This is an optimization exercise on Yosys and OpenROAD, whose aim is small area, a short achievable clock period and few clock cycles, not a production implementation. At most, simulation tests tie the RTL to the original design; equivalence was not proved. Not every run is shown, and edits may drop behaviour that the tests do not exercise. Function not checked in runs 1, 2, 4 and 22: the RTL went through the layout flow alone.

===== flow/config.mk =====
export PLATFORM = sky130hd
export DESIGN_NAME = ahb_lite_fir_filter
export DESIGN_NICKNAME = ahb_lite_fir_filter
export VERILOG_FILES = /design/flow/design.v
export SDC_FILE = /design/flow/constraint.sdc
export NUM_CORES = 4
export LEC_CHECK = 0
export CAP_MARGIN = 30
export CORE_MARGIN = 2
export CORE_UTILIZATION = 40
export SETUP_SLACK_MARGIN = 5
export SLEW_MARGIN = 30
export TNS_END_PERCENT = 100

===== flow/constraint.sdc =====
create_clock -name core_clock -period 10.0 [get_ports {clk}]
set_input_delay 2.0000 -clock core_clock [delete_from_list [all_inputs] [get_ports {clk}]]
set_output_delay 2.0000 -clock core_clock [all_outputs]
set_load 0.01 [all_outputs]

===== flow/design.v =====
module magnitude(input logic [16:0] in, output logic [15:0] out);
    assign out = in[16] ? (~in[15:0] + 16'd1) : in[15:0];
endmodule
module mul_tree(
    input  logic [15:0] a,
    input  logic [15:0] b,
    output logic [31:0] ra,
    output logic [31:0] rb
);
    wire one0 = b[0] ^ 1'b0;
    wire two0 = (b[1] & ~b[0] & ~1'b0) | (~b[1] & b[0] & 1'b0);
    wire neg0 = b[1] & ~(b[0] & 1'b0);
    wire pp0_0 = ((one0 & a[0]) | (two0 & 1'b0)) ^ neg0;
    wire pp0_1 = ((one0 & a[1]) | (two0 & a[0])) ^ neg0;
    wire pp0_2 = ((one0 & a[2]) | (two0 & a[1])) ^ neg0;
    wire pp0_3 = ((one0 & a[3]) | (two0 & a[2])) ^ neg0;
    wire pp0_4 = ((one0 & a[4]) | (two0 & a[3])) ^ neg0;
    wire pp0_5 = ((one0 & a[5]) | (two0 & a[4])) ^ neg0;
    wire pp0_6 = ((one0 & a[6]) | (two0 & a[5])) ^ neg0;
    wire pp0_7 = ((one0 & a[7]) | (two0 & a[6])) ^ neg0;
    wire pp0_8 = ((one0 & a[8]) | (two0 & a[7])) ^ neg0;
    wire pp0_9 = ((one0 & a[9]) | (two0 & a[8])) ^ neg0;
    wire pp0_10 = ((one0 & a[10]) | (two0 & a[9])) ^ neg0;
    wire pp0_11 = ((one0 & a[11]) | (two0 & a[10])) ^ neg0;
    wire pp0_12 = ((one0 & a[12]) | (two0 & a[11])) ^ neg0;
    wire pp0_13 = ((one0 & a[13]) | (two0 & a[12])) ^ neg0;
    wire pp0_14 = ((one0 & a[14]) | (two0 & a[13])) ^ neg0;
    wire pp0_15 = ((one0 & a[15]) | (two0 & a[14])) ^ neg0;
    wire pp0_16 = ((one0 & 1'b0) | (two0 & a[15])) ^ neg0;
    wire one1 = b[2] ^ b[1];
    wire two1 = (b[3] & ~b[2] & ~b[1]) | (~b[3] & b[2] & b[1]);
    wire neg1 = b[3] & ~(b[2] & b[1]);
    wire pp1_0 = ((one1 & a[0]) | (two1 & 1'b0)) ^ neg1;
    wire pp1_1 = ((one1 & a[1]) | (two1 & a[0])) ^ neg1;
    wire pp1_2 = ((one1 & a[2]) | (two1 & a[1])) ^ neg1;
    wire pp1_3 = ((one1 & a[3]) | (two1 & a[2])) ^ neg1;
    wire pp1_4 = ((one1 & a[4]) | (two1 & a[3])) ^ neg1;
    wire pp1_5 = ((one1 & a[5]) | (two1 & a[4])) ^ neg1;
    wire pp1_6 = ((one1 & a[6]) | (two1 & a[5])) ^ neg1;
    wire pp1_7 = ((one1 & a[7]) | (two1 & a[6])) ^ neg1;
    wire pp1_8 = ((one1 & a[8]) | (two1 & a[7])) ^ neg1;
    wire pp1_9 = ((one1 & a[9]) | (two1 & a[8])) ^ neg1;
    wire pp1_10 = ((one1 & a[10]) | (two1 & a[9])) ^ neg1;
    wire pp1_11 = ((one1 & a[11]) | (two1 & a[10])) ^ neg1;
    wire pp1_12 = ((one1 & a[12]) | (two1 & a[11])) ^ neg1;
    wire pp1_13 = ((one1 & a[13]) | (two1 & a[12])) ^ neg1;
    wire pp1_14 = ((one1 & a[14]) | (two1 & a[13])) ^ neg1;
    wire pp1_15 = ((one1 & a[15]) | (two1 & a[14])) ^ neg1;
    wire pp1_16 = ((one1 & 1'b0) | (two1 & a[15])) ^ neg1;
    wire one2 = b[4] ^ b[3];
    wire two2 = (b[5] & ~b[4] & ~b[3]) | (~b[5] & b[4] & b[3]);
    wire neg2 = b[5] & ~(b[4] & b[3]);
    wire pp2_0 = ((one2 & a[0]) | (two2 & 1'b0)) ^ neg2;
    wire pp2_1 = ((one2 & a[1]) | (two2 & a[0])) ^ neg2;
    wire pp2_2 = ((one2 & a[2]) | (two2 & a[1])) ^ neg2;
    wire pp2_3 = ((one2 & a[3]) | (two2 & a[2])) ^ neg2;
    wire pp2_4 = ((one2 & a[4]) | (two2 & a[3])) ^ neg2;
    wire pp2_5 = ((one2 & a[5]) | (two2 & a[4])) ^ neg2;
    wire pp2_6 = ((one2 & a[6]) | (two2 & a[5])) ^ neg2;
    wire pp2_7 = ((one2 & a[7]) | (two2 & a[6])) ^ neg2;
    wire pp2_8 = ((one2 & a[8]) | (two2 & a[7])) ^ neg2;
    wire pp2_9 = ((one2 & a[9]) | (two2 & a[8])) ^ neg2;
    wire pp2_10 = ((one2 & a[10]) | (two2 & a[9])) ^ neg2;
    wire pp2_11 = ((one2 & a[11]) | (two2 & a[10])) ^ neg2;
    wire pp2_12 = ((one2 & a[12]) | (two2 & a[11])) ^ neg2;
    wire pp2_13 = ((one2 & a[13]) | (two2 & a[12])) ^ neg2;
    wire pp2_14 = ((one2 & a[14]) | (two2 & a[13])) ^ neg2;
    wire pp2_15 = ((one2 & a[15]) | (two2 & a[14])) ^ neg2;
    wire pp2_16 = ((one2 & 1'b0) | (two2 & a[15])) ^ neg2;
    wire one3 = b[6] ^ b[5];
    wire two3 = (b[7] & ~b[6] & ~b[5]) | (~b[7] & b[6] & b[5]);
    wire neg3 = b[7] & ~(b[6] & b[5]);
    wire pp3_0 = ((one3 & a[0]) | (two3 & 1'b0)) ^ neg3;
    wire pp3_1 = ((one3 & a[1]) | (two3 & a[0])) ^ neg3;
    wire pp3_2 = ((one3 & a[2]) | (two3 & a[1])) ^ neg3;
    wire pp3_3 = ((one3 & a[3]) | (two3 & a[2])) ^ neg3;
    wire pp3_4 = ((one3 & a[4]) | (two3 & a[3])) ^ neg3;
    wire pp3_5 = ((one3 & a[5]) | (two3 & a[4])) ^ neg3;
    wire pp3_6 = ((one3 & a[6]) | (two3 & a[5])) ^ neg3;
    wire pp3_7 = ((one3 & a[7]) | (two3 & a[6])) ^ neg3;
    wire pp3_8 = ((one3 & a[8]) | (two3 & a[7])) ^ neg3;
    wire pp3_9 = ((one3 & a[9]) | (two3 & a[8])) ^ neg3;
    wire pp3_10 = ((one3 & a[10]) | (two3 & a[9])) ^ neg3;
    wire pp3_11 = ((one3 & a[11]) | (two3 & a[10])) ^ neg3;
    wire pp3_12 = ((one3 & a[12]) | (two3 & a[11])) ^ neg3;
    wire pp3_13 = ((one3 & a[13]) | (two3 & a[12])) ^ neg3;
    wire pp3_14 = ((one3 & a[14]) | (two3 & a[13])) ^ neg3;
    wire pp3_15 = ((one3 & a[15]) | (two3 & a[14])) ^ neg3;
    wire pp3_16 = ((one3 & 1'b0) | (two3 & a[15])) ^ neg3;
    wire one4 = b[8] ^ b[7];
    wire two4 = (b[9] & ~b[8] & ~b[7]) | (~b[9] & b[8] & b[7]);
    wire neg4 = b[9] & ~(b[8] & b[7]);
    wire pp4_0 = ((one4 & a[0]) | (two4 & 1'b0)) ^ neg4;
    wire pp4_1 = ((one4 & a[1]) | (two4 & a[0])) ^ neg4;
    wire pp4_2 = ((one4 & a[2]) | (two4 & a[1])) ^ neg4;
    wire pp4_3 = ((one4 & a[3]) | (two4 & a[2])) ^ neg4;
    wire pp4_4 = ((one4 & a[4]) | (two4 & a[3])) ^ neg4;
    wire pp4_5 = ((one4 & a[5]) | (two4 & a[4])) ^ neg4;
    wire pp4_6 = ((one4 & a[6]) | (two4 & a[5])) ^ neg4;
    wire pp4_7 = ((one4 & a[7]) | (two4 & a[6])) ^ neg4;
    wire pp4_8 = ((one4 & a[8]) | (two4 & a[7])) ^ neg4;
    wire pp4_9 = ((one4 & a[9]) | (two4 & a[8])) ^ neg4;
    wire pp4_10 = ((one4 & a[10]) | (two4 & a[9])) ^ neg4;
    wire pp4_11 = ((one4 & a[11]) | (two4 & a[10])) ^ neg4;
    wire pp4_12 = ((one4 & a[12]) | (two4 & a[11])) ^ neg4;
    wire pp4_13 = ((one4 & a[13]) | (two4 & a[12])) ^ neg4;
    wire pp4_14 = ((one4 & a[14]) | (two4 & a[13])) ^ neg4;
    wire pp4_15 = ((one4 & a[15]) | (two4 & a[14])) ^ neg4;
    wire pp4_16 = ((one4 & 1'b0) | (two4 & a[15])) ^ neg4;
    wire one5 = b[10] ^ b[9];
    wire two5 = (b[11] & ~b[10] & ~b[9]) | (~b[11] & b[10] & b[9]);
    wire neg5 = b[11] & ~(b[10] & b[9]);
    wire pp5_0 = ((one5 & a[0]) | (two5 & 1'b0)) ^ neg5;
    wire pp5_1 = ((one5 & a[1]) | (two5 & a[0])) ^ neg5;
    wire pp5_2 = ((one5 & a[2]) | (two5 & a[1])) ^ neg5;
    wire pp5_3 = ((one5 & a[3]) | (two5 & a[2])) ^ neg5;
    wire pp5_4 = ((one5 & a[4]) | (two5 & a[3])) ^ neg5;
    wire pp5_5 = ((one5 & a[5]) | (two5 & a[4])) ^ neg5;
    wire pp5_6 = ((one5 & a[6]) | (two5 & a[5])) ^ neg5;
    wire pp5_7 = ((one5 & a[7]) | (two5 & a[6])) ^ neg5;
    wire pp5_8 = ((one5 & a[8]) | (two5 & a[7])) ^ neg5;
    wire pp5_9 = ((one5 & a[9]) | (two5 & a[8])) ^ neg5;
    wire pp5_10 = ((one5 & a[10]) | (two5 & a[9])) ^ neg5;
    wire pp5_11 = ((one5 & a[11]) | (two5 & a[10])) ^ neg5;
    wire pp5_12 = ((one5 & a[12]) | (two5 & a[11])) ^ neg5;
    wire pp5_13 = ((one5 & a[13]) | (two5 & a[12])) ^ neg5;
    wire pp5_14 = ((one5 & a[14]) | (two5 & a[13])) ^ neg5;
    wire pp5_15 = ((one5 & a[15]) | (two5 & a[14])) ^ neg5;
    wire pp5_16 = ((one5 & 1'b0) | (two5 & a[15])) ^ neg5;
    wire one6 = b[12] ^ b[11];
    wire two6 = (b[13] & ~b[12] & ~b[11]) | (~b[13] & b[12] & b[11]);
    wire neg6 = b[13] & ~(b[12] & b[11]);
    wire pp6_0 = ((one6 & a[0]) | (two6 & 1'b0)) ^ neg6;
    wire pp6_1 = ((one6 & a[1]) | (two6 & a[0])) ^ neg6;
    wire pp6_2 = ((one6 & a[2]) | (two6 & a[1])) ^ neg6;
    wire pp6_3 = ((one6 & a[3]) | (two6 & a[2])) ^ neg6;
    wire pp6_4 = ((one6 & a[4]) | (two6 & a[3])) ^ neg6;
    wire pp6_5 = ((one6 & a[5]) | (two6 & a[4])) ^ neg6;
    wire pp6_6 = ((one6 & a[6]) | (two6 & a[5])) ^ neg6;
    wire pp6_7 = ((one6 & a[7]) | (two6 & a[6])) ^ neg6;
    wire pp6_8 = ((one6 & a[8]) | (two6 & a[7])) ^ neg6;
    wire pp6_9 = ((one6 & a[9]) | (two6 & a[8])) ^ neg6;
    wire pp6_10 = ((one6 & a[10]) | (two6 & a[9])) ^ neg6;
    wire pp6_11 = ((one6 & a[11]) | (two6 & a[10])) ^ neg6;
    wire pp6_12 = ((one6 & a[12]) | (two6 & a[11])) ^ neg6;
    wire pp6_13 = ((one6 & a[13]) | (two6 & a[12])) ^ neg6;
    wire pp6_14 = ((one6 & a[14]) | (two6 & a[13])) ^ neg6;
    wire pp6_15 = ((one6 & a[15]) | (two6 & a[14])) ^ neg6;
    wire pp6_16 = ((one6 & 1'b0) | (two6 & a[15])) ^ neg6;
    wire one7 = b[14] ^ b[13];
    wire two7 = (b[15] & ~b[14] & ~b[13]) | (~b[15] & b[14] & b[13]);
    wire neg7 = b[15] & ~(b[14] & b[13]);
    wire pp7_0 = ((one7 & a[0]) | (two7 & 1'b0)) ^ neg7;
    wire pp7_1 = ((one7 & a[1]) | (two7 & a[0])) ^ neg7;
    wire pp7_2 = ((one7 & a[2]) | (two7 & a[1])) ^ neg7;
    wire pp7_3 = ((one7 & a[3]) | (two7 & a[2])) ^ neg7;
    wire pp7_4 = ((one7 & a[4]) | (two7 & a[3])) ^ neg7;
    wire pp7_5 = ((one7 & a[5]) | (two7 & a[4])) ^ neg7;
    wire pp7_6 = ((one7 & a[6]) | (two7 & a[5])) ^ neg7;
    wire pp7_7 = ((one7 & a[7]) | (two7 & a[6])) ^ neg7;
    wire pp7_8 = ((one7 & a[8]) | (two7 & a[7])) ^ neg7;
    wire pp7_9 = ((one7 & a[9]) | (two7 & a[8])) ^ neg7;
    wire pp7_10 = ((one7 & a[10]) | (two7 & a[9])) ^ neg7;
    wire pp7_11 = ((one7 & a[11]) | (two7 & a[10])) ^ neg7;
    wire pp7_12 = ((one7 & a[12]) | (two7 & a[11])) ^ neg7;
    wire pp7_13 = ((one7 & a[13]) | (two7 & a[12])) ^ neg7;
    wire pp7_14 = ((one7 & a[14]) | (two7 & a[13])) ^ neg7;
    wire pp7_15 = ((one7 & a[15]) | (two7 & a[14])) ^ neg7;
    wire pp7_16 = ((one7 & 1'b0) | (two7 & a[15])) ^ neg7;
    wire one8 = 1'b0 ^ b[15];
    wire two8 = (1'b0 & ~1'b0 & ~b[15]) | (~1'b0 & 1'b0 & b[15]);
    wire neg8 = 1'b0 & ~(1'b0 & b[15]);
    wire pp8_0 = ((one8 & a[0]) | (two8 & 1'b0)) ^ neg8;
    wire pp8_1 = ((one8 & a[1]) | (two8 & a[0])) ^ neg8;
    wire pp8_2 = ((one8 & a[2]) | (two8 & a[1])) ^ neg8;
    wire pp8_3 = ((one8 & a[3]) | (two8 & a[2])) ^ neg8;
    wire pp8_4 = ((one8 & a[4]) | (two8 & a[3])) ^ neg8;
    wire pp8_5 = ((one8 & a[5]) | (two8 & a[4])) ^ neg8;
    wire pp8_6 = ((one8 & a[6]) | (two8 & a[5])) ^ neg8;
    wire pp8_7 = ((one8 & a[7]) | (two8 & a[6])) ^ neg8;
    wire pp8_8 = ((one8 & a[8]) | (two8 & a[7])) ^ neg8;
    wire pp8_9 = ((one8 & a[9]) | (two8 & a[8])) ^ neg8;
    wire pp8_10 = ((one8 & a[10]) | (two8 & a[9])) ^ neg8;
    wire pp8_11 = ((one8 & a[11]) | (two8 & a[10])) ^ neg8;
    wire pp8_12 = ((one8 & a[12]) | (two8 & a[11])) ^ neg8;
    wire pp8_13 = ((one8 & a[13]) | (two8 & a[12])) ^ neg8;
    wire pp8_14 = ((one8 & a[14]) | (two8 & a[13])) ^ neg8;
    wire pp8_15 = ((one8 & a[15]) | (two8 & a[14])) ^ neg8;
    wire pp8_16 = ((one8 & 1'b0) | (two8 & a[15])) ^ neg8;
    wire hs0 = pp0_16 ^ pp1_14;
    wire hc0 = pp0_16 & pp1_14;
    wire fs1 = ~neg0 ^ pp1_15 ^ pp2_13;
    wire fc1 = (~neg0 & pp1_15) | (~neg0 & pp2_13) | (pp1_15 & pp2_13);
    wire hs2 = pp1_16 ^ pp2_14;
    wire hc2 = pp1_16 & pp2_14;
    wire hs3 = pp0_10 ^ pp1_8;
    wire hc3 = pp0_10 & pp1_8;
    wire hs4 = pp0_11 ^ pp1_9;
    wire hc4 = pp0_11 & pp1_9;
    wire fs5 = pp0_12 ^ pp1_10 ^ pp2_8;
    wire fc5 = (pp0_12 & pp1_10) | (pp0_12 & pp2_8) | (pp1_10 & pp2_8);
    wire hs6 = pp3_6 ^ pp4_4;
    wire hc6 = pp3_6 & pp4_4;
    wire fs7 = pp0_13 ^ pp1_11 ^ pp2_9;
    wire fc7 = (pp0_13 & pp1_11) | (pp0_13 & pp2_9) | (pp1_11 & pp2_9);
    wire hs8 = pp3_7 ^ pp4_5;
    wire hc8 = pp3_7 & pp4_5;
    wire fs9 = pp0_14 ^ pp1_12 ^ pp2_10;
    wire fc9 = (pp0_14 & pp1_12) | (pp0_14 & pp2_10) | (pp1_12 & pp2_10);
    wire fs10 = pp3_8 ^ pp4_6 ^ pp5_4;
    wire fc10 = (pp3_8 & pp4_6) | (pp3_8 & pp5_4) | (pp4_6 & pp5_4);
    wire hs11 = pp6_2 ^ pp7_0;
    wire hc11 = pp6_2 & pp7_0;
    wire fs12 = pp0_15 ^ pp1_13 ^ pp2_11;
    wire fc12 = (pp0_15 & pp1_13) | (pp0_15 & pp2_11) | (pp1_13 & pp2_11);
    wire fs13 = pp3_9 ^ pp4_7 ^ pp5_5;
    wire fc13 = (pp3_9 & pp4_7) | (pp3_9 & pp5_5) | (pp4_7 & pp5_5);
    wire hs14 = pp6_3 ^ pp7_1;
    wire hc14 = pp6_3 & pp7_1;
    wire fs15 = pp2_12 ^ pp3_10 ^ pp4_8;
    wire fc15 = (pp2_12 & pp3_10) | (pp2_12 & pp4_8) | (pp3_10 & pp4_8);
    wire fs16 = pp5_6 ^ pp6_4 ^ pp7_2;
    wire fc16 = (pp5_6 & pp6_4) | (pp5_6 & pp7_2) | (pp6_4 & pp7_2);
    wire fs17 = pp8_0 ^ neg8 ^ hs0;
    wire fc17 = (pp8_0 & neg8) | (pp8_0 & hs0) | (neg8 & hs0);
    wire fs18 = pp3_11 ^ pp4_9 ^ pp5_7;
    wire fc18 = (pp3_11 & pp4_9) | (pp3_11 & pp5_7) | (pp4_9 & pp5_7);
    wire fs19 = pp6_5 ^ pp7_3 ^ pp8_1;
    wire fc19 = (pp6_5 & pp7_3) | (pp6_5 & pp8_1) | (pp7_3 & pp8_1);
    wire fs20 = 1'b1 ^ fs1 ^ hc0;
    wire fc20 = (1'b1 & fs1) | (1'b1 & hc0) | (fs1 & hc0);
    wire fs21 = pp3_12 ^ pp4_10 ^ pp5_8;
    wire fc21 = (pp3_12 & pp4_10) | (pp3_12 & pp5_8) | (pp4_10 & pp5_8);
    wire fs22 = pp6_6 ^ pp7_4 ^ pp8_2;
    wire fc22 = (pp6_6 & pp7_4) | (pp6_6 & pp8_2) | (pp7_4 & pp8_2);
    wire fs23 = 1'b1 ^ hs2 ^ fc1;
    wire fc23 = (1'b1 & hs2) | (1'b1 & fc1) | (hs2 & fc1);
    wire fs24 = ~neg1 ^ pp2_15 ^ pp3_13;
    wire fc24 = (~neg1 & pp2_15) | (~neg1 & pp3_13) | (pp2_15 & pp3_13);
    wire fs25 = pp4_11 ^ pp5_9 ^ pp6_7;
    wire fc25 = (pp4_11 & pp5_9) | (pp4_11 & pp6_7) | (pp5_9 & pp6_7);
    wire fs26 = pp7_5 ^ pp8_3 ^ hc2;
    wire fc26 = (pp7_5 & pp8_3) | (pp7_5 & hc2) | (pp8_3 & hc2);
    wire fs27 = pp2_16 ^ pp3_14 ^ pp4_12;
    wire fc27 = (pp2_16 & pp3_14) | (pp2_16 & pp4_12) | (pp3_14 & pp4_12);
    wire fs28 = pp5_10 ^ pp6_8 ^ pp7_6;
    wire fc28 = (pp5_10 & pp6_8) | (pp5_10 & pp7_6) | (pp6_8 & pp7_6);
    wire hs29 = pp8_4 ^ 1'b1;
    wire hc29 = pp8_4 & 1'b1;
    wire fs30 = ~neg2 ^ pp3_15 ^ pp4_13;
    wire fc30 = (~neg2 & pp3_15) | (~neg2 & pp4_13) | (pp3_15 & pp4_13);
    wire fs31 = pp5_11 ^ pp6_9 ^ pp7_7;
    wire fc31 = (pp5_11 & pp6_9) | (pp5_11 & pp7_7) | (pp6_9 & pp7_7);
    wire fs32 = pp3_16 ^ pp4_14 ^ pp5_12;
    wire fc32 = (pp3_16 & pp4_14) | (pp3_16 & pp5_12) | (pp4_14 & pp5_12);
    wire hs33 = pp6_10 ^ pp7_8;
    wire hc33 = pp6_10 & pp7_8;
    wire fs34 = ~neg3 ^ pp4_15 ^ pp5_13;
    wire fc34 = (~neg3 & pp4_15) | (~neg3 & pp5_13) | (pp4_15 & pp5_13);
    wire hs35 = pp4_16 ^ pp5_14;
    wire hc35 = pp4_16 & pp5_14;
    wire hs36 = pp0_6 ^ pp1_4;
    wire hc36 = pp0_6 & pp1_4;
    wire hs37 = pp0_7 ^ pp1_5;
    wire hc37 = pp0_7 & pp1_5;
    wire fs38 = pp0_8 ^ pp1_6 ^ pp2_4;
    wire fc38 = (pp0_8 & pp1_6) | (pp0_8 & pp2_4) | (pp1_6 & pp2_4);
    wire hs39 = pp3_2 ^ pp4_0;
    wire hc39 = pp3_2 & pp4_0;
    wire fs40 = pp0_9 ^ pp1_7 ^ pp2_5;
    wire fc40 = (pp0_9 & pp1_7) | (pp0_9 & pp2_5) | (pp1_7 & pp2_5);
    wire hs41 = pp3_3 ^ pp4_1;
    wire hc41 = pp3_3 & pp4_1;
    wire fs42 = pp2_6 ^ pp3_4 ^ pp4_2;
    wire fc42 = (pp2_6 & pp3_4) | (pp2_6 & pp4_2) | (pp3_4 & pp4_2);
    wire fs43 = pp5_0 ^ neg5 ^ hs3;
    wire fc43 = (pp5_0 & neg5) | (pp5_0 & hs3) | (neg5 & hs3);
    wire fs44 = pp2_7 ^ pp3_5 ^ pp4_3;
    wire fc44 = (pp2_7 & pp3_5) | (pp2_7 & pp4_3) | (pp3_5 & pp4_3);
    wire fs45 = pp5_1 ^ hs4 ^ hc3;
    wire fc45 = (pp5_1 & hs4) | (pp5_1 & hc3) | (hs4 & hc3);
    wire fs46 = pp5_2 ^ pp6_0 ^ neg6;
    wire fc46 = (pp5_2 & pp6_0) | (pp5_2 & neg6) | (pp6_0 & neg6);
    wire fs47 = fs5 ^ hs6 ^ hc4;
    wire fc47 = (fs5 & hs6) | (fs5 & hc4) | (hs6 & hc4);
    wire fs48 = pp5_3 ^ pp6_1 ^ fs7;
    wire fc48 = (pp5_3 & pp6_1) | (pp5_3 & fs7) | (pp6_1 & fs7);
    wire fs49 = hs8 ^ fc5 ^ hc6;
    wire fc49 = (hs8 & fc5) | (hs8 & hc6) | (fc5 & hc6);
    wire fs50 = neg7 ^ fs9 ^ fs10;
    wire fc50 = (neg7 & fs9) | (neg7 & fs10) | (fs9 & fs10);
    wire fs51 = hs11 ^ fc7 ^ hc8;
    wire fc51 = (hs11 & fc7) | (hs11 & hc8) | (fc7 & hc8);
    wire fs52 = fs12 ^ fs13 ^ hs14;
    wire fc52 = (fs12 & fs13) | (fs12 & hs14) | (fs13 & hs14);
    wire fs53 = fc9 ^ fc10 ^ hc11;
    wire fc53 = (fc9 & fc10) | (fc9 & hc11) | (fc10 & hc11);
    wire fs54 = fs15 ^ fs16 ^ fs17;
    wire fc54 = (fs15 & fs16) | (fs15 & fs17) | (fs16 & fs17);
    wire fs55 = fc12 ^ fc13 ^ hc14;
    wire fc55 = (fc12 & fc13) | (fc12 & hc14) | (fc13 & hc14);
    wire fs56 = fs18 ^ fs19 ^ fs20;
    wire fc56 = (fs18 & fs19) | (fs18 & fs20) | (fs19 & fs20);
    wire fs57 = fc15 ^ fc16 ^ fc17;
    wire fc57 = (fc15 & fc16) | (fc15 & fc17) | (fc16 & fc17);
    wire fs58 = fs21 ^ fs22 ^ fs23;
    wire fc58 = (fs21 & fs22) | (fs21 & fs23) | (fs22 & fs23);
    wire fs59 = fc18 ^ fc19 ^ fc20;
    wire fc59 = (fc18 & fc19) | (fc18 & fc20) | (fc19 & fc20);
    wire fs60 = fs24 ^ fs25 ^ fs26;
    wire fc60 = (fs24 & fs25) | (fs24 & fs26) | (fs25 & fs26);
    wire fs61 = fc21 ^ fc22 ^ fc23;
    wire fc61 = (fc21 & fc22) | (fc21 & fc23) | (fc22 & fc23);
    wire fs62 = fs27 ^ fs28 ^ hs29;
    wire fc62 = (fs27 & fs28) | (fs27 & hs29) | (fs28 & hs29);
    wire fs63 = fc24 ^ fc25 ^ fc26;
    wire fc63 = (fc24 & fc25) | (fc24 & fc26) | (fc25 & fc26);
    wire fs64 = pp8_5 ^ fs30 ^ fs31;
    wire fc64 = (pp8_5 & fs30) | (pp8_5 & fs31) | (fs30 & fs31);
    wire fs65 = fc27 ^ fc28 ^ hc29;
    wire fc65 = (fc27 & fc28) | (fc27 & hc29) | (fc28 & hc29);
    wire fs66 = pp8_6 ^ 1'b1 ^ fs32;
    wire fc66 = (pp8_6 & 1'b1) | (pp8_6 & fs32) | (1'b1 & fs32);
    wire fs67 = hs33 ^ fc30 ^ fc31;
    wire fc67 = (hs33 & fc30) | (hs33 & fc31) | (fc30 & fc31);
    wire fs68 = pp6_11 ^ pp7_9 ^ pp8_7;
    wire fc68 = (pp6_11 & pp7_9) | (pp6_11 & pp8_7) | (pp7_9 & pp8_7);
    wire fs69 = fs34 ^ fc32 ^ hc33;
    wire fc69 = (fs34 & fc32) | (fs34 & hc33) | (fc32 & hc33);
    wire fs70 = pp6_12 ^ pp7_10 ^ pp8_8;
    wire fc70 = (pp6_12 & pp7_10) | (pp6_12 & pp8_8) | (pp7_10 & pp8_8);
    wire fs71 = 1'b1 ^ hs35 ^ fc34;
    wire fc71 = (1'b1 & hs35) | (1'b1 & fc34) | (hs35 & fc34);
    wire fs72 = ~neg4 ^ pp5_15 ^ pp6_13;
    wire fc72 = (~neg4 & pp5_15) | (~neg4 & pp6_13) | (pp5_15 & pp6_13);
    wire fs73 = pp7_11 ^ pp8_9 ^ hc35;
    wire fc73 = (pp7_11 & pp8_9) | (pp7_11 & hc35) | (pp8_9 & hc35);
    wire fs74 = pp5_16 ^ pp6_14 ^ pp7_12;
    wire fc74 = (pp5_16 & pp6_14) | (pp5_16 & pp7_12) | (pp6_14 & pp7_12);
    wire hs75 = pp8_10 ^ 1'b1;
    wire hc75 = pp8_10 & 1'b1;
    wire fs76 = ~neg5 ^ pp6_15 ^ pp7_13;
    wire fc76 = (~neg5 & pp6_15) | (~neg5 & pp7_13) | (pp6_15 & pp7_13);
    wire hs77 = pp6_16 ^ pp7_14;
    wire hc77 = pp6_16 & pp7_14;
    wire hs78 = pp0_4 ^ pp1_2;
    wire hc78 = pp0_4 & pp1_2;
    wire hs79 = pp0_5 ^ pp1_3;
    wire hc79 = pp0_5 & pp1_3;
    wire fs80 = pp2_2 ^ pp3_0 ^ neg3;
    wire fc80 = (pp2_2 & pp3_0) | (pp2_2 & neg3) | (pp3_0 & neg3);
    wire fs81 = pp2_3 ^ pp3_1 ^ hs37;
    wire fc81 = (pp2_3 & pp3_1) | (pp2_3 & hs37) | (pp3_1 & hs37);
    wire fs82 = neg4 ^ fs38 ^ hs39;
    wire fc82 = (neg4 & fs38) | (neg4 & hs39) | (fs38 & hs39);
    wire fs83 = fs40 ^ hs41 ^ fc38;
    wire fc83 = (fs40 & hs41) | (fs40 & fc38) | (hs41 & fc38);
    wire fs84 = fs42 ^ fs43 ^ fc40;
    wire fc84 = (fs42 & fs43) | (fs42 & fc40) | (fs43 & fc40);
    wire fs85 = fs44 ^ fs45 ^ fc42;
    wire fc85 = (fs44 & fs45) | (fs44 & fc42) | (fs45 & fc42);
    wire fs86 = fs46 ^ fs47 ^ fc44;
    wire fc86 = (fs46 & fs47) | (fs46 & fc44) | (fs47 & fc44);
    wire fs87 = fs48 ^ fs49 ^ fc46;
    wire fc87 = (fs48 & fs49) | (fs48 & fc46) | (fs49 & fc46);
    wire fs88 = fs50 ^ fs51 ^ fc48;
    wire fc88 = (fs50 & fs51) | (fs50 & fc48) | (fs51 & fc48);
    wire fs89 = fs52 ^ fs53 ^ fc50;
    wire fc89 = (fs52 & fs53) | (fs52 & fc50) | (fs53 & fc50);
    wire fs90 = fs54 ^ fs55 ^ fc52;
    wire fc90 = (fs54 & fs55) | (fs54 & fc52) | (fs55 & fc52);
    wire fs91 = fs56 ^ fs57 ^ fc54;
    wire fc91 = (fs56 & fs57) | (fs56 & fc54) | (fs57 & fc54);
    wire fs92 = fs58 ^ fs59 ^ fc56;
    wire fc92 = (fs58 & fs59) | (fs58 & fc56) | (fs59 & fc56);
    wire fs93 = fs60 ^ fs61 ^ fc58;
    wire fc93 = (fs60 & fs61) | (fs60 & fc58) | (fs61 & fc58);
    wire fs94 = fs62 ^ fs63 ^ fc60;
    wire fc94 = (fs62 & fs63) | (fs62 & fc60) | (fs63 & fc60);
    wire fs95 = fs64 ^ fs65 ^ fc62;
    wire fc95 = (fs64 & fs65) | (fs64 & fc62) | (fs65 & fc62);
    wire fs96 = fs66 ^ fs67 ^ fc64;
    wire fc96 = (fs66 & fs67) | (fs66 & fc64) | (fs67 & fc64);
    wire fs97 = fs68 ^ fs69 ^ fc66;
    wire fc97 = (fs68 & fs69) | (fs68 & fc66) | (fs69 & fc66);
    wire fs98 = fs70 ^ fs71 ^ fc68;
    wire fc98 = (fs70 & fs71) | (fs70 & fc68) | (fs71 & fc68);
    wire fs99 = fs72 ^ fs73 ^ fc70;
    wire fc99 = (fs72 & fs73) | (fs72 & fc70) | (fs73 & fc70);
    wire fs100 = fs74 ^ hs75 ^ fc72;
    wire fc100 = (fs74 & hs75) | (fs74 & fc72) | (hs75 & fc72);
    wire fs101 = pp8_11 ^ fs76 ^ fc74;
    wire fc101 = (pp8_11 & fs76) | (pp8_11 & fc74) | (fs76 & fc74);
    wire fs102 = pp8_12 ^ 1'b1 ^ hs77;
    wire fc102 = (pp8_12 & 1'b1) | (pp8_12 & hs77) | (1'b1 & hs77);
    wire fs103 = ~neg6 ^ pp7_15 ^ pp8_13;
    wire fc103 = (~neg6 & pp7_15) | (~neg6 & pp8_13) | (pp7_15 & pp8_13);
    wire hs104 = pp7_16 ^ pp8_14;
    wire hc104 = pp7_16 & pp8_14;
    wire hs105 = pp0_2 ^ pp1_0;
    wire hc105 = pp0_2 & pp1_0;
    wire hs106 = pp0_3 ^ pp1_1;
    wire hc106 = pp0_3 & pp1_1;
    wire fs107 = pp2_0 ^ neg2 ^ hs78;
    wire fc107 = (pp2_0 & neg2) | (pp2_0 & hs78) | (neg2 & hs78);
    wire fs108 = pp2_1 ^ hs79 ^ hc78;
    wire fc108 = (pp2_1 & hs79) | (pp2_1 & hc78) | (hs79 & hc78);
    wire fs109 = hs36 ^ fs80 ^ hc79;
    wire fc109 = (hs36 & fs80) | (hs36 & hc79) | (fs80 & hc79);
    wire fs110 = hc36 ^ fs81 ^ fc80;
    wire fc110 = (hc36 & fs81) | (hc36 & fc80) | (fs81 & fc80);
    wire fs111 = hc37 ^ fs82 ^ fc81;
    wire fc111 = (hc37 & fs82) | (hc37 & fc81) | (fs82 & fc81);
    wire fs112 = hc39 ^ fs83 ^ fc82;
    wire fc112 = (hc39 & fs83) | (hc39 & fc82) | (fs83 & fc82);
    wire fs113 = hc41 ^ fs84 ^ fc83;
    wire fc113 = (hc41 & fs84) | (hc41 & fc83) | (fs84 & fc83);
    wire fs114 = fc43 ^ fs85 ^ fc84;
    wire fc114 = (fc43 & fs85) | (fc43 & fc84) | (fs85 & fc84);
    wire fs115 = fc45 ^ fs86 ^ fc85;
    wire fc115 = (fc45 & fs86) | (fc45 & fc85) | (fs86 & fc85);
    wire fs116 = fc47 ^ fs87 ^ fc86;
    wire fc116 = (fc47 & fs87) | (fc47 & fc86) | (fs87 & fc86);
    wire fs117 = fc49 ^ fs88 ^ fc87;
    wire fc117 = (fc49 & fs88) | (fc49 & fc87) | (fs88 & fc87);
    wire fs118 = fc51 ^ fs89 ^ fc88;
    wire fc118 = (fc51 & fs89) | (fc51 & fc88) | (fs89 & fc88);
    wire fs119 = fc53 ^ fs90 ^ fc89;
    wire fc119 = (fc53 & fs90) | (fc53 & fc89) | (fs90 & fc89);
    wire fs120 = fc55 ^ fs91 ^ fc90;
    wire fc120 = (fc55 & fs91) | (fc55 & fc90) | (fs91 & fc90);
    wire fs121 = fc57 ^ fs92 ^ fc91;
    wire fc121 = (fc57 & fs92) | (fc57 & fc91) | (fs92 & fc91);
    wire fs122 = fc59 ^ fs93 ^ fc92;
    wire fc122 = (fc59 & fs93) | (fc59 & fc92) | (fs93 & fc92);
    wire fs123 = fc61 ^ fs94 ^ fc93;
    wire fc123 = (fc61 & fs94) | (fc61 & fc93) | (fs94 & fc93);
    wire fs124 = fc63 ^ fs95 ^ fc94;
    wire fc124 = (fc63 & fs95) | (fc63 & fc94) | (fs95 & fc94);
    wire fs125 = fc65 ^ fs96 ^ fc95;
    wire fc125 = (fc65 & fs96) | (fc65 & fc95) | (fs96 & fc95);
    wire fs126 = fc67 ^ fs97 ^ fc96;
    wire fc126 = (fc67 & fs97) | (fc67 & fc96) | (fs97 & fc96);
    wire fs127 = fc69 ^ fs98 ^ fc97;
    wire fc127 = (fc69 & fs98) | (fc69 & fc97) | (fs98 & fc97);
    wire fs128 = fc71 ^ fs99 ^ fc98;
    wire fc128 = (fc71 & fs99) | (fc71 & fc98) | (fs99 & fc98);
    wire fs129 = fc73 ^ fs100 ^ fc99;
    wire fc129 = (fc73 & fs100) | (fc73 & fc99) | (fs100 & fc99);
    wire fs130 = hc75 ^ fs101 ^ fc100;
    wire fc130 = (hc75 & fs101) | (hc75 & fc100) | (fs101 & fc100);
    wire fs131 = fc76 ^ fs102 ^ fc101;
    wire fc131 = (fc76 & fs102) | (fc76 & fc101) | (fs102 & fc101);
    wire fs132 = hc77 ^ fs103 ^ fc102;
    wire fc132 = (hc77 & fs103) | (hc77 & fc102) | (fs103 & fc102);
    wire fs133 = 1'b1 ^ hs104 ^ fc103;
    wire fc133 = (1'b1 & hs104) | (1'b1 & fc103) | (hs104 & fc103);
    wire fs134 = ~neg7 ^ pp8_15 ^ hc104;
    wire fc134 = (~neg7 & pp8_15) | (~neg7 & hc104) | (pp8_15 & hc104);
    assign ra = {fs134, fs133, fs132, fs131, fs130, fs129, fs128, fs127, fs126, fs125, fs124, fs123, fs122, fs121, fs120, fs119, fs118, fs117, fs116, fs115, fs114, fs113, fs112, fs111, fs110, fs109, fs108, fs107, hs106, neg1, pp0_1, pp0_0};
    assign rb = {fc133, fc132, fc131, fc130, fc129, fc128, fc127, fc126, fc125, fc124, fc123, fc122, fc121, fc120, fc119, fc118, fc117, fc116, fc115, fc114, fc113, fc112, fc111, fc110, fc109, fc108, fc107, hc106, hc105, hs105, 1'b0, neg0};
endmodule
module fir_filter(
    input  logic        clk,
    input  logic        n_rst,
    input  logic        start_sample,    
    input  logic        start_load,      
    input  logic [15:0] new_sample,      
    input  logic [63:0] coeff_regs,      
    output logic        busy,
    output logic        err,
    output logic [16:0] r_q              
);
    logic [15:0] x0, x1, x2;             
    logic [15:0] f0, f1, f2, f3;         
    logic [16:0] q3;                     
    logic [16:0] qd;                     
    logic        e1, e2;                 
    logic [3:0]  s1;                     
    logic [3:0]  s2;                     
    logic        ld;                     
    logic [15:0] ma, mb;
    logic [31:0] ra, rb;                 
    logic [31:0] pa, pb;                 
    assign x0 = new_sample;
    always_comb begin
        ma = s1[1] ? x1 : (s1[2] ? x2 : x0);
        mb = ({16{s1[0]}} & f0) | ({16{s1[3]}} & f1) | ({16{s1[1]}} & f2) | ({16{s1[2]}} & f3);
    end
    mul_tree tree(.a(ma), .b(mb), .ra(ra), .rb(rb));
    always_ff @(posedge clk) begin
        pa <= ra;
        pb <= rb;
    end
    logic [14:0] lo;
    logic        c15;
    logic [16:0] ph;
    assign {c15, lo} = {1'b0, pa[14:0]} + {1'b0, pb[14:0]};
    assign ph = pa[31:15] + pb[31:15] + {16'd0, c15};
    logic [18:0] ea, eb, na, nq3;
    logic [18:0] s1a, c1a, s2a, c2a;
    logic [18:0] t3, t4;
    always_comb begin
        ea  = {2'b00, pa[31:15]};
        eb  = {2'b00, pb[31:15]};
        if (s2[3]) na = ~{3'b000, qd[16] ? 16'd0 : qd[15:0]};
        else       na = ~{{2{qd[16]}}, qd};
        nq3 = ~{3'b000, q3[15:0]};
        s1a = ea ^ eb ^ na;
        c1a = {((ea & eb) | (ea & na) | (eb & na)), c15};
        t3  = s1a + c1a + 19'd1;
        s2a = s1a ^ c1a ^ nq3;
        c2a = {((s1a & c1a) | (s1a & nq3) | (c1a & nq3)), 1'b1};
        t4  = s2a + c2a + 19'd1;
    end
    logic        ovf3, ovf4, e_next;
    logic [16:0] r;
    always_comb begin
        ovf3 = ~e2 & ~t3[18] & t3[16];
        ovf4 = t4[18] & ~t4[16];
        e_next = 1'b1;
        if (ph[16])                      r = 17'd0;
        else if (e1)                     r = {1'b0, ph[15:0]};
        else if (e2 | ovf3 | q3[16])     r = t3[16:0];
        else begin
            r = t4[16:0];
            e_next = ovf4;
        end
    end
    wire acc = s2[0];
    always_ff @(posedge clk, negedge n_rst) begin
        if (!n_rst) begin
            x1 <= '0; x2 <= '0;
            f0 <= '0; f1 <= '0; f2 <= '0; f3 <= '0;
            q3 <= '0; qd <= '0; e1 <= 1'b0; e2 <= 1'b0;
            s1 <= '0; s2 <= '0; ld <= 1'b0;
            busy <= 1'b0; err <= 1'b0; r_q <= '0;
        end else begin
            if (start_sample) begin
                x1 <= x0;
                x2 <= x1;
            end
            if (start_load) begin
                f0 <= coeff_regs[15:0];
                f1 <= coeff_regs[31:16];
                f2 <= coeff_regs[47:32];
                f3 <= coeff_regs[63:48];
            end
            if (s2[1]) qd <= ph;
            if (s2[2]) q3 <= ph;
            if (s2[3]) begin
                qd <= t3[16:0];
                e1 <= ph[16];
                e2 <= qd[16];
            end
            if (acc) begin
                r_q <= r;
                err <= e_next;
            end else if (start_load) begin
                err <= 1'b0;
            end
            if (start_sample)    s1 <= 4'b0001;
            else if (start_load) s1 <= 4'b0010;
            else                 s1 <= {s1[2:0], 1'b0};
            s2 <= s1;
            if (start_sample)    ld <= 1'b0;
            else if (start_load) ld <= 1'b1;
            busy <= start_sample | start_load | (~ld & s1[0]) | (ld & (s1[1] | s1[2] | s1[3]));
        end
    end
endmodule
module ahb_lite_fir_filter(
    input logic clk,
    input logic n_rst,
    input logic hsel,
    input logic [3:0] haddr,
    input logic hsize,
    input logic [1:0] htrans,
    input logic hwrite,
    input logic [15:0] hwdata,
    output logic [15:0] hrdata,
    output logic hresp
);
    logic        wr_q;           
    logic [3:0]  a_q;
    logic        sz_q;
    logic [13:4][7:0] regs;      
    logic [7:1]  reg14;          
    logic        busy, err;
    logic [15:0] fir_out;
    logic [16:0] r_q;
    logic [13:4] be;
    assign hresp = hsel & ((hwrite & ((haddr <= 4'd3) | (haddr == 4'd15)))
                         | (~hwrite & (haddr == 4'd15)));
    always_comb begin
        for (int i = 4; i <= 13; i++)
            be[i] = wr_q & (a_q[3:1] == i[3:1]) & (sz_q | (a_q[0] == i[0]));
    end
    wire be14 = wr_q & (a_q == 4'd14);
    wire start_sample = be[4] | be[5];
    wire start_load = be14 & hwdata[0];
    always_ff @(posedge clk, negedge n_rst) begin
        if (!n_rst) begin
            wr_q <= 1'b0;
            a_q <= '0;
            sz_q <= 1'b0;
            for (int i = 4; i <= 13; i++) regs[i] <= '0;
            reg14 <= '0;
        end else begin
            wr_q <= hsel & (htrans != 2'b00) & hwrite & ~hresp;
            a_q <= haddr;
            sz_q <= hsize;
            for (int i = 4; i <= 13; i++)
                if (be[i]) regs[i] <= i[0] ? hwdata[15:8] : hwdata[7:0];
            if (be14) reg14 <= hwdata[0] ? 7'd0 : hwdata[7:1];
        end
    end
    magnitude mag_u(.in(r_q), .out(fir_out));
    logic [7:0] rb [0:15];
    always_comb begin
        rb[0] = {7'd0, busy};
        rb[1] = {7'd0, err};
        rb[2] = fir_out[7:0];
        rb[3] = fir_out[15:8];
        for (int i = 4; i <= 13; i++) rb[i] = regs[i];
        rb[14] = {reg14, 1'b0};
        rb[15] = 8'd0;
        hrdata[15:8] = (a_q == 4'd14 || (!sz_q && !a_q[0])) ? 8'd0 : rb[{a_q[3:1], 1'b1}];
        hrdata[7:0]  = (!sz_q && a_q[0]) ? 8'd0 : rb[{a_q[3:1], 1'b0}];
    end
    fir_filter filt(
        .clk(clk), .n_rst(n_rst),
        .start_sample(start_sample), .start_load(start_load),
        .new_sample({regs[5], regs[4]}),
        .coeff_regs({regs[13], regs[12], regs[11], regs[10], regs[9], regs[8], regs[7], regs[6]}),
        .busy(busy), .err(err), .r_q(r_q)
    );
endmodule

===== flow/run.sh =====
#!/bin/bash
# synth_recipe.tcl (not shown) runs the flow's synth.tcl, then flattens the netlist and writes it again
# the make line also repeats each setting of config.mk as NAME=value (left out here)
make -C /OpenROAD-flow-scripts/flow DESIGN_CONFIG=/design/flow/config.mk WORK_HOME=/design/flow/orfs CLKGATE_MAP_FILE= SYNTH_SCRIPT=/design/flow/synth_recipe.tcl finish

==> run_1/floorplan.png <==
Scale bar: 50 um. Pins as bars on the die edge.
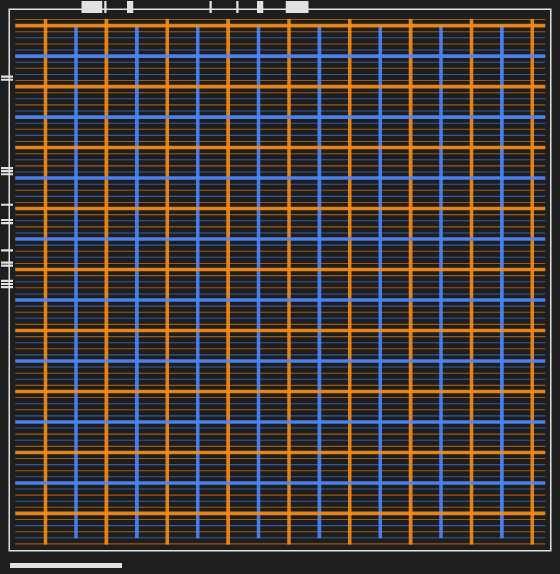
Orange marks VSS. Blue marks VDD.
17 straps on met4. 44 signal pins sit on the boundary. The core has 86 rows. 17 straps on met5. 87 met1 rails follow the rows.
CORE AREA: 55310 um^2

==> run_1/class_map.png <==
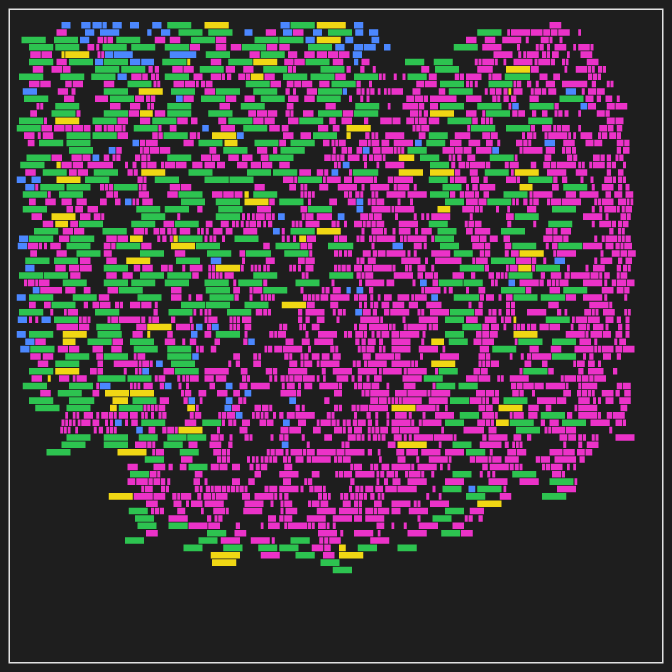
Yellow marks clock drivers and dummy loads, cells 68, share of their area 5.3%. Green marks registers, cells 316, share of their area 31%. Magenta marks remaining logic cells, cells 1927, share of their area 60%. Blue marks remaining buffers and delay cells, cells 101, share of their area 3.7%.

==> impl_metrics.ini, run 1 <==
[worst_setup_path]
startpoint_type = flip-flop
worstSetupPathType = flip-flop to output pin
critPathRequiredTime_ns = 8.00
cp_max_fo = 39
cp_slowest_cell = clkdlybuf4s50_1
worstReg2RegStart = filt.s1[0]

[timing]
fmax_mhz = 201.7
relSlewSlack = 0.2852
setup_viol = 0
report.final.slew_viol_count = 0
holdWs_ns = 0.4700
rsz0062_at_grt = yes

[routing]
detail-route-antenna-nets = 0
drt-pass1-iter-count = 5

[final_layout]
layout_commonest_cell = nand2_1
mostFrequentLayoutCells = 333 x nand2_1, 246 x dfrtp_1, 233 x inv_1
final_layout_size_suffix_gt1_frac = 0.1658

[global_routing]
overflow = 0
grt_pass1_vias = 17590
track_usage = 0.2223
antenna_found_initial = 1
grt_pass1_wl_um = 100200

[clock_network]
tritoncts = yes
cts_hold_buf = 0
cts_made_buffers = 37

[synthesis]
synth_fp_nets = 2612
ys_seq_area_frac = 0.3382
synth_area_leader_cell = dfrtp_1
yosysMostFrequentCell = nand2_1
ys_seq_elements = 316
synthCells = 2345

[run_status]
outcome = complete, no violations

[worst_hold_path]
hold_path_depth = 2
hold_class = flip-flop to flip-flop
holdPathEnd = reg14[3]

[placed_design]
io_buffer_count = 43
gp_congestion = 0.8960
dp_hpwl_um = 45640
dp_cells = 3068
==> run_1/clock_wires.png <==
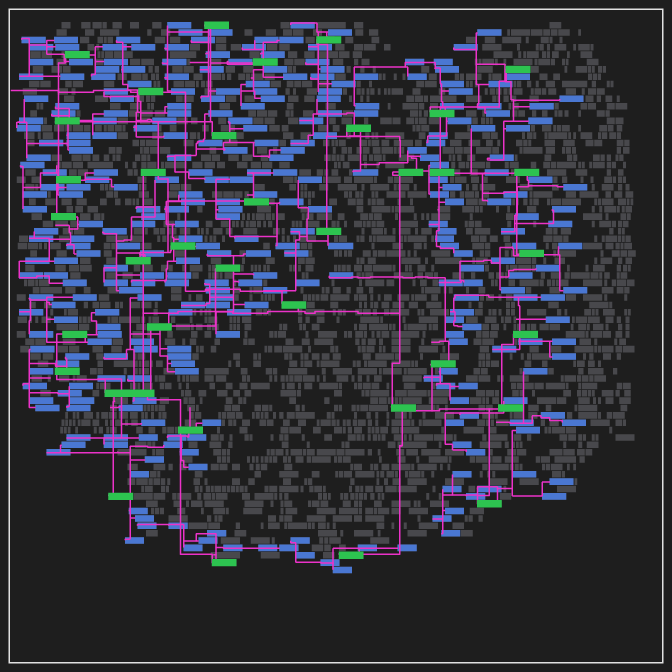
Green marks clock-net drivers, count 37. Blue marks flip-flops, count 316. Magenta marks clock wires, length 4460 um.
There are 38 routed clock nets.
worst skew pair latency: 0.58 ns
clock skew: 0.03729 ns

-- run 1: worst max-delay path by stage --
stage                       end  slack, ns  cells after the start
floorplan           filt.pa[19]       5.05                     17
global placement    filt.pa[19]       4.60                     15
detailed placement  filt.pa[19]       4.60                     15
CTS                  hrdata[13]       4.95                      9
global route         hrdata[13]       4.95                      9
finish                hrdata[5]       5.04                      8
-- run 1: logic make-up (layout without fill, tap and decap cells) --
logic type,count (synthesis),after routing,share of synthesized area
XOR/XNOR,175,175,0.06828
buffers and inverters,342,409,0.05841
AO/OA/AOI/OAI,475,475,0.1324
flip-flops,316,316,0.3382
adder cells (fa/ha/maj),240,240,0.1799
multiplexers,228,228,0.1133
AND/OR/NAND/NOR,569,569,0.1095
-- run 1: what timing repair did --
| action | in CTS | in global routing |
|---|---|---|
| buffers inserted | 9 | 12 |
| gates cloned | 2 | 0 |
| setup endpoints to repair | 62 | 57 |
| gates resized for setup | 58 | 58 |
| pin swaps | 8 | 17 |
| hold endpoints to repair | 0 | 0 |
-- run 1: sequential cells by signal, summed over array words and instances, names as in the netlist, 4 cells and up --
register	count
filt.s1	4
filt.x1	16
filt.pa	32
filt.s2	4
filt.f0	16
filt.pb	31
filt.qd	17
filt.f2	16
filt.r_q	17
regs	80
filt.x2	16
filt.f3	16
a_q	4
reg14	7
filt.q3	17
filt.f1	16
-- run 1: worst max-delay path: cells and delay by family (launching register included) --
kind / cells / cell delay (ns)
buffers and inverters: 3 / 0.95
AO/OA/AOI/OAI: 3 / 0.64
AND/OR/NAND/NOR: 2 / 0.40
flip-flops: 1 / 0.37
-- run 1: metal layers --
layer	vias up	GRT usage	part of all wire
met4	0	0.07875	0.031
met3	131	0.02608	0.048
li1	7928	-	-
met5	-	0	0
met2	510	0.3640	0.47
met1	8563	0.3049	0.45
-- run 1: area by class of cell --
type | count | area (um^2)
Multi-Input combinational cell | 1687 | 13960
Clock inverter | 14 | 203.9
Clock buffer | 54 | 1100
Sequential cell | 316 | 7604
Fill cell | 5259 | 29680
Tap cell | 748 | 935.9
Timing Repair Buffer | 101 | 920.9
Inverter | 240 | 904.6
--- run 2 (diff from run 1) ---
==> flow/flow/run.sh (new file) <==
#!/bin/bash
set -euo pipefail
bash standard.sh SETUP_SLACK_MARGIN=5.6 finish > orfs_make.log 2>&1
==> flow/standard.sh (new file) <==
#!/bin/bash
# synth_recipe.tcl (not shown) runs the flow's synth.tcl, then flattens the netlist and writes it again
# the make line also repeats each setting of config.mk as NAME=value (left out here)
make -C /OpenROAD-flow-scripts/flow DESIGN_CONFIG=/design/flow/config.mk WORK_HOME=/design/flow/orfs CLKGATE_MAP_FILE= SYNTH_SCRIPT=/design/flow/synth_recipe.tcl "${@:-finish}"
removed: flow/run.sh
==> run 2 against run 1 <==
Net effect:
- sequential cell count is the same
- count of clock-buffer cells in the layout shrank 4
- die area is the same
- clock skew grew 0.0016 ns
- still clean on timing, DRC and antenna
==> impl_metrics.ini, run 2 <==
[run_status]
outcome = complete, no violations

[routing]
detail-route-antenna-nets = 0
drt-pass1-iter-count = 6
drt_iter0_markers = 1375

[worst_setup_path]
worstSetupPathType = flip-flop to output pin
cp_top_family = simple AND/OR/NAND/NOR gates
cp_slowest_cell = or4_4
startpoint_type = flip-flop
crit_buf_inv = 1
critPathRequiredTime_ns = 8.00
cp_max_fo = 3

[final_layout]
final_layout_size_suffix_gt1_frac = 0.2762
layout_commonest_cell = nand2_1
top_register = regs
area_growth_pct = 24.46
largest_reg_flops = 80
reg_top3 = regs: 80 flops, filt.pa: 32 flops, filt.pb: 31 flops
mostFrequentLayoutCells = 319 x nand2_1, 239 x dfrtp_1, 222 x inv_1
nNetsFinal = 2767

[timing]
setup_viol = 0
skew_ns = 0.03886
fmax_mhz = 202.6
holdWs_ns = 0.4617
report.final.slew_viol_count = 0
rsz0062_at_grt = yes
fin_crit_sh = 0.4936
relSlewSlack = 0.3410

[global_routing]
grt_pass1_wl_um = 105500
antenna_found_initial = 0
track_usage = 0.2347
grt_pass1_vias = 18110
overflow = 0

[clock_network]
clkSinkCount = 316
clk_pin_slew_worst_paths_ns = 0.06
worst_skew_pair.late_latency_ns = 0.58
cts_made_buffers = 37
tritoncts = yes

[synthesis]
synth_top_flop_cell = dfrtp_1
synth_fp_nets = 2612
yosysMostFrequentCell = nand2_1
synth_area_leader_cell = dfrtp_1
ys_seq_area_frac = 0.3382
synthCells = 2345
ys_seq_elements = 316

[worst_hold_path]
hold_class = flip-flop to flip-flop

[placed_design]
dp_cells = 3064
gp_congestion = 0.8955
dp_hpwl_um = 45750

[floorplan]
core_area_um2 = 55310
initial_utilization = 0.4059
[run 2: cell counts after synthesis]
Identical to the previous run, type by type.
[run 2: timing repair]
item	CTS	global route
pin swaps	78	119
gates resized for setup	301	206
hold buffers	0	0
buffers inserted	64	66
gates cloned	8	6
setup endpoints to repair	86	68
[run 2: metrics by stage]
step	worst slack [ns]	util
floorplan	5.588	-
global placement	4.560	0.4284
detailed placement	4.509	0.4289
CTS	5.048	0.4808
global route	4.939	0.5052
finish	5.064	0.5052
[run 2: final cells by class]
cell class | count | area (um^2)
clock buffer | 50 | 1057
clock inverter | 16 | 187.7
fill | 5037 | 27370
inverter | 240 | 914.6
multi-input combinational | 1688 | 15080
sequential | 316 | 7622
tap | 748 | 935.9
timing repair buffer | 217 | 2141
[run 2: path summary, 6_finish.rpt]
| path | startpoint | cells after the start | slack, ns | to |
|---|---|---|---|---|
| worst min register to register | reg14[6] | 2 | 0.46 | reg14[6] |
| worst max register to register | filt.s2[3] | 18 | 5.41 | filt.r_q[9] |
| worst min-delay path | reg14[6] | 2 | 0.46 | reg14[6] |
| max in group asynchronous | n_rst | 3 | 7.21 | filt.s1[3] |
| min in group asynchronous | n_rst | 1 | 1.34 | regs[54] |
| worst max-delay path | filt.r_q[0] | 9 | 5.06 | hrdata[13] |
[run 2: cell families (layout without fill, tap and decap cells)]
group / Yosys count / count (layout) / share of synthesized area
multiplexers: 228 / 228 / 0.1133
AND/OR/NAND/NOR: 569 / 569 / 0.1095
adder cells (fa/ha/maj): 240 / 240 / 0.1799
flip-flops: 316 / 316 / 0.3382
XOR/XNOR: 175 / 176 / 0.06828
AO/OA/AOI/OAI: 475 / 475 / 0.1324
buffers and inverters: 342 / 523 / 0.05841
[run 2: routing by layer]
metal | global-route usage | up-vias | share of wire
met5 | 0 | - | 0
met4 | 0.07651 | 0 | 0.036
met3 | 0.02859 | 174 | 0.060
met2 | 0.3897 | 649 | 0.47
met1 | 0.3192 | 8944 | 0.43
li1 | - | 8178 | -
==> run_2/floorplan.png <==
Scale bar: 50 um. Pins as bars on the die edge.
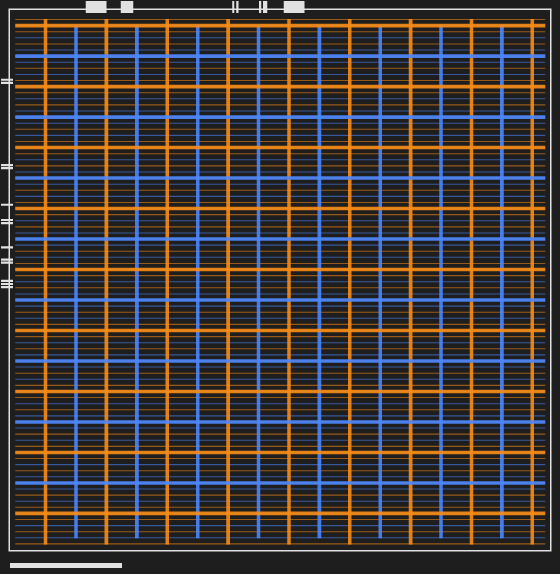
Blue marks VDD. Orange marks VSS.
17 straps on met4. 87 met1 rails follow the rows. The core has 86 rows.

==> run_2/layers.png <==
Scale bar: 50 um.
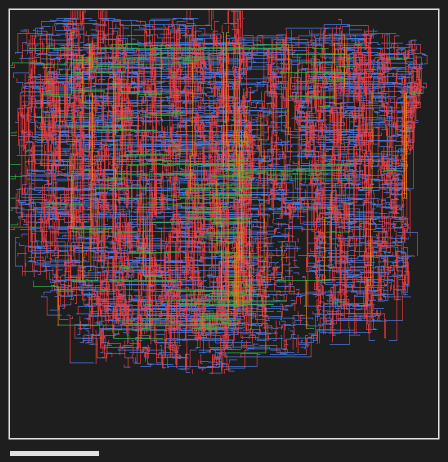
Orange marks M4, wire length 2470 um. Red marks M2, wire length 32.7 mm. Green marks M3, wire length 4140 um. Blue marks M1, wire length 29.5 mm.

--- run 3 (diff from run 2) ---
--- a/flow/design.v
+++ b/flow/design.v
@@ -4,8 +4,8 @@
 module mul_tree(
     input  logic [15:0] a,
     input  logic [15:0] b,
-    output logic [31:0] ra,
-    output logic [31:0] rb
+    output logic [33:0] ra,
+    output logic [33:0] rb
 );
     wire one0 = b[0] ^ 1'b0;
     wire two0 = (b[1] & ~b[0] & ~1'b0) | (~b[1] & b[0] & 1'b0);
@@ -457,8 +457,10 @@
     wire fc133 = (1'b1 & hs104) | (1'b1 & fc103) | (hs104 & fc103);
     wire fs134 = ~neg7 ^ pp8_15 ^ hc104;
     wire fc134 = (~neg7 & pp8_15) | (~neg7 & hc104) | (pp8_15 & hc104);
-    assign ra = {fs134, fs133, fs132, fs131, fs130, fs129, fs128, fs127, fs126, fs125, fs124, fs123, fs122, fs121, fs120, fs119, fs118, fs117, fs116, fs115, fs114, fs113, fs112, fs111, fs110, fs109, fs108, fs107, hs106, neg1, pp0_1, pp0_0};
-    assign rb = {fc133, fc132, fc131, fc130, fc129, fc128, fc127, fc126, fc125, fc124, fc123, fc122, fc121, fc120, fc119, fc118, fc117, fc116, fc115, fc114, fc113, fc112, fc111, fc110, fc109, fc108, fc107, hc106, hc105, hs105, 1'b0, neg0};
+    wire hs135 = pp8_16 ^ 1'b1;
+    wire hc135 = pp8_16 & 1'b1;
+    assign ra = {~neg8, hs135, fs134, fs133, fs132, fs131, fs130, fs129, fs128, fs127, fs126, fs125, fs124, fs123, fs122, fs121, fs120, fs119, fs118, fs117, fs116, fs115, fs114, fs113, fs112, fs111, fs110, fs109, fs108, fs107, hs106, neg1, pp0_1, pp0_0};
+    assign rb = {hc135, fc134, fc133, fc132, fc131, fc130, fc129, fc128, fc127, fc126, fc125, fc124, fc123, fc122, fc121, fc120, fc119, fc118, fc117, fc116, fc115, fc114, fc113, fc112, fc111, fc110, fc109, fc108, fc107, hc106, hc105, hs105, 1'b0, neg0};
 endmodule
 module fir_filter(
     input  logic        clk,
@@ -480,8 +482,8 @@
     logic [3:0]  s2;                     
     logic        ld;                     
     logic [15:0] ma, mb;
-    logic [31:0] ra, rb;                 
-    logic [31:0] pa, pb;                 
+    logic [33:0] ra, rb;                 
+    logic [33:0] pa, pb;                 
     assign x0 = new_sample;
     always_comb begin
         ma = s1[1] ? x1 : (s1[2] ? x2 : x0);
@@ -501,8 +503,8 @@
     logic [18:0] s1a, c1a, s2a, c2a;
     logic [18:0] t3, t4;
     always_comb begin
-        ea  = {2'b00, pa[31:15]};
-        eb  = {2'b00, pb[31:15]};
+        ea  = pa[33:15];
+        eb  = pb[33:15];
         if (s2[3]) na = ~{3'b000, qd[16] ? 16'd0 : qd[15:0]};
         else       na = ~{{2{qd[16]}}, qd};
         nq3 = ~{3'b000, q3[15:0]};
==> flow/run.sh (new file) <==
#!/bin/bash
# synth_recipe.tcl (not shown) runs the flow's synth.tcl, then flattens the netlist and writes it again
# the make line also repeats each setting of config.mk as NAME=value (left out here)
make -C /OpenROAD-flow-scripts/flow DESIGN_CONFIG=/design/flow/config.mk WORK_HOME=/design/flow/orfs CLKGATE_MAP_FILE= SYNTH_SCRIPT=/design/flow/synth_recipe.tcl finish
removed: flow/flow/run.sh
removed: flow/standard.sh
==> run 3 against run 2 <==
Net effect:
- via count is 1.3% lower
- cell count is 0.85% higher
- worst hold slack better by 0.00098 ns
- sequential share of layout area is 2.5 points higher
- highest routed layer unchanged
- first-iteration DRC count is 1.8% lower
- critical endpoint unchanged
- synthesized area is 0.76% lower
- critical path type unchanged
- fmax is 0.84% lower
- register-to-register slack worse by 0.26 ns
- core utilization is 4.1 points lower
- sequential cell count is 1 higher
==> impl_metrics.ini, run 3 <==
[worst_setup_path]
crit_cells = 8
cp-startpoint = filt.r_q[4]
reg2reg_setup_slack_ns = 5.15
cp_slowest_cell = or4_4
r2r_end = filt.pa[17]

[final_layout]
area_growth_pct = 14.85
layout_commonest_cell = nand2_1
top_register = regs
n_fill_cell = 5260

[worst_hold_path]
hold_class = flip-flop to flip-flop
min-delay-start = reg14[3]
holdPathEnd = reg14[3]
hold_path_depth = 2

[synthesis]
synth_top_flop_cell = dfrtp_1
synthCells = 2465
synth_mux_area_frac = 0.07891
synth_compound_area_frac = 0.1274

[placed_design]
io_buffer_count = 43

[global_routing]
grt_pass1_vias = 18400
grt_pass1_wl_um = 103900

[timing]
fin_crit_sh = 0.4978
skew_ns = 0.04308
setup_viol = 0
rsz0062_at_grt = yes

[routing]
drt-pass1-iter-count = 5

[run_status]
outcome = complete, no violations
Testbench counts for the RTL of run 3, summed over its fixed seeds: cycles 2,696.
run 3: layout make-up:
type | count | area, um^2 | share of cell area
Tap cell | 748 | 935.9 | 0.03658
Clock buffer | 49 | 1054 | 0.04118
Multi-Input combinational cell | 1796 | 13630 | 0.5329
Clock inverter | 20 | 265.3 | 0.01037
Sequential cell | 317 | 7621 | 0.2979
Timing Repair Buffer | 130 | 1152 | 0.04504
Inverter | 243 | 920.9 | 0.03600
run 3: timing repair:
action / in CTS / in global routing
setup endpoints to repair: 55 / 54
pin swaps: 6 / 17
resized for setup: 43 / 48
setup buffers: 35 / 18
run 3: cells by family (layout without fill, tap and decap cells):
kind of cell / after synthesis / in the layout
AOI/OAI and AO/OA: 463 / 463
xor gates and xnor gates: 176 / 176
adders and majority gates: 242 / 242
buffers and inverters: 352 / 442
DFF: 317 / 317
muxes: 160 / 160
and+or+nand+nor: 755 / 755
run 3: routing by layer:
metal | wire length, um | part of all wire | global-route usage | vias up
met2 | 30620 | 0.47 | 0.3785 | 555
li1 | - | - | - | 8245
met4 | 1886 | 0.029 | 0.08150 | 0
met3 | 3935 | 0.060 | 0.03892 | 133
met5 | 0 | 0 | 0 | -
met1 | 28950 | 0.44 | 0.3115 | 8777
run 3: stage by stage:
stage / cells / instance area, um^2 / util / hold slack (ns) / setup slack (ns)
2_1_floorplan: 2465 / 22280 / - / 0.3519 / 5.200
3_3_place_gp: 3180 / 23510 / 0.4267 / 0.4473 / 4.494
3_5_place_dp: 3180 / 23520 / 0.4269 / 0.4508 / 4.527
4_1_cts: 3284 / 25230 / 0.4579 / 0.4660 / 4.847
5_1_grt: 3303 / 25580 / 0.4644 / 0.4921 / 4.897
6_report: 3303 / 25580 / 0.4644 / 0.4627 / 5.022
run 3: worst reg2reg max path, cell delays in order, from the launching register on:
cell,delay (ns)
dfrtp_2,0.56
a22oi_1,0.48
nand2_1,0.32
nor3_1,0.29
a31oi_1,0.07
buf_4,0.22
o21ai_0,0.20
xnor2_1,0.18
fa_1,0.52
ha_1,0.34
fa_1,0.47
fa_1,0.55
inv_1,0.05
fa_1,0.44
==> run_3/congestion_map.png <==
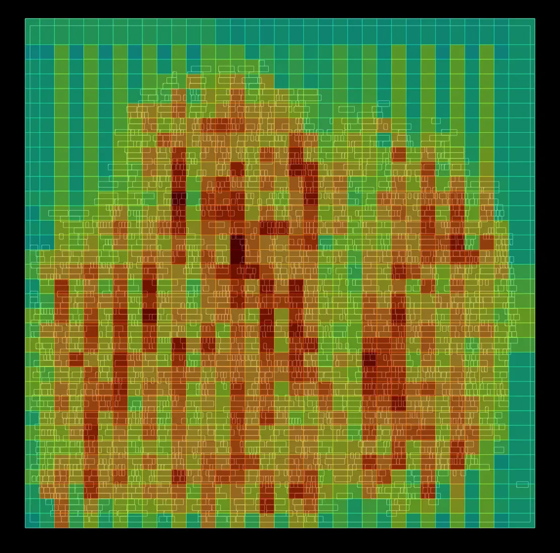
GR Util met2: 0.3785
met1 GRT Util: 0.3115
GRT busiest layer: met2
M3 GR Usage: 0.03892

==> run_3/cts.png <==
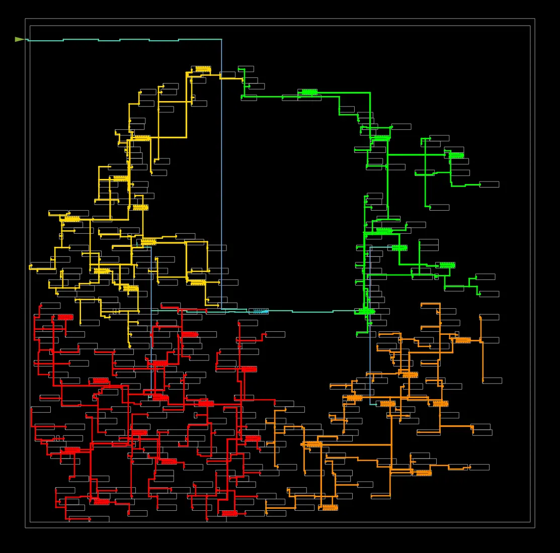
CTS buffer count: 38
clock sink total: 317

--- run 4 (diff from run 3) ---
--- a/flow/design.v
+++ b/flow/design.v
@@ -4,8 +4,8 @@
 module mul_tree(
     input  logic [15:0] a,
     input  logic [15:0] b,
-    output logic [33:0] ra,
-    output logic [33:0] rb
+    output logic [32:0] ra,
+    output logic [32:0] rb
 );
     wire one0 = b[0] ^ 1'b0;
     wire two0 = (b[1] & ~b[0] & ~1'b0) | (~b[1] & b[0] & 1'b0);
@@ -459,8 +459,8 @@
     wire fc134 = (~neg7 & pp8_15) | (~neg7 & hc104) | (pp8_15 & hc104);
     wire hs135 = pp8_16 ^ 1'b1;
     wire hc135 = pp8_16 & 1'b1;
-    assign ra = {~neg8, hs135, fs134, fs133, fs132, fs131, fs130, fs129, fs128, fs127, fs126, fs125, fs124, fs123, fs122, fs121, fs120, fs119, fs118, fs117, fs116, fs115, fs114, fs113, fs112, fs111, fs110, fs109, fs108, fs107, hs106, neg1, pp0_1, pp0_0};
-    assign rb = {hc135, fc134, fc133, fc132, fc131, fc130, fc129, fc128, fc127, fc126, fc125, fc124, fc123, fc122, fc121, fc120, fc119, fc118, fc117, fc116, fc115, fc114, fc113, fc112, fc111, fc110, fc109, fc108, fc107, hc106, hc105, hs105, 1'b0, neg0};
+    assign ra = {hs135, fs134, fs133, fs132, fs131, fs130, fs129, fs128, fs127, fs126, fs125, fs124, fs123, fs122, fs121, fs120, fs119, fs118, fs117, fs116, fs115, fs114, fs113, fs112, fs111, fs110, fs109, fs108, fs107, hs106, neg1, pp0_1, pp0_0};
+    assign rb = {fc134, fc133, fc132, fc131, fc130, fc129, fc128, fc127, fc126, fc125, fc124, fc123, fc122, fc121, fc120, fc119, fc118, fc117, fc116, fc115, fc114, fc113, fc112, fc111, fc110, fc109, fc108, fc107, hc106, hc105, hs105, 1'b0, neg0};
 endmodule
 module fir_filter(
     input  logic        clk,
@@ -482,8 +482,8 @@
     logic [3:0]  s2;                     
     logic        ld;                     
     logic [15:0] ma, mb;
-    logic [33:0] ra, rb;                 
-    logic [33:0] pa, pb;                 
+    logic [32:0] ra, rb;                 
+    logic [32:0] pa, pb;                 
     assign x0 = new_sample;
     always_comb begin
         ma = s1[1] ? x1 : (s1[2] ? x2 : x0);
@@ -499,27 +499,27 @@
     logic [16:0] ph;
     assign {c15, lo} = {1'b0, pa[14:0]} + {1'b0, pb[14:0]};
     assign ph = pa[31:15] + pb[31:15] + {16'd0, c15};
-    logic [18:0] ea, eb, na, nq3;
-    logic [18:0] s1a, c1a, s2a, c2a;
-    logic [18:0] t3, t4;
+    logic [17:0] ea, eb, na, nq3;
+    logic [17:0] s1a, c1a, s2a, c2a;
+    logic [17:0] t3, t4;
     always_comb begin
-        ea  = pa[33:15];
-        eb  = pb[33:15];
-        if (s2[3]) na = ~{3'b000, qd[16] ? 16'd0 : qd[15:0]};
-        else       na = ~{{2{qd[16]}}, qd};
-        nq3 = ~{3'b000, q3[15:0]};
+        ea  = pa[32:15];
+        eb  = pb[32:15];
+        if (s2[3]) na = ~{2'b00, qd[16] ? 16'd0 : qd[15:0]};
+        else       na = ~{qd[16], qd};
+        nq3 = ~{2'b00, q3[15:0]};
         s1a = ea ^ eb ^ na;
         c1a = {((ea & eb) | (ea & na) | (eb & na)), c15};
-        t3  = s1a + c1a + 19'd1;
+        t3  = s1a + c1a + 18'd1;
         s2a = s1a ^ c1a ^ nq3;
         c2a = {((s1a & c1a) | (s1a & nq3) | (c1a & nq3)), 1'b1};
-        t4  = s2a + c2a + 19'd1;
+        t4  = s2a + c2a + 18'd1;
     end
     logic        ovf3, ovf4, e_next;
     logic [16:0] r;
     always_comb begin
-        ovf3 = ~e2 & ~t3[18] & t3[16];
-        ovf4 = t4[18] & ~t4[16];
+        ovf3 = ~e2 & ~t3[17] & t3[16];
+        ovf4 = t4[17] & ~t4[16];
         e_next = 1'b1;
         if (ph[16])                      r = 17'd0;
         else if (e1)                     r = {1'b0, ph[15:0]};
--- a/flow/config.mk
+++ b/flow/config.mk
@@ -8,6 +8,7 @@
 export CAP_MARGIN = 30
 export CORE_MARGIN = 2
 export CORE_UTILIZATION = 40
+export CTS_BUF_LIST = sky130_fd_sc_hd__clkbuf_4
 export SETUP_SLACK_MARGIN = 5
 export SLEW_MARGIN = 30
 export TNS_END_PERCENT = 100
==> run 4 against run 3 <==
Net effect:
- critical path depth is 2 higher
- core utilization is 0.089 points higher
- fmax is 4.4% lower
- worst hold slack better by 0.0035 ns
- design area is 0.58% higher
- global-route usage is 0.57 points lower
- die area is 0.88% higher
- count of clock-buffer cells in the layout is 82 higher
- register-to-register slack better by 0.07 ns
==> impl_metrics.ini, run 4 <==
[final_layout]
fin_area_um2 = 25730
final_layout_size_suffix_gt1_frac = 0.2077
reg_top3 = regs: 80 flops, filt.pa: 32 flops, filt.pb: 32 flops

[clock_network]
cts_hold_buf = 0
tritoncts = yes

[synthesis]
synth_top_flop_cell = dfrtp_1
synth_area_leader_cell = dfrtp_1
synthCells = 2327

[run_status]
outcome = complete, no violations

[timing]
skew_ns = 0.08849
holdWs_ns = 0.4661
fin_crit_sh = 0.5207

[global_routing]
met1_usage = 0.3087
antenna_found_initial = 2

[worst_setup_path]
cp_max_fo = 3
r2r_cells = 23
critPathRequiredTime_ns = 8.00
crit_buf_inv = 2

[placed_design]
dp_hpwl_um = 45880
io_buffer_count = 43

[floorplan]
initial_utilization = 0.4064

[worst_hold_path]
hold_path_depth = 2

[routing]
top_layer_used = met4
detail-route-antenna-nets = 0
-- run 4: cell types whose count changed after synthesis, moves of 8 or more --
cell      delta
a21oi_1      -8
nand2_1    -205
o211ai_1    -11
buf_2        +9
mux2_2      +61
mux2i_1      +8
clkbuf_1    -32
-- run 4: worst min-delay path: cells and delay by family (launching register included) --
kind | cells | cell delay (ns)
flops | 1 | 0.34
simple gates | 2 | 0.10
-- run 4: timing repair --
action                     in CTS  in global routing
gates resized for setup        95                 65
setup endpoints to repair      61                 56
buffers inserted               14                 20
pin swaps                      12                 21
gates cloned                    2                  1
-- run 4: cell type report --
type,count,share of cell area
multi-input combinational,1672,0.5451
clock inverter,22,0.004182
antenna,5,0.0004862
inverter,240,0.03540
tap,748,0.03637
timing repair buffer,117,0.04391
sequential,317,0.2963
clock buffer,131,0.03822
-- run 4: through the flow --
| step | worst slack (ns) | util |
|---|---|---|
| 4_1_cts | 4.746 | 0.4561 |
| 5_1_grt | 4.602 | 0.4652 |
| 3_3_place_gp | 4.521 | 0.4282 |
| 2_1_floorplan | 5.184 | - |
| 6_report | 4.793 | 0.4653 |
| 3_5_place_dp | 4.388 | 0.4287 |
-- run 4: kinds of logic (layout without fill, tap and decap cells) --
logic type                 after synthesis  in the layout  synth area share
and+or+nand+nor                        561            561            0.1094
adders and majority gates              238            238            0.1789
DFF                                    317            317            0.3387
buffers and inverters                  338            510           0.05946
AOI/OAI and AO/OA                      468            468            0.1315
other                                    0              5                 0
xor gates and xnor gates               174            174           0.06814
muxes                                  231            231            0.1138
-- run 4: final timing paths --
path / from / to / slack, ns
setup reg to reg: filt.pa[2] / filt.r_q[14] / 5.22
max in group asynchronous: n_rst / filt.s1[1] / 7.58
min in group asynchronous: n_rst / filt.f0[7] / 1.08
hold reg to reg: reg14[3] / reg14[3] / 0.47
hold / removal: reg14[3] / reg14[3] / 0.47
setup / recovery: filt.r_q[2] / hrdata[15] / 4.79
==> run_4/floorplan.png <==
Scale bar: 50 um. Pins as bars on the die edge.
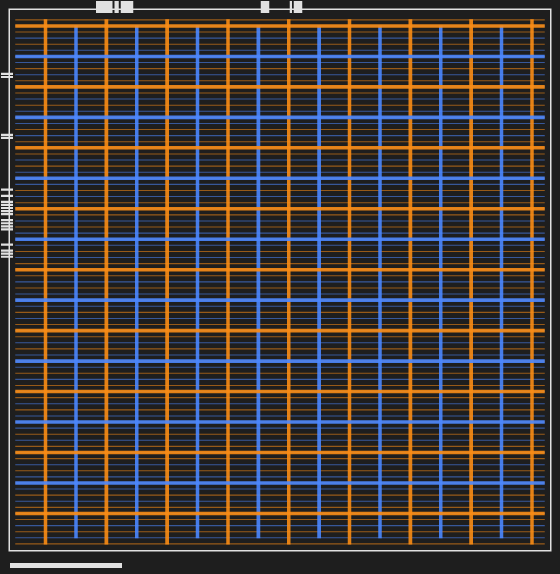
Blue marks VDD. Orange marks VSS.
87 met1 rails follow the rows. 44 signal pins sit on the boundary.

==> run_4/congestion_map.png <==
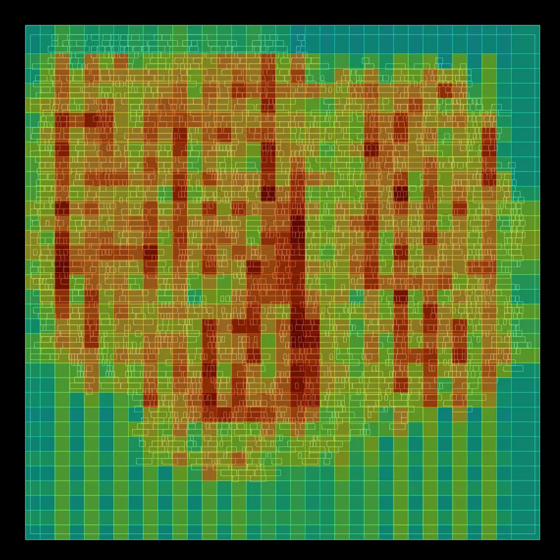
Wirelength per Cell: 19.93 um
M3 GR Usage: 0.04335
Total Routing Usage GR: 0.2262

--- run 5 (diff from run 4) ---
--- a/flow/design.v
+++ b/flow/design.v
@@ -496,23 +496,25 @@
     end
     logic [14:0] lo;
     logic        c15;
-    logic [16:0] ph;
+    logic [16:0] xs;
     assign {c15, lo} = {1'b0, pa[14:0]} + {1'b0, pb[14:0]};
-    assign ph = pa[31:15] + pb[31:15] + {16'd0, c15};
+    assign xs = pa[31:15] + pb[31:15] + {16'd0, c15};
+    wire e0 = xs[16];
     logic [17:0] ea, eb, na, nq3;
     logic [17:0] s1a, c1a, s2a, c2a;
     logic [17:0] t3, t4;
     always_comb begin
         ea  = pa[32:15];
         eb  = pb[32:15];
-        if (s2[3]) na = ~{2'b00, qd[16] ? 16'd0 : qd[15:0]};
-        else       na = ~{qd[16], qd};
+        if (s2[3])           na = ~{2'b00, qd[16] ? 16'd0 : qd[15:0]};
+        else if (s2[0] & ~e1) na = ~{qd[16], qd};
+        else                 na = '1;
         nq3 = ~{2'b00, q3[15:0]};
         s1a = ea ^ eb ^ na;
-        c1a = {((ea & eb) | (ea & na) | (eb & na)), c15};
+        c1a = {((ea[16:0] & eb[16:0]) | (ea[16:0] & na[16:0]) | (eb[16:0] & na[16:0])), c15};
         t3  = s1a + c1a + 18'd1;
         s2a = s1a ^ c1a ^ nq3;
-        c2a = {((s1a & c1a) | (s1a & nq3) | (c1a & nq3)), 1'b1};
+        c2a = {((s1a[16:0] & c1a[16:0]) | (s1a[16:0] & nq3[16:0]) | (c1a[16:0] & nq3[16:0])), 1'b1};
         t4  = s2a + c2a + 18'd1;
     end
     logic        ovf3, ovf4, e_next;
@@ -521,9 +523,8 @@
         ovf3 = ~e2 & ~t3[17] & t3[16];
         ovf4 = t4[17] & ~t4[16];
         e_next = 1'b1;
-        if (ph[16])                      r = 17'd0;
-        else if (e1)                     r = {1'b0, ph[15:0]};
-        else if (e2 | ovf3 | q3[16])     r = t3[16:0];
+        if (e0)                               r = 17'd0;
+        else if (e1 | e2 | ovf3 | q3[16])     r = t3[16:0];
         else begin
             r = t4[16:0];
             e_next = ovf4;
@@ -548,11 +549,11 @@
                 f2 <= coeff_regs[47:32];
                 f3 <= coeff_regs[63:48];
             end
-            if (s2[1]) qd <= ph;
-            if (s2[2]) q3 <= ph;
+            if (s2[1]) qd <= t3[16:0];
+            if (s2[2]) q3 <= t3[16:0];
             if (s2[3]) begin
                 qd <= t3[16:0];
-                e1 <= ph[16];
+                e1 <= e0;
                 e2 <= qd[16];
             end
             if (acc) begin
--- a/flow/config.mk
+++ b/flow/config.mk
@@ -8,7 +8,6 @@
 export CAP_MARGIN = 30
 export CORE_MARGIN = 2
 export CORE_UTILIZATION = 40
-export CTS_BUF_LIST = sky130_fd_sc_hd__clkbuf_4
 export SETUP_SLACK_MARGIN = 5
 export SLEW_MARGIN = 30
 export TNS_END_PERCENT = 100
==> run 5 against run 4 <==
Net effect:
- design area decreased by 3.0%
- sequential cell count is the same
- cell count down 4.1%
- critical path depth decreased by 1
- synthesized area shrank 2.6%
- clock skew is 0.067 ns lower
- setup slack better by 0.057 ns
- routed wire length decreased by 2.2%
- still clean
- register-to-register slack worse by 0.02 ns
- first-iteration DRC count rose by 15%
==> impl_metrics.ini, run 5 <==
[run_status]
outcome = complete, no violations

[worst_setup_path]
cp_max_fo = 3
r2r_end = filt.r_q[2]
cp_slowest_cell = or4_4

[synthesis]
yosys.area_share.simple = 0.1395
synthCells = 2356
synth_top_flop_cell = dfrtp_1
synth_compound_area_frac = 0.1138
yosysMostFrequentCell = nand2_1
ys_seq_elements = 317

[worst_hold_path]
holdPathEnd = reg14[4]
hold_class = flip-flop to flip-flop
min-delay-start = reg14[4]

[timing]
relSlewSlack = 0.3209
fmax_mhz = 194.2

[clock_network]
cts_hold_buf = 0
clk_pin_slew_worst_paths_ns = 0.06
clkSinkCount = 317

[final_layout]
layout_commonest_cell = nand2_1
regArea_um2 = 7624
nNetsFinal = 2658
multi_input_area_um2 = 13370
reg_top3 = regs: 80 flops, filt.pa: 32 flops, filt.pb: 32 flops
diodes = 0

[routing]
detail-route-antenna-nets = 0
drt-pass1-iter-count = 5

[placed_design]
io_buffer_count = 43

[floorplan]
initial_utilization = 0.4060

[global_routing]
grt_pass1_wl_um = 99460
Testbench counts for the RTL of run 5, summed over its fixed seeds: cycles 2,696.
-- run 5: stage by stage --
step,area [um^2],instances,worst slack [ns],hold WS (ns)
after floorplan,21890,2356,5.165,0.3487
after global placement,23090,3030,4.288,0.4530
after detailed placement,23110,3030,4.241,0.4598
after CTS,24730,3110,4.824,0.4750
after global routing,24960,3120,4.736,0.4944
final,24960,3120,4.851,0.4696
-- run 5: worst max path at each step --
stage,from,endpoint,cells after the start
after global routing,filt.r_q[4],hrdata[13],9
after global placement,filt.s1[1],filt.pa[19],15
after floorplan,filt.s1[2],filt.pa[17],18
after detailed placement,filt.s1[1],filt.pa[19],15
after CTS,filt.r_q[4],hrdata[15],9
final,filt.r_q[4],hrdata[15],9
-- run 5: cells by family after synthesis --
logic type      after synthesis
xor+xnor                    174
buf+inv                     332
compound gates              396
fa+ha+maj                   237
simple gates                726
flops                       317
mux                         174
-- run 5: cell type report --
class / count / share of cell area
clock buffers: 57 / 0.04422
clock inverters: 14 / 0.007921
inverters: 228 / 0.03479
multi-input cells: 1707 / 0.5358
flip-flops and latches: 317 / 0.3055
well taps: 696 / 0.03489
repair buffers: 100 / 0.03675
repair inverters: 1 / 0.0002005
-- run 5: layer usage --
metal	vias to the layer above	part of all wire	GRT usage
met3	122	0.069	0.04026
met1	8391	0.43	0.3073
met2	549	0.46	0.3613
met4	0	0.037	0.09167
li1	7840	-	-
met5	-	0	0
-- run 5: repair_timing --
action                                  4_1_cts  5_1_grt
endpoints found under the setup margin       57       43
cloned                                        0        1
buffers inserted                              9        7
resized for setup                            60       35
pin swaps                                     5       12
-- run 5: worst reg2reg max path: cells and delay by family, from the launching register on --
family / cells / cell delay (ns)
AO/OA/AOI/OAI: 8 / 2.10
adder cells (fa/ha/maj): 3 / 0.93
buffers and inverters: 2 / 0.23
flip-flops: 1 / 0.30
multiplexers: 1 / 0.39
AND/OR/NAND/NOR: 3 / 0.79
==> run_5/congestion_map.png <==
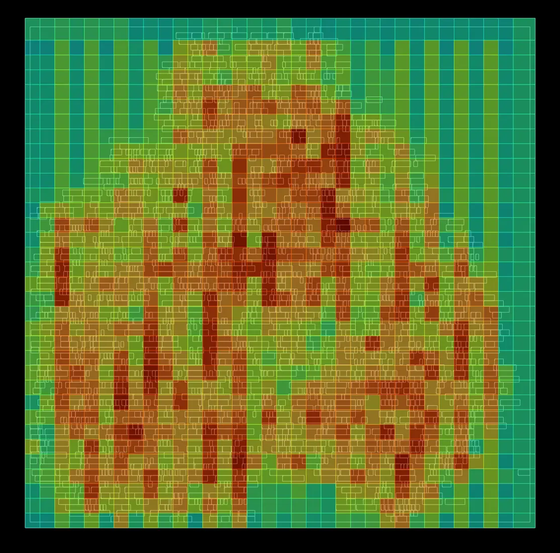
met1 GRT Util: 0.3073
final core occ: 0.4629

==> run_5/layers.png <==
Scale bar: 50 um.
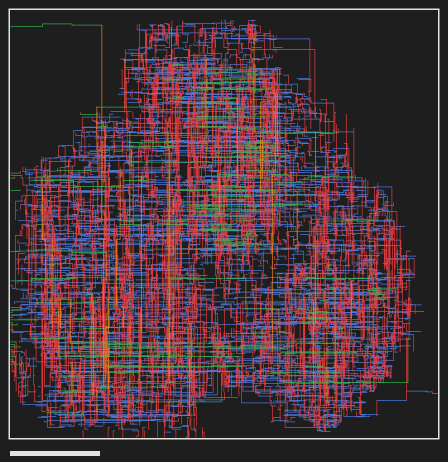
Wirelength per Cell: 20.31 um
DRT Wirelength: 63350 um
Total Routing Usage GR: 0.2271

--- run 6 (diff from run 5) ---
--- a/flow/config.mk
+++ b/flow/config.mk
@@ -8,6 +8,8 @@
 export CAP_MARGIN = 30
 export CORE_MARGIN = 2
 export CORE_UTILIZATION = 40
+export CTS_CLUSTER_DIAMETER = 100
+export CTS_CLUSTER_SIZE = 30
 export SETUP_SLACK_MARGIN = 5
 export SLEW_MARGIN = 30
 export TNS_END_PERCENT = 100
==> run 6 against run 5 <==
Net effect:
- still clean
- via count shrank 1.1%
- first-iteration DRC count fell by 0.41%
- critical path depth up 1
- fmax is 0.76% higher
- clock skew up 0.016 ns
- core utilization decreased by 1.1 points
- worst hold slack improved by 0.012 ns
- setup slack better by 0.039 ns
- register-to-register slack about the same
- sequential share of layout area increased by 0.74 points
- sequential cell count unchanged
- critical path type unchanged
==> impl_metrics.ini, run 6 <==
[placed_design]
io_buffer_count = 43
gp_congestion = 0.9291
dpl_worst_slack_ns = 4.241
dp_hpwl_um = 45720

[floorplan]
core_area_um2 = 53920
initial_utilization = 0.4060
die_w_um = 237.9

[synthesis]
synth_area_leader_cell = dfrtp_1
ys_seq_area_frac = 0.3477
synthCells = 2356
yosysMostFrequentCell = nand2_1
synth_fp_nets = 2620
ys_seq_elements = 317

[timing]
fmax_mhz = 195.7
report.final.slew_viol_count = 0
skew_ns = 0.03800
finalWorstSetupSlack_ns = 4.890
relSlewSlack = 0.3131
rsz0062_at_grt = yes
holdWs_ns = 0.4818
setup_viol = 0

[final_layout]
final_layout_size_suffix_gt1_frac = 0.1256
n_fill_cell = 5108
area_growth_pct = 11.30
multi_input_area_um2 = 13410
nNetsFinal = 2640
mostFrequentLayoutCells = 502 x nand2_1, 245 x dfrtp_1, 221 x inv_1
regArea_um2 = 7622
top_register = regs
largest_reg_flops = 80
reg_top3 = regs: 80 flops, filt.pa: 32 flops, filt.pb: 32 flops

[worst_setup_path]
critPathRequiredTime_ns = 8.00
worstSetupPathType = flip-flop to output pin
crit_buf_inv = 2
cp_top_family = simple AND/OR/NAND/NOR gates
cp_slowest_cell = or4_4
startpoint_type = flip-flop

[routing]
detail-route-antenna-nets = 0
drt-pass1-iter-count = 6
drt_iter0_markers = 1440

[clock_network]
cts_hold_buf = 0
tritoncts = yes
clk_pin_slew_worst_paths_ns = 0.10
clkSinkCount = 317
cts_made_buffers = 18
worst_skew_pair.late_latency_ns = 0.56

[run_status]
outcome = complete, no violations

[global_routing]
antenna_found_initial = 1
overflow = 0
grt_pass1_vias = 16870

[worst_hold_path]
hold_class = flip-flop to flip-flop
==> run 6: layout make-up <==
class / instances / share of cell area
Timing Repair Buffer: 103 / 0.03795
Tap cell: 696 / 0.03574
Inverter: 228 / 0.03564
Multi-Input combinational cell: 1707 / 0.5501
Sequential cell: 317 / 0.3128
Clock inverter: 8 / 0.006829
Clock buffer: 24 / 0.02069
Timing Repair inverter: 1 / 0.0002054
==> run 6: path summary, 6_finish.rpt <==
kind | start | to | slack (ns) | cells past startpoint
max | filt.r_q[4] | hrdata[13] | 4.89 | 10
min | filt.x2[11] | filt.x2[11] | 0.48 | 2
max reg2reg | filt.s1[2] | filt.pa[17] | 5.21 | 14
min reg2reg | filt.x2[11] | filt.x2[11] | 0.48 | 2
max in group asynchronous | n_rst | filt.x2[3] | 7.09 | 3
min in group asynchronous | n_rst | filt.r_q[9] | 1.34 | 1
==> run 6: cell families (layout without fill, tap and decap cells) <==
kind of cell,Yosys count,in the layout,synth area share
xor gates and xnor gates,174,174,0.06961
muxes,174,174,0.08830
adders and majority gates,237,237,0.1824
DFF,317,317,0.3477
AOI/OAI and AO/OA,396,396,0.1138
and+or+nand+nor,726,726,0.1395
buffers and inverters,332,364,0.05858
==> run 6: layer usage <==
layer,wire length (um),global-route usage,part of all wire
met1,27730,0.3061,0.44
met2,29290,0.3642,0.46
met3,3714,0.03378,0.059
met4,2324,0.07681,0.037
met5,0,0,0
==> run 6: metrics by stage <==
stage                     cells  area [um^2]    util
after global routing       3084        24370  0.4519
after floorplan            2356        21890       -
final                      3084        24370  0.4519
after CTS                  3075        24140  0.4478
after detailed placement   3030        23110  0.4286
after global placement     3030        23090  0.4282
==> run 6: tightest hold or removal path: stages (launching register included) <==
cell and delay [ns]:
dfrtp_1 0.35, nand2_1 0.05, nand2_1 0.05
==> run 6: timing repair <==
item,CTS,global route
setup endpoints to repair,59,48
resized for setup,75,34
endpoints found under the hold margin,0,0
setup buffers,13,6
gates cloned,0,1
pin swaps,9,15
==> run_6/layers.png <==
Scale bar: 50 um.
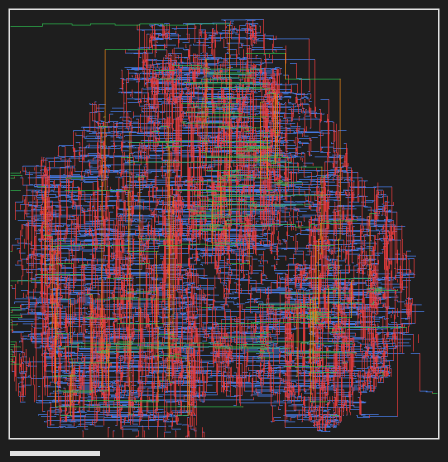
Red marks M2, wire length 29.3 mm. Green marks M3, wire length 3710 um. Blue marks M1, wire length 27.7 mm. Orange marks M4, wire length 2320 um.
Wirelength per Cell: 20.45 um
Total Routing Usage GR: 0.2241
DRT Wirelength: 63060 um

==> run_6/floorplan.png <==
Scale bar: 50 um. Pins as bars on the die edge.
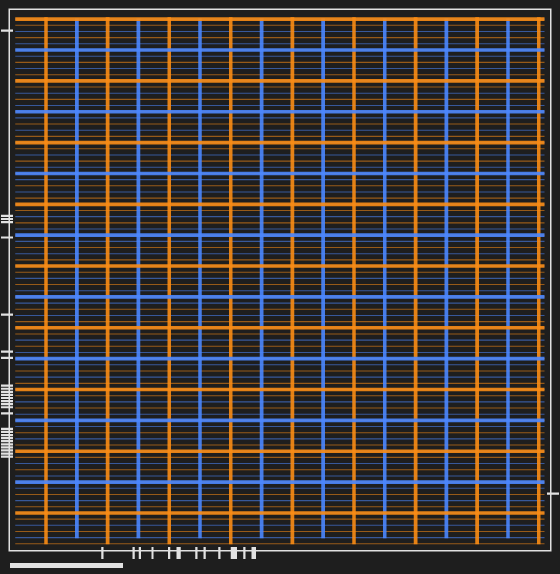
Blue marks VDD. Orange marks VSS.
17 straps on met5. 17 straps on met4. 44 signal pins sit on the boundary.

--- run 7 (diff from run 6) ---
--- a/flow/config.mk
+++ b/flow/config.mk
@@ -9,7 +9,7 @@
 export CORE_MARGIN = 2
 export CORE_UTILIZATION = 40
 export CTS_CLUSTER_DIAMETER = 100
-export CTS_CLUSTER_SIZE = 30
+export CTS_CLUSTER_SIZE = 20
 export SETUP_SLACK_MARGIN = 5
 export SLEW_MARGIN = 30
 export TNS_END_PERCENT = 100
==> run 7 against run 6 <==
Net effect:
- via count rose by 0.19%
- global-route usage about the same
- setup slack lost 0.028 ns
- critical endpoint unchanged
- core utilization increased by 0.060 points
==> impl_metrics.ini, run 7 <==
[timing]
relSlewSlack = 0.3083
rsz0062_at_grt = yes
skew_ns = 0.03498
report.final.slew_viol_count = 0
fin_crit_sh = 0.5138
finalWorstSetupSlack_ns = 4.862

[synthesis]
ys_seq_area_frac = 0.3477
synthAdderAreaFrac = 0.1824
synthCells = 2356
yosys.area_share.simple = 0.1395
synth_area_leader_cell = dfrtp_1
ys_seq_elements = 317
synth_top_flop_cell = dfrtp_1
yosysMostFrequentCell = nand2_1
synth_compound_area_frac = 0.1138
synth-xor-area-share = 0.06961
synth_fp_nets = 2620

[routing]
detail-route-antenna-nets = 0
drt_iter0_markers = 1340
wl_per_cell_um = 20.34
drt-pass1-iter-count = 6

[worst_setup_path]
r2r_end = filt.r_q[2]
r2r_cells = 17
worstSetupPathType = flip-flop to output pin
worstReg2RegStart = filt.pb[8]
reg2reg_setup_slack_ns = 5.20
startpoint_type = flip-flop
cp_max_fo = 3

[final_layout]
reg_top3 = regs: 80 flops, filt.pa: 32 flops, filt.pb: 32 flops
top_register = regs
diodes = 0
layout_commonest_cell = nand2_1
final_layout_size_suffix_gt1_frac = 0.1248

[floorplan]
initial_utilization = 0.4060
die_w_um = 237.9

[clock_network]
clk_pin_slew_worst_paths_ns = 0.09
cts_made_buffers = 23
worst_skew_pair.late_latency_ns = 0.59
clkSinkCount = 317
tritoncts = yes

[run_status]
outcome = complete, no violations

[worst_hold_path]
min-delay-start = reg14[4]
hold_class = flip-flop to flip-flop
hold_path_depth = 2

[global_routing]
antenna_found_initial = 1
grt_max_degree = 125
track_usage = 0.2243
overflow = 0

[placed_design]
dp_cells = 3030
dp_hpwl_um = 45720
gp_congestion = 0.9291
==> run 7: cell counts after synthesis <==
Identical to the previous run, type by type.
==> run 7: layer usage <==
metal,part of all wire,GRT usage,vias to the layer above
li1,-,-,7819
met1,0.43,0.3083,8240
met2,0.46,0.3634,565
met3,0.066,0.03228,119
met4,0.035,0.07662,0
met5,0,0,-
==> run 7: logic make-up after synthesis <==
family	after synthesis
compound gates	396
xor+xnor	174
fa+ha+maj	237
buf+inv	332
flops	317
mux	174
simple gates	726
==> run 7: worst max-delay path: stages, from the launching register on <==
cell and delay (ns):
dfrtp_2 0.44, nor3_2 0.19, nand2_1 0.09, or3_4 0.34, or4_4 0.49, o41ai_4 0.28, xnor2_2 0.17, a21oi_2 0.23
nor2_1 0.05, dlygate4sd2_1 0.29
==> run 7: cell type report <==
| cell class | count | area, um^2 | area share |
|---|---|---|---|
| multi-input combinational | 1707 | 13390 | 0.5488 |
| timing repair buffer | 100 | 910.9 | 0.03733 |
| inverter | 228 | 868.3 | 0.03559 |
| tap | 696 | 870.8 | 0.03569 |
| timing repair inverter | 1 | 5.005 | 0.0002051 |
| clock inverter | 8 | 115.1 | 0.004718 |
| clock buffer | 34 | 616.8 | 0.02528 |
| sequential | 317 | 7622 | 0.3124 |
==> run 7: stage by stage <==
step | hold WS, ns
finish | 0.4773
global route | 0.5031
CTS | 0.4788
detailed placement | 0.4598
global placement | 0.4530
floorplan | 0.3487
==> run 7: worst max path at each step <==
stage,start,to,cells after the start
after floorplan,filt.s1[2],filt.pa[17],18
after global placement,filt.s1[1],filt.pa[19],15
after detailed placement,filt.s1[1],filt.pa[19],15
after CTS,filt.r_q[4],hrdata[15],9
after global routing,filt.r_q[4],hrdata[15],9
final,filt.r_q[4],hrdata[13],9
==> run 7: timing repair <==
action                                  in CTS  in global routing
endpoints found under the setup margin      58                 48
setup buffers                               12                  4
hold buffers                                 0                  0
resized for setup                           67                 33
cloned                                       0                  1
pin swaps                                   10                 11
==> run_7/class_map.png <==
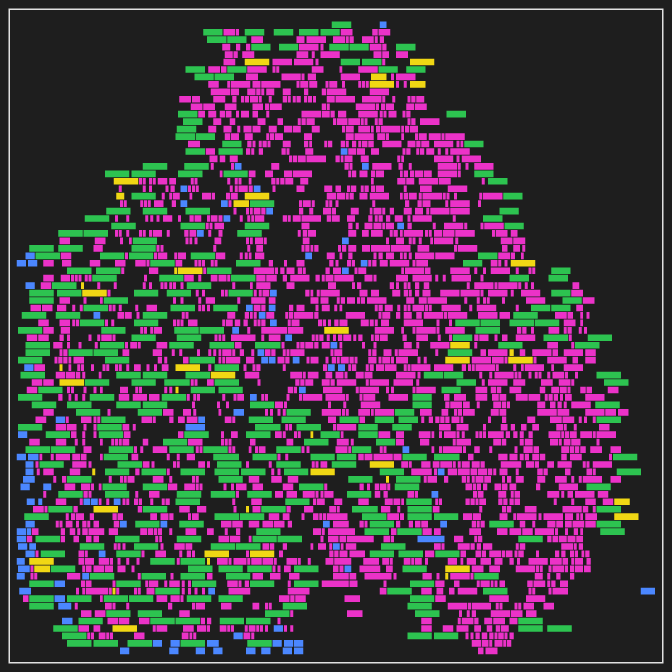
Green marks registers, cells 317, share of their area 32%. Magenta marks remaining logic cells, cells 1936, share of their area 61%. Blue marks remaining buffers and delay cells, cells 100, share of their area 3.9%. Yellow marks clock drivers and dummy loads, cells 42, share of their area 3.1%.
fin area: 24400 um^2
Seq/total area: 0.3124
CORE AREA: 53920 um^2
final core occ: 0.4525
Core Rows: 85

==> run_7/cts.png <==
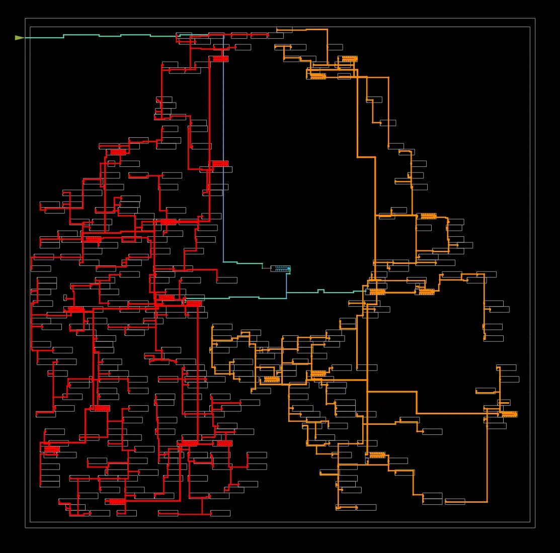
sequential cell count: 317
CTS HTree Levels: 1
Root Buffer: clkbuf_16

--- run 8 (diff from run 7) ---
--- a/flow/config.mk
+++ b/flow/config.mk
@@ -7,9 +7,9 @@
 export LEC_CHECK = 0
 export CAP_MARGIN = 30
 export CORE_MARGIN = 2
-export CORE_UTILIZATION = 40
+export CORE_UTILIZATION = 55
 export CTS_CLUSTER_DIAMETER = 100
-export CTS_CLUSTER_SIZE = 20
+export CTS_CLUSTER_SIZE = 30
 export SETUP_SLACK_MARGIN = 5
 export SLEW_MARGIN = 30
 export TNS_END_PERCENT = 100
==> run 8 against run 7 <==
Net effect:
- synthesized area unchanged
- setup slack gained 0.17 ns
- sequential cell count stayed put
- synthesized cell count unchanged
- worst hold slack improved by 0.0088 ns
- design area decreased by 1.0%
- via count up 0.94%
- die area is 27% lower
- first-iteration DRC count rose by 18%
- sequential share of layout area up 0.34 points
- clock skew decreased by 0.0050 ns
- highest routed layer unchanged
==> impl_metrics.ini, run 8 <==
[global_routing]
grt_max_degree = 178
grt_pass1_vias = 17400
met1_usage = 0.4336
top_usage_layer = met2
grt_util_met2 = 0.5127
grt_pass1_wl_um = 99870
overflow = 0

[clock_network]
cts_max_level = 1
tritoncts = yes
cts_hold_buf = 0
cts_root_buffer = clkbuf_16
clk_pin_slew_worst_paths_ns = 0.12

[timing]
relSlewSlack = 0.2690
rsz0062_at_grt = yes
holdWs_ns = 0.4860
report.final.slew_viol_count = 0
fin_crit_sh = 0.4965

[routing]
wl_per_cell_um = 21.76
wirelength_um = 63320
detail-route-antenna-nets = 0

[synthesis]
synth_area_leader_cell = dfrtp_1
ys_seq_area_frac = 0.3477
ys_seq_elements = 317

[final_layout]
diodes = 0
mostFrequentLayoutCells = 502 x nand2_1, 245 x dfrtp_1, 221 x inv_1
layout_commonest_cell = nand2_1

[worst_hold_path]
min-delay-start = reg14[6]
hold_class = flip-flop to flip-flop

[run_status]
outcome = complete, no violations

[worst_setup_path]
worstReg2RegStart = filt.s1[3]
cp_max_fo = 2

[floorplan]
core_area_um2 = 39550
initial_utilization = 0.5535

[placed_design]
dp_hpwl_um = 45400
==> run 8: cell type report <==
cell class	count	area [um^2]	share of cell area
multi-input combinational	1707	13480	0.5581
sequential	317	7625	0.3158
timing repair buffer	105	968.4	0.04010
inverter	228	868.3	0.03596
tap	525	656.9	0.02720
clock buffer	21	440.4	0.01824
clock inverter	6	107.6	0.004456
timing repair inverter	1	5.005	0.0002073
==> run 8: final timing paths <==
path / end / slack (ns) / cells past startpoint
max: hrdata[9] / 5.04 / 9
min: reg14[6] / 0.49 / 2
max reg2reg: filt.pa[17] / 5.17 / 13
min reg2reg: reg14[6] / 0.49 / 2
max in group asynchronous: filt.s1[1] / 7.08 / 3
min in group asynchronous: filt.qd[5] / 1.44 / 1
==> run 8: cell families after synthesis <==
family	Yosys count	share of synthesized area
compound gates	396	0.1138
simple gates	726	0.1395
fa+ha+maj	237	0.1824
buf+inv	332	0.05858
xor+xnor	174	0.06961
mux	174	0.08830
flops	317	0.3477
==> run 8: timing repair <==
| item | CTS | global route |
|---|---|---|
| setup endpoints to repair | 65 | 37 |
| gates resized for setup | 82 | 32 |
| cloned | 0 | 1 |
| pin swaps | 18 | 17 |
| buffers inserted | 13 | 7 |
==> run 8: critical path: stages (launching register included) <==
cell and delay [ns]:
dfrtp_2 0.45, nor3_2 0.17, nand2_1 0.09, or3_4 0.36, buf_12 0.14, o31ai_4 0.23
xnor2_2 0.22, a221oi_2 0.11, nor2_1 0.13, clkdlybuf4s50_1 0.55
==> run 8: routing by layer <==
layer | vias up | routed length, um
li1 | 7795 | -
met1 | 8402 | 27340
met2 | 595 | 30150
met3 | 109 | 4085
met4 | 0 | 1736
met5 | - | 0
==> run 8: stage by stage <==
step	cells	setup WS [ns]	area (um^2)
global placement	2858	4.271	22890
floorplan	2356	5.165	21890
detailed placement	2859	4.279	22920
CTS	2899	4.818	23840
finish	2910	5.035	24150
global route	2910	4.889	24150
==> run_8/cts.png <==
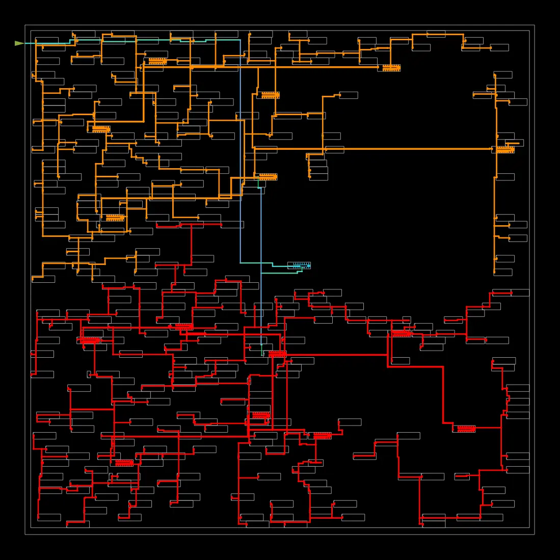
CTS buffer count: 16

==> run_8/floorplan.png <==
Scale bar: 50 um. Pins as bars on the die edge.
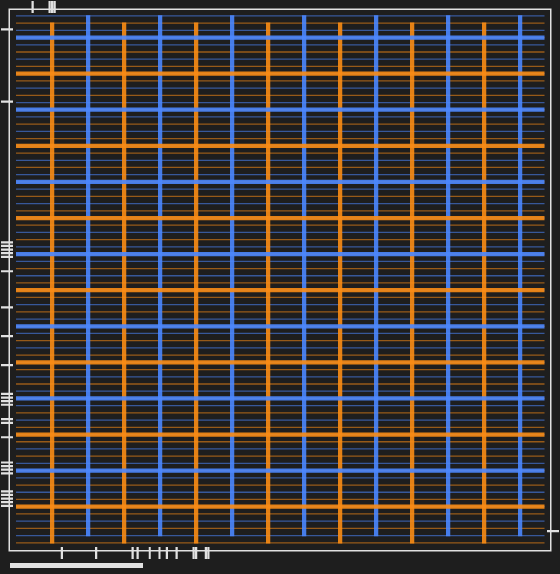
Blue marks VDD. Orange marks VSS.
14 straps on met4. 14 straps on met5.

--- run 9 (diff from run 8) ---
--- a/flow/config.mk
+++ b/flow/config.mk
@@ -7,7 +7,7 @@
 export LEC_CHECK = 0
 export CAP_MARGIN = 30
 export CORE_MARGIN = 2
-export CORE_UTILIZATION = 55
+export CORE_UTILIZATION = 65
 export CTS_CLUSTER_DIAMETER = 100
 export CTS_CLUSTER_SIZE = 30
 export SETUP_SLACK_MARGIN = 5
==> run 9 against run 8 <==
Net effect:
- clock skew increased by 0.020 ns
- synthesized cell count unchanged
- still clean
- sequential share of layout area increased by 0.39 points
- register-to-register slack got worse by 0.09 ns
- non-clock buffer count decreased by 11
- fmax decreased by 2.3%
- design area decreased by 1.2%
- largest cell class unchanged
==> impl_metrics.ini, run 9 <==
[run_status]
outcome = complete, no violations

[clock_network]
worst_skew_pair.late_latency_ns = 0.56
cts_root_buffer = clkbuf_16
tritoncts = yes
cts_made_buffers = 16
clk_pin_slew_worst_paths_ns = 0.12
clkSinkCount = 317
cts_max_level = 1
cts_hold_buf = 0

[timing]
report.final.slew_viol_count = 0
finalWorstSetupSlack_ns = 4.921
relSlewSlack = 0.2954
fin_crit_sh = 0.5079
skew_ns = 0.04958
fmax_mhz = 196.9

[routing]
drt_iter0_markers = 1495
wl_per_cell_um = 21.59
drt-pass1-iter-count = 5

[synthesis]
synth_top_flop_cell = dfrtp_1
ys_seq_elements = 317
ys_seq_area_frac = 0.3477
synth_area_leader_cell = dfrtp_1

[final_layout]
nNetsFinal = 2628
reg_top3 = regs: 80 flops, filt.pa: 32 flops, filt.pb: 32 flops
layout_commonest_cell = nand2_1
diodes = 0
mostFrequentLayoutCells = 502 x nand2_1, 244 x dfrtp_1, 221 x inv_1
final_layout_size_suffix_gt1_frac = 0.1234

[floorplan]
die_w_um = 187.5
initial_utilization = 0.6562

[worst_setup_path]
reg2reg_setup_slack_ns = 5.08
worstSetupPathType = flip-flop to output pin
slowest_delay_ns = 0.48
startpoint_type = flip-flop
r2r_end = filt.err
path_cells = nor3_2 > nand2_1 > or3_4 > or4_4 > o41ai_4 > xnor2_2 > a21oi_1 > nor2_1 > clkdlybuf4s15_2
cp_slowest_cell = or4_4
r2r_cells = 18
cp_top_family = simple AND/OR/NAND/NOR gates
critPathRequiredTime_ns = 8.00
worstReg2RegStart = filt.s2[0]

[placed_design]
io_buffer_count = 43
gp_congestion = 0.9355
dp_hpwl_um = 44190

[global_routing]
grt_pass1_vias = 17510

[worst_hold_path]
holdPathEnd = filt.s2[1]
hold_class = flip-flop to flip-flop
-- run 9: how the worst max path moves through the flow --
stage           startpoint      endpoint
3_3_place_gp    filt.s2[0]  filt.r_q[11]
5_1_grt        filt.r_q[4]    hrdata[13]
3_5_place_dp    filt.s2[0]  filt.r_q[11]
4_1_cts        filt.r_q[4]    hrdata[13]
6_report       filt.r_q[4]    hrdata[13]
2_1_floorplan   filt.s1[2]   filt.pa[17]
-- run 9: layer usage --
metal,part of all wire,vias to the layer above,wire length [um],track usage
met2,0.47,758,28380,0.5674
li1,-,7775,-,-
met4,0.041,0,2507,0.1239
met1,0.41,8533,24960,0.4764
met5,0,-,0,0
met3,0.084,177,5098,0.06738
-- run 9: what timing repair did --
item                                    in CTS  in global routing
gates resized for setup                     66                 38
endpoints found under the setup margin      62                 49
hold endpoints to repair                     0                  0
setup buffers                                6                  6
pin swaps                                    9                  9
-- run 9: cell type report --
type / instances / area [um^2] / area share
Inverter: 228 / 868.3 / 0.03641
Tap cell: 448 / 560.5 / 0.02350
Multi-Input combinational cell: 1707 / 13400 / 0.5619
Sequential cell: 317 / 7624 / 0.3196
Clock buffer: 22 / 432.9 / 0.01815
Clock inverter: 6 / 100.1 / 0.004197
Timing Repair Buffer: 94 / 863.3 / 0.03620
-- run 9: cell families after synthesis --
family,Yosys count,share of synthesized area
xor gates and xnor gates,174,0.06961
DFF,317,0.3477
adders and majority gates,237,0.1824
muxes,174,0.08830
and+or+nand+nor,726,0.1395
AOI/OAI and AO/OA,396,0.1138
buffers and inverters,332,0.05858
-- run 9: through the flow --
step                area, um^2  hold slack [ns]
floorplan                21890           0.3487
global placement         22780           0.3832
detailed placement       22790           0.3881
CTS                      23580           0.4293
global route             23850           0.4427
finish                   23850           0.4445
-- run 9: worst reg2reg max path: cells and delay by family (launching register included) --
family / cells / cell delay [ns]
muxes: 1 / 0.23
AOI/OAI and AO/OA: 6 / 1.14
DFF: 1 / 0.46
and+or+nand+nor: 3 / 0.69
adders and majority gates: 4 / 1.70
buffers and inverters: 4 / 0.56
==> run_9/cts.png <==
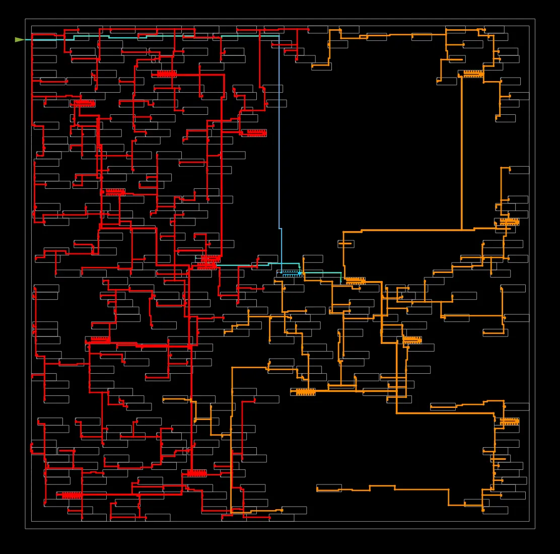

==> run_9/class_map.png <==
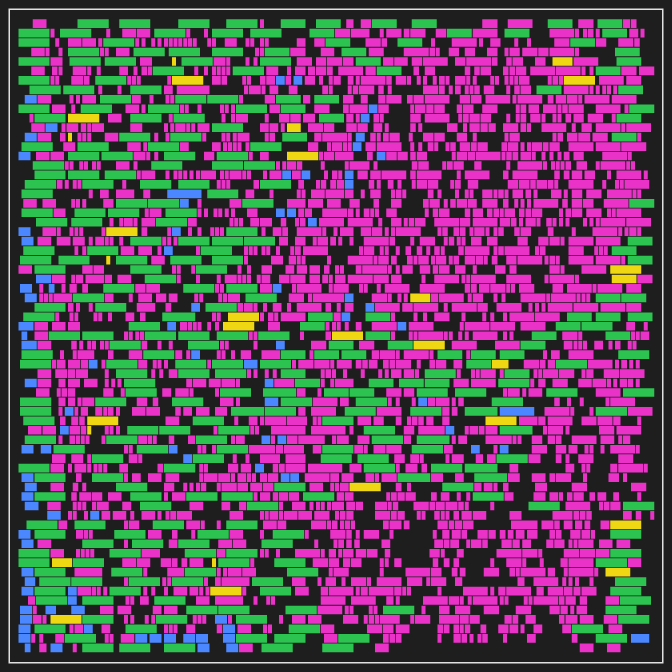
Core Rows: 67
final core occ: 0.7149
CORE AREA: 33360 um^2

--- run 10 (diff from run 9) ---
--- a/flow/config.mk
+++ b/flow/config.mk
@@ -5,11 +5,12 @@
 export SDC_FILE = /design/flow/constraint.sdc
 export NUM_CORES = 4
 export LEC_CHECK = 0
+export ABC_AREA = 1
 export CAP_MARGIN = 30
 export CORE_MARGIN = 2
-export CORE_UTILIZATION = 65
+export CORE_UTILIZATION = 55
 export CTS_CLUSTER_DIAMETER = 100
-export CTS_CLUSTER_SIZE = 30
+export CTS_CLUSTER_SIZE = 25
 export SETUP_SLACK_MARGIN = 5
 export SLEW_MARGIN = 30
 export TNS_END_PERCENT = 100
==> run 10 against run 9 <==
Net effect:
- still clean
- sequential cell count unchanged
- critical path depth is 1 lower
- count of clock-buffer cells in the layout increased by 6
- synthesized area down 1.6%
- die area grew 16%
- routed wire length down 2.8%
- largest cell class unchanged
- highest routed layer unchanged
==> impl_metrics.ini, run 10 <==
[final_layout]
nNetsFinal = 2776
diodes = 0
mostFrequentLayoutCells = 422 x nand2_1, 383 x inv_1, 246 x dfrtp_1
final_layout_size_suffix_gt1_frac = 0.09707
largest_reg_flops = 80

[timing]
fin_crit_sh = 0.5053
holdWs_ns = 0.4842
skew_ns = 0.04708

[placed_design]
post_dp_cell_area_um2 = 22350
dp_hpwl_um = 43120

[synthesis]
synthCells = 2485

[global_routing]
grt_pass1_wl_um = 95200
overflow = 0
grt_pass1_vias = 17030

[routing]
wl_per_cell_um = 19.47
detail-route-antenna-nets = 0
drt_iter0_markers = 1230

[run_status]
outcome = complete, no violations

[clock_network]
clkSinkCount = 317
cts_made_buffers = 18

[worst_setup_path]
worstSetupPathType = flip-flop to output pin

[worst_hold_path]
hold_class = flip-flop to flip-flop
-- run 10: cell count changes after synthesis, sizes merged, moves of 38 or more --
cell / change
xnor2: -129
a21oi: +38
xor2: +123
inv: +183
mux2i: -51
o21ai: +98
mux2: -104
nand2: -66
o22ai: +129
-- run 10: final timing paths --
| path | start | depth (start not counted) | to |
|---|---|---|---|
| hold reg to reg | filt.x2[8] | 2 | filt.x2[8] |
| min in group asynchronous | n_rst | 1 | filt.x1[2] |
| max in group asynchronous | n_rst | 3 | filt.qd[3] |
| hold / removal | filt.x2[8] | 2 | filt.x2[8] |
| setup / recovery | a_q[3] | 8 | hrdata[7] |
| setup reg to reg | filt.s1[1] | 13 | filt.pa[16] |
-- run 10: worst max-delay path: stages, from the launching register on --
cell and delay, ns:
dfrtp_2 0.48, nor3_2 0.26, buf_6 0.19, clkinvlp_4 0.21, buf_4 0.20, nor3_4 0.34, nor4_1 0.08, nor2_1 0.14
clkdlybuf4s50_1 0.55
-- run 10: stage by stage --
stage / setup WS [ns] / instances
detailed placement: 4.265 / 2971
floorplan: 5.190 / 2485
global route: 4.746 / 3042
global placement: 4.275 / 2971
CTS: 4.857 / 3012
finish: 4.947 / 3042
-- run 10: final cells by class --
class                           count  area (um^2)
Multi-Input combinational cell   1654        12100
Timing Repair inverter              1        5.005
Sequential cell                   317         7621
Clock inverter                      4        66.31
Timing Repair Buffer              108        980.9
Fill cell                        3490        15130
Tap cell                          518        648.1
Clock buffer                       28        498.0
Inverter                          412         1599
-- run 10: routing by layer --
layer  vias up  global-route usage  wire length (um)
met2       573              0.4703             27220
met1      8351              0.4282             26800
li1       8110                   -                 -
met4         0             0.07773              1381
met5         -                   0                 0
met3        83             0.04805              3821
-- run 10: timing repair --
action                     CTS  global route
pin swaps                    3            12
setup endpoints to repair   42            47
gates resized for setup     47            53
gates cloned                 0             1
buffers inserted             9            28
-- run 10: logic make-up (layout without fill, tap and decap cells) --
group                      Yosys count  count (layout)  synth area share
and+or+nand+nor                    661             661            0.1321
AOI/OAI and AO/OA                  572             572            0.1555
buffers and inverters              514             553           0.09566
DFF                                317             317            0.3534
adders and majority gates          237             237            0.1854
xor gates and xnor gates           168             168           0.06952
muxes                               16              16          0.008364
==> run_10/layers.png <==
Scale bar: 50 um.
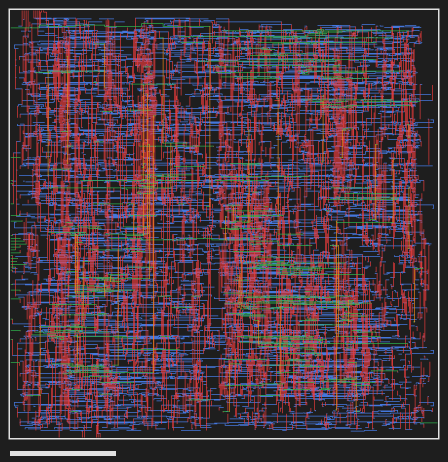
Blue marks M1, wire length 26.8 mm. Green marks M3, wire length 3820 um. Red marks M2, wire length 27.2 mm. Orange marks M4, wire length 1380 um.
DRT Wirelength: 59220 um
Total Routing Usage GR: 0.2975

==> run_10/class_map.png <==
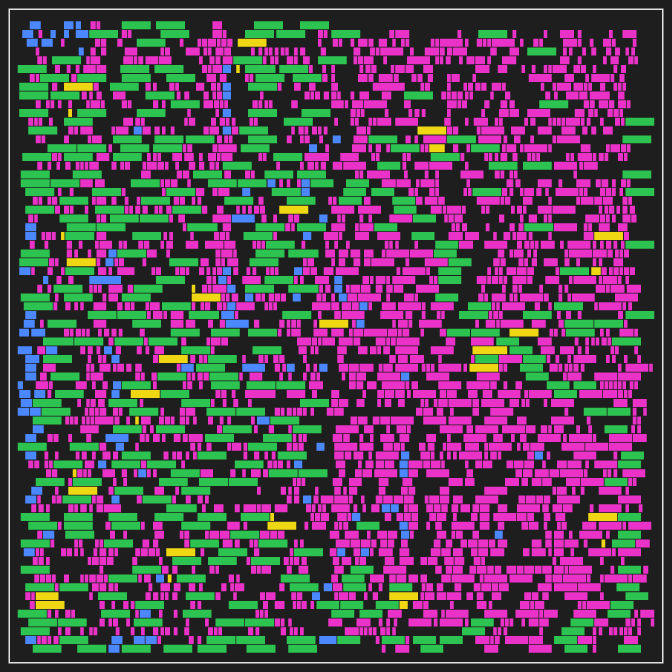
Yellow marks clock drivers and dummy loads, cells 32, share of their area 2.5%. Blue marks remaining buffers and delay cells, cells 108, share of their area 4.3%. Magenta marks remaining logic cells, cells 2067, share of their area 60%. Green marks registers, cells 317, share of their area 33%.
Core Rows: 72
Seq/total area: 0.3240
fin area: 23520 um^2
final core occ: 0.6086
CORE AREA: 38650 um^2

--- run 11 (diff from run 10) ---
--- a/flow/config.mk
+++ b/flow/config.mk
@@ -5,7 +5,6 @@
 export SDC_FILE = /design/flow/constraint.sdc
 export NUM_CORES = 4
 export LEC_CHECK = 0
-export ABC_AREA = 1
 export CAP_MARGIN = 30
 export CORE_MARGIN = 2
 export CORE_UTILIZATION = 55
==> run 11 against run 10 <==
Net effect:
- die area is 1.6% higher
- count of clock-buffer cells in the layout is 2 lower
- critical path type unchanged
- largest cell class unchanged
==> impl_metrics.ini, run 11 <==
[run_status]
outcome = complete, no violations

[clock_network]
cts_hold_buf = 0
worst_skew_pair.late_latency_ns = 0.56
clk_pin_slew_worst_paths_ns = 0.10
tritoncts = yes

[final_layout]
diodes = 0
nNetsFinal = 2641
final_layout_size_suffix_gt1_frac = 0.1293
area_growth_pct = 10.36

[placed_design]
dp_cells = 2859
gp_congestion = 0.9079

[routing]
drt-pass1-iter-count = 6
drt_iter0_markers = 1542
wl_met1_um = 27280

[worst_setup_path]
cp_max_fo = 3
cp_top_family = simple AND/OR/NAND/NOR gates
critPathRequiredTime_ns = 8.00
worstSetupPathType = flip-flop to output pin
slowest_delay_ns = 0.49

[synthesis]
synth_compound_area_frac = 0.1138
synth_area_leader_cell = dfrtp_1
yosys.area_share.simple = 0.1395
ys_seq_area_frac = 0.3477
synthAdderAreaFrac = 0.1824

[timing]
setup_viol = 0
rsz0062_at_grt = yes
fmax_mhz = 201.3

[worst_hold_path]
hold_class = flip-flop to flip-flop

[floorplan]
die_w_um = 203.5
initial_utilization = 0.5535
core_area_um2 = 39550
placement_rows = 73

[global_routing]
grt_pass1_vias = 17420
top_usage_layer = met2
run 11: changes by cell type in the layout (fill, tap and decap cells not counted), sizes merged, moves of 30 or more:
cell,change
a21oi,-38
a22oi,+30
inv,-169
mux2,+104
mux2i,+51
nand2,+66
nor2,-30
o21ai,-98
o22ai,-129
xnor2,+129
xor2,-123
run 11: tightest hold or removal path, delay by kind of cell (launching register included):
kind             cells  cell delay, ns
and+or+nand+nor      2            0.10
DFF                  1            0.36
run 11: what timing repair did:
item,CTS,global route
gates resized for setup,82,33
endpoints found under the setup margin,64,37
cloned,0,1
setup buffers,13,8
pin swaps,18,18
run 11: through the flow:
stage | area, um^2 | hold WS [ns] | setup WS [ns]
after floorplan | 21890 | 0.3487 | 5.165
after global placement | 22890 | 0.4513 | 4.271
after CTS | 23850 | 0.4834 | 4.812
after global routing | 24160 | 0.5072 | 4.889
after detailed placement | 22920 | 0.4613 | 4.279
final | 24160 | 0.4792 | 5.032
run 11: logic make-up (layout without fill, tap and decap cells):
| kind of cell | Yosys count | count (layout) |
|---|---|---|
| AOI/OAI and AO/OA | 396 | 396 |
| xor gates and xnor gates | 174 | 174 |
| adders and majority gates | 237 | 237 |
| buffers and inverters | 332 | 365 |
| DFF | 317 | 317 |
| muxes | 174 | 174 |
| and+or+nand+nor | 726 | 726 |
run 11: path summary, 6_finish.rpt:
check / from / to / slack [ns] / cells after the start
setup / recovery: filt.r_q[1] / hrdata[15] / 5.03 / 9
hold / removal: reg14[6] / reg14[6] / 0.48 / 2
setup reg to reg: filt.s1[3] / filt.pa[17] / 5.12 / 13
hold reg to reg: reg14[6] / reg14[6] / 0.48 / 2
max in group asynchronous: n_rst / filt.s1[3] / 7.11 / 3
min in group asynchronous: n_rst / filt.qd[5] / 1.43 / 1
run 11: area by class of cell:
cell class | instances | area [um^2]
Clock buffer | 26 | 490.5
Multi-Input combinational cell | 1707 | 13480
Fill cell | 3463 | 15390
Inverter | 228 | 870.8
Timing Repair inverter | 1 | 5.005
Clock inverter | 6 | 68.82
Timing Repair Buffer | 104 | 960.9
Sequential cell | 317 | 7625
Tap cell | 525 | 656.9
==> run_11/cts.png <==
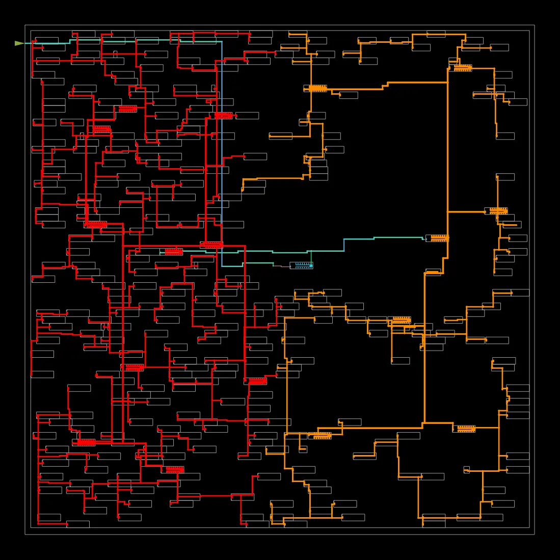
CTS buffer count: 18

==> run_11/congestion_map.png <==
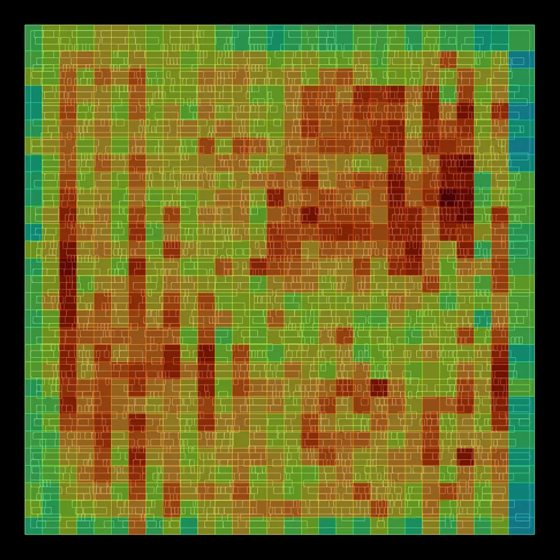
Wirelength per Cell: 21.72 um
GR Util met2: 0.5090
Total Routing Usage GR: 0.3130

--- run 12 (diff from run 11) ---
==> flow/flow/run.sh (new file) <==
#!/bin/bash
set -euo pipefail
bash standard.sh \
    "BUFFER_PORTS_ARGS=-buffer_cell sky130_fd_sc_hd__buf_2" \
    MATCH_CELL_FOOTPRINT=0 \
    SETUP_SLACK_MARGIN=5.3 \
    finish > orfs_make.log 2>&1
==> flow/standard.sh (new file) <==
#!/bin/bash
# synth_recipe.tcl (not shown) runs the flow's synth.tcl, then flattens the netlist and writes it again
# the make line also repeats each setting of config.mk as NAME=value (left out here)
make -C /OpenROAD-flow-scripts/flow DESIGN_CONFIG=/design/flow/config.mk WORK_HOME=/design/flow/orfs CLKGATE_MAP_FILE= SYNTH_SCRIPT=/design/flow/synth_recipe.tcl "${@:-finish}"
removed: flow/run.sh
==> run 12 against run 11 <==
Net effect:
- still clean on timing, DRC and antenna
- clock skew increased by 0.0083 ns
- via count increased by 1.1%
- critical path type unchanged
==> impl_metrics.ini, run 12 <==
[placed_design]
gp_congestion = 0.9195
dpl_worst_slack_ns = 4.483

[worst_setup_path]
cp_max_fo = 4
slowest_delay_ns = 0.48
startpoint_type = flip-flop
path_cells = nor3_2 > nand2_1 > or3_4 > or4_4 > o31ai_4 > xnor2_4 > a221oi_2 > nor2_1 > buf_2

[synthesis]
synth_top_flop_cell = dfrtp_1
synthCells = 2356
ys_seq_elements = 317
yosysMostFrequentCell = nand2_1
synth_area_leader_cell = dfrtp_1

[timing]
fmax_mhz = 200.9
rsz0062_at_grt = yes

[final_layout]
stdcell_count = 2933
nNetsFinal = 2660
diodes = 0
final_layout_size_suffix_gt1_frac = 0.1620
area_growth_pct = 10.97

[clock_network]
tritoncts = yes
cts_root_buffer = clkbuf_16
worst_skew_pair.late_latency_ns = 0.57
cts_made_buffers = 18

[floorplan]
die_w_um = 203.5
placement_rows = 73

[run_status]
outcome = complete, no violations

[routing]
wl_met1_um = 27330
wl_met3_um = 4304

[worst_hold_path]
hold_path_depth = 2
holdPathEnd = reg14[1]

[global_routing]
overflow = 0
## run 12: worst max-delay path: cells and delay by family, from the launching register on
family                    cells  cell delay, ns
buffers and inverters         1            0.15
DFF                           1            0.45
AOI/OAI and AO/OA             2            0.53
and+or+nand+nor               5            1.14
xor gates and xnor gates      1            0.15
## run 12: worst max-delay path by stage
stage / cells past startpoint / endpoint / slack (ns) / startpoint
after floorplan: 18 / filt.pa[17] / 5.24 / filt.s1[2]
after global placement: 12 / filt.pa[17] / 4.31 / filt.s1[0]
after detailed placement: 16 / filt.err / 4.48 / filt.s2[0]
after CTS: 9 / hrdata[15] / 4.98 / filt.r_q[1]
after global routing: 9 / hrdata[15] / 4.92 / filt.r_q[1]
final: 9 / hrdata[15] / 5.02 / filt.r_q[1]
## run 12: cells by family after synthesis
group,Yosys count,synth area share
and+or+nand+nor,726,0.1395
AOI/OAI and AO/OA,396,0.1138
buffers and inverters,332,0.05858
DFF,317,0.3477
adders and majority gates,237,0.1824
xor gates and xnor gates,174,0.06961
muxes,174,0.08830
## run 12: layout make-up
| class | instances | area (um^2) | area share |
|---|---|---|---|
| Tap cell | 525 | 656.9 | 0.02704 |
| Multi-Input combinational cell | 1707 | 13610 | 0.5604 |
| Clock buffer | 25 | 476.7 | 0.01962 |
| Clock inverter | 7 | 131.4 | 0.005408 |
| Timing Repair inverter | 1 | 5.005 | 0.0002060 |
| Sequential cell | 317 | 7631 | 0.3141 |
| Timing Repair Buffer | 123 | 912.1 | 0.03755 |
| Inverter | 228 | 867.1 | 0.03569 |
## run 12: repair_timing
| action | CTS | global route |
|---|---|---|
| buffers inserted | 18 | 22 |
| setup endpoints to repair | 73 | 43 |
| cloned | 1 | 2 |
| pin swaps | 4 | 16 |
| gates resized for setup | 66 | 63 |
## run 12: per-layer routing
layer  global-route usage  up-vias
met3              0.04778      126
met4              0.09437        0
met2               0.5080      603
li1                     -     7843
met1               0.4351     8540
met5                    0        -
==> run_12/cts.png <==
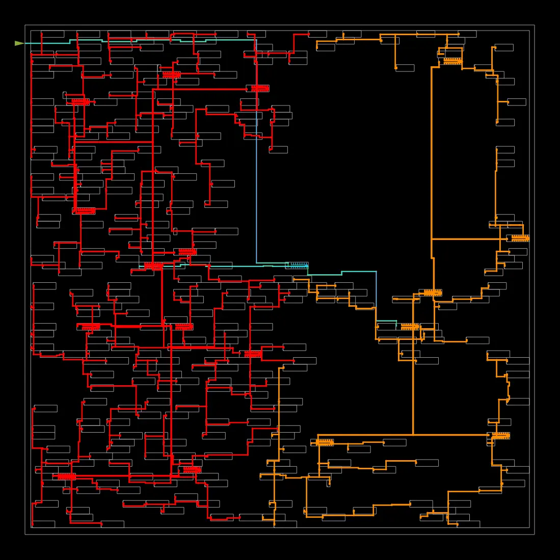

==> run_12/congestion_map.png <==
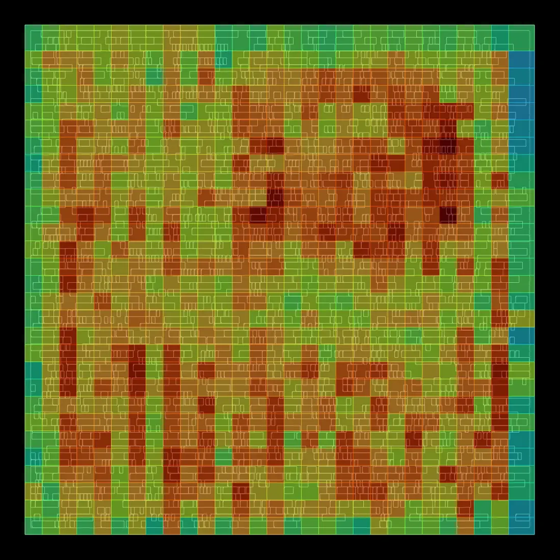
met1 GRT Util: 0.4351
final core occ: 0.6143
Wirelength per Cell: 21.75 um
M3 GR Usage: 0.04778

--- run 13 (diff from run 12) ---
--- a/flow/design.v
+++ b/flow/design.v
@@ -1,5 +1,18 @@
-module magnitude(input logic [16:0] in, output logic [15:0] out);
-    assign out = in[16] ? (~in[15:0] + 16'd1) : in[15:0];
+module magnitude(
+    input  logic [16:0] in,
+    input  logic [3:1]  nz,
+    output logic [15:0] out
+);
+    logic [3:0] g;            
+    logic       below;
+    always_comb begin
+        g = {nz, 1'b0};
+        for (int i = 0; i < 16; i++) begin
+            below = g[i / 4];
+            for (int j = 4 * (i / 4); j < i; j++) below = below | in[j];
+            out[i] = in[i] ^ (in[16] & below);
+        end
+    end
 endmodule
 module mul_tree(
     input  logic [15:0] a,
@@ -471,7 +484,8 @@
     input  logic [63:0] coeff_regs,      
     output logic        busy,
     output logic        err,
-    output logic [16:0] r_q              
+    output logic [16:0] r_q,             
+    output logic [3:1]  nz_q             
 );
     logic [15:0] x0, x1, x2;             
     logic [15:0] f0, f1, f2, f3;         
@@ -519,14 +533,22 @@
     end
     logic        ovf3, ovf4, e_next;
     logic [16:0] r;
+    logic [3:1]  nz3, nz4, nz;
     always_comb begin
         ovf3 = ~e2 & ~t3[17] & t3[16];
         ovf4 = t4[17] & ~t4[16];
+        nz3 = {|t3[11:0], |t3[7:0], |t3[3:0]};
+        nz4 = {|t4[11:0], |t4[7:0], |t4[3:0]};
         e_next = 1'b1;
-        if (e0)                               r = 17'd0;
-        else if (e1 | e2 | ovf3 | q3[16])     r = t3[16:0];
-        else begin
+        if (e0) begin
+            r = 17'd0;
+            nz = 3'd0;
+        end else if (e1 | e2 | ovf3 | q3[16]) begin
+            r = t3[16:0];
+            nz = nz3;
+        end else begin
             r = t4[16:0];
+            nz = nz4;
             e_next = ovf4;
         end
     end
@@ -537,7 +559,7 @@
             f0 <= '0; f1 <= '0; f2 <= '0; f3 <= '0;
             q3 <= '0; qd <= '0; e1 <= 1'b0; e2 <= 1'b0;
             s1 <= '0; s2 <= '0; ld <= 1'b0;
-            busy <= 1'b0; err <= 1'b0; r_q <= '0;
+            busy <= 1'b0; err <= 1'b0; r_q <= '0; nz_q <= '0;
         end else begin
             if (start_sample) begin
                 x1 <= x0;
@@ -558,6 +580,7 @@
             end
             if (acc) begin
                 r_q <= r;
+                nz_q <= nz;
                 err <= e_next;
             end else if (start_load) begin
                 err <= 1'b0;
@@ -592,6 +615,7 @@
     logic        busy, err;
     logic [15:0] fir_out;
     logic [16:0] r_q;
+    logic [3:1]  nz_q;
     logic [13:4] be;
     assign hresp = hsel & ((hwrite & ((haddr <= 4'd3) | (haddr == 4'd15)))
                          | (~hwrite & (haddr == 4'd15)));
@@ -618,7 +642,7 @@
             if (be14) reg14 <= hwdata[0] ? 7'd0 : hwdata[7:1];
         end
     end
-    magnitude mag_u(.in(r_q), .out(fir_out));
+    magnitude mag_u(.in(r_q), .nz(nz_q), .out(fir_out));
     logic [7:0] rb [0:15];
     always_comb begin
         rb[0] = {7'd0, busy};
@@ -636,6 +660,6 @@
         .start_sample(start_sample), .start_load(start_load),
         .new_sample({regs[5], regs[4]}),
         .coeff_regs({regs[13], regs[12], regs[11], regs[10], regs[9], regs[8], regs[7], regs[6]}),
-        .busy(busy), .err(err), .r_q(r_q)
+        .busy(busy), .err(err), .r_q(r_q), .nz_q(nz_q)
     );
 endmodule
==> flow/run.sh (new file) <==
#!/bin/bash
# synth_recipe.tcl (not shown) runs the flow's synth.tcl, then flattens the netlist and writes it again
# the make line also repeats each setting of config.mk as NAME=value (left out here)
make -C /OpenROAD-flow-scripts/flow DESIGN_CONFIG=/design/flow/config.mk WORK_HOME=/design/flow/orfs CLKGATE_MAP_FILE= SYNTH_SCRIPT=/design/flow/synth_recipe.tcl finish
--- a/flow/config.mk
+++ b/flow/config.mk
@@ -5,6 +5,7 @@
 export SDC_FILE = /design/flow/constraint.sdc
 export NUM_CORES = 4
 export LEC_CHECK = 0
+export ABC_AREA = 1
 export CAP_MARGIN = 30
 export CORE_MARGIN = 2
 export CORE_UTILIZATION = 55
removed: flow/flow/run.sh
removed: flow/standard.sh
==> run 13 against run 12 <==
Net effect:
- design area down 2.9%
- critical path depth shrank 5
- cell count is 5.4% higher
- global-route usage fell by 2.4 points
- fmax increased by 0.89%
- via count rose by 0.35%
- largest cell class unchanged
- highest routed layer unchanged
==> impl_metrics.ini, run 13 <==
[clock_network]
clkSinkCount = 320
tritoncts = yes
cts_max_level = 1
clk_pin_slew_worst_paths_ns = 0.10
worst_skew_pair.late_latency_ns = 0.57
cts_root_buffer = clkbuf_16

[placed_design]
io_buffer_count = 43
dp_hpwl_um = 43220

[run_status]
outcome = complete, no violations

[synthesis]
ys_seq_elements = 320
synth_fp_nets = 2798
ys_seq_area_frac = 0.3549
synthCells = 2535

[worst_setup_path]
critPathRequiredTime_ns = 8.00
worstSetupPathType = input port to output pin
worstReg2RegStart = filt.s1[1]
startpoint_type = input port
r2r_end = filt.pa[23]
cp_slowest_cell = or3b_4
cp_top_family = buffers and inverters
cp_max_fo = 3

[global_routing]
grt_max_degree = 161
overflow = 0

[worst_hold_path]
min-delay-start = filt.x2[8]
hold_class = flip-flop to flip-flop
holdPathEnd = filt.x2[8]

[final_layout]
reg_top3 = regs: 80 flops, filt.pa: 32 flops, filt.pb: 32 flops
top_register = regs
largest_reg_flops = 80
final_layout_size_suffix_gt1_frac = 0.08628
diodes = 0
area_growth_pct = 8.837

[timing]
fmax_mhz = 202.7
rsz0062_at_grt = no
holdWs_ns = 0.4834
finalWorstSetupSlack_ns = 5.067
report.final.slew_viol_count = 0
relSlewSlack = 0.3115
setup_viol = 0
skew_ns = 0.04942

[floorplan]
placement_rows = 72

[routing]
top_layer_used = met4
drt-pass1-iter-count = 5
wl_met3_um = 2999

[power]
Testbench counts for the RTL of run 13, summed over its fixed seeds: cycles 2,696.
-- run 13: final cells by class --
type / instances / area, um^2 / area share
flip-flops and latches: 320 / 7696 / 0.3264
clock buffers: 26 / 480.5 / 0.02038
repair buffers: 111 / 1032 / 0.04378
clock inverters: 6 / 76.32 / 0.003237
inverters: 418 / 1622 / 0.06878
multi-input cells: 1690 / 12010 / 0.5094
repair inverters: 2 / 12.51 / 0.0005307
well taps: 518 / 648.1 / 0.02749
-- run 13: layer usage --
metal	vias up	track usage
met5	-	0
met4	0	0.07977
met3	96	0.03435
met2	513	0.4662
met1	8324	0.4140
li1	8239	-
-- run 13: timing repair --
action | CTS | global route
buffers inserted | 0 | 33
endpoints found under the setup margin | 35 | 31
pin swaps | 1 | 3
cloned | 0 | 2
gates resized for setup | 29 | 31
-- run 13: worst max path at each step --
stage / startpoint / to / cells past startpoint
2_1_floorplan: filt.s1[1] / filt.pa[17] / 16
3_3_place_gp: hwrite / hresp / 4
3_5_place_dp: hwrite / hresp / 4
4_1_cts: a_q[2] / hrdata[10] / 8
5_1_grt: filt.s1[1] / filt.pa[17] / 16
6_report: haddr[3] / hresp / 4
-- run 13: per-stage QoR --
stage	util	std cells
finish	0.6087	3091
global route	0.6087	3091
CTS	0.5976	3055
detailed placement	0.5822	3023
global placement	0.5815	3022
floorplan	-	2535
-- run 13: cells by family after synthesis --
| kind of cell | Yosys count | share of synthesized area |
|---|---|---|
| flops | 320 | 0.3549 |
| xor+xnor | 169 | 0.06833 |
| fa+ha+maj | 236 | 0.1838 |
| compound gates | 574 | 0.1547 |
| simple gates | 697 | 0.1349 |
| mux | 14 | 0.007277 |
| buf+inv | 525 | 0.09611 |
-- run 13: worst register-to-register path, cell delays in order, from the launching register on --
cell,delay [ns]
dfrtp_1,0.37
buf_4,0.26
a22o_1,0.29
nor2_2,0.35
inv_1,0.16
ha_1,0.35
clkinvlp_4,0.28
o22ai_1,0.28
xor2_1,0.23
fa_1,0.49
fa_1,0.56
inv_1,0.06
fa_1,0.50
inv_1,0.05
fa_1,0.45
==> run_13/clock_wires.png <==
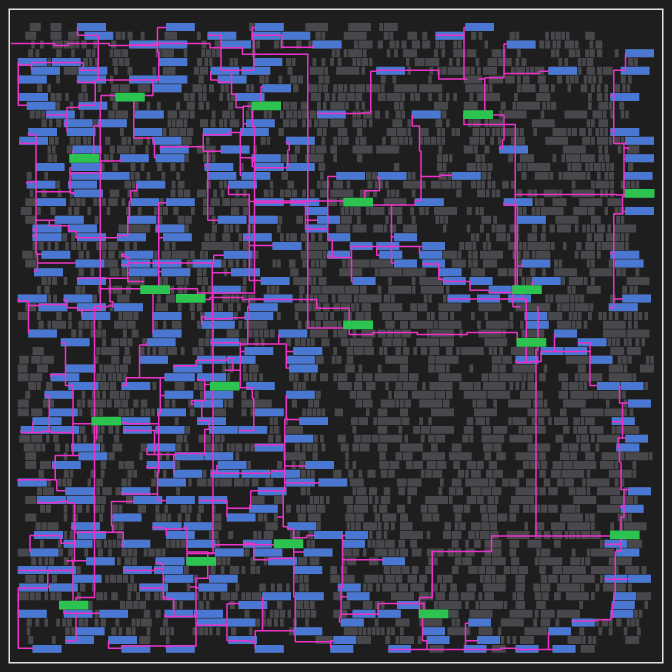
Magenta marks clock wires, length 3910 um. Blue marks flip-flops, count 320. Green marks clock-net drivers, count 18.
Position of the flops: widely spread.

==> run_13/layers.png <==
Scale bar: 50 um.
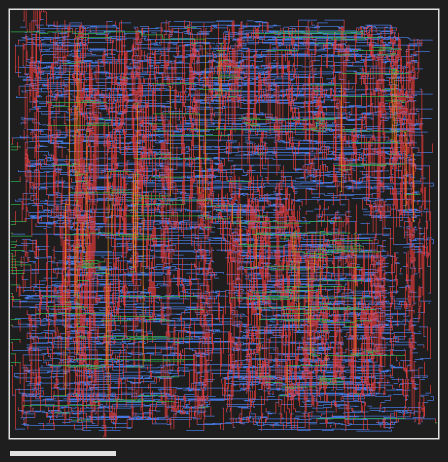
vias: 17170
Total Routing Usage GR: 0.2888

--- run 14 (diff from run 13) ---
--- a/flow/config.mk
+++ b/flow/config.mk
@@ -5,7 +5,6 @@
 export SDC_FILE = /design/flow/constraint.sdc
 export NUM_CORES = 4
 export LEC_CHECK = 0
-export ABC_AREA = 1
 export CAP_MARGIN = 30
 export CORE_MARGIN = 2
 export CORE_UTILIZATION = 55
==> run 14 against run 13 <==
Net effect:
- still clean
- critical path type unchanged
- fmax up 0.90%
- count of clock-buffer cells in the layout down 2
- worst hold slack better by 0.0015 ns
- die area up 1.1%
- design area up 1.7%
- register-to-register slack better by 0.02 ns
- cell count down 9.2%
==> impl_metrics.ini, run 14 <==
[timing]
setup_viol = 0
rsz0062_at_grt = yes
fin_crit_sh = 0.4889
holdWs_ns = 0.4849

[placed_design]
dp_hpwl_um = 43300
dpl_worst_slack_ns = 4.074
gp_congestion = 0.8790

[clock_network]
tritoncts = yes
clk_pin_slew_worst_paths_ns = 0.10
cts_made_buffers = 17
cts_root_buffer = clkbuf_16
clkSinkCount = 320

[final_layout]
layout_commonest_cell = nand2_1
reg_top3 = regs: 80 flops, filt.pa: 32 flops, filt.pb: 32 flops
final_layout_size_suffix_gt1_frac = 0.1565
area_growth_pct = 9.439
mostFrequentLayoutCells = 310 x nand2_1, 247 x dfrtp_1, 246 x inv_1
top_register = regs
nNetsFinal = 2535
diodes = 0

[worst_setup_path]
cp_max_fo = 2
reg2reg_setup_slack_ns = 5.19
cp-startpoint = haddr[0]

[routing]
drt-pass1-iter-count = 6
vias = 16460
drt_iter0_markers = 1300

[floorplan]
die_w_um = 203.6

[worst_hold_path]
hold_class = flip-flop to flip-flop

[global_routing]
grt_pass1_wl_um = 94160
grt_max_degree = 125

[run_status]
outcome = complete, no violations
run 14: logic make-up after synthesis:
family / after synthesis / share of synthesized area
AND/OR/NAND/NOR: 510 / 0.09981
adder cells (fa/ha/maj): 236 / 0.1817
buffers and inverters: 355 / 0.06155
AO/OA/AOI/OAI: 429 / 0.1235
XOR/XNOR: 166 / 0.06635
flip-flops: 320 / 0.3508
multiplexers: 229 / 0.1163
run 14: worst min-delay path by stage:
stage                            end  slack (ns)  startpoint
after global routing      filt.qd[5]        0.51  filt.qd[5]
final                     filt.x2[8]        0.48  filt.x2[8]
after floorplan           filt.s2[0]        0.35  filt.s1[0]
after detailed placement  filt.x2[2]        0.46  filt.x2[2]
after global placement    filt.x2[1]        0.46  filt.x2[1]
after CTS                 filt.x2[2]        0.49  filt.x2[2]
run 14: layer usage:
metal,wire [um],share of wire,global-route usage
met1,27000,0.45,0.4171
met2,28510,0.47,0.4848
met3,3858,0.064,0.03707
met4,981,0.016,0.05813
met5,0,0,0
run 14: worst max-delay path: stages:
cell and delay [ns]:
clkdlybuf4s50_1 0.48, nand4_1 0.09, nand2_1 0.08, and2_1 0.12
buf_2 0.12
run 14: final cells by class:
class	instances	area (um^2)	area share
Clock buffer	24	451.7	0.01884
Timing Repair Buffer	104	963.4	0.04018
Timing Repair inverter	1	5.005	0.0002087
Tap cell	525	656.9	0.02739
Sequential cell	320	7701	0.3211
Clock inverter	4	36.28	0.001513
Multi-Input combinational cell	1572	13190	0.5499
Inverter	256	978.4	0.04080
run 14: what timing repair did:
item,4_1_cts,5_1_grt
pin swaps,2,7
setup endpoints to repair,66,57
setup buffers,9,12
gates resized for setup,40,41
hold buffers,0,0
endpoints found under the hold margin,0,0
cloned,1,4
==> run_14/layers.png <==
Scale bar: 50 um.
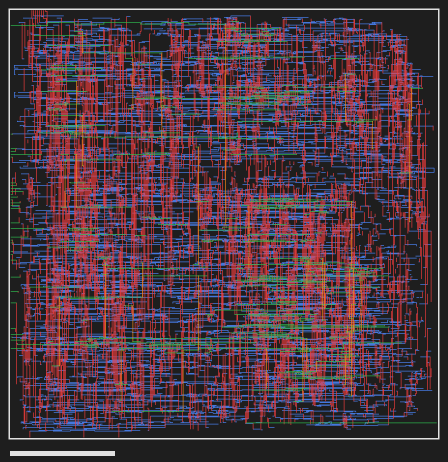
Blue marks M1, wire length 27.0 mm. Green marks M3, wire length 3860 um. Red marks M2, wire length 28.5 mm. Orange marks M4, wire length 982 um.

==> run_14/clock_wires.png <==
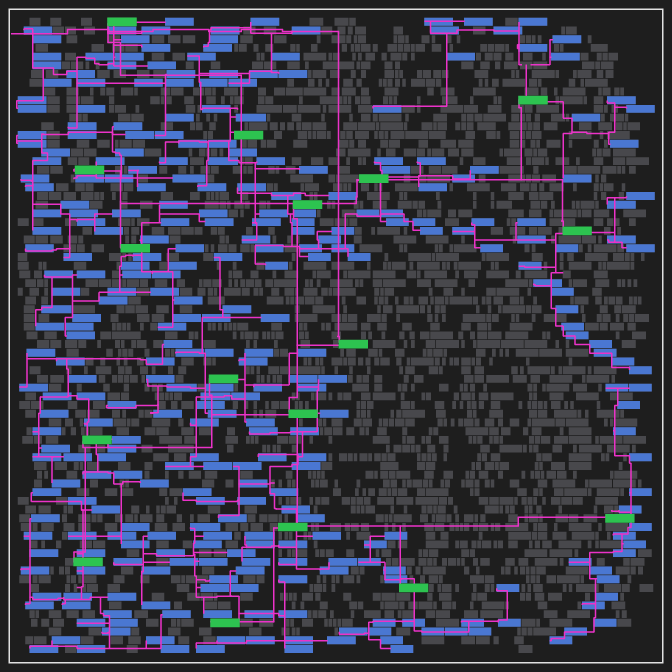
clock skew: 0.01550 ns
worst skew pair latency: 0.53 ns

--- run 15 (diff from run 14) ---
--- a/flow/config.mk
+++ b/flow/config.mk
@@ -5,11 +5,12 @@
 export SDC_FILE = /design/flow/constraint.sdc
 export NUM_CORES = 4
 export LEC_CHECK = 0
+export ABC_AREA = 1
 export CAP_MARGIN = 30
 export CORE_MARGIN = 2
-export CORE_UTILIZATION = 55
+export CORE_UTILIZATION = 62
 export CTS_CLUSTER_DIAMETER = 100
-export CTS_CLUSTER_SIZE = 25
+export CTS_CLUSTER_SIZE = 28
 export SETUP_SLACK_MARGIN = 5
 export SLEW_MARGIN = 30
 export TNS_END_PERCENT = 100
==> run 15 against run 14 <==
Net effect:
- design area is 3.3% lower
- global-route usage rose by 2.0 points
- first-iteration DRC count grew 0.85%
- count of clock-buffer cells in the layout did not move
- still clean
- fmax decreased by 1.3%
- register-to-register slack worse by 0.07 ns
- core utilization rose by 6.6 points
- via count rose by 4.9%
- die area fell by 12%
==> impl_metrics.ini, run 15 <==
[synthesis]
synthCells = 2535
synth_top_flop_cell = dfrtp_1

[timing]
report.final.slew_viol_count = 0
rsz0062_at_grt = yes
setup_viol = 0

[final_layout]
area_growth_pct = 7.006
fin_area_um2 = 23180
diodes = 0
nNetsFinal = 2799

[global_routing]
track_usage = 0.3137
grt_pass1_wl_um = 90450
grt_pass1_vias = 17070

[clock_network]
clkSinkCount = 320
cts_root_buffer = clkbuf_16
tritoncts = yes

[worst_setup_path]
cp_max_fo = 3
path_cells = dlygate4sd2_1 > or3b_4 > a21boi_2 > buf_2
worstSetupPathType = input port to output pin
r2r_cells = 14
cp_slowest_cell = or3b_4

[run_status]
outcome = complete, no violations

[routing]
vias = 17260

[worst_hold_path]
hold_path_depth = 2

[floorplan]
initial_utilization = 0.6287
placement_rows = 68

[placed_design]
dpl_worst_slack_ns = 4.244
io_buffer_count = 43
run 15: cell types whose count changed in the layout (fill, tap and decap cells not counted), sizes merged, moves of 46 or more:
cell	change
mux2	-171
inv	+157
nand2	+148
xor2	+131
xnor2	-128
o22ai	+123
o21ai	+86
nor2	+46
run 15: path summary, 6_finish.rpt:
| kind | from | end | slack (ns) |
|---|---|---|---|
| max in group asynchronous | n_rst | filt.qd[2] | 7.20 |
| hold reg to reg | filt.x2[4] | filt.x2[4] | 0.49 |
| setup / recovery | haddr[3] | hresp | 5.04 |
| min in group asynchronous | n_rst | filt.x2[1] | 1.47 |
| setup reg to reg | filt.s1[2] | filt.pa[17] | 5.12 |
| hold / removal | filt.x2[4] | filt.x2[4] | 0.49 |
run 15: timing repair:
item,in CTS,in global routing
endpoints found under the setup margin,25,33
pin swaps,1,4
setup buffers,0,14
gates resized for setup,19,25
hold buffers,0,0
run 15: cells by family after synthesis:
logic type | after synthesis | synth area share
DFF | 320 | 0.3549
buffers and inverters | 525 | 0.09611
muxes | 14 | 0.007277
adders and majority gates | 236 | 0.1838
xor gates and xnor gates | 169 | 0.06833
AOI/OAI and AO/OA | 574 | 0.1547
and+or+nand+nor | 697 | 0.1349
run 15: per-layer routing:
metal	vias up	wire length, um	global-route usage
met4	0	1362	0.07692
li1	8181	-	-
met5	-	0	0
met1	8408	24910	0.4456
met2	573	26290	0.5210
met3	96	2984	0.02992
run 15: layout make-up:
cell class,count,area share
Multi-Input combinational cell,1690,0.5168
Sequential cell,320,0.3319
Inverter,418,0.06963
Timing Repair Buffer,90,0.03530
Tap cell,455,0.02456
Clock buffer,24,0.01900
Clock inverter,4,0.002807
run 15: tightest hold or removal path, delay by kind of cell, from the launching register on:
kind             cells  cell delay, ns
flip-flops           1            0.36
AND/OR/NAND/NOR      2            0.10
==> run_15/class_map.png <==
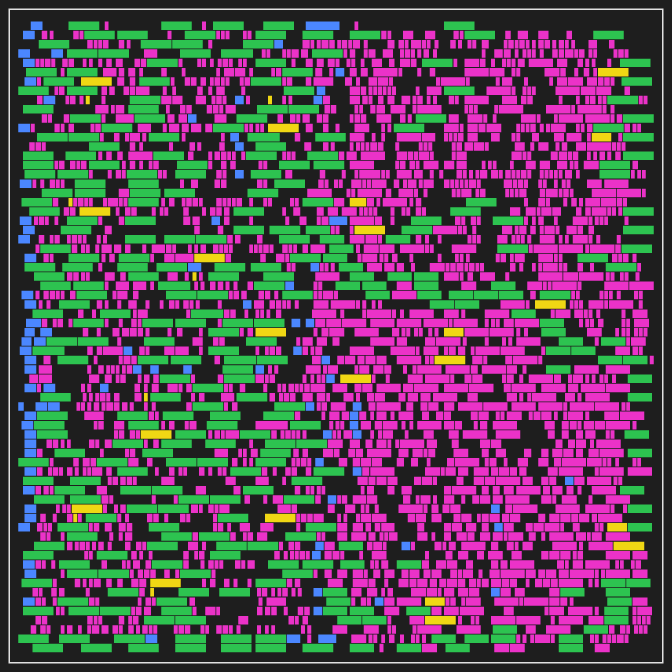
Green marks registers, cells 320, share of their area 34%. Yellow marks clock drivers and dummy loads, cells 28, share of their area 2.2%. Blue marks remaining buffers and delay cells, cells 90, share of their area 3.6%. Magenta marks remaining logic cells, cells 2108, share of their area 60%.

==> run_15/floorplan.png <==
Scale bar: 50 um. Pins as bars on the die edge.
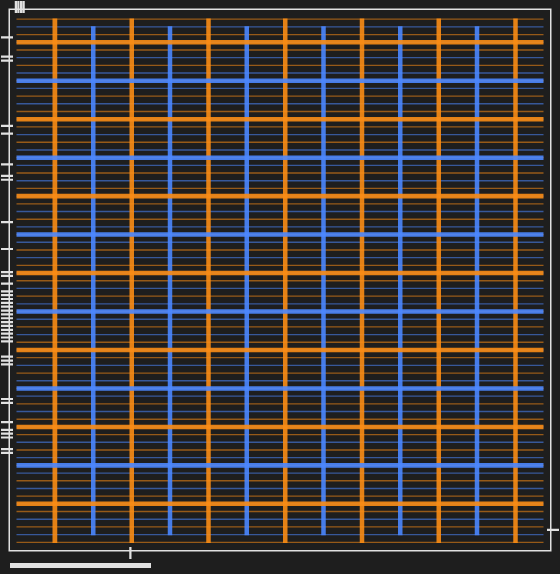
CORE AREA: 34460 um^2
die height: 190.9 um
die width: 190.9 um

--- run 16 (diff from run 15) ---
==> flow/flow/run.sh (new file) <==
#!/bin/bash
set -euo pipefail
bash standard.sh \
    "BUFFER_PORTS_ARGS=-buffer_cell sky130_fd_sc_hd__buf_2" \
    MATCH_CELL_FOOTPRINT=0 \
    SETUP_SLACK_MARGIN=5.3 \
    finish > orfs_make.log 2>&1
==> flow/standard.sh (new file) <==
#!/bin/bash
# synth_recipe.tcl (not shown) runs the flow's synth.tcl, then flattens the netlist and writes it again
# the make line also repeats each setting of config.mk as NAME=value (left out here)
make -C /OpenROAD-flow-scripts/flow DESIGN_CONFIG=/design/flow/config.mk WORK_HOME=/design/flow/orfs CLKGATE_MAP_FILE= SYNTH_SCRIPT=/design/flow/synth_recipe.tcl "${@:-finish}"
removed: flow/run.sh
==> run 16 against run 15 <==
Net effect:
- core utilization is 0.49 points higher
- synthesized area stayed put
- design area is 0.72% higher
- routed wire length is 5.5% higher
- first-iteration DRC count is 17% higher
- highest routed layer unchanged
==> impl_metrics.ini, run 16 <==
[run_status]
outcome = complete, no violations

[final_layout]
top_register = regs
fin_area_um2 = 23350
diodes = 0
layout_commonest_cell = nand2_1
stdcell_count = 3040
reg_top3 = regs: 80 flops, filt.pa: 32 flops, filt.pb: 32 flops

[worst_setup_path]
path_cells = buf_6 > or3b_4 > a21boi_2 > buf_2
cp_top_family = simple AND/OR/NAND/NOR gates
cp_max_fo = 3
slowest_delay_ns = 0.39
startpoint_type = input port
crit_buf_inv = 2

[clock_network]
clk_pin_slew_worst_paths_ns = 0.12
cts_root_buffer = clkbuf_16
tritoncts = yes
cts_made_buffers = 16
worst_skew_pair.late_latency_ns = 0.55
cts_hold_buf = 0

[placed_design]
post_dp_cell_area_um2 = 22230
dp_hpwl_um = 43490
gp_congestion = 0.9710

[floorplan]
die_y_um = 190.9
initial_utilization = 0.6287

[routing]
vias = 17610
drt-pass1-iter-count = 6

[global_routing]
grt_pass1_wl_um = 93210
antenna_found_initial = 0
grt_pass1_vias = 17030

[synthesis]
ys_seq_elements = 320
synth_fp_nets = 2798

[worst_hold_path]
hold_class = flip-flop to flip-flop

[timing]
skew_ns = 0.03170
run 16: logic make-up after synthesis:
family	after synthesis	synth area share
flip-flops	320	0.3549
adder cells (fa/ha/maj)	236	0.1838
buffers and inverters	525	0.09611
XOR/XNOR	169	0.06833
AND/OR/NAND/NOR	697	0.1349
AO/OA/AOI/OAI	574	0.1547
multiplexers	14	0.007277
run 16: worst reg2reg max path, delay by kind of cell, from the launching register on:
kind	cells	cell delay, ns
DFF	1	0.46
adders and majority gates	5	2.47
xor gates and xnor gates	1	0.15
and+or+nand+nor	1	0.18
AOI/OAI and AO/OA	2	0.53
buffers and inverters	5	0.68
run 16: layout make-up:
type / instances / area [um^2]
repair buffers: 127 / 914.6
multi-input cells: 1690 / 12040
inverters: 418 / 1617
well taps: 455 / 569.3
fillers: 2903 / 11110
flip-flops and latches: 320 / 7696
clock buffers: 24 / 440.4
clock inverters: 4 / 63.81
repair inverters: 2 / 12.51
run 16: repair_timing:
| action | 4_1_cts | 5_1_grt |
|---|---|---|
| gates resized for setup | 19 | 31 |
| endpoints found under the hold margin | 0 | 0 |
| cloned | 1 | 1 |
| setup endpoints to repair | 23 | 47 |
| pin swaps | 3 | 7 |
| buffers inserted | 19 | 31 |
run 16: worst paths after layout:
kind	startpoint	endpoint	slack, ns	cells past startpoint
setup / recovery	haddr[3]	hresp	5.16	4
hold / removal	filt.x2[9]	filt.x2[9]	0.48	2
setup reg to reg	filt.s1[1]	filt.pa[17]	5.39	14
hold reg to reg	filt.x2[9]	filt.x2[9]	0.48	2
max in group asynchronous	n_rst	filt.s2[0]	7.23	3
min in group asynchronous	n_rst	filt.qd[3]	1.31	1
run 16: metal layers:
layer	up-vias	share of wire	GRT usage
li1	8263	-	-
met1	8551	0.44	0.4706
met2	692	0.47	0.5293
met3	100	0.058	0.02901
met4	0	0.032	0.09153
met5	-	0	0
==> run_16/clock_wires.png <==
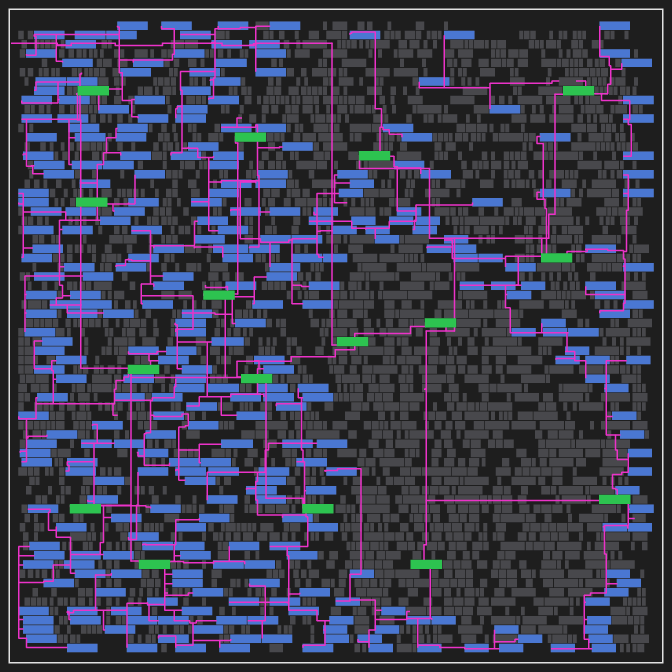
Magenta marks clock wires, length 3780 um. Green marks clock-net drivers, count 16. Blue marks flip-flops, count 320.
Position of the flops: widely spread.

==> run_16/congestion_map.png <==
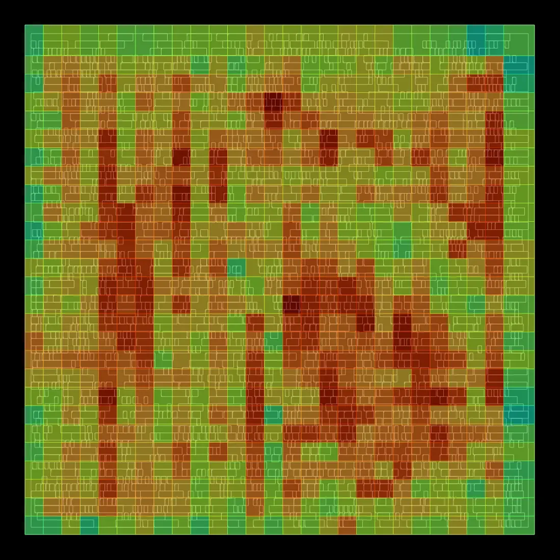
final core occ: 0.6776
Total Routing Usage GR: 0.3259
M3 GR Usage: 0.02901
GR Util met2: 0.5293
Wirelength per Cell: 19.28 um

--- run 17 (diff from run 16) ---
--- a/flow/config.mk
+++ b/flow/config.mk
@@ -5,12 +5,11 @@
 export SDC_FILE = /design/flow/constraint.sdc
 export NUM_CORES = 4
 export LEC_CHECK = 0
-export ABC_AREA = 1
 export CAP_MARGIN = 30
 export CORE_MARGIN = 2
-export CORE_UTILIZATION = 62
+export CORE_UTILIZATION = 55
 export CTS_CLUSTER_DIAMETER = 100
-export CTS_CLUSTER_SIZE = 28
+export CTS_CLUSTER_SIZE = 25
 export SETUP_SLACK_MARGIN = 5
 export SLEW_MARGIN = 30
 export TNS_END_PERCENT = 100
==> run 17 against run 16 <==
Net effect:
- fmax rose by 3.1%
- largest cell class unchanged
- cell count down 6.0%
- core utilization down 5.8 points
- highest routed layer unchanged
- global-route usage shrank 1.5 points
- design area up 4.9%
- via count down 4.2%
==> impl_metrics.ini, run 17 <==
[final_layout]
fin_area_um2 = 24490
mostFrequentLayoutCells = 304 x nand2_1, 250 x dfrtp_1, 243 x inv_1
nNetsFinal = 2587
area_growth_pct = 11.76
regArea_um2 = 7700
top_register = regs
layout_commonest_cell = nand2_1
largest_reg_flops = 80

[worst_hold_path]
hold_path_depth = 2
holdPathEnd = filt.x2[14]

[timing]
relSlewSlack = 0.2945
skew_ns = 0.03500
setup_viol = 0
rsz0062_at_grt = yes
holdWs_ns = 0.4854

[synthesis]
synth_fp_nets = 2508
synth_top_flop_cell = dfrtp_1
synthCells = 2245
ys_seq_area_frac = 0.3508
synth_area_leader_cell = dfrtp_1

[routing]
wirelength_um = 63310
drt_iter0_markers = 1457
detail-route-antenna-nets = 0

[worst_setup_path]
cp_top_family = adder cells
startpoint_type = flip-flop
cp_max_fo = 5
worstSetupPathType = flip-flop to flip-flop
cp_slowest_cell = fa_1
slowest_delay_ns = 0.55
r2r_end = filt.nz_q[3]
reg2reg_setup_slack_ns = 5.31

[clock_network]
cts_root_buffer = clkbuf_16

[floorplan]
core_area_um2 = 39550

[global_routing]
grt_max_degree = 111
antenna_found_initial = 0

[run_status]
outcome = complete, no violations
-- run 17: cell types whose count changed in the layout (fill, tap and decap cells not counted), sizes merged, moves of 41 or more --
cell	previous run	this run
nand2	460	312
nor2	131	85
o22ai	143	20
xor2	159	28
a21oi	96	55
o21ai	275	189
inv	411	252
xnor2	10	138
mux2i	0	43
mux2	14	185
-- run 17: cell families (layout without fill, tap and decap cells) --
kind of cell             count (synthesis)  after routing  synth area share
XOR/XNOR                               166            166           0.06635
flip-flops                             320            320            0.3508
AND/OR/NAND/NOR                        510            510           0.09981
adder cells (fa/ha/maj)                236            236            0.1817
AO/OA/AOI/OAI                          429            431            0.1235
multiplexers                           229            229            0.1163
buffers and inverters                  355            442           0.06155
-- run 17: timing repair --
action	CTS	global route
endpoints found under the setup margin	72	53
cloned	2	2
pin swaps	8	36
setup buffers	39	34
gates resized for setup	50	70
endpoints found under the hold margin	0	0
-- run 17: per-layer routing --
metal  GRT usage  routed length [um]  vias to the layer above
met5           0                   0                        -
met4     0.08577                1740                        0
met3     0.04474                4737                      121
met2      0.5009               29130                      706
met1      0.4410               27700                     8372
li1            -                   -                     7667
-- run 17: area by class of cell --
type | count | area share
clock buffer | 26 | 0.01916
clock inverter | 3 | 0.001482
inverter | 256 | 0.04011
multi-input combinational | 1572 | 0.5475
sequential | 320 | 0.3144
tap | 525 | 0.02682
timing repair inverter | 1 | 0.0002044
timing repair buffer | 156 | 0.05032
-- run 17: worst max-delay path by stage --
stage	startpoint	endpoint	slack, ns	cells after the start
6_report	filt.s2[3]	filt.nz_q[3]	5.31	20
5_1_grt	filt.s2[3]	filt.nz_q[3]	5.10	20
4_1_cts	filt.s2[0]	filt.nz_q[3]	5.14	21
3_5_place_dp	filt.s2[0]	filt.nz_q[3]	4.32	20
3_3_place_gp	filt.s2[0]	filt.nz_q[3]	4.46	20
2_1_floorplan	filt.s1[1]	filt.pa[17]	5.31	18
-- run 17: per-stage QoR --
step                setup WS, ns
finish                     5.308
global route               5.101
CTS                        5.145
global placement           4.457
detailed placement         4.323
floorplan                  5.314
-- run 17: worst min-delay path, delay by kind of cell, from the launching register on --
family | cells | cell delay [ns]
AND/OR/NAND/NOR | 2 | 0.10
flip-flops | 1 | 0.36
==> run_17/layers.png <==
Scale bar: 50 um.
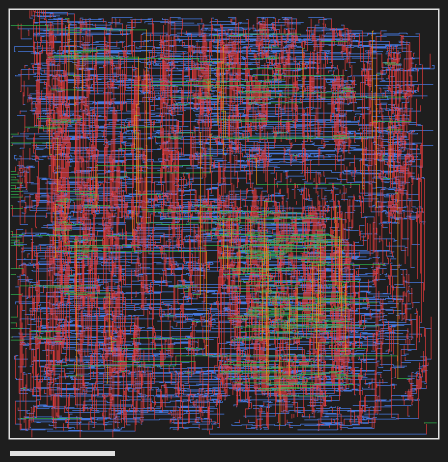
vias: 16870
Wirelength per Cell: 22.14 um

==> run_17/congestion_map.png <==
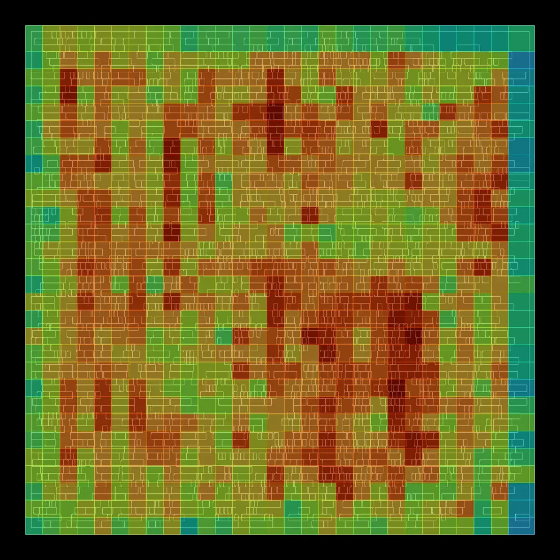
final core occ: 0.6192
GR Util met2: 0.5009
Total Routing Usage GR: 0.3110

--- run 18 (diff from run 17) ---
==> flow/flow/run.sh (replaced) <==
#!/bin/bash
set -euo pipefail
bash standard.sh \
    "BUFFER_PORTS_ARGS=-buffer_cell sky130_fd_sc_hd__buf_2" \
    MATCH_CELL_FOOTPRINT=0 \
    SETUP_SLACK_MARGIN=5.5 \
    finish > orfs_make.log 2>&1
--- a/flow/config.mk
+++ b/flow/config.mk
@@ -5,6 +5,7 @@
 export SDC_FILE = /design/flow/constraint.sdc
 export NUM_CORES = 4
 export LEC_CHECK = 0
+export ABC_AREA = 1
 export CAP_MARGIN = 30
 export CORE_MARGIN = 2
 export CORE_UTILIZATION = 55
==> run 18 against run 17 <==
Net effect:
- still clean
- cell count is 10% higher
- die area is 1.1% lower
- synthesized cell count is 13% higher
- largest cell class unchanged
==> impl_metrics.ini, run 18 <==
[final_layout]
final_layout_size_suffix_gt1_frac = 0.1405
mostFrequentLayoutCells = 447 x nand2_1, 383 x inv_1, 247 x dfrtp_1
nNetsFinal = 2885
area_growth_pct = 12.02
layout_commonest_cell = nand2_1
largest_reg_flops = 80
top_register = regs
diodes = 0

[timing]
setup_viol = 0
report.final.slew_viol_count = 0
fin_crit_sh = 0.4754
relSlewSlack = 0.2786
skew_ns = 0.02213
fmax_mhz = 210.3
holdWs_ns = 0.4868
finalWorstSetupSlack_ns = 5.246

[routing]
detail-route-antenna-nets = 0
wirelength_um = 60800
drt_iter0_markers = 1372
wl_per_cell_um = 19.30
drt-pass1-iter-count = 5
vias = 17620

[global_routing]
track_usage = 0.2933
grt_pass1_wl_um = 95110
grt_pass1_vias = 17200
overflow = 0
grt_max_degree = 122

[floorplan]
placement_rows = 72

[worst_hold_path]
hold_path_depth = 2
hold_class = flip-flop to flip-flop

[clock_network]
cts_root_buffer = clkbuf_16
worst_skew_pair.late_latency_ns = 0.55
cts_made_buffers = 17
cts_max_level = 1
clk_pin_slew_worst_paths_ns = 0.10
clkSinkCount = 320
cts_hold_buf = 0
tritoncts = yes

[synthesis]
yosys.area_share.simple = 0.1349
synth_fp_nets = 2798
synth_top_family_by_area = adder cells
synth_top_flop_cell = dfrtp_1
synthCells = 2535
synth_mux_area_frac = 0.007277
synth_compound_area_frac = 0.1547
ys_seq_area_frac = 0.3549
synth-xor-area-share = 0.06833
synthAdderAreaFrac = 0.1838

[placed_design]
gp_congestion = 0.9108
dp_hpwl_um = 44400
dpl_worst_slack_ns = 4.843
io_buffer_count = 43

[run_status]
outcome = complete, no violations

[worst_setup_path]
r2r_cells = 17
worstSetupPathType = input port to output pin
startpoint_type = input port
run 18: path summary, 6_finish.rpt:
kind                             start     endpoint  slack (ns)
setup / recovery              haddr[2]        hresp        5.25
hold / removal             filt.x2[15]  filt.x2[15]        0.49
setup reg to reg            filt.s1[1]  filt.pa[14]        5.56
hold reg to reg            filt.x2[15]  filt.x2[15]        0.49
max in group asynchronous        n_rst   filt.s2[0]        7.15
min in group asynchronous        n_rst   filt.x1[1]        1.31
run 18: metrics by stage:
step	cells	cell area [um^2]
6_report	3151	24270
5_1_grt	3151	24270
3_5_place_dp	3022	22340
4_1_cts	3087	23300
2_1_floorplan	2535	21680
3_3_place_gp	3021	22330
run 18: logic make-up after synthesis:
group                    Yosys count
buffers and inverters            525
flip-flops                       320
multiplexers                      14
AND/OR/NAND/NOR                  697
adder cells (fa/ha/maj)          236
XOR/XNOR                         169
AO/OA/AOI/OAI                    574
run 18: timing repair:
action,4_1_cts,5_1_grt
cloned,2,4
setup endpoints to repair,49,47
resized for setup,54,80
pin swaps,6,34
setup buffers,33,59
run 18: final cells by class:
cell class	instances	area [um^2]	area share
Clock inverter	4	48.80	0.002011
Inverter	418	1627	0.06703
Sequential cell	320	7699	0.3172
Tap cell	518	648.1	0.02671
Timing Repair Buffer	171	1364	0.05620
Clock buffer	26	469.2	0.01933
Multi-Input combinational cell	1690	12380	0.5103
Timing Repair inverter	4	27.53	0.001134
run 18: layer usage:
metal / wire [um] / track usage / vias up
met5: 0 / 0 / -
met4: 2146 / 0.08942 / 0
met3: 3777 / 0.03724 / 119
met2: 27630 / 0.4693 / 643
met1: 27250 / 0.4195 / 8514
li1: - / - / 8348
run 18: worst max-delay path: stages:
cell      delay (ns)
buf_6           0.09
or3b_4          0.39
a21boi_4        0.15
buf_6           0.12
==> run_18/class_map.png <==
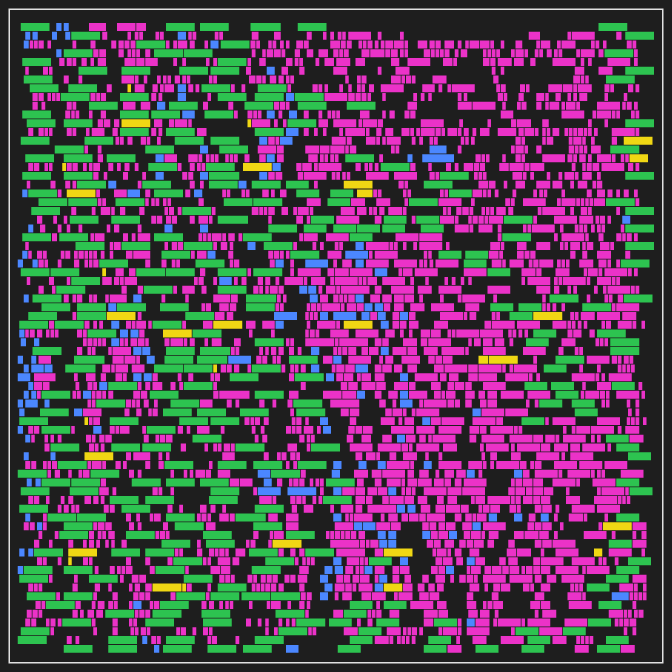
Green marks registers, cells 320, share of their area 33%. Yellow marks clock drivers and dummy loads, cells 30, share of their area 2.2%. Blue marks remaining buffers and delay cells, cells 171, share of their area 5.8%. Magenta marks remaining logic cells, cells 2112, share of their area 59%.

==> run_18/floorplan.png <==
Scale bar: 50 um. Pins as bars on the die edge.
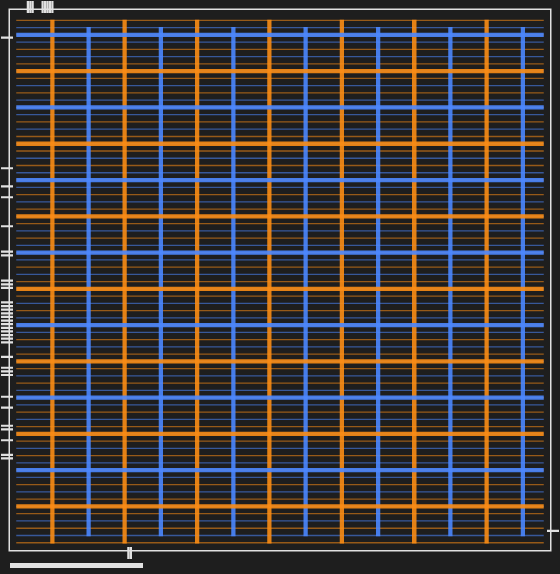
Blue marks VDD. Orange marks VSS.
The core has 72 rows. 73 met1 rails follow the rows.
die width: 202.5 um
CORE AREA: 38740 um^2
die height: 202.5 um

--- run 19 (diff from run 18) ---
==> flow/flow/run.sh (replaced) <==
#!/bin/bash
set -euo pipefail
bash standard.sh \
    "BUFFER_PORTS_ARGS=-buffer_cell sky130_fd_sc_hd__buf_2" \
    MATCH_CELL_FOOTPRINT=0 \
    SETUP_SLACK_MARGIN=5.2 \
    finish > orfs_make.log 2>&1
==> run 19 against run 18 <==
Net effect:
- count of clock-buffer cells in the layout up 1
- synthesized area unchanged
- core utilization down 2.1 points
- global-route usage about the same
- register-to-register slack worse by 0.16 ns
- largest cell class unchanged
- critical path type unchanged
- cell count down 1.7%
- sequential share of layout area up 1.1 points
- still clean on timing, DRC and antenna
- critical path depth unchanged
- sequential cell count unchanged
- design area down 3.4%
==> impl_metrics.ini, run 19 <==
[run_status]
outcome = complete, no violations

[final_layout]
final_layout_size_suffix_gt1_frac = 0.1043
largest_reg_flops = 80
area_growth_pct = 8.236
mostFrequentLayoutCells = 447 x nand2_1, 385 x inv_1, 251 x dfrtp_1
nNetsFinal = 2829
layout_commonest_cell = nand2_1
reg_top3 = regs: 80 flops, filt.pa: 32 flops, filt.pb: 32 flops

[global_routing]
antenna_found_initial = 0
grt_max_degree = 111
overflow = 0
grt_pass1_wl_um = 94990

[floorplan]
core_area_um2 = 38740
die_y_um = 202.5
initial_utilization = 0.5592

[routing]
wl_per_cell_um = 19.08
detail-route-antenna-nets = 0
dr_wl_met2_um = 26680
vias = 17320
drt_iter0_markers = 1600

[placed_design]
gp_congestion = 0.9455
dp_cells = 3019
dp_hpwl_um = 44560
io_buffer_count = 43

[worst_setup_path]
startpoint_type = input port
crit_buf_inv = 2
critPathRequiredTime_ns = 8.00
path_cells = buf_6 > or3b_4 > a21boi_2 > buf_2
cp_slowest_cell = or3b_4
slowest_delay_ns = 0.39
cp_max_fo = 3

[timing]
fmax_mhz = 209.1
report.final.slew_viol_count = 0
skew_ns = 0.04845
rsz0062_at_grt = yes
setup_viol = 0

[clock_network]
cts_hold_buf = 0
tritoncts = yes
clk_pin_slew_worst_paths_ns = 0.10

[synthesis]
synth_top_flop_cell = dfrtp_1
synth_fp_nets = 2798
synthCells = 2535
synth_area_leader_cell = dfrtp_1
[run 19: cell counts after synthesis]
Identical to the previous run, type by type.
[run 19: final timing paths]
kind                             from  cells past startpoint          end  slack (ns)
setup / recovery             haddr[2]                      4        hresp        5.22
hold / removal                filt.e2                      2      filt.e2        0.48
setup reg to reg           filt.s1[1]                     15  filt.pa[14]        5.40
hold reg to reg               filt.e2                      2      filt.e2        0.48
max in group asynchronous       n_rst                      2   filt.q3[2]        7.29
min in group asynchronous       n_rst                      1   filt.x2[3]        1.44
[run 19: cell families (layout without fill, tap and decap cells)]
group | Yosys count | in the layout | share of synthesized area
compound gates | 574 | 574 | 0.1547
xor+xnor | 169 | 169 | 0.06833
fa+ha+maj | 236 | 236 | 0.1838
buf+inv | 525 | 568 | 0.09611
flops | 320 | 320 | 0.3549
mux | 14 | 14 | 0.007277
simple gates | 697 | 697 | 0.1349
[run 19: routing by layer]
| layer | up-vias | GRT usage |
|---|---|---|
| li1 | 8244 | - |
| met2 | 635 | 0.4677 |
| met5 | - | 0.005952 |
| met3 | 114 | 0.03403 |
| met4 | 2 | 0.09046 |
| met1 | 8328 | 0.4219 |
[run 19: timing repair]
action	4_1_cts	5_1_grt
pin swaps	1	7
cloned	0	2
setup endpoints to repair	20	37
gates resized for setup	12	37
setup buffers	5	38
[run 19: final cells by class]
type / instances / area [um^2] / area share
Timing Repair inverter: 2 / 10.01 / 0.0004269
Timing Repair Buffer: 116 / 833.3 / 0.03554
Multi-Input combinational cell: 1690 / 12050 / 0.5139
Sequential cell: 320 / 7696 / 0.3282
Inverter: 418 / 1620 / 0.06910
Clock buffer: 27 / 505.5 / 0.02156
Clock inverter: 5 / 85.08 / 0.003629
Tap cell: 518 / 648.1 / 0.02764
[run 19: metrics by stage]
step	area, um^2	util
finish	23450	0.6053
CTS	22950	0.5925
floorplan	21660	-
detailed placement	22290	0.5755
global route	23450	0.6053
global placement	22290	0.5755
[run 19: tightest hold or removal path, cell delays in order, from the launching register on]
cell	delay (ns)
dfrtp_1	0.35
nand2_1	0.05
nand2_1	0.05
==> run_19/congestion_map.png <==
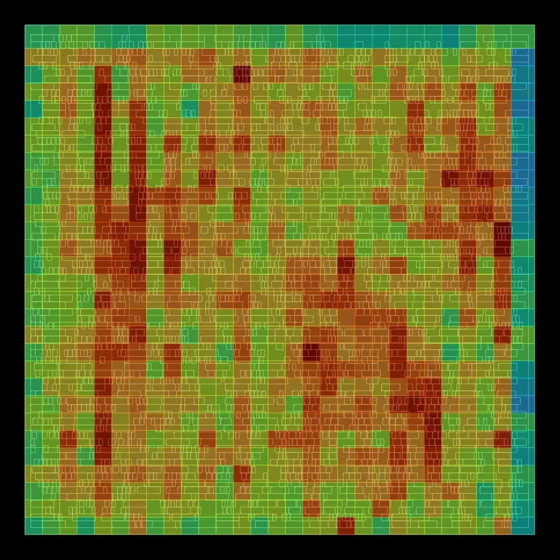
met1 GRT Util: 0.4219
GR Util met2: 0.4677
Total Routing Usage GR: 0.2933

==> run_19/cts.png <==
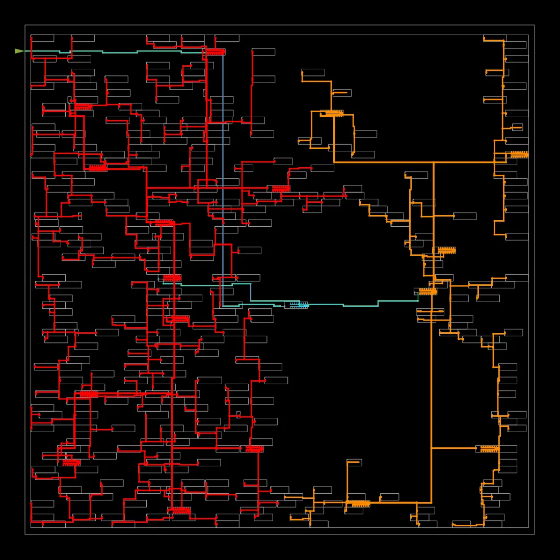
sequential cell count: 320
clock sink total: 320

--- run 20 (diff from run 19) ---
==> flow/flow/run.sh (replaced) <==
#!/bin/bash
set -euo pipefail
bash standard.sh \
    "BUFFER_PORTS_ARGS=-buffer_cell sky130_fd_sc_hd__buf_2" \
    MATCH_CELL_FOOTPRINT=0 \
    SETUP_SLACK_MARGIN=5.3 \
    finish > orfs_make.log 2>&1
==> run 20 against run 19 <==
Net effect:
- still clean
- sequential share of layout area shrank 0.13 points
- register-to-register slack gained 0.08 ns
- synthesized area is the same
- count of clock-buffer cells in the layout shrank 7
- critical path depth is the same
- clock skew shrank 0.026 ns
- first-iteration DRC count shrank 5.3%
==> impl_metrics.ini, run 20 <==
[worst_setup_path]
slowest_delay_ns = 0.38

[run_status]
outcome = complete, no violations

[floorplan]
initial_utilization = 0.5592
die_w_um = 202.5
die_y_um = 202.5
placement_rows = 72

[clock_network]
worst_skew_pair.late_latency_ns = 0.54
clk_pin_slew_worst_paths_ns = 0.10

[placed_design]
io_buffer_count = 43

[timing]
holdWs_ns = 0.4802
setup_viol = 0
fmax_mhz = 209.1
relSlewSlack = 0.3319

[routing]
detail-route-antenna-nets = 0
vias = 17270

[synthesis]
synth_area_leader_cell = dfrtp_1
yosysMostFrequentCell = nand2_1
ys_seq_elements = 320

[global_routing]
grt_max_degree = 114
grt_pass1_vias = 17350

[final_layout]
area_growth_pct = 8.664
nNetsFinal = 2835
final_layout_size_suffix_gt1_frac = 0.1086
reg_top3 = regs: 80 flops, filt.pa: 32 flops, filt.pb: 32 flops
regArea_um2 = 7696

[worst_hold_path]
hold_class = flip-flop to flip-flop
run 20: area by class of cell:
cell class                 instances  share of cell area
tap                              518             0.02753
multi-input combinational       1690              0.5150
inverter                         418             0.06894
sequential                       320              0.3269
timing repair inverter             2           0.0004252
timing repair buffer             123             0.03790
clock buffer                      20             0.01855
clock inverter                     5            0.004677
run 20: what timing repair did:
action | CTS | global route
gates resized for setup | 30 | 38
endpoints found under the hold margin | 0 | 0
endpoints found under the setup margin | 36 | 40
buffers inserted | 14 | 37
pin swaps | 4 | 11
gates cloned | 0 | 2
run 20: layer usage:
metal | vias to the layer above | part of all wire | GRT usage
met1 | 8353 | 0.45 | 0.4259
met2 | 580 | 0.46 | 0.4785
li1 | 8239 | - | -
met4 | 0 | 0.028 | 0.08837
met5 | - | 0 | 0
met3 | 96 | 0.060 | 0.03612
run 20: worst max-delay path, delay by kind of cell:
kind,cells,cell delay [ns]
AOI/OAI and AO/OA,1,0.16
and+or+nand+nor,1,0.38
buffers and inverters,2,0.24
run 20: logic make-up after synthesis:
| logic type | share of synthesized area |
|---|---|
| adders and majority gates | 0.1838 |
| xor gates and xnor gates | 0.06833 |
| buffers and inverters | 0.09611 |
| muxes | 0.007277 |
| and+or+nand+nor | 0.1349 |
| DFF | 0.3549 |
| AOI/OAI and AO/OA | 0.1547 |
run 20: worst paths after layout:
path,cells after the start,from,to
min in group asynchronous,1,n_rst,filt.qd[2]
worst min-delay path,2,filt.x2[11],filt.x2[11]
worst max register to register,13,filt.s1[1],filt.pa[17]
max in group asynchronous,3,n_rst,filt.r_q[16]
worst min register to register,2,filt.x2[11],filt.x2[11]
worst max-delay path,4,haddr[2],hresp
run 20: stage by stage:
stage | util | worst slack [ns] | cells
after floorplan | - | 5.328 | 2535
after detailed placement | 0.5753 | 4.688 | 3017
final | 0.6077 | 5.218 | 3096
after global placement | 0.5752 | 4.811 | 3017
after global routing | 0.6077 | 5.202 | 3096
after CTS | 0.5947 | 5.250 | 3056
==> run_20/layers.png <==
Scale bar: 50 um.
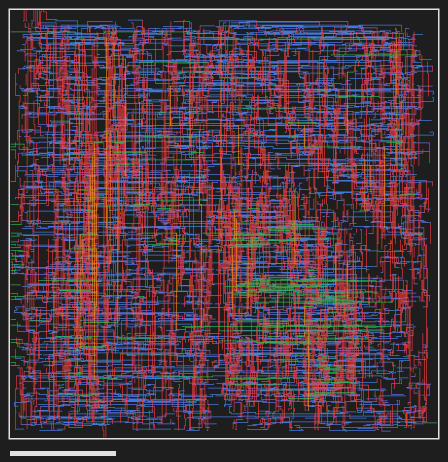
Red marks M2, wire length 27.5 mm. Orange marks M4, wire length 1710 um. Green marks M3, wire length 3590 um. Blue marks M1, wire length 27.1 mm.

==> run_20/congestion_map.png <==
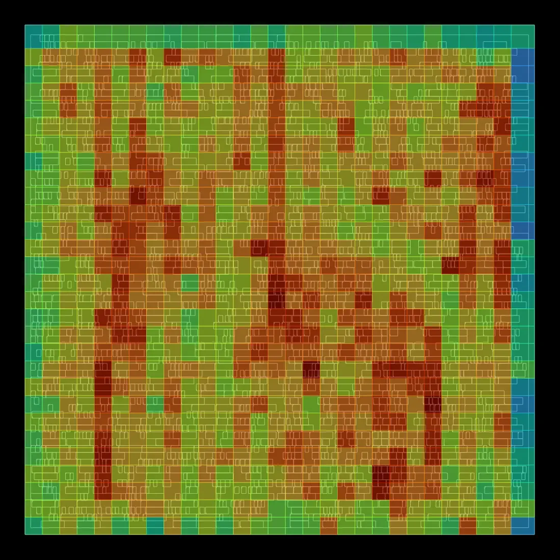
Total Routing Usage GR: 0.2977
M3 GR Usage: 0.03612
final core occ: 0.6077

--- run 21 (diff from run 20) ---
==> flow/flow/run.sh (replaced) <==
#!/bin/bash
set -euo pipefail
bash standard.sh \
    "BUFFER_PORTS_ARGS=-buffer_cell sky130_fd_sc_hd__buf_1" \
    MATCH_CELL_FOOTPRINT=0 \
    SETUP_SLACK_MARGIN=5.3 \
    finish > orfs_make.log 2>&1
==> run 21 against run 20 <==
Net effect:
- still clean on timing, DRC and antenna
- cell count increased by 0.68%
- die area is the same
- routed wire length is 1.1% higher
- sequential cell count did not move
- synthesized cell count stayed put
- fmax about the same
- design area up 0.99%
- core utilization increased by 0.60 points
==> impl_metrics.ini, run 21 <==
[timing]
fin_crit_sh = 0.4779
setup_viol = 0
relSlewSlack = 0.3186
report.final.slew_viol_count = 0
rsz0062_at_grt = yes
fmax_mhz = 209.3

[worst_setup_path]
crit_buf_inv = 2
startpoint_type = input port
worstSetupPathType = input port to output pin
path_cells = buf_6 > or3b_4 > a21boi_2 > buf_2
critPathRequiredTime_ns = 8.00
cp_top_family = simple AND/OR/NAND/NOR gates
cp_slowest_cell = or3b_4
slowest_delay_ns = 0.38

[final_layout]
top_register = regs
diodes = 0
regArea_um2 = 7699
largest_reg_flops = 80
area_growth_pct = 9.738
layout_commonest_cell = nand2_1
final_layout_size_suffix_gt1_frac = 0.1000
reg_top3 = regs: 80 flops, filt.pa: 32 flops, filt.pb: 32 flops
mostFrequentLayoutCells = 447 x nand2_1, 384 x inv_1, 251 x dfrtp_1
nNetsFinal = 2850
fin_area_um2 = 23770

[global_routing]
overflow = 0
antenna_found_initial = 0
track_usage = 0.2985
grt_max_degree = 144
grt_pass1_vias = 17210

[placed_design]
dp_hpwl_um = 44610
gp_congestion = 0.9419
io_buffer_count = 43

[run_status]
outcome = complete, no violations

[clock_network]
cts_made_buffers = 18
tritoncts = yes
cts_max_level = 1
cts_root_buffer = clkbuf_16
clk_pin_slew_worst_paths_ns = 0.10
cts_hold_buf = 0
clkSinkCount = 320

[synthesis]
ys_seq_area_frac = 0.3549
ys_seq_elements = 320
synth_fp_nets = 2798
yosysMostFrequentCell = nand2_1
synthCells = 2535
synth_area_leader_cell = dfrtp_1

[floorplan]
initial_utilization = 0.5592
placement_rows = 72
die_w_um = 202.5
die_y_um = 202.5

[routing]
detail-route-antenna-nets = 0
drt_iter0_markers = 1566
wl_per_cell_um = 19.46
vias = 17560

[worst_hold_path]
hold_class = flip-flop to flip-flop
[run 21: logic make-up (layout without fill, tap and decap cells)]
family                   Yosys count  count (layout)  share of synthesized area
AND/OR/NAND/NOR                  697             697                     0.1349
AO/OA/AOI/OAI                    574             574                     0.1547
buffers and inverters            525             589                    0.09611
flip-flops                       320             320                     0.3549
adder cells (fa/ha/maj)          236             236                     0.1838
XOR/XNOR                         169             169                    0.06833
multiplexers                      14              14                   0.007277
[run 21: stage by stage]
step           std cells    util  worst slack (ns)
2_1_floorplan       2535       -             5.328
3_3_place_gp        3018  0.5742             4.882
3_5_place_dp        3019  0.5746             4.954
4_1_cts             3068  0.5956             5.231
5_1_grt             3117  0.6137             5.173
6_report            3117  0.6137             5.221
[run 21: final timing paths]
kind | start | end | cells past startpoint
max in group asynchronous | n_rst | filt.qd[3] | 2
hold / removal | filt.x2[12] | filt.x2[12] | 2
hold reg to reg | filt.x2[12] | filt.x2[12] | 2
min in group asynchronous | n_rst | filt.x2[5] | 1
setup / recovery | haddr[3] | hresp | 4
setup reg to reg | filt.s1[1] | filt.pa[18] | 14
[run 21: final cells by class]
type	count	area share
clock buffers	27	0.02079
repair inverters	1	0.0003158
inverters	418	0.06816
repair buffers	138	0.04374
clock inverters	5	0.003842
multi-input cells	1690	0.5121
well taps	518	0.02726
flip-flops and latches	320	0.3238
[run 21: worst register-to-register path, delay by kind of cell, from the launching register on]
family          cells  cell delay (ns)
buf+inv             5             0.66
simple gates        1             0.19
xor+xnor            1             0.14
fa+ha+maj           5             2.44
compound gates      2             0.52
flops               1             0.46
[run 21: metal layers]
metal / routed length, um / up-vias / track usage
li1: - / 8294 / -
met1: 27630 / 8584 / 0.4364
met2: 27940 / 582 / 0.4755
met3: 3615 / 99 / 0.03596
met4: 1467 / 0 / 0.07508
met5: 0 / - / 0
[run 21: timing repair]
| item | in CTS | in global routing |
|---|---|---|
| setup buffers | 16 | 45 |
| endpoints found under the setup margin | 32 | 44 |
| pin swaps | 3 | 19 |
| resized for setup | 35 | 48 |
| cloned | 1 | 2 |
==> run_21/clock_wires.png <==
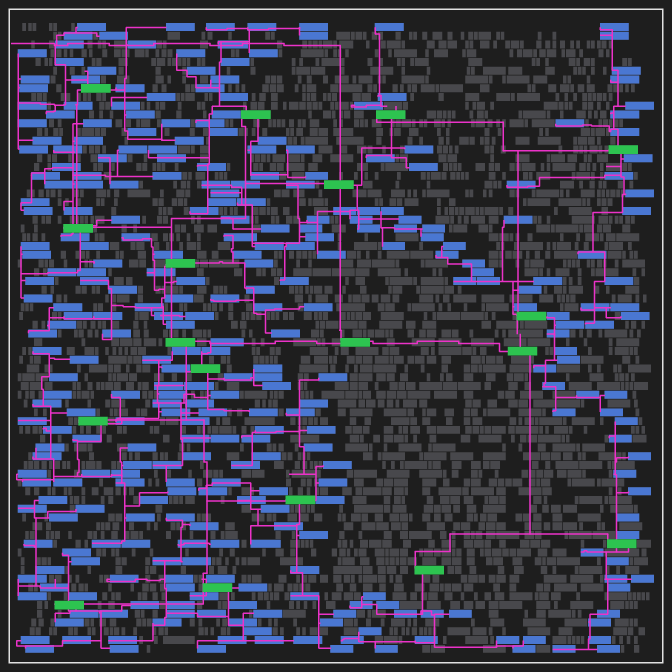
Green marks clock-net drivers, count 18. Blue marks flip-flops, count 320. Magenta marks clock wires, length 3900 um.
There are 19 routed clock nets. Position of the flops: widely spread.
worst skew pair latency: 0.57 ns
clock skew: 0.04956 ns

==> run_21/floorplan.png <==
Scale bar: 50 um. Pins as bars on the die edge.
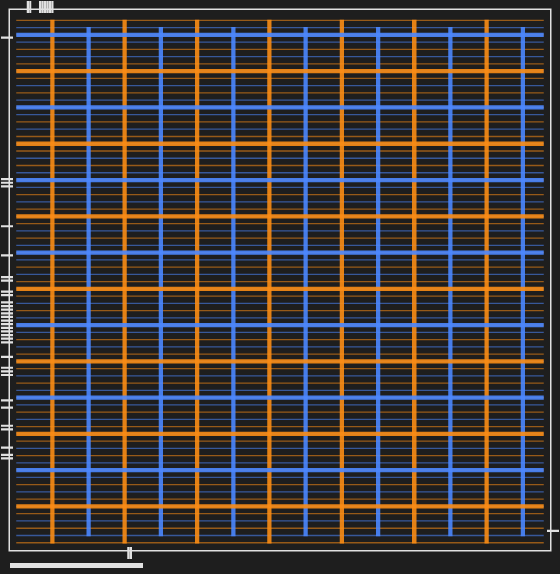

--- run 22 (diff from run 21) ---
--- a/flow/design.v
+++ b/flow/design.v
@@ -617,8 +617,8 @@
     logic [16:0] r_q;
     logic [3:1]  nz_q;
     logic [13:4] be;
-    assign hresp = hsel & ((hwrite & ((haddr <= 4'd3) | (haddr == 4'd15)))
-                         | (~hwrite & (haddr == 4'd15)));
+    wire   bad_addr = (hwrite & (haddr <= 4'd3)) | (haddr == 4'd15);
+    assign hresp = bad_addr;
     always_comb begin
         for (int i = 4; i <= 13; i++)
             be[i] = wr_q & (a_q[3:1] == i[3:1]) & (sz_q | (a_q[0] == i[0]));
@@ -634,7 +634,7 @@
             for (int i = 4; i <= 13; i++) regs[i] <= '0;
             reg14 <= '0;
         end else begin
-            wr_q <= hsel & (htrans != 2'b00) & hwrite & ~hresp;
+            wr_q <= hsel & (htrans != 2'b00) & hwrite & ~bad_addr;
             a_q <= haddr;
             sz_q <= hsize;
             for (int i = 4; i <= 13; i++)
==> flow/flow/run.sh (replaced) <==
#!/bin/bash
set -euo pipefail
bash standard.sh \
    "BUFFER_PORTS_ARGS=-buffer_cell sky130_fd_sc_hd__buf_2" \
    MATCH_CELL_FOOTPRINT=0 \
    SETUP_SLACK_MARGIN=5.3 \
    finish > orfs_make.log 2>&1
==> run 22 against run 21 <==
Net effect:
- sequential cell count did not move
- die area shrank 0.63%
==> impl_metrics.ini, run 22 <==
[floorplan]
placement_rows = 72

[timing]
finalWorstSetupSlack_ns = 5.262
fmax_mhz = 211.1
setup_viol = 0

[final_layout]
regArea_um2 = 7700
area_growth_pct = 8.557
final_layout_size_suffix_gt1_frac = 0.09946
reg_top3 = regs: 80 flops, filt.pa: 32 flops, filt.pb: 32 flops
top_register = regs
diodes = 0

[synthesis]
synth_top_flop_cell = dfrtp_1
yosysMostFrequentCell = nand2_1
synth_fp_nets = 2791

[global_routing]
grt_max_degree = 112
grt_pass1_vias = 17130
antenna_found_initial = 0
track_usage = 0.2989

[clock_network]
worst_skew_pair.late_latency_ns = 0.55

[routing]
detail-route-antenna-nets = 0
vias = 17220
wl_per_cell_um = 19.29

[placed_design]
gp_congestion = 0.9170

[worst_setup_path]
cp-startpoint = a_q[1]
startpoint_type = flip-flop
cp_max_fo = 12
slowest_delay_ns = 0.50
worstReg2RegStart = filt.s1[2]
r2r_cells = 16

[worst_hold_path]
holdPathEnd = regs[51]
hold_class = flip-flop to flip-flop

[run_status]
outcome = complete, no violations
[run 22: stage by stage]
step                  util  area, um^2
finish              0.6046       23370
global route        0.6046       23370
CTS                 0.5966       23060
detailed placement  0.5745       22200
global placement    0.5740       22190
floorplan                -       21520
[run 22: worst max path at each step]
stage | cells after the start | endpoint
2_1_floorplan | 16 | filt.pa[19]
3_3_place_gp | 15 | filt.pa[21]
3_5_place_dp | 15 | filt.pa[21]
4_1_cts | 14 | filt.pa[23]
5_1_grt | 9 | hrdata[10]
6_report | 8 | hrdata[12]
[run 22: repair_timing]
item,4_1_cts,5_1_grt
buffers inserted,23,26
gates resized for setup,44,26
setup endpoints to repair,50,41
endpoints found under the hold margin,0,0
pin swaps,2,7
[run 22: kinds of logic (layout without fill, tap and decap cells)]
kind of cell	after synthesis	in the layout	synth area share
mux	12	12	0.006278
compound gates	585	585	0.1549
simple gates	670	670	0.1310
xor+xnor	168	168	0.06871
buf+inv	537	583	0.09708
flops	320	320	0.3571
fa+ha+maj	236	236	0.1850
[run 22: per-layer routing]
layer,global-route usage,vias to the layer above
met5,0,-
met4,0.07826,0
met3,0.04031,88
met2,0.4779,531
met1,0.4314,8368
li1,-,8234
[run 22: cell type report]
class / instances / area share
clock inverters: 6 / 0.001874
clock buffers: 24 / 0.01976
repair buffers: 123 / 0.03700
inverters: 430 / 0.07106
multi-input cells: 1671 / 0.5130
flip-flops and latches: 320 / 0.3295
well taps: 518 / 0.02774
[run 22: worst reg2reg max path, stage by stage, from the launching register on]
cell	delay (ns)
dfrtp_2	0.45
buf_6	0.20
a22o_1	0.21
nor2_1	0.25
inv_1	0.12
ha_1	0.35
clkinvlp_4	0.16
buf_4	0.17
o22ai_1	0.21
xor2_1	0.12
fa_1	0.55
inv_1	0.05
fa_1	0.48
inv_1	0.06
fa_1	0.52
inv_1	0.05
fa_1	0.43
==> run_22/class_map.png <==
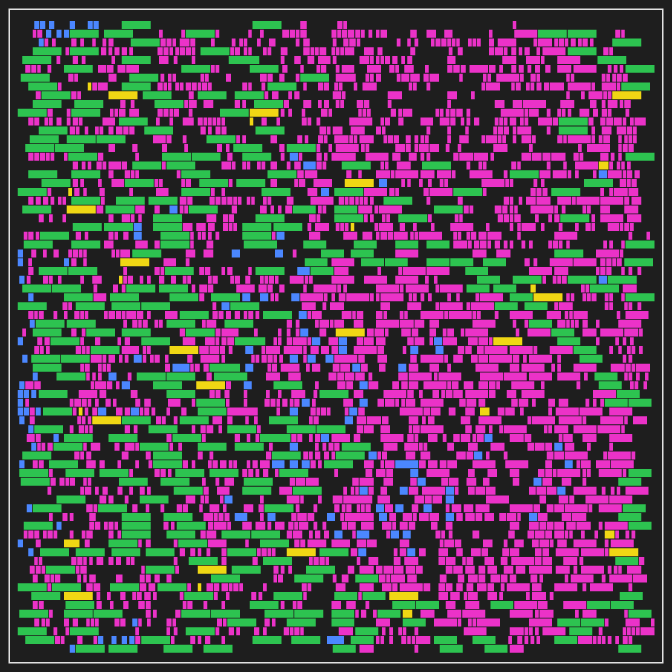
Green marks registers, cells 320, share of their area 34%. Yellow marks clock drivers and dummy loads, cells 30, share of their area 2.2%. Blue marks remaining buffers and delay cells, cells 123, share of their area 3.8%. Magenta marks remaining logic cells, cells 2101, share of their area 60%.
CORE AREA: 38650 um^2
final core occ: 0.6046
Seq/total area: 0.3295
fin area: 23370 um^2

==> run_22/floorplan.png <==
Scale bar: 50 um. Pins as bars on the die edge.
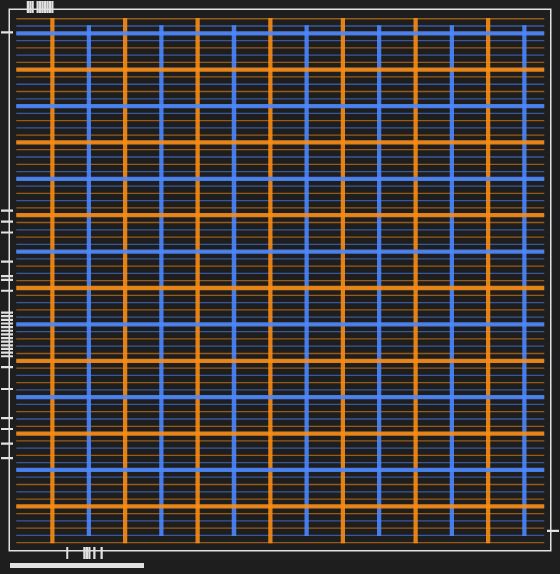
Orange marks VSS. Blue marks VDD.
73 met1 rails follow the rows. The core has 72 rows. 44 signal pins sit on the boundary. 14 straps on met4.
die width: 201.8 um
die height: 201.8 um

--- run 23 (diff from run 22) ---
--- a/flow/design.v
+++ b/flow/design.v
@@ -608,8 +608,9 @@
     output logic hresp
 );
     logic        wr_q;           
-    logic [3:0]  a_q;
-    logic        sz_q;
+    logic [7:0]  sel_q;
+    logic        a0_q, sz_q;
+    logic        lo_q, hi_q;
     logic [13:4][7:0] regs;      
     logic [7:1]  reg14;          
     logic        busy, err;
@@ -621,22 +622,28 @@
     assign hresp = bad_addr;
     always_comb begin
         for (int i = 4; i <= 13; i++)
-            be[i] = wr_q & (a_q[3:1] == i[3:1]) & (sz_q | (a_q[0] == i[0]));
+            be[i] = wr_q & sel_q[i / 2] & (sz_q | (a0_q == i[0]));
     end
-    wire be14 = wr_q & (a_q == 4'd14);
+    wire be14 = wr_q & sel_q[7] & ~a0_q;
     wire start_sample = be[4] | be[5];
     wire start_load = be14 & hwdata[0];
     always_ff @(posedge clk, negedge n_rst) begin
         if (!n_rst) begin
             wr_q <= 1'b0;
-            a_q <= '0;
+            sel_q <= '0;
+            a0_q <= 1'b0;
             sz_q <= 1'b0;
+            lo_q <= 1'b0;
+            hi_q <= 1'b0;
             for (int i = 4; i <= 13; i++) regs[i] <= '0;
             reg14 <= '0;
         end else begin
             wr_q <= hsel & (htrans != 2'b00) & hwrite & ~bad_addr;
-            a_q <= haddr;
+            for (int k = 0; k < 8; k++) sel_q[k] <= (haddr[3:1] == k[2:0]);
+            a0_q <= haddr[0];
             sz_q <= hsize;
+            lo_q <= hsize | ~haddr[0];
+            hi_q <= (hsize | haddr[0]) & (haddr != 4'd14);
             for (int i = 4; i <= 13; i++)
                 if (be[i]) regs[i] <= i[0] ? hwdata[15:8] : hwdata[7:0];
             if (be14) reg14 <= hwdata[0] ? 7'd0 : hwdata[7:1];
@@ -652,8 +659,13 @@
         for (int i = 4; i <= 13; i++) rb[i] = regs[i];
         rb[14] = {reg14, 1'b0};
         rb[15] = 8'd0;
-        hrdata[15:8] = (a_q == 4'd14 || (!sz_q && !a_q[0])) ? 8'd0 : rb[{a_q[3:1], 1'b1}];
-        hrdata[7:0]  = (!sz_q && a_q[0]) ? 8'd0 : rb[{a_q[3:1], 1'b0}];
+        hrdata = '0;
+        for (int k = 0; k < 8; k++) begin
+            hrdata[7:0]  = hrdata[7:0]  | ({8{sel_q[k]}} & rb[2 * k]);
+            hrdata[15:8] = hrdata[15:8] | ({8{sel_q[k]}} & rb[2 * k + 1]);
+        end
+        hrdata[7:0]  = hrdata[7:0]  & {8{lo_q}};
+        hrdata[15:8] = hrdata[15:8] & {8{hi_q}};
     end
     fir_filter filt(
         .clk(clk), .n_rst(n_rst),
==> flow/flow/run.sh (replaced) <==
#!/bin/bash
set -euo pipefail
bash standard.sh \
    "BUFFER_PORTS_ARGS=-buffer_cell sky130_fd_sc_hd__buf_2" \
    MATCH_CELL_FOOTPRINT=0 \
    SETUP_SLACK_MARGIN=5.5 \
    finish > orfs_make.log 2>&1
==> run 23 against run 22 <==
Net effect:
- count of clock-buffer cells in the layout is 2 higher
- non-clock buffer count is 43 higher
- critical path depth is 3 lower
- critical endpoint is now hresp
==> impl_metrics.ini, run 23 <==
[global_routing]
overflow = 0
grt_pass1_vias = 17260
track_usage = 0.3029
antenna_found_initial = 0
grt_max_degree = 127
grt_pass1_wl_um = 97950

[final_layout]
layout_commonest_cell = nand2_1
area_growth_pct = 11.97
stdcell_count = 3161
utilization = 0.6271
diodes = 0
reg_top3 = regs: 80 flops, filt.pa: 32 flops, filt.pb: 32 flops
nNetsFinal = 2894
mostFrequentLayoutCells = 472 x nand2_1, 386 x inv_1, 254 x dfrtp_1

[synthesis]
synth_compound_area_frac = 0.1479
ys_seq_elements = 327
synth_mux_area_frac = 0.009322
yosysMostFrequentCell = nand2_1
synth_area_leader_cell = dfrtp_1
yosys.area_share.simple = 0.1369
synth_top_flop_cell = dfrtp_1
synth_top_family_by_area = adder cells
ys_seq_area_frac = 0.3616
synthCells = 2547

[timing]
setup_viol = 0
fin_crit_sh = 0.4573
skew_ns = 0.03681
fmax_mhz = 218.7
rsz0062_at_grt = yes
relSlewSlack = 0.3407
report.final.slew_viol_count = 0

[placed_design]
gp_congestion = 0.9260
io_buffer_count = 43
dp_hpwl_um = 44490
dpl_worst_slack_ns = 4.443
dp_cells = 3027

[routing]
dr_wl_met2_um = 29010
wl_met3_um = 3326
wl_met1_um = 28230
wl_per_cell_um = 19.59
drt_iter0_markers = 1434
top_layer_used = met4
vias = 17700

[clock_network]
clk_pin_slew_worst_paths_ns = 0.10
tritoncts = yes
worst_skew_pair.late_latency_ns = 0.57
cts_max_level = 1

[worst_setup_path]
startpoint_type = input port
cp_max_fo = 2

[floorplan]
core_area_um2 = 38830

[run_status]
outcome = complete, no violations
Testbench counts for the RTL of run 23, summed over its fixed seeds: cycles 2,696.
## run 23: kinds of logic after synthesis
family | after synthesis
XOR/XNOR | 165
flip-flops | 327
adder cells (fa/ha/maj) | 236
AND/OR/NAND/NOR | 721
buffers and inverters | 527
multiplexers | 18
AO/OA/AOI/OAI | 553
## run 23: worst max-delay path, stage by stage
cell	delay, ns
buf_8	0.08
inv_6	0.03
nor3_4	0.18
a32o_2	0.17
buf_6	0.10
## run 23: final timing paths
| check | endpoint | from | slack (ns) | depth (start not counted) |
|---|---|---|---|---|
| worst min register to register | filt.x2[15] | filt.x2[15] | 0.49 | 2 |
| min in group asynchronous | filt.x2[4] | n_rst | 1.30 | 1 |
| worst min-delay path | filt.x2[15] | filt.x2[15] | 0.49 | 2 |
| max in group asynchronous | filt.qd[1] | n_rst | 7.15 | 3 |
| worst max register to register | filt.pa[17] | filt.s1[0] | 5.60 | 15 |
| worst max-delay path | hresp | haddr[1] | 5.43 | 5 |
## run 23: metal layers
metal / vias to the layer above / global-route usage
met5: - / 0
met3: 79 / 0.02841
li1: 8347 / -
met4: 0 / 0.06387
met2: 558 / 0.4952
met1: 8720 / 0.4420
## run 23: repair_timing
action / CTS / global route
pin swaps: 10 / 37
hold buffers: 0 / 0
gates cloned: 2 / 6
endpoints found under the setup margin: 55 / 53
resized for setup: 66 / 79
buffers inserted: 35 / 58
## run 23: area by class of cell
| cell class | count | area, um^2 |
|---|---|---|
| fill | 3470 | 14480 |
| multi-input combinational | 1693 | 12250 |
| sequential | 327 | 7876 |
| inverter | 420 | 1655 |
| timing repair buffer | 166 | 1330 |
| tap | 518 | 648.1 |
| clock buffer | 26 | 480.5 |
| clock inverter | 6 | 66.31 |
| timing repair inverter | 5 | 38.79 |
## run 23: through the flow
step | hold WS [ns] | cell area (um^2)
after floorplan | 0.3487 | 21760
after global placement | 0.4627 | 22370
after detailed placement | 0.4653 | 22370
after CTS | 0.4917 | 23420
after global routing | 0.5082 | 24350
final | 0.4920 | 24350
==> run_23/layers.png <==
Scale bar: 50 um.
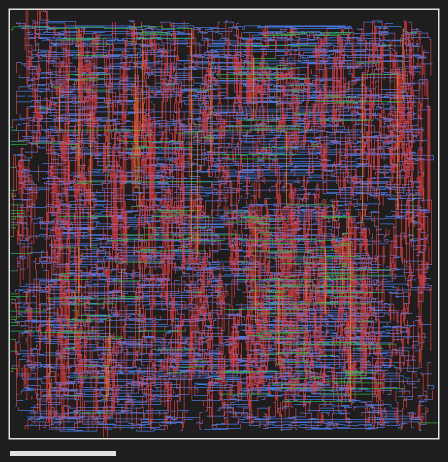
Blue marks M1, wire length 28.2 mm. Green marks M3, wire length 3330 um. Orange marks M4, wire length 1340 um. Red marks M2, wire length 29.0 mm.

==> run_23/clock_wires.png <==
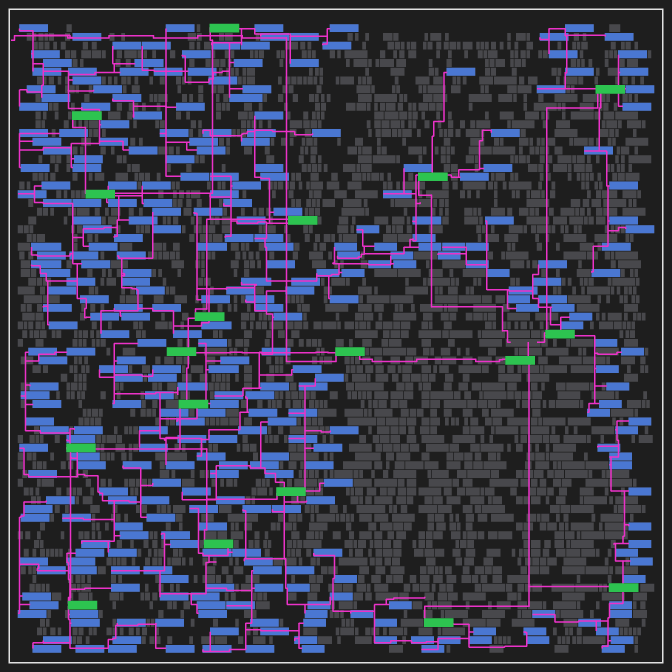
Green marks clock-net drivers, count 18. Blue marks flip-flops, count 327. Magenta marks clock wires, length 3970 um.
Position of the flops: widely spread.

--- run 24 (diff from run 23) ---
==> flow/flow/run.sh (replaced) <==
#!/bin/bash
set -euo pipefail
bash standard.sh \
    "BUFFER_PORTS_ARGS=-buffer_cell sky130_fd_sc_hd__buf_2" \
    MATCH_CELL_FOOTPRINT=0 \
    SETUP_SLACK_MARGIN=5.4 \
    finish > orfs_make.log 2>&1
==> run 24 against run 23 <==
Net effect:
- synthesized cell count is the same
- core utilization down 1.4 points
- die area unchanged
- register-to-register slack worse by 0.07 ns
- clock skew shrank 0.015 ns
- count of clock-buffer cells in the layout decreased by 7
- critical path type unchanged
==> impl_metrics.ini, run 24 <==
[run_status]
outcome = complete, no violations

[clock_network]
cts_made_buffers = 18
tritoncts = yes
cts_hold_buf = 0
clk_pin_slew_worst_paths_ns = 0.10
cts_root_buffer = clkbuf_16
cts_max_level = 1

[worst_setup_path]
cp_max_fo = 4
worstSetupPathType = input port to output pin
cp_slowest_cell = nor3_4
startpoint_type = input port
path_cells = buf_8 > inv_6 > nor3_4 > a32o_1 > buf_2

[timing]
report.final.slew_viol_count = 0

[final_layout]
nNetsFinal = 2865
fin_area_um2 = 23820
layout_commonest_cell = nand2_1
top_register = regs
diodes = 0
area_growth_pct = 9.523
reg_top3 = regs: 80 flops, filt.pa: 32 flops, filt.pb: 32 flops

[placed_design]
dp_hpwl_um = 45070
io_buffer_count = 43

[routing]
drt_iter0_markers = 1743
vias = 17630
wl_per_cell_um = 19.57
drt-pass1-iter-count = 8

[synthesis]
ys_seq_elements = 327
synth_top_flop_cell = dfrtp_1
ys_seq_area_frac = 0.3616

[global_routing]
overflow = 0
grt_pass1_wl_um = 97060

[floorplan]
die_w_um = 202.8
run 24: cell count changes in the layout (fill, tap and decap cells not counted), moves of 5 or more:
cell / delta
clkinvlp_4: -5
clkbuf_1: -8
o21ai_1: -7
o21ai_0: +5
o21ai_2: +7
buf_6: -7
buf_4: -19
o22ai_1: +8
o22ai_2: -6
o21ai_4: -5
run 24: layer usage:
metal | global-route usage | share of wire | vias to the layer above
met4 | 0.06908 | 0.022 | 0
met5 | 0 | 0 | -
met2 | 0.4905 | 0.46 | 622
met3 | 0.03628 | 0.065 | 100
met1 | 0.4331 | 0.45 | 8601
li1 | - | - | 8305
run 24: cell type report:
cell class              instances  area, um^2  area share
multi-input cells            1694       12040      0.5056
flip-flops and latches        327        7871      0.3305
inverters                     420        1649     0.06924
repair buffers                138        1054     0.04424
well taps                     518       648.1     0.02721
clock buffers                  19       464.2     0.01949
clock inverters                 6       70.07    0.002942
repair inverters                3       17.52   0.0007355
run 24: per-stage QoR:
step,setup slack [ns]
2_1_floorplan,5.443
3_3_place_gp,4.857
3_5_place_dp,4.710
4_1_cts,5.389
5_1_grt,5.375
6_report,5.399
run 24: worst max-delay path: cells and delay by family:
kind / cells / cell delay, ns
simple gates: 1 / 0.19
compound gates: 1 / 0.16
buf+inv: 3 / 0.25
run 24: kinds of logic (layout without fill, tap and decap cells):
group,count (synthesis),in the layout,share of synthesized area
multiplexers,18,18,0.009321
AO/OA/AOI/OAI,553,553,0.1479
adder cells (fa/ha/maj),236,236,0.1831
buffers and inverters,527,586,0.09437
XOR/XNOR,165,165,0.06681
AND/OR/NAND/NOR,721,722,0.1369
flip-flops,327,327,0.3616
run 24: repair_timing:
action	4_1_cts	5_1_grt
buffers inserted	30	38
pin swaps	5	14
cloned	0	4
resized for setup	47	47
setup endpoints to repair	39	42
run 24: final timing paths:
path	from	endpoint	slack, ns	cells past startpoint
setup / recovery	haddr[3]	hresp	5.40	5
hold / removal	filt.x2[15]	filt.x2[15]	0.49	2
setup reg to reg	filt.s1[2]	filt.pa[21]	5.53	16
hold reg to reg	filt.x2[15]	filt.x2[15]	0.49	2
max in group asynchronous	n_rst	filt.r_q[16]	7.41	2
min in group asynchronous	n_rst	filt.x1[4]	1.39	1
==> run_24/cts.png <==
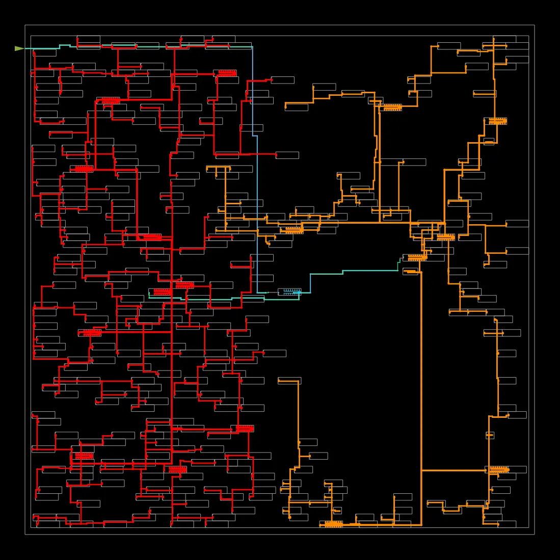
clock sink total: 327
sequential cell count: 327

==> run_24/clock_wires.png <==
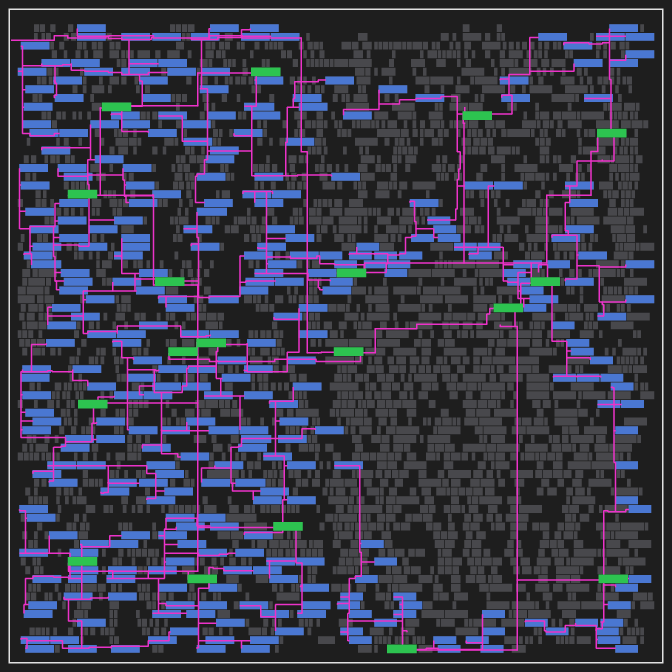
Blue marks flip-flops, count 327. Green marks clock-net drivers, count 18. Magenta marks clock wires, length 4020 um.
Position of the flops: widely spread.
clock skew: 0.02132 ns
worst skew pair latency: 0.55 ns

--- run 25 (diff from run 24) ---
==> flow/flow/run.sh (replaced) <==
#!/bin/bash
set -euo pipefail
bash standard.sh \
    "BUFFER_PORTS_ARGS=-buffer_cell sky130_fd_sc_hd__buf_2" \
    MATCH_CELL_FOOTPRINT=0 \
    SETUP_SLACK_MARGIN=5.3 \
    finish > orfs_make.log 2>&1
--- a/flow/config.mk
+++ b/flow/config.mk
@@ -8,7 +8,7 @@
 export ABC_AREA = 1
 export CAP_MARGIN = 30
 export CORE_MARGIN = 2
-export CORE_UTILIZATION = 55
+export CORE_UTILIZATION = 62
 export CTS_CLUSTER_DIAMETER = 100
 export CTS_CLUSTER_SIZE = 25
 export SETUP_SLACK_MARGIN = 5
==> run 25 against run 24 <==
Net effect:
- still clean on timing, DRC and antenna
- synthesized area is the same
- first-iteration DRC count shrank 4.6%
- design area is 1.4% lower
- via count is essentially flat
- count of clock-buffer cells in the layout is 1 higher
- critical path type unchanged
- largest cell class unchanged
==> impl_metrics.ini, run 25 <==
[clock_network]
clk_pin_slew_worst_paths_ns = 0.09
cts_max_level = 1

[global_routing]
antenna_found_initial = 1
track_usage = 0.3298

[final_layout]
final_layout_size_suffix_gt1_frac = 0.1029
layout_commonest_cell = nand2_1
diodes = 0
nNetsFinal = 2844

[worst_setup_path]
r2r_end = filt.pa[20]
worstReg2RegStart = filt.s1[2]
r2r_cells = 14

[routing]
drt_iter0_markers = 1663
wirelength_um = 58880
vias = 17620

[worst_hold_path]
hold_class = flip-flop to flip-flop

[floorplan]
placement_rows = 68

[synthesis]
yosysMostFrequentCell = nand2_1
synth_fp_nets = 2810

[run_status]
outcome = complete, no violations

[timing]
report.final.slew_viol_count = 0
-- run 25: kinds of logic (layout without fill, tap and decap cells) --
kind of cell	count (synthesis)	in the layout	synth area share
and+or+nand+nor	721	721	0.1369
AOI/OAI and AO/OA	553	553	0.1479
buffers and inverters	527	566	0.09437
DFF	327	327	0.3616
adders and majority gates	236	236	0.1831
xor gates and xnor gates	165	165	0.06681
muxes	18	18	0.009321
-- run 25: per-stage QoR --
step / hold slack (ns) / setup WS (ns) / cell area (um^2)
after detailed placement: 0.4663 / 4.664 / 22330
after global placement: 0.4618 / 4.820 / 22310
after CTS: 0.4933 / 5.299 / 23140
final: 0.4947 / 5.343 / 23470
after floorplan: 0.3487 / 5.348 / 21750
after global routing: 0.5222 / 5.207 / 23470
-- run 25: worst min-delay path: cells and delay by family, from the launching register on --
family,cells,cell delay [ns]
flops,1,0.35
compound gates,1,0.06
simple gates,1,0.05
-- run 25: what timing repair did --
action                                  in CTS  in global routing
gates cloned                                 0                  2
hold buffers                                 0                  0
endpoints found under the setup margin      32                 43
resized for setup                           30                 33
buffers inserted                            23                 22
pin swaps                                    3                 10
-- run 25: worst min path at each step --
stage / endpoint / slack (ns) / cells after the start
final: regs[62] / 0.49 / 2
after global placement: filt.x2[15] / 0.46 / 2
after floorplan: filt.s2[2] / 0.35 / 0
after global routing: filt.f2[11] / 0.52 / 2
after CTS: filt.x2[0] / 0.49 / 2
after detailed placement: filt.x2[0] / 0.47 / 2
-- run 25: area by class of cell --
cell class,count,area [um^2]
Timing Repair Buffer,120,895.9
Multi-Input combinational cell,1693,12000
Fill cell,2870,11070
Inverter,420,1617
Sequential cell,327,7873
Tap cell,455,569.3
Timing Repair inverter,2,12.51
Clock inverter,4,58.81
Clock buffer,20,446.7
-- run 25: per-layer routing --
layer | track usage | up-vias | wire length (um)
met5 | 0 | - | 0
met4 | 0.1030 | 0 | 2069
met3 | 0.04700 | 139 | 4158
met2 | 0.5275 | 703 | 27130
met1 | 0.4670 | 8509 | 25520
li1 | - | 8264 | -
==> run_25/clock_wires.png <==
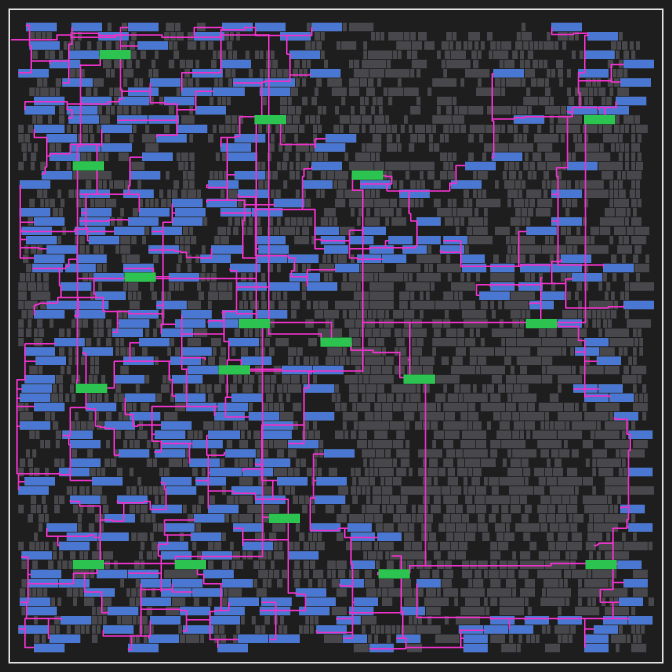
Green marks clock-net drivers, count 17. Magenta marks clock wires, length 3840 um. Blue marks flip-flops, count 327.
Position of the flops: widely spread. There are 18 routed clock nets.
worst skew pair latency: 0.54 ns
clock skew: 0.01726 ns

==> run_25/congestion_map.png <==
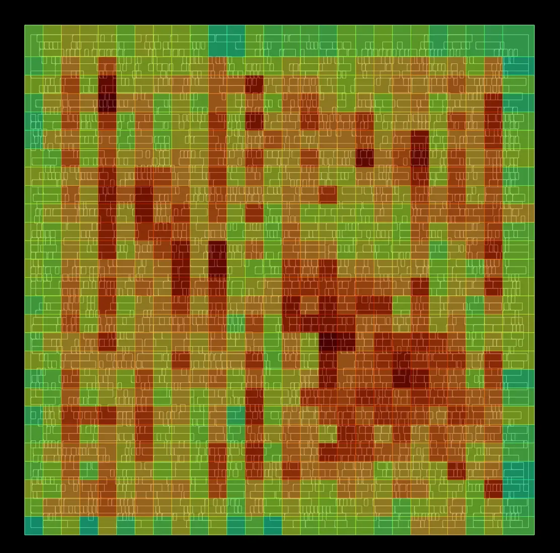
met1 GRT Util: 0.4670
GR Util met2: 0.5275
Wirelength per Cell: 19.36 um

--- run 26 (diff from run 25) ---
--- a/flow/config.mk
+++ b/flow/config.mk
@@ -8,9 +8,10 @@
 export ABC_AREA = 1
 export CAP_MARGIN = 30
 export CORE_MARGIN = 2
-export CORE_UTILIZATION = 62
+export CORE_UTILIZATION = 55
 export CTS_CLUSTER_DIAMETER = 100
 export CTS_CLUSTER_SIZE = 25
+export GPL_TIMING_DRIVEN = 0
 export SETUP_SLACK_MARGIN = 5
 export SLEW_MARGIN = 30
 export TNS_END_PERCENT = 100
==> run 26 against run 25 <==
Net effect:
- critical path depth unchanged
- setup slack better by 0.0086 ns
- count of clock-buffer cells in the layout up 2
- design area up 1.3%
- synthesized area unchanged
- via count up 2.2%
- sequential share of layout area down 0.48 points
- critical path type unchanged
- critical endpoint unchanged
- largest cell class unchanged
==> impl_metrics.ini, run 26 <==
[run_status]
outcome = complete, no violations

[clock_network]
tritoncts = yes
clk_pin_slew_worst_paths_ns = 0.10
worst_skew_pair.late_latency_ns = 0.53
cts_max_level = 1
cts_made_buffers = 18
cts_hold_buf = 0

[worst_setup_path]
startpoint_type = input port
cp_slowest_cell = a32o_2
worstSetupPathType = input port to output pin
path_common_cell = buf_2
path_cells = buf_2 > inv_2 > nor3_4 > a32o_2 > buf_2

[final_layout]
layout_commonest_cell = nand2_1
area_growth_pct = 9.391
diodes = 0
largest_reg_flops = 80
final_layout_size_suffix_gt1_frac = 0.1064
nNetsFinal = 2894
top_register = regs
fin_area_um2 = 23790
stdcell_count = 3158
mostFrequentLayoutCells = 476 x nand2_1, 393 x inv_1, 262 x dfrtp_1

[synthesis]
synth-xor-area-share = 0.06680
synth_top_family_by_area = adder cells
yosysMostFrequentCell = nand2_1
synthAdderAreaFrac = 0.1831
synth_top_flop_cell = dfrtp_1
synth_area_leader_cell = dfrtp_1
ys_seq_elements = 327
synthCells = 2547
yosys.area_share.simple = 0.1369
synth_mux_area_frac = 0.009322

[placed_design]
post_dp_cell_area_um2 = 22710
dp_hpwl_um = 50940
io_buffer_count = 43
gp_congestion = 0.9563

[timing]
rsz0062_at_grt = yes
holdWs_ns = 0.3865
skew_ns = 0.02548
fin_crit_sh = 0.4649
relSlewSlack = 0.4021
fmax_mhz = 215.1
report.final.slew_viol_count = 0

[floorplan]
initial_utilization = 0.5600

[global_routing]
antenna_found_initial = 0
grt_pass1_wl_um = 101000
track_usage = 0.3178
overflow = 0

[worst_hold_path]
hold_class = flip-flop to flip-flop

[routing]
drt_iter0_markers = 1561
detail-route-antenna-nets = 0
drt-pass1-iter-count = 5
-- run 26: cell counts after synthesis --
Identical to the previous run, type by type.
-- run 26: cell type report --
| type | count | area share |
|---|---|---|
| Clock buffer | 22 | 0.02046 |
| Clock inverter | 7 | 0.002577 |
| Inverter | 420 | 0.06707 |
| Sequential cell | 327 | 0.3306 |
| Multi-Input combinational cell | 1693 | 0.5089 |
| Buffer | 107 | 0.02430 |
| Tap cell | 518 | 0.02725 |
| Timing Repair Buffer | 64 | 0.01883 |
-- run 26: final timing paths --
kind	startpoint	to	slack, ns	cells after the start
max in group asynchronous	n_rst	filt.qd[1]	7.87	2
setup reg to reg	filt.s1[2]	filt.pa[17]	5.41	15
hold / removal	filt.s1[3]	filt.s2[3]	0.39	0
min in group asynchronous	n_rst	filt.x1[6]	1.37	1
setup / recovery	haddr[2]	hresp	5.35	5
hold reg to reg	filt.s1[3]	filt.s2[3]	0.39	0
-- run 26: critical path, delay by kind of cell --
| kind | cells | cell delay (ns) |
|---|---|---|
| compound gates | 1 | 0.23 |
| buf+inv | 3 | 0.37 |
| simple gates | 1 | 0.05 |
-- run 26: per-layer routing --
layer / vias up / global-route usage / share of wire
met5: - / 0 / 0
met4: 0 / 0.09828 / 0.031
met3: 100 / 0.03852 / 0.067
met2: 700 / 0.5132 / 0.46
met1: 8826 / 0.4508 / 0.44
li1: 8370 / - / -
-- run 26: per-stage QoR --
stage / util / setup WS, ns
2_1_floorplan: - / 5.348
5_1_grt: 0.6126 / 5.244
3_5_place_dp: 0.5848 / 4.392
4_1_cts: 0.6044 / 5.258
3_3_place_gp: 0.5823 / 2.103
6_report: 0.6126 / 5.351
-- run 26: repair_timing --
action                     4_1_cts  5_1_grt
pin swaps                        8        9
resized for setup               78       77
setup buffers                    6       12
setup endpoints to repair       39       36
cloned                           0        0
-- run 26: cells by family after synthesis --
kind of cell	count (synthesis)
simple gates	721
mux	18
fa+ha+maj	236
compound gates	553
buf+inv	527
flops	327
xor+xnor	165
==> run_26/layers.png <==
Scale bar: 50 um.
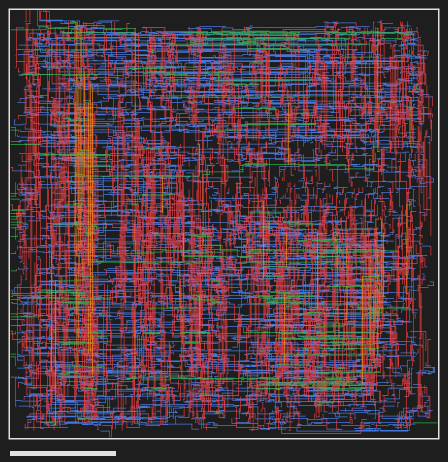
Wirelength per Cell: 20.26 um
DRT Wirelength: 63980 um
vias: 18000

==> run_26/floorplan.png <==
Scale bar: 50 um. Pins as bars on the die edge.
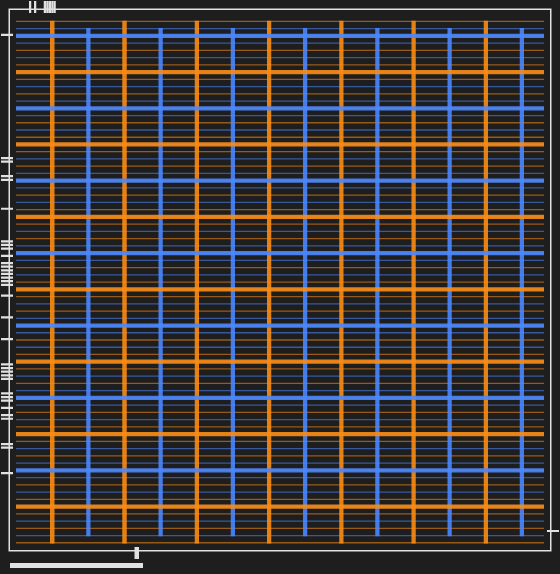
Blue marks VDD. Orange marks VSS.
14 straps on met4. 14 straps on met5. 44 signal pins sit on the boundary.
CORE AREA: 38830 um^2
die height: 202.8 um
die width: 202.8 um

--- run 27 (diff from run 26) ---
--- a/flow/config.mk
+++ b/flow/config.mk
@@ -11,7 +11,7 @@
 export CORE_UTILIZATION = 55
 export CTS_CLUSTER_DIAMETER = 100
 export CTS_CLUSTER_SIZE = 25
-export GPL_TIMING_DRIVEN = 0
+export GPL_ROUTABILITY_DRIVEN = 0
 export SETUP_SLACK_MARGIN = 5
 export SLEW_MARGIN = 30
 export TNS_END_PERCENT = 100
==> run 27 against run 26 <==
Net effect:
- synthesized area did not move
- via count fell by 3.7%
- clock skew fell by 0.0050 ns
- first-iteration DRC count fell by 13%
- synthesized cell count did not move
==> impl_metrics.ini, run 27 <==
[floorplan]
initial_utilization = 0.5600
placement_rows = 72
core_area_um2 = 38830
die_w_um = 202.8

[final_layout]
area_growth_pct = 8.309
layout_commonest_cell = nand2_1
stdcell_count = 3103
top_register = regs
largest_reg_flops = 80
reg_top3 = regs: 80 flops, filt.pa: 32 flops, filt.pb: 32 flops
final_layout_size_suffix_gt1_frac = 0.1025

[routing]
detail-route-antenna-nets = 0
drt-pass1-iter-count = 7
wirelength_um = 60190

[timing]
relSlewSlack = 0.2814
skew_ns = 0.02044
report.final.slew_viol_count = 0
finalWorstSetupSlack_ns = 5.335
rsz0062_at_grt = no

[placed_design]
post_dp_cell_area_um2 = 22390
dp_hpwl_um = 44420
dp_cells = 3030
io_buffer_count = 43
dpl_worst_slack_ns = 4.704

[synthesis]
synth_top_flop_cell = dfrtp_1
ys_seq_area_frac = 0.3616
synthCells = 2547

[global_routing]
grt_pass1_vias = 17100
antenna_found_initial = 0
grt_max_degree = 135

[clock_network]
worst_skew_pair.late_latency_ns = 0.55
cts_root_buffer = clkbuf_16

[worst_setup_path]
startpoint_type = input port

[run_status]
outcome = complete, no violations
## run 27: area by class of cell
class | count | area [um^2]
timing repair buffer | 120 | 940.9
clock buffer | 18 | 429.2
multi-input combinational | 1693 | 11990
inverter | 420 | 1617
timing repair inverter | 2 | 12.51
sequential | 327 | 7875
fill | 3507 | 15280
tap | 518 | 648.1
clock inverter | 5 | 38.79
## run 27: repair_timing
item                                    in CTS  in global routing
hold endpoints to repair                     0                  0
buffers inserted                            23                 24
gates resized for setup                     28                 37
endpoints found under the setup margin      32                 41
hold buffers                                 0                  0
gates cloned                                 0                  2
pin swaps                                    4                  9
## run 27: critical path, stage by stage
cell	delay (ns)
buf_2	0.13
inv_2	0.12
nor3_4	0.06
a32o_2	0.24
buf_6	0.12
## run 27: final timing paths
path,end,from,depth (start not counted),slack [ns]
worst max-delay path,hresp,haddr[2],5,5.34
min in group asynchronous,filt.x2[6],n_rst,1,1.36
worst max register to register,filt.pa[21],filt.s1[2],16,5.45
worst min register to register,filt.x2[12],filt.x2[12],2,0.49
worst min-delay path,filt.x2[12],filt.x2[12],2,0.49
max in group asynchronous,filt.qd[1],n_rst,2,7.49
## run 27: logic make-up (layout without fill, tap and decap cells)
logic type | after synthesis | in the layout | share of synthesized area
adder cells (fa/ha/maj) | 236 | 236 | 0.1831
AND/OR/NAND/NOR | 721 | 721 | 0.1369
buffers and inverters | 527 | 565 | 0.09437
flip-flops | 327 | 327 | 0.3616
AO/OA/AOI/OAI | 553 | 553 | 0.1479
multiplexers | 18 | 18 | 0.009321
XOR/XNOR | 165 | 165 | 0.06681
## run 27: routing by layer
layer | vias up | track usage | part of all wire
li1 | 8258 | - | -
met1 | 8395 | 0.4256 | 0.45
met2 | 588 | 0.4795 | 0.46
met3 | 95 | 0.04061 | 0.061
met4 | 0 | 0.08133 | 0.029
met5 | - | 0 | 0
==> run_27/cts.png <==
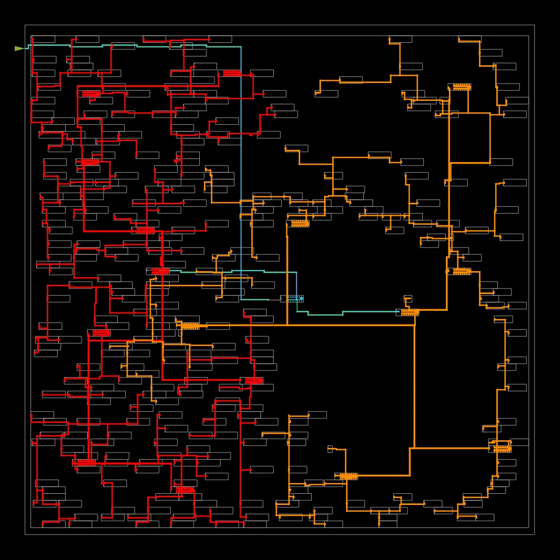
CTS buffer count: 17

==> run_27/congestion_map.png <==
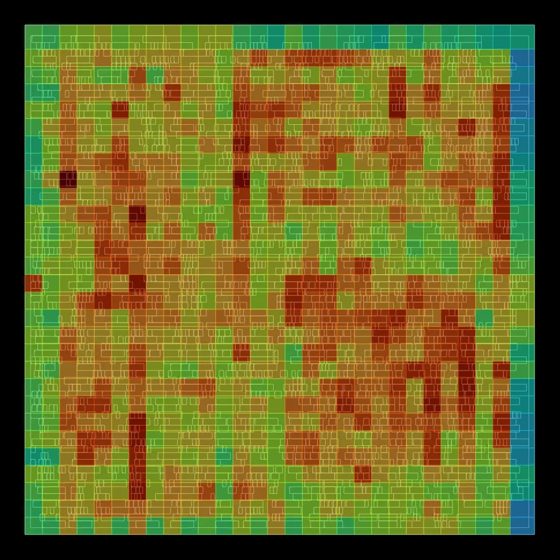
final core occ: 0.6066
Total Routing Usage GR: 0.2979
Wirelength per Cell: 19.40 um

--- run 28 (diff from run 27) ---
--- a/flow/config.mk
+++ b/flow/config.mk
@@ -11,7 +11,6 @@
 export CORE_UTILIZATION = 55
 export CTS_CLUSTER_DIAMETER = 100
 export CTS_CLUSTER_SIZE = 25
-export GPL_ROUTABILITY_DRIVEN = 0
 export SETUP_SLACK_MARGIN = 5
 export SLEW_MARGIN = 30
 export TNS_END_PERCENT = 100
==> run 28 against run 27 <==
Net effect:
- sequential share of layout area decreased by 0.13 points
- die area unchanged
- first-iteration DRC count increased by 15%
- non-clock buffer count increased by 5
- core utilization increased by 0.20 points
- count of clock-buffer cells in the layout increased by 8
- worst hold slack improved by 0.0015 ns
- critical path type unchanged
- critical path depth unchanged
- highest routed layer unchanged
==> impl_metrics.ini, run 28 <==
[timing]
relSlewSlack = 0.3659
rsz0062_at_grt = yes
setup_viol = 0
report.final.slew_viol_count = 0

[synthesis]
synth_compound_area_frac = 0.1479
synth-xor-area-share = 0.06680
synth_top_flop_cell = dfrtp_1
yosysMostFrequentCell = nand2_1
yosys.area_share.simple = 0.1369
synth_top_family_by_area = adder cells
synthCells = 2547
ys_seq_area_frac = 0.3616

[worst_setup_path]
cp_slowest_cell = nor3_4
crit_cells = 5
worstSetupPathType = input port to output pin
r2r_cells = 13
crit_buf_inv = 3
critPathRequiredTime_ns = 8.00
cp_top_family = buffers and inverters
startpoint_type = input port

[routing]
drt-pass1-iter-count = 5
wl_per_cell_um = 19.46
wirelength_um = 60630
vias = 17430
drt_iter0_markers = 1562

[worst_hold_path]
hold_class = flip-flop to flip-flop
hold_path_depth = 2

[placed_design]
io_buffer_count = 43
dp_cells = 3032

[run_status]
outcome = complete, no violations

[global_routing]
grt_pass1_vias = 17260
grt_max_degree = 160
overflow = 0
track_usage = 0.2996
antenna_found_initial = 0

[floorplan]
initial_utilization = 0.5600
placement_rows = 72
core_area_um2 = 38830
die_w_um = 202.8

[final_layout]
top_register = regs
multi_input_area_um2 = 11990
layout_commonest_cell = nand2_1
final_layout_size_suffix_gt1_frac = 0.1043
stdcell_count = 3116
area_growth_pct = 8.660
nNetsFinal = 2849
reg_top3 = regs: 80 flops, filt.pa: 32 flops, filt.pb: 32 flops
regArea_um2 = 7870
largest_reg_flops = 80
diodes = 0

[clock_network]
cts_made_buffers = 18
cts_max_level = 1
clkSinkCount = 327
clk_pin_slew_worst_paths_ns = 0.09
cts_root_buffer = clkbuf_16
[run 28: cell counts after synthesis]
No cell type changed its count.
[run 28: worst paths after layout]
check                            from     endpoint  slack, ns
setup / recovery             haddr[3]        hresp       5.34
hold / removal             filt.f1[2]   filt.f1[2]       0.49
setup reg to reg           filt.s1[2]  filt.pa[20]       5.41
hold reg to reg            filt.f1[2]   filt.f1[2]       0.49
max in group asynchronous       n_rst  filt.f0[15]       7.61
min in group asynchronous       n_rst   filt.x2[4]       1.26
[run 28: logic make-up after synthesis]
group	count (synthesis)
AOI/OAI and AO/OA	553
adders and majority gates	236
DFF	327
muxes	18
and+or+nand+nor	721
xor gates and xnor gates	165
buffers and inverters	527
[run 28: tightest hold or removal path: stages, from the launching register on]
cell	delay [ns]
dfrtp_1	0.36
nand2_1	0.05
o21ai_0	0.06
[run 28: layer usage]
| metal | vias to the layer above | share of wire | wire length [um] | track usage |
|---|---|---|---|---|
| li1 | 8274 | - | - | - |
| met1 | 8477 | 0.45 | 27150 | 0.4276 |
| met2 | 571 | 0.46 | 27810 | 0.4840 |
| met3 | 109 | 0.060 | 3668 | 0.03403 |
| met4 | 0 | 0.033 | 1996 | 0.08942 |
| met5 | - | 0 | 0 | 0 |
[run 28: area by class of cell]
cell class              instances  share of cell area
clock inverters                 6            0.004130
multi-input cells            1693              0.5073
inverters                     420             0.06852
repair inverters                1           0.0002118
flip-flops and latches        327              0.3331
well taps                     518             0.02743
repair buffers                125             0.03903
clock buffers                  26             0.02033
[run 28: what timing repair did]
| action | 4_1_cts | 5_1_grt |
|---|---|---|
| gates resized for setup | 26 | 35 |
| buffers inserted | 20 | 29 |
| endpoints found under the setup margin | 27 | 46 |
| gates cloned | 0 | 1 |
| hold buffers | 0 | 0 |
| pin swaps | 4 | 14 |
[run 28: through the flow]
stage                     area, um^2  worst slack [ns]  hold WS, ns
after floorplan                21750             5.348       0.3487
after global placement         22410             4.853       0.4616
after detailed placement       22410             4.770       0.4679
after CTS                      23220             5.300       0.4922
after global routing           23630             5.247       0.5045
final                          23630             5.345       0.4921
==> run_28/class_map.png <==
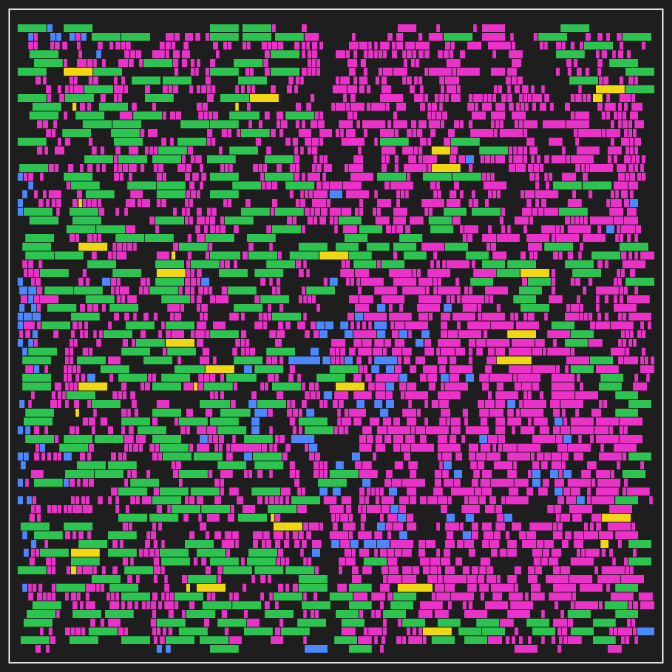
final core occ: 0.6085
fin area: 23630 um^2
Seq/total area: 0.3331

==> run_28/clock_wires.png <==
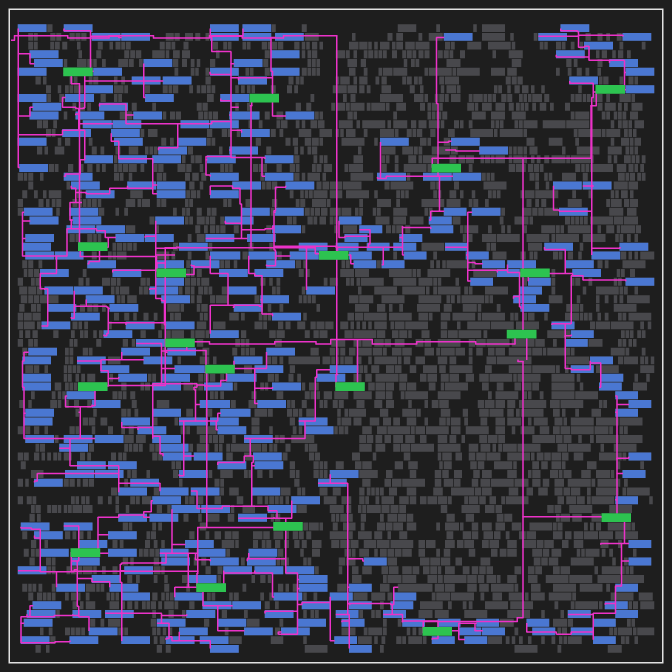
Blue marks flip-flops, count 327. Green marks clock-net drivers, count 18. Magenta marks clock wires, length 3920 um.
There are 19 routed clock nets.
worst skew pair latency: 0.58 ns
clock skew: 0.04989 ns

--- run 29 (diff from run 28) ---
--- a/flow/config.mk
+++ b/flow/config.mk
@@ -10,7 +10,7 @@
 export CORE_MARGIN = 2
 export CORE_UTILIZATION = 55
 export CTS_CLUSTER_DIAMETER = 100
-export CTS_CLUSTER_SIZE = 25
+export CTS_CLUSTER_SIZE = 30
 export SETUP_SLACK_MARGIN = 5
 export SLEW_MARGIN = 30
 export TNS_END_PERCENT = 100
==> run 29 against run 28 <==
Net effect:
- routed wire length fell by 0.71%
- clock skew fell by 0.019 ns
- die area did not move
- synthesized cell count did not move
- design area fell by 0.32%
- critical path type is now flip-flop to output pin
- fmax fell by 0.38%
- sequential share of layout area rose by 0.11 points
- cell count fell by 0.32%
- global-route usage fell by 0.11 points
- largest cell class unchanged
==> impl_metrics.ini, run 29 <==
[run_status]
outcome = complete, no violations

[timing]
relSlewSlack = 0.3175
fin_crit_sh = 0.4673
skew_ns = 0.03132
setup_viol = 0
finalWorstSetupSlack_ns = 5.327
rsz0062_at_grt = yes

[floorplan]
placement_rows = 72
core_area_um2 = 38830
die_y_um = 202.8

[final_layout]
nNetsFinal = 2846
n_fill_cell = 3517
stdcell_count = 3106
utilization = 0.6066
reg_top3 = regs: 80 flops, filt.pa: 32 flops, filt.pb: 32 flops

[synthesis]
synth_top_flop_cell = dfrtp_1
synth_fp_nets = 2810
ys_seq_area_frac = 0.3616
synthCells = 2547

[clock_network]
clkSinkCount = 327
cts_made_buffers = 16
clk_pin_slew_worst_paths_ns = 0.11
tritoncts = yes

[placed_design]
io_buffer_count = 43
post_dp_cell_area_um2 = 22410
dpl_worst_slack_ns = 4.770
gp_congestion = 0.9335

[global_routing]
grt_max_degree = 160
overflow = 0

[routing]
drt-pass1-iter-count = 5
drt_iter0_markers = 1491
wirelength_um = 60200
vias = 17430
wl_per_cell_um = 19.38
detail-route-antenna-nets = 0

[worst_setup_path]
cp_max_fo = 10
cp_slowest_cell = dfrtp_1
worstReg2RegStart = filt.s1[2]

[worst_hold_path]
hold_class = flip-flop to flip-flop
[run 29: cell counts after synthesis]
Identical to the previous run, type by type.
[run 29: cell type report]
cell class | count | area, um^2 | share of cell area
Multi-Input combinational cell | 1693 | 11970 | 0.5084
Timing Repair Buffer | 125 | 947.2 | 0.04022
Inverter | 420 | 1619 | 0.06875
Clock inverter | 6 | 88.84 | 0.003772
Clock buffer | 17 | 404.1 | 0.01716
Sequential cell | 327 | 7870 | 0.3342
Tap cell | 518 | 648.1 | 0.02752
[run 29: logic make-up (layout without fill, tap and decap cells)]
family,after synthesis,after routing,share of synthesized area
XOR/XNOR,165,165,0.06681
AO/OA/AOI/OAI,553,553,0.1479
adder cells (fa/ha/maj),236,236,0.1831
multiplexers,18,18,0.009321
flip-flops,327,327,0.3616
AND/OR/NAND/NOR,721,721,0.1369
buffers and inverters,527,568,0.09437
[run 29: timing repair]
action	in CTS	in global routing
hold buffers	0	0
resized for setup	26	33
pin swaps	4	8
buffers inserted	21	29
setup endpoints to repair	29	42
hold endpoints to repair	0	0
[run 29: path summary, 6_finish.rpt]
check / slack [ns] / depth (start not counted) / endpoint
worst max-delay path: 5.33 / 5 / hrdata[11]
worst min-delay path: 0.49 / 2 / filt.q3[0]
worst max register to register: 5.41 / 15 / filt.pa[21]
worst min register to register: 0.49 / 2 / filt.q3[0]
max in group asynchronous: 7.57 / 2 / filt.s1[0]
min in group asynchronous: 1.29 / 1 / filt.x2[4]
[run 29: critical path: cells and delay by family, from the launching register on]
| kind | cells | cell delay [ns] |
|---|---|---|
| buf+inv | 2 | 0.63 |
| compound gates | 3 | 0.85 |
| flops | 1 | 0.64 |
[run 29: per-layer routing]
| metal | vias to the layer above | part of all wire | global-route usage |
|---|---|---|---|
| met1 | 8514 | 0.45 | 0.4247 |
| met3 | 105 | 0.060 | 0.03355 |
| met2 | 559 | 0.46 | 0.4850 |
| met4 | 0 | 0.031 | 0.08707 |
| li1 | 8256 | - | - |
| met5 | - | 0 | 0 |
==> run_29/class_map.png <==
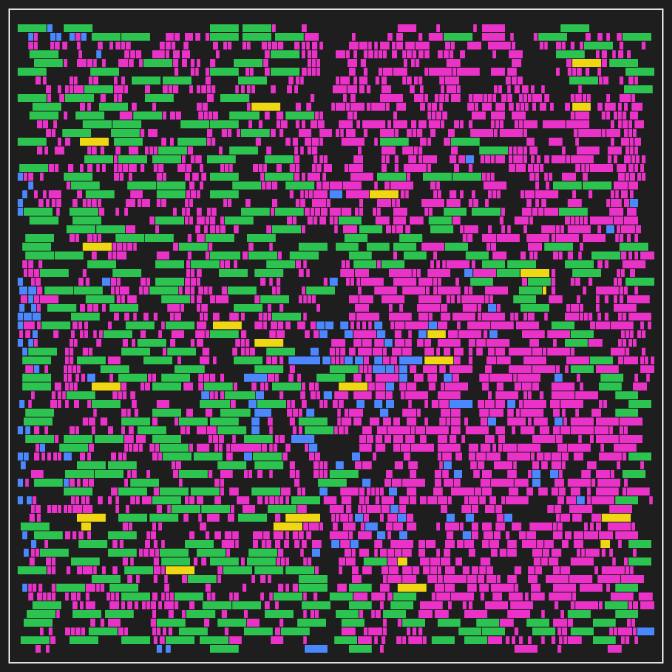
Green marks registers, cells 327, share of their area 34%. Magenta marks remaining logic cells, cells 2113, share of their area 59%. Yellow marks clock drivers and dummy loads, cells 23, share of their area 2.2%. Blue marks remaining buffers and delay cells, cells 125, share of their area 4.1%.

==> run_29/clock_wires.png <==
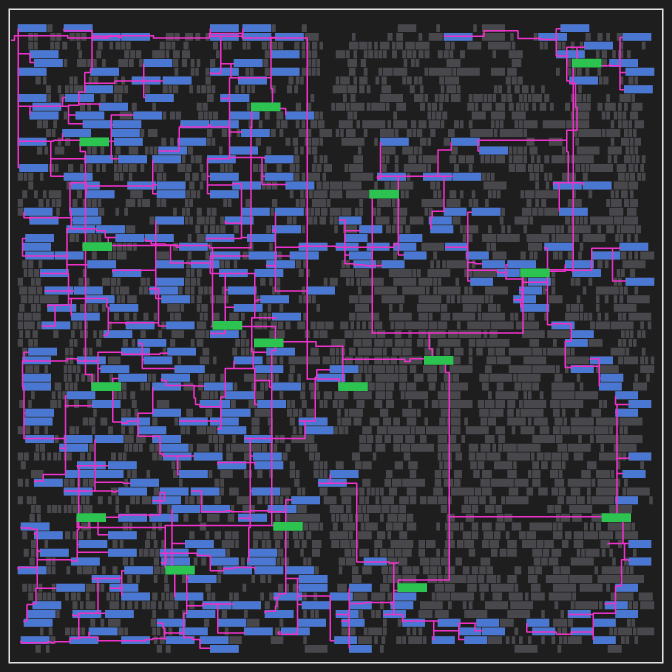
Green marks clock-net drivers, count 16. Magenta marks clock wires, length 3900 um. Blue marks flip-flops, count 327.
There are 17 routed clock nets. Position of the flops: widely spread.


==> notes/layouts.md <==
Pictures saved along the way, in no particular order.

Routing congestion.
Plate I
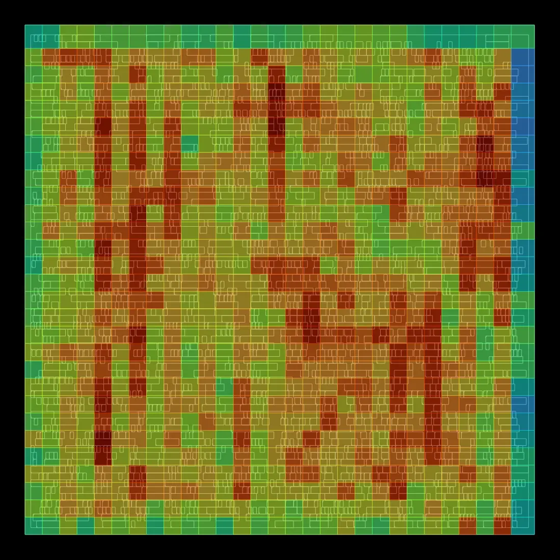
Plate II
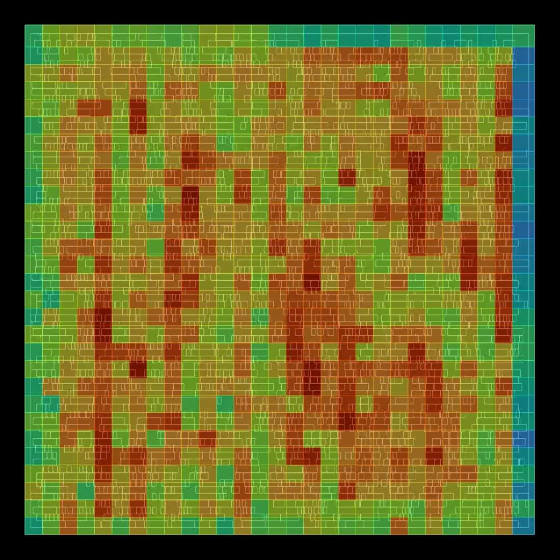
Plate III
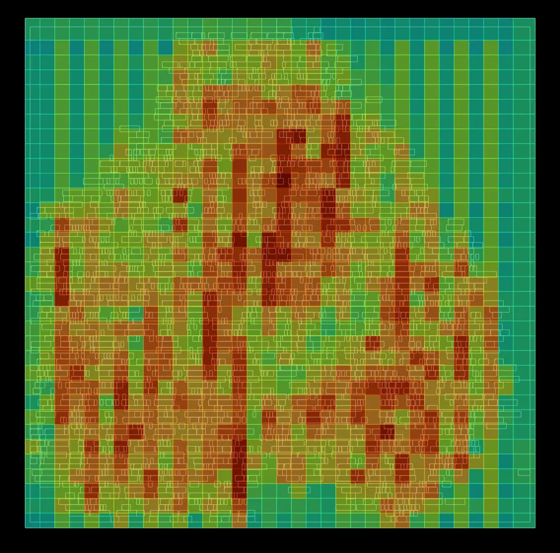
Plate IV
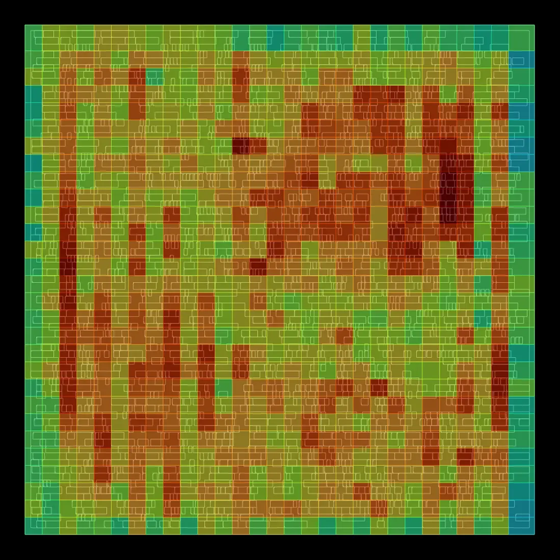
Plate V
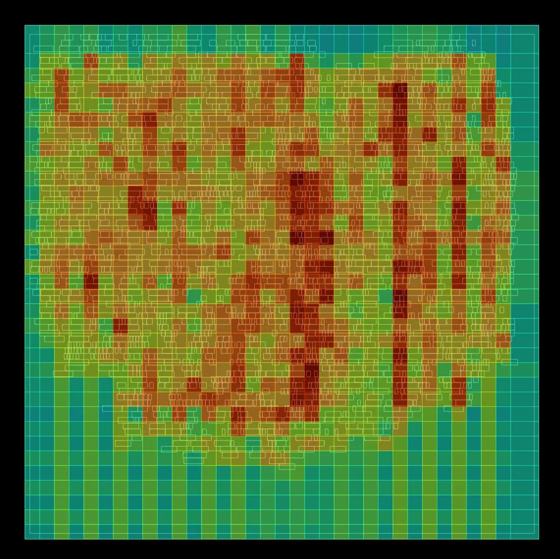
Plate VI
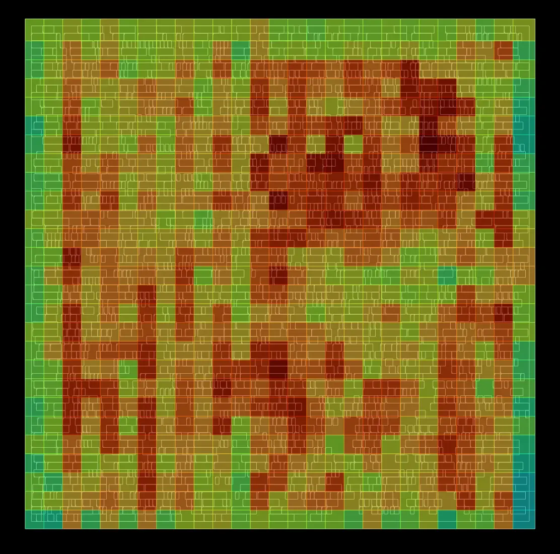
Run 10 is Plate II.
Run 9 is Plate VI.
Run 8 is Plate IV.
Run 6 is Plate III.
Run 1 is Plate V.
Run 21 is Plate I.
Of these, highest utilization: Plate VI


## Gallery

PDN straps and rails.
Scale bar: 50 um. Pins as bars on the die edge.
picture 1
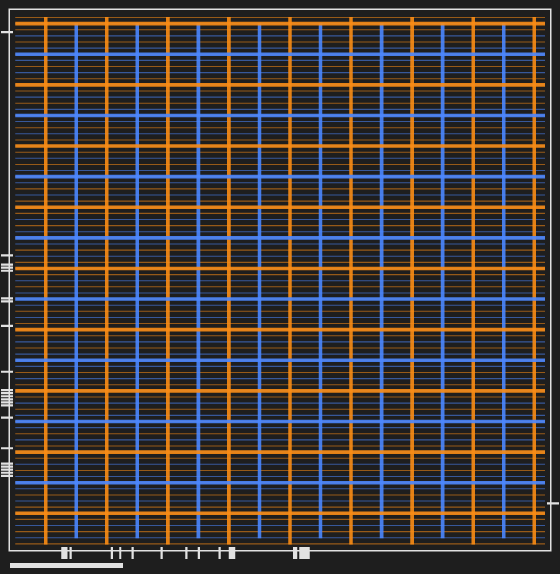
picture 2
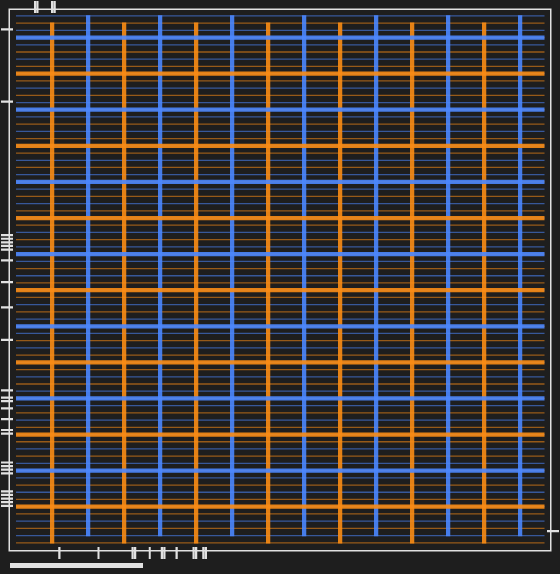
picture 3
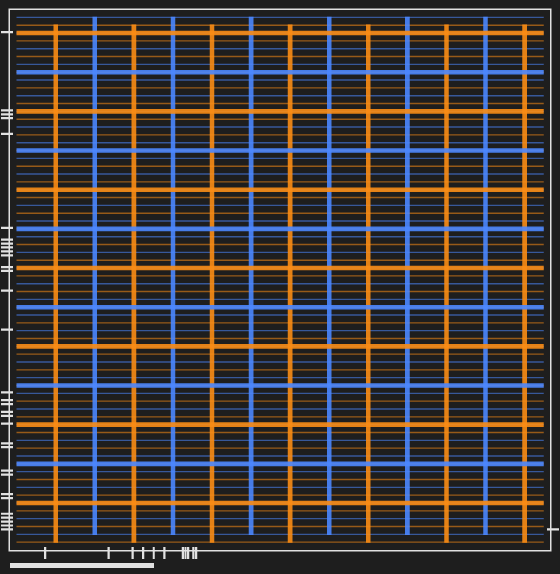
picture 2: run 12
picture 1: run 3
picture 3: run 9

Key to picture 3:
Blue marks VDD. Orange marks VSS.
13 straps on met5. 68 met1 rails follow the rows. The core has 67 rows. 44 signal pins sit on the boundary.

==> static timing again, ports no longer ideal <==
How much do the figures lean on ideal ports? The routed layouts below were timed once more, with nothing changed but the port constraints.
Step 1 assumes that a clkbuf_16 drives the clock port and a buf_2 every other input.
Step 2 also shifts input and output timing later by t, the mid clock arrival at the registers, as if the neighbouring blocks saw the same clock.
Three values: ideal ports, drivers, drivers and shift; two values: the first two.
run	shift t [ns]	slack for setup (ns)	latest minus earliest clock arrival (ns)	worst register clock-pin slew, ns	cell pins on the clock port's net
run 1	0.612	5.042 / 4.988 / 5.080	0.038 / 0.038	0.07 / 0.07	1
run 2	0.617	5.064 / 5.005 / 5.405	0.039 / 0.038	0.07 / 0.07	1
run 3	0.623	5.022 / 4.964 / 4.514	0.043 / 0.043	0.06 / 0.06	1
run 4	0.856	4.793 / 4.742 / 5.072	0.092 / 0.092	0.08 / 0.08	1
run 5	0.630	4.851 / 4.793 / 5.130	0.023 / 0.022	0.06 / 0.06	1
run 6	0.604	4.890 / 4.831 / 5.130	0.038 / 0.038	0.12 / 0.12	1
run 7	0.627	4.862 / 4.803 / 5.117	0.035 / 0.035	0.09 / 0.09	1
run 8	0.593	5.035 / 4.976 / 5.134	0.030 / 0.030	0.12 / 0.12	1
run 9	0.590	4.921 / 4.864 / 5.083	0.050 / 0.050	0.12 / 0.12	1
run 10	0.607	4.947 / 4.893 / 5.110	0.047 / 0.047	0.11 / 0.11	1
run 11	0.596	5.032 / 4.974 / 5.123	0.040 / 0.040	0.11 / 0.11	1
run 12	0.605	5.023 / 4.963 / 5.330	0.049 / 0.048	0.10 / 0.10	1
run 13	0.605	5.067 / 5.025 / 5.046	0.050 / 0.049	0.10 / 0.10	1
run 14	0.581	5.111 / 5.080 / 5.085	0.016 / 0.016	0.10 / 0.10	1
run 15	0.589	5.045 / 5.005 / 5.022	0.028 / 0.028	0.11 / 0.11	1
run 16	0.586	5.164 / 5.131 / 5.131	0.032 / 0.032	0.12 / 0.12	1
run 17	0.589	5.308 / 5.308 / 5.308	0.035 / 0.035	0.11 / 0.11	1
run 18	0.603	5.246 / 5.213 / 5.213	0.022 / 0.022	0.11 / 0.11	1
run 19	0.609	5.217 / 5.185 / 5.185	0.048 / 0.049	0.11 / 0.11	1
run 20	0.593	5.218 / 5.186 / 5.186	0.023 / 0.023	0.10 / 0.10	1
run 21	0.605	5.221 / 5.190 / 5.190	0.052 / 0.052	0.11 / 0.11	1
run 22	0.605	5.262 / 5.201 / 5.391	0.023 / 0.022	0.11 / 0.11	1
run 23	0.609	5.427 / 5.377 / 5.377	0.037 / 0.037	0.11 / 0.11	1
run 24	0.601	5.399 / 5.348 / 5.348	0.022 / 0.022	0.10 / 0.10	1
run 25	0.589	5.343 / 5.312 / 5.321	0.019 / 0.019	0.10 / 0.10	1
run 26	0.581	5.351 / 5.330 / 5.330	0.026 / 0.026	0.10 / 0.10	1
run 27	0.602	5.335 / 5.305 / 5.316	0.020 / 0.020	0.10 / 0.10	1
run 28	0.615	5.345 / 5.284 / 5.323	0.050 / 0.050	0.10 / 0.10	1
run 29	0.596	5.327 / 5.264 / 5.323	0.032 / 0.032	0.12 / 0.12	1
After both steps setup and hold are still met in every run listed. For run 3, which loses most, drivers alone change the setup slack by -0.058 ns; drivers and shift together by -0.508 ns.
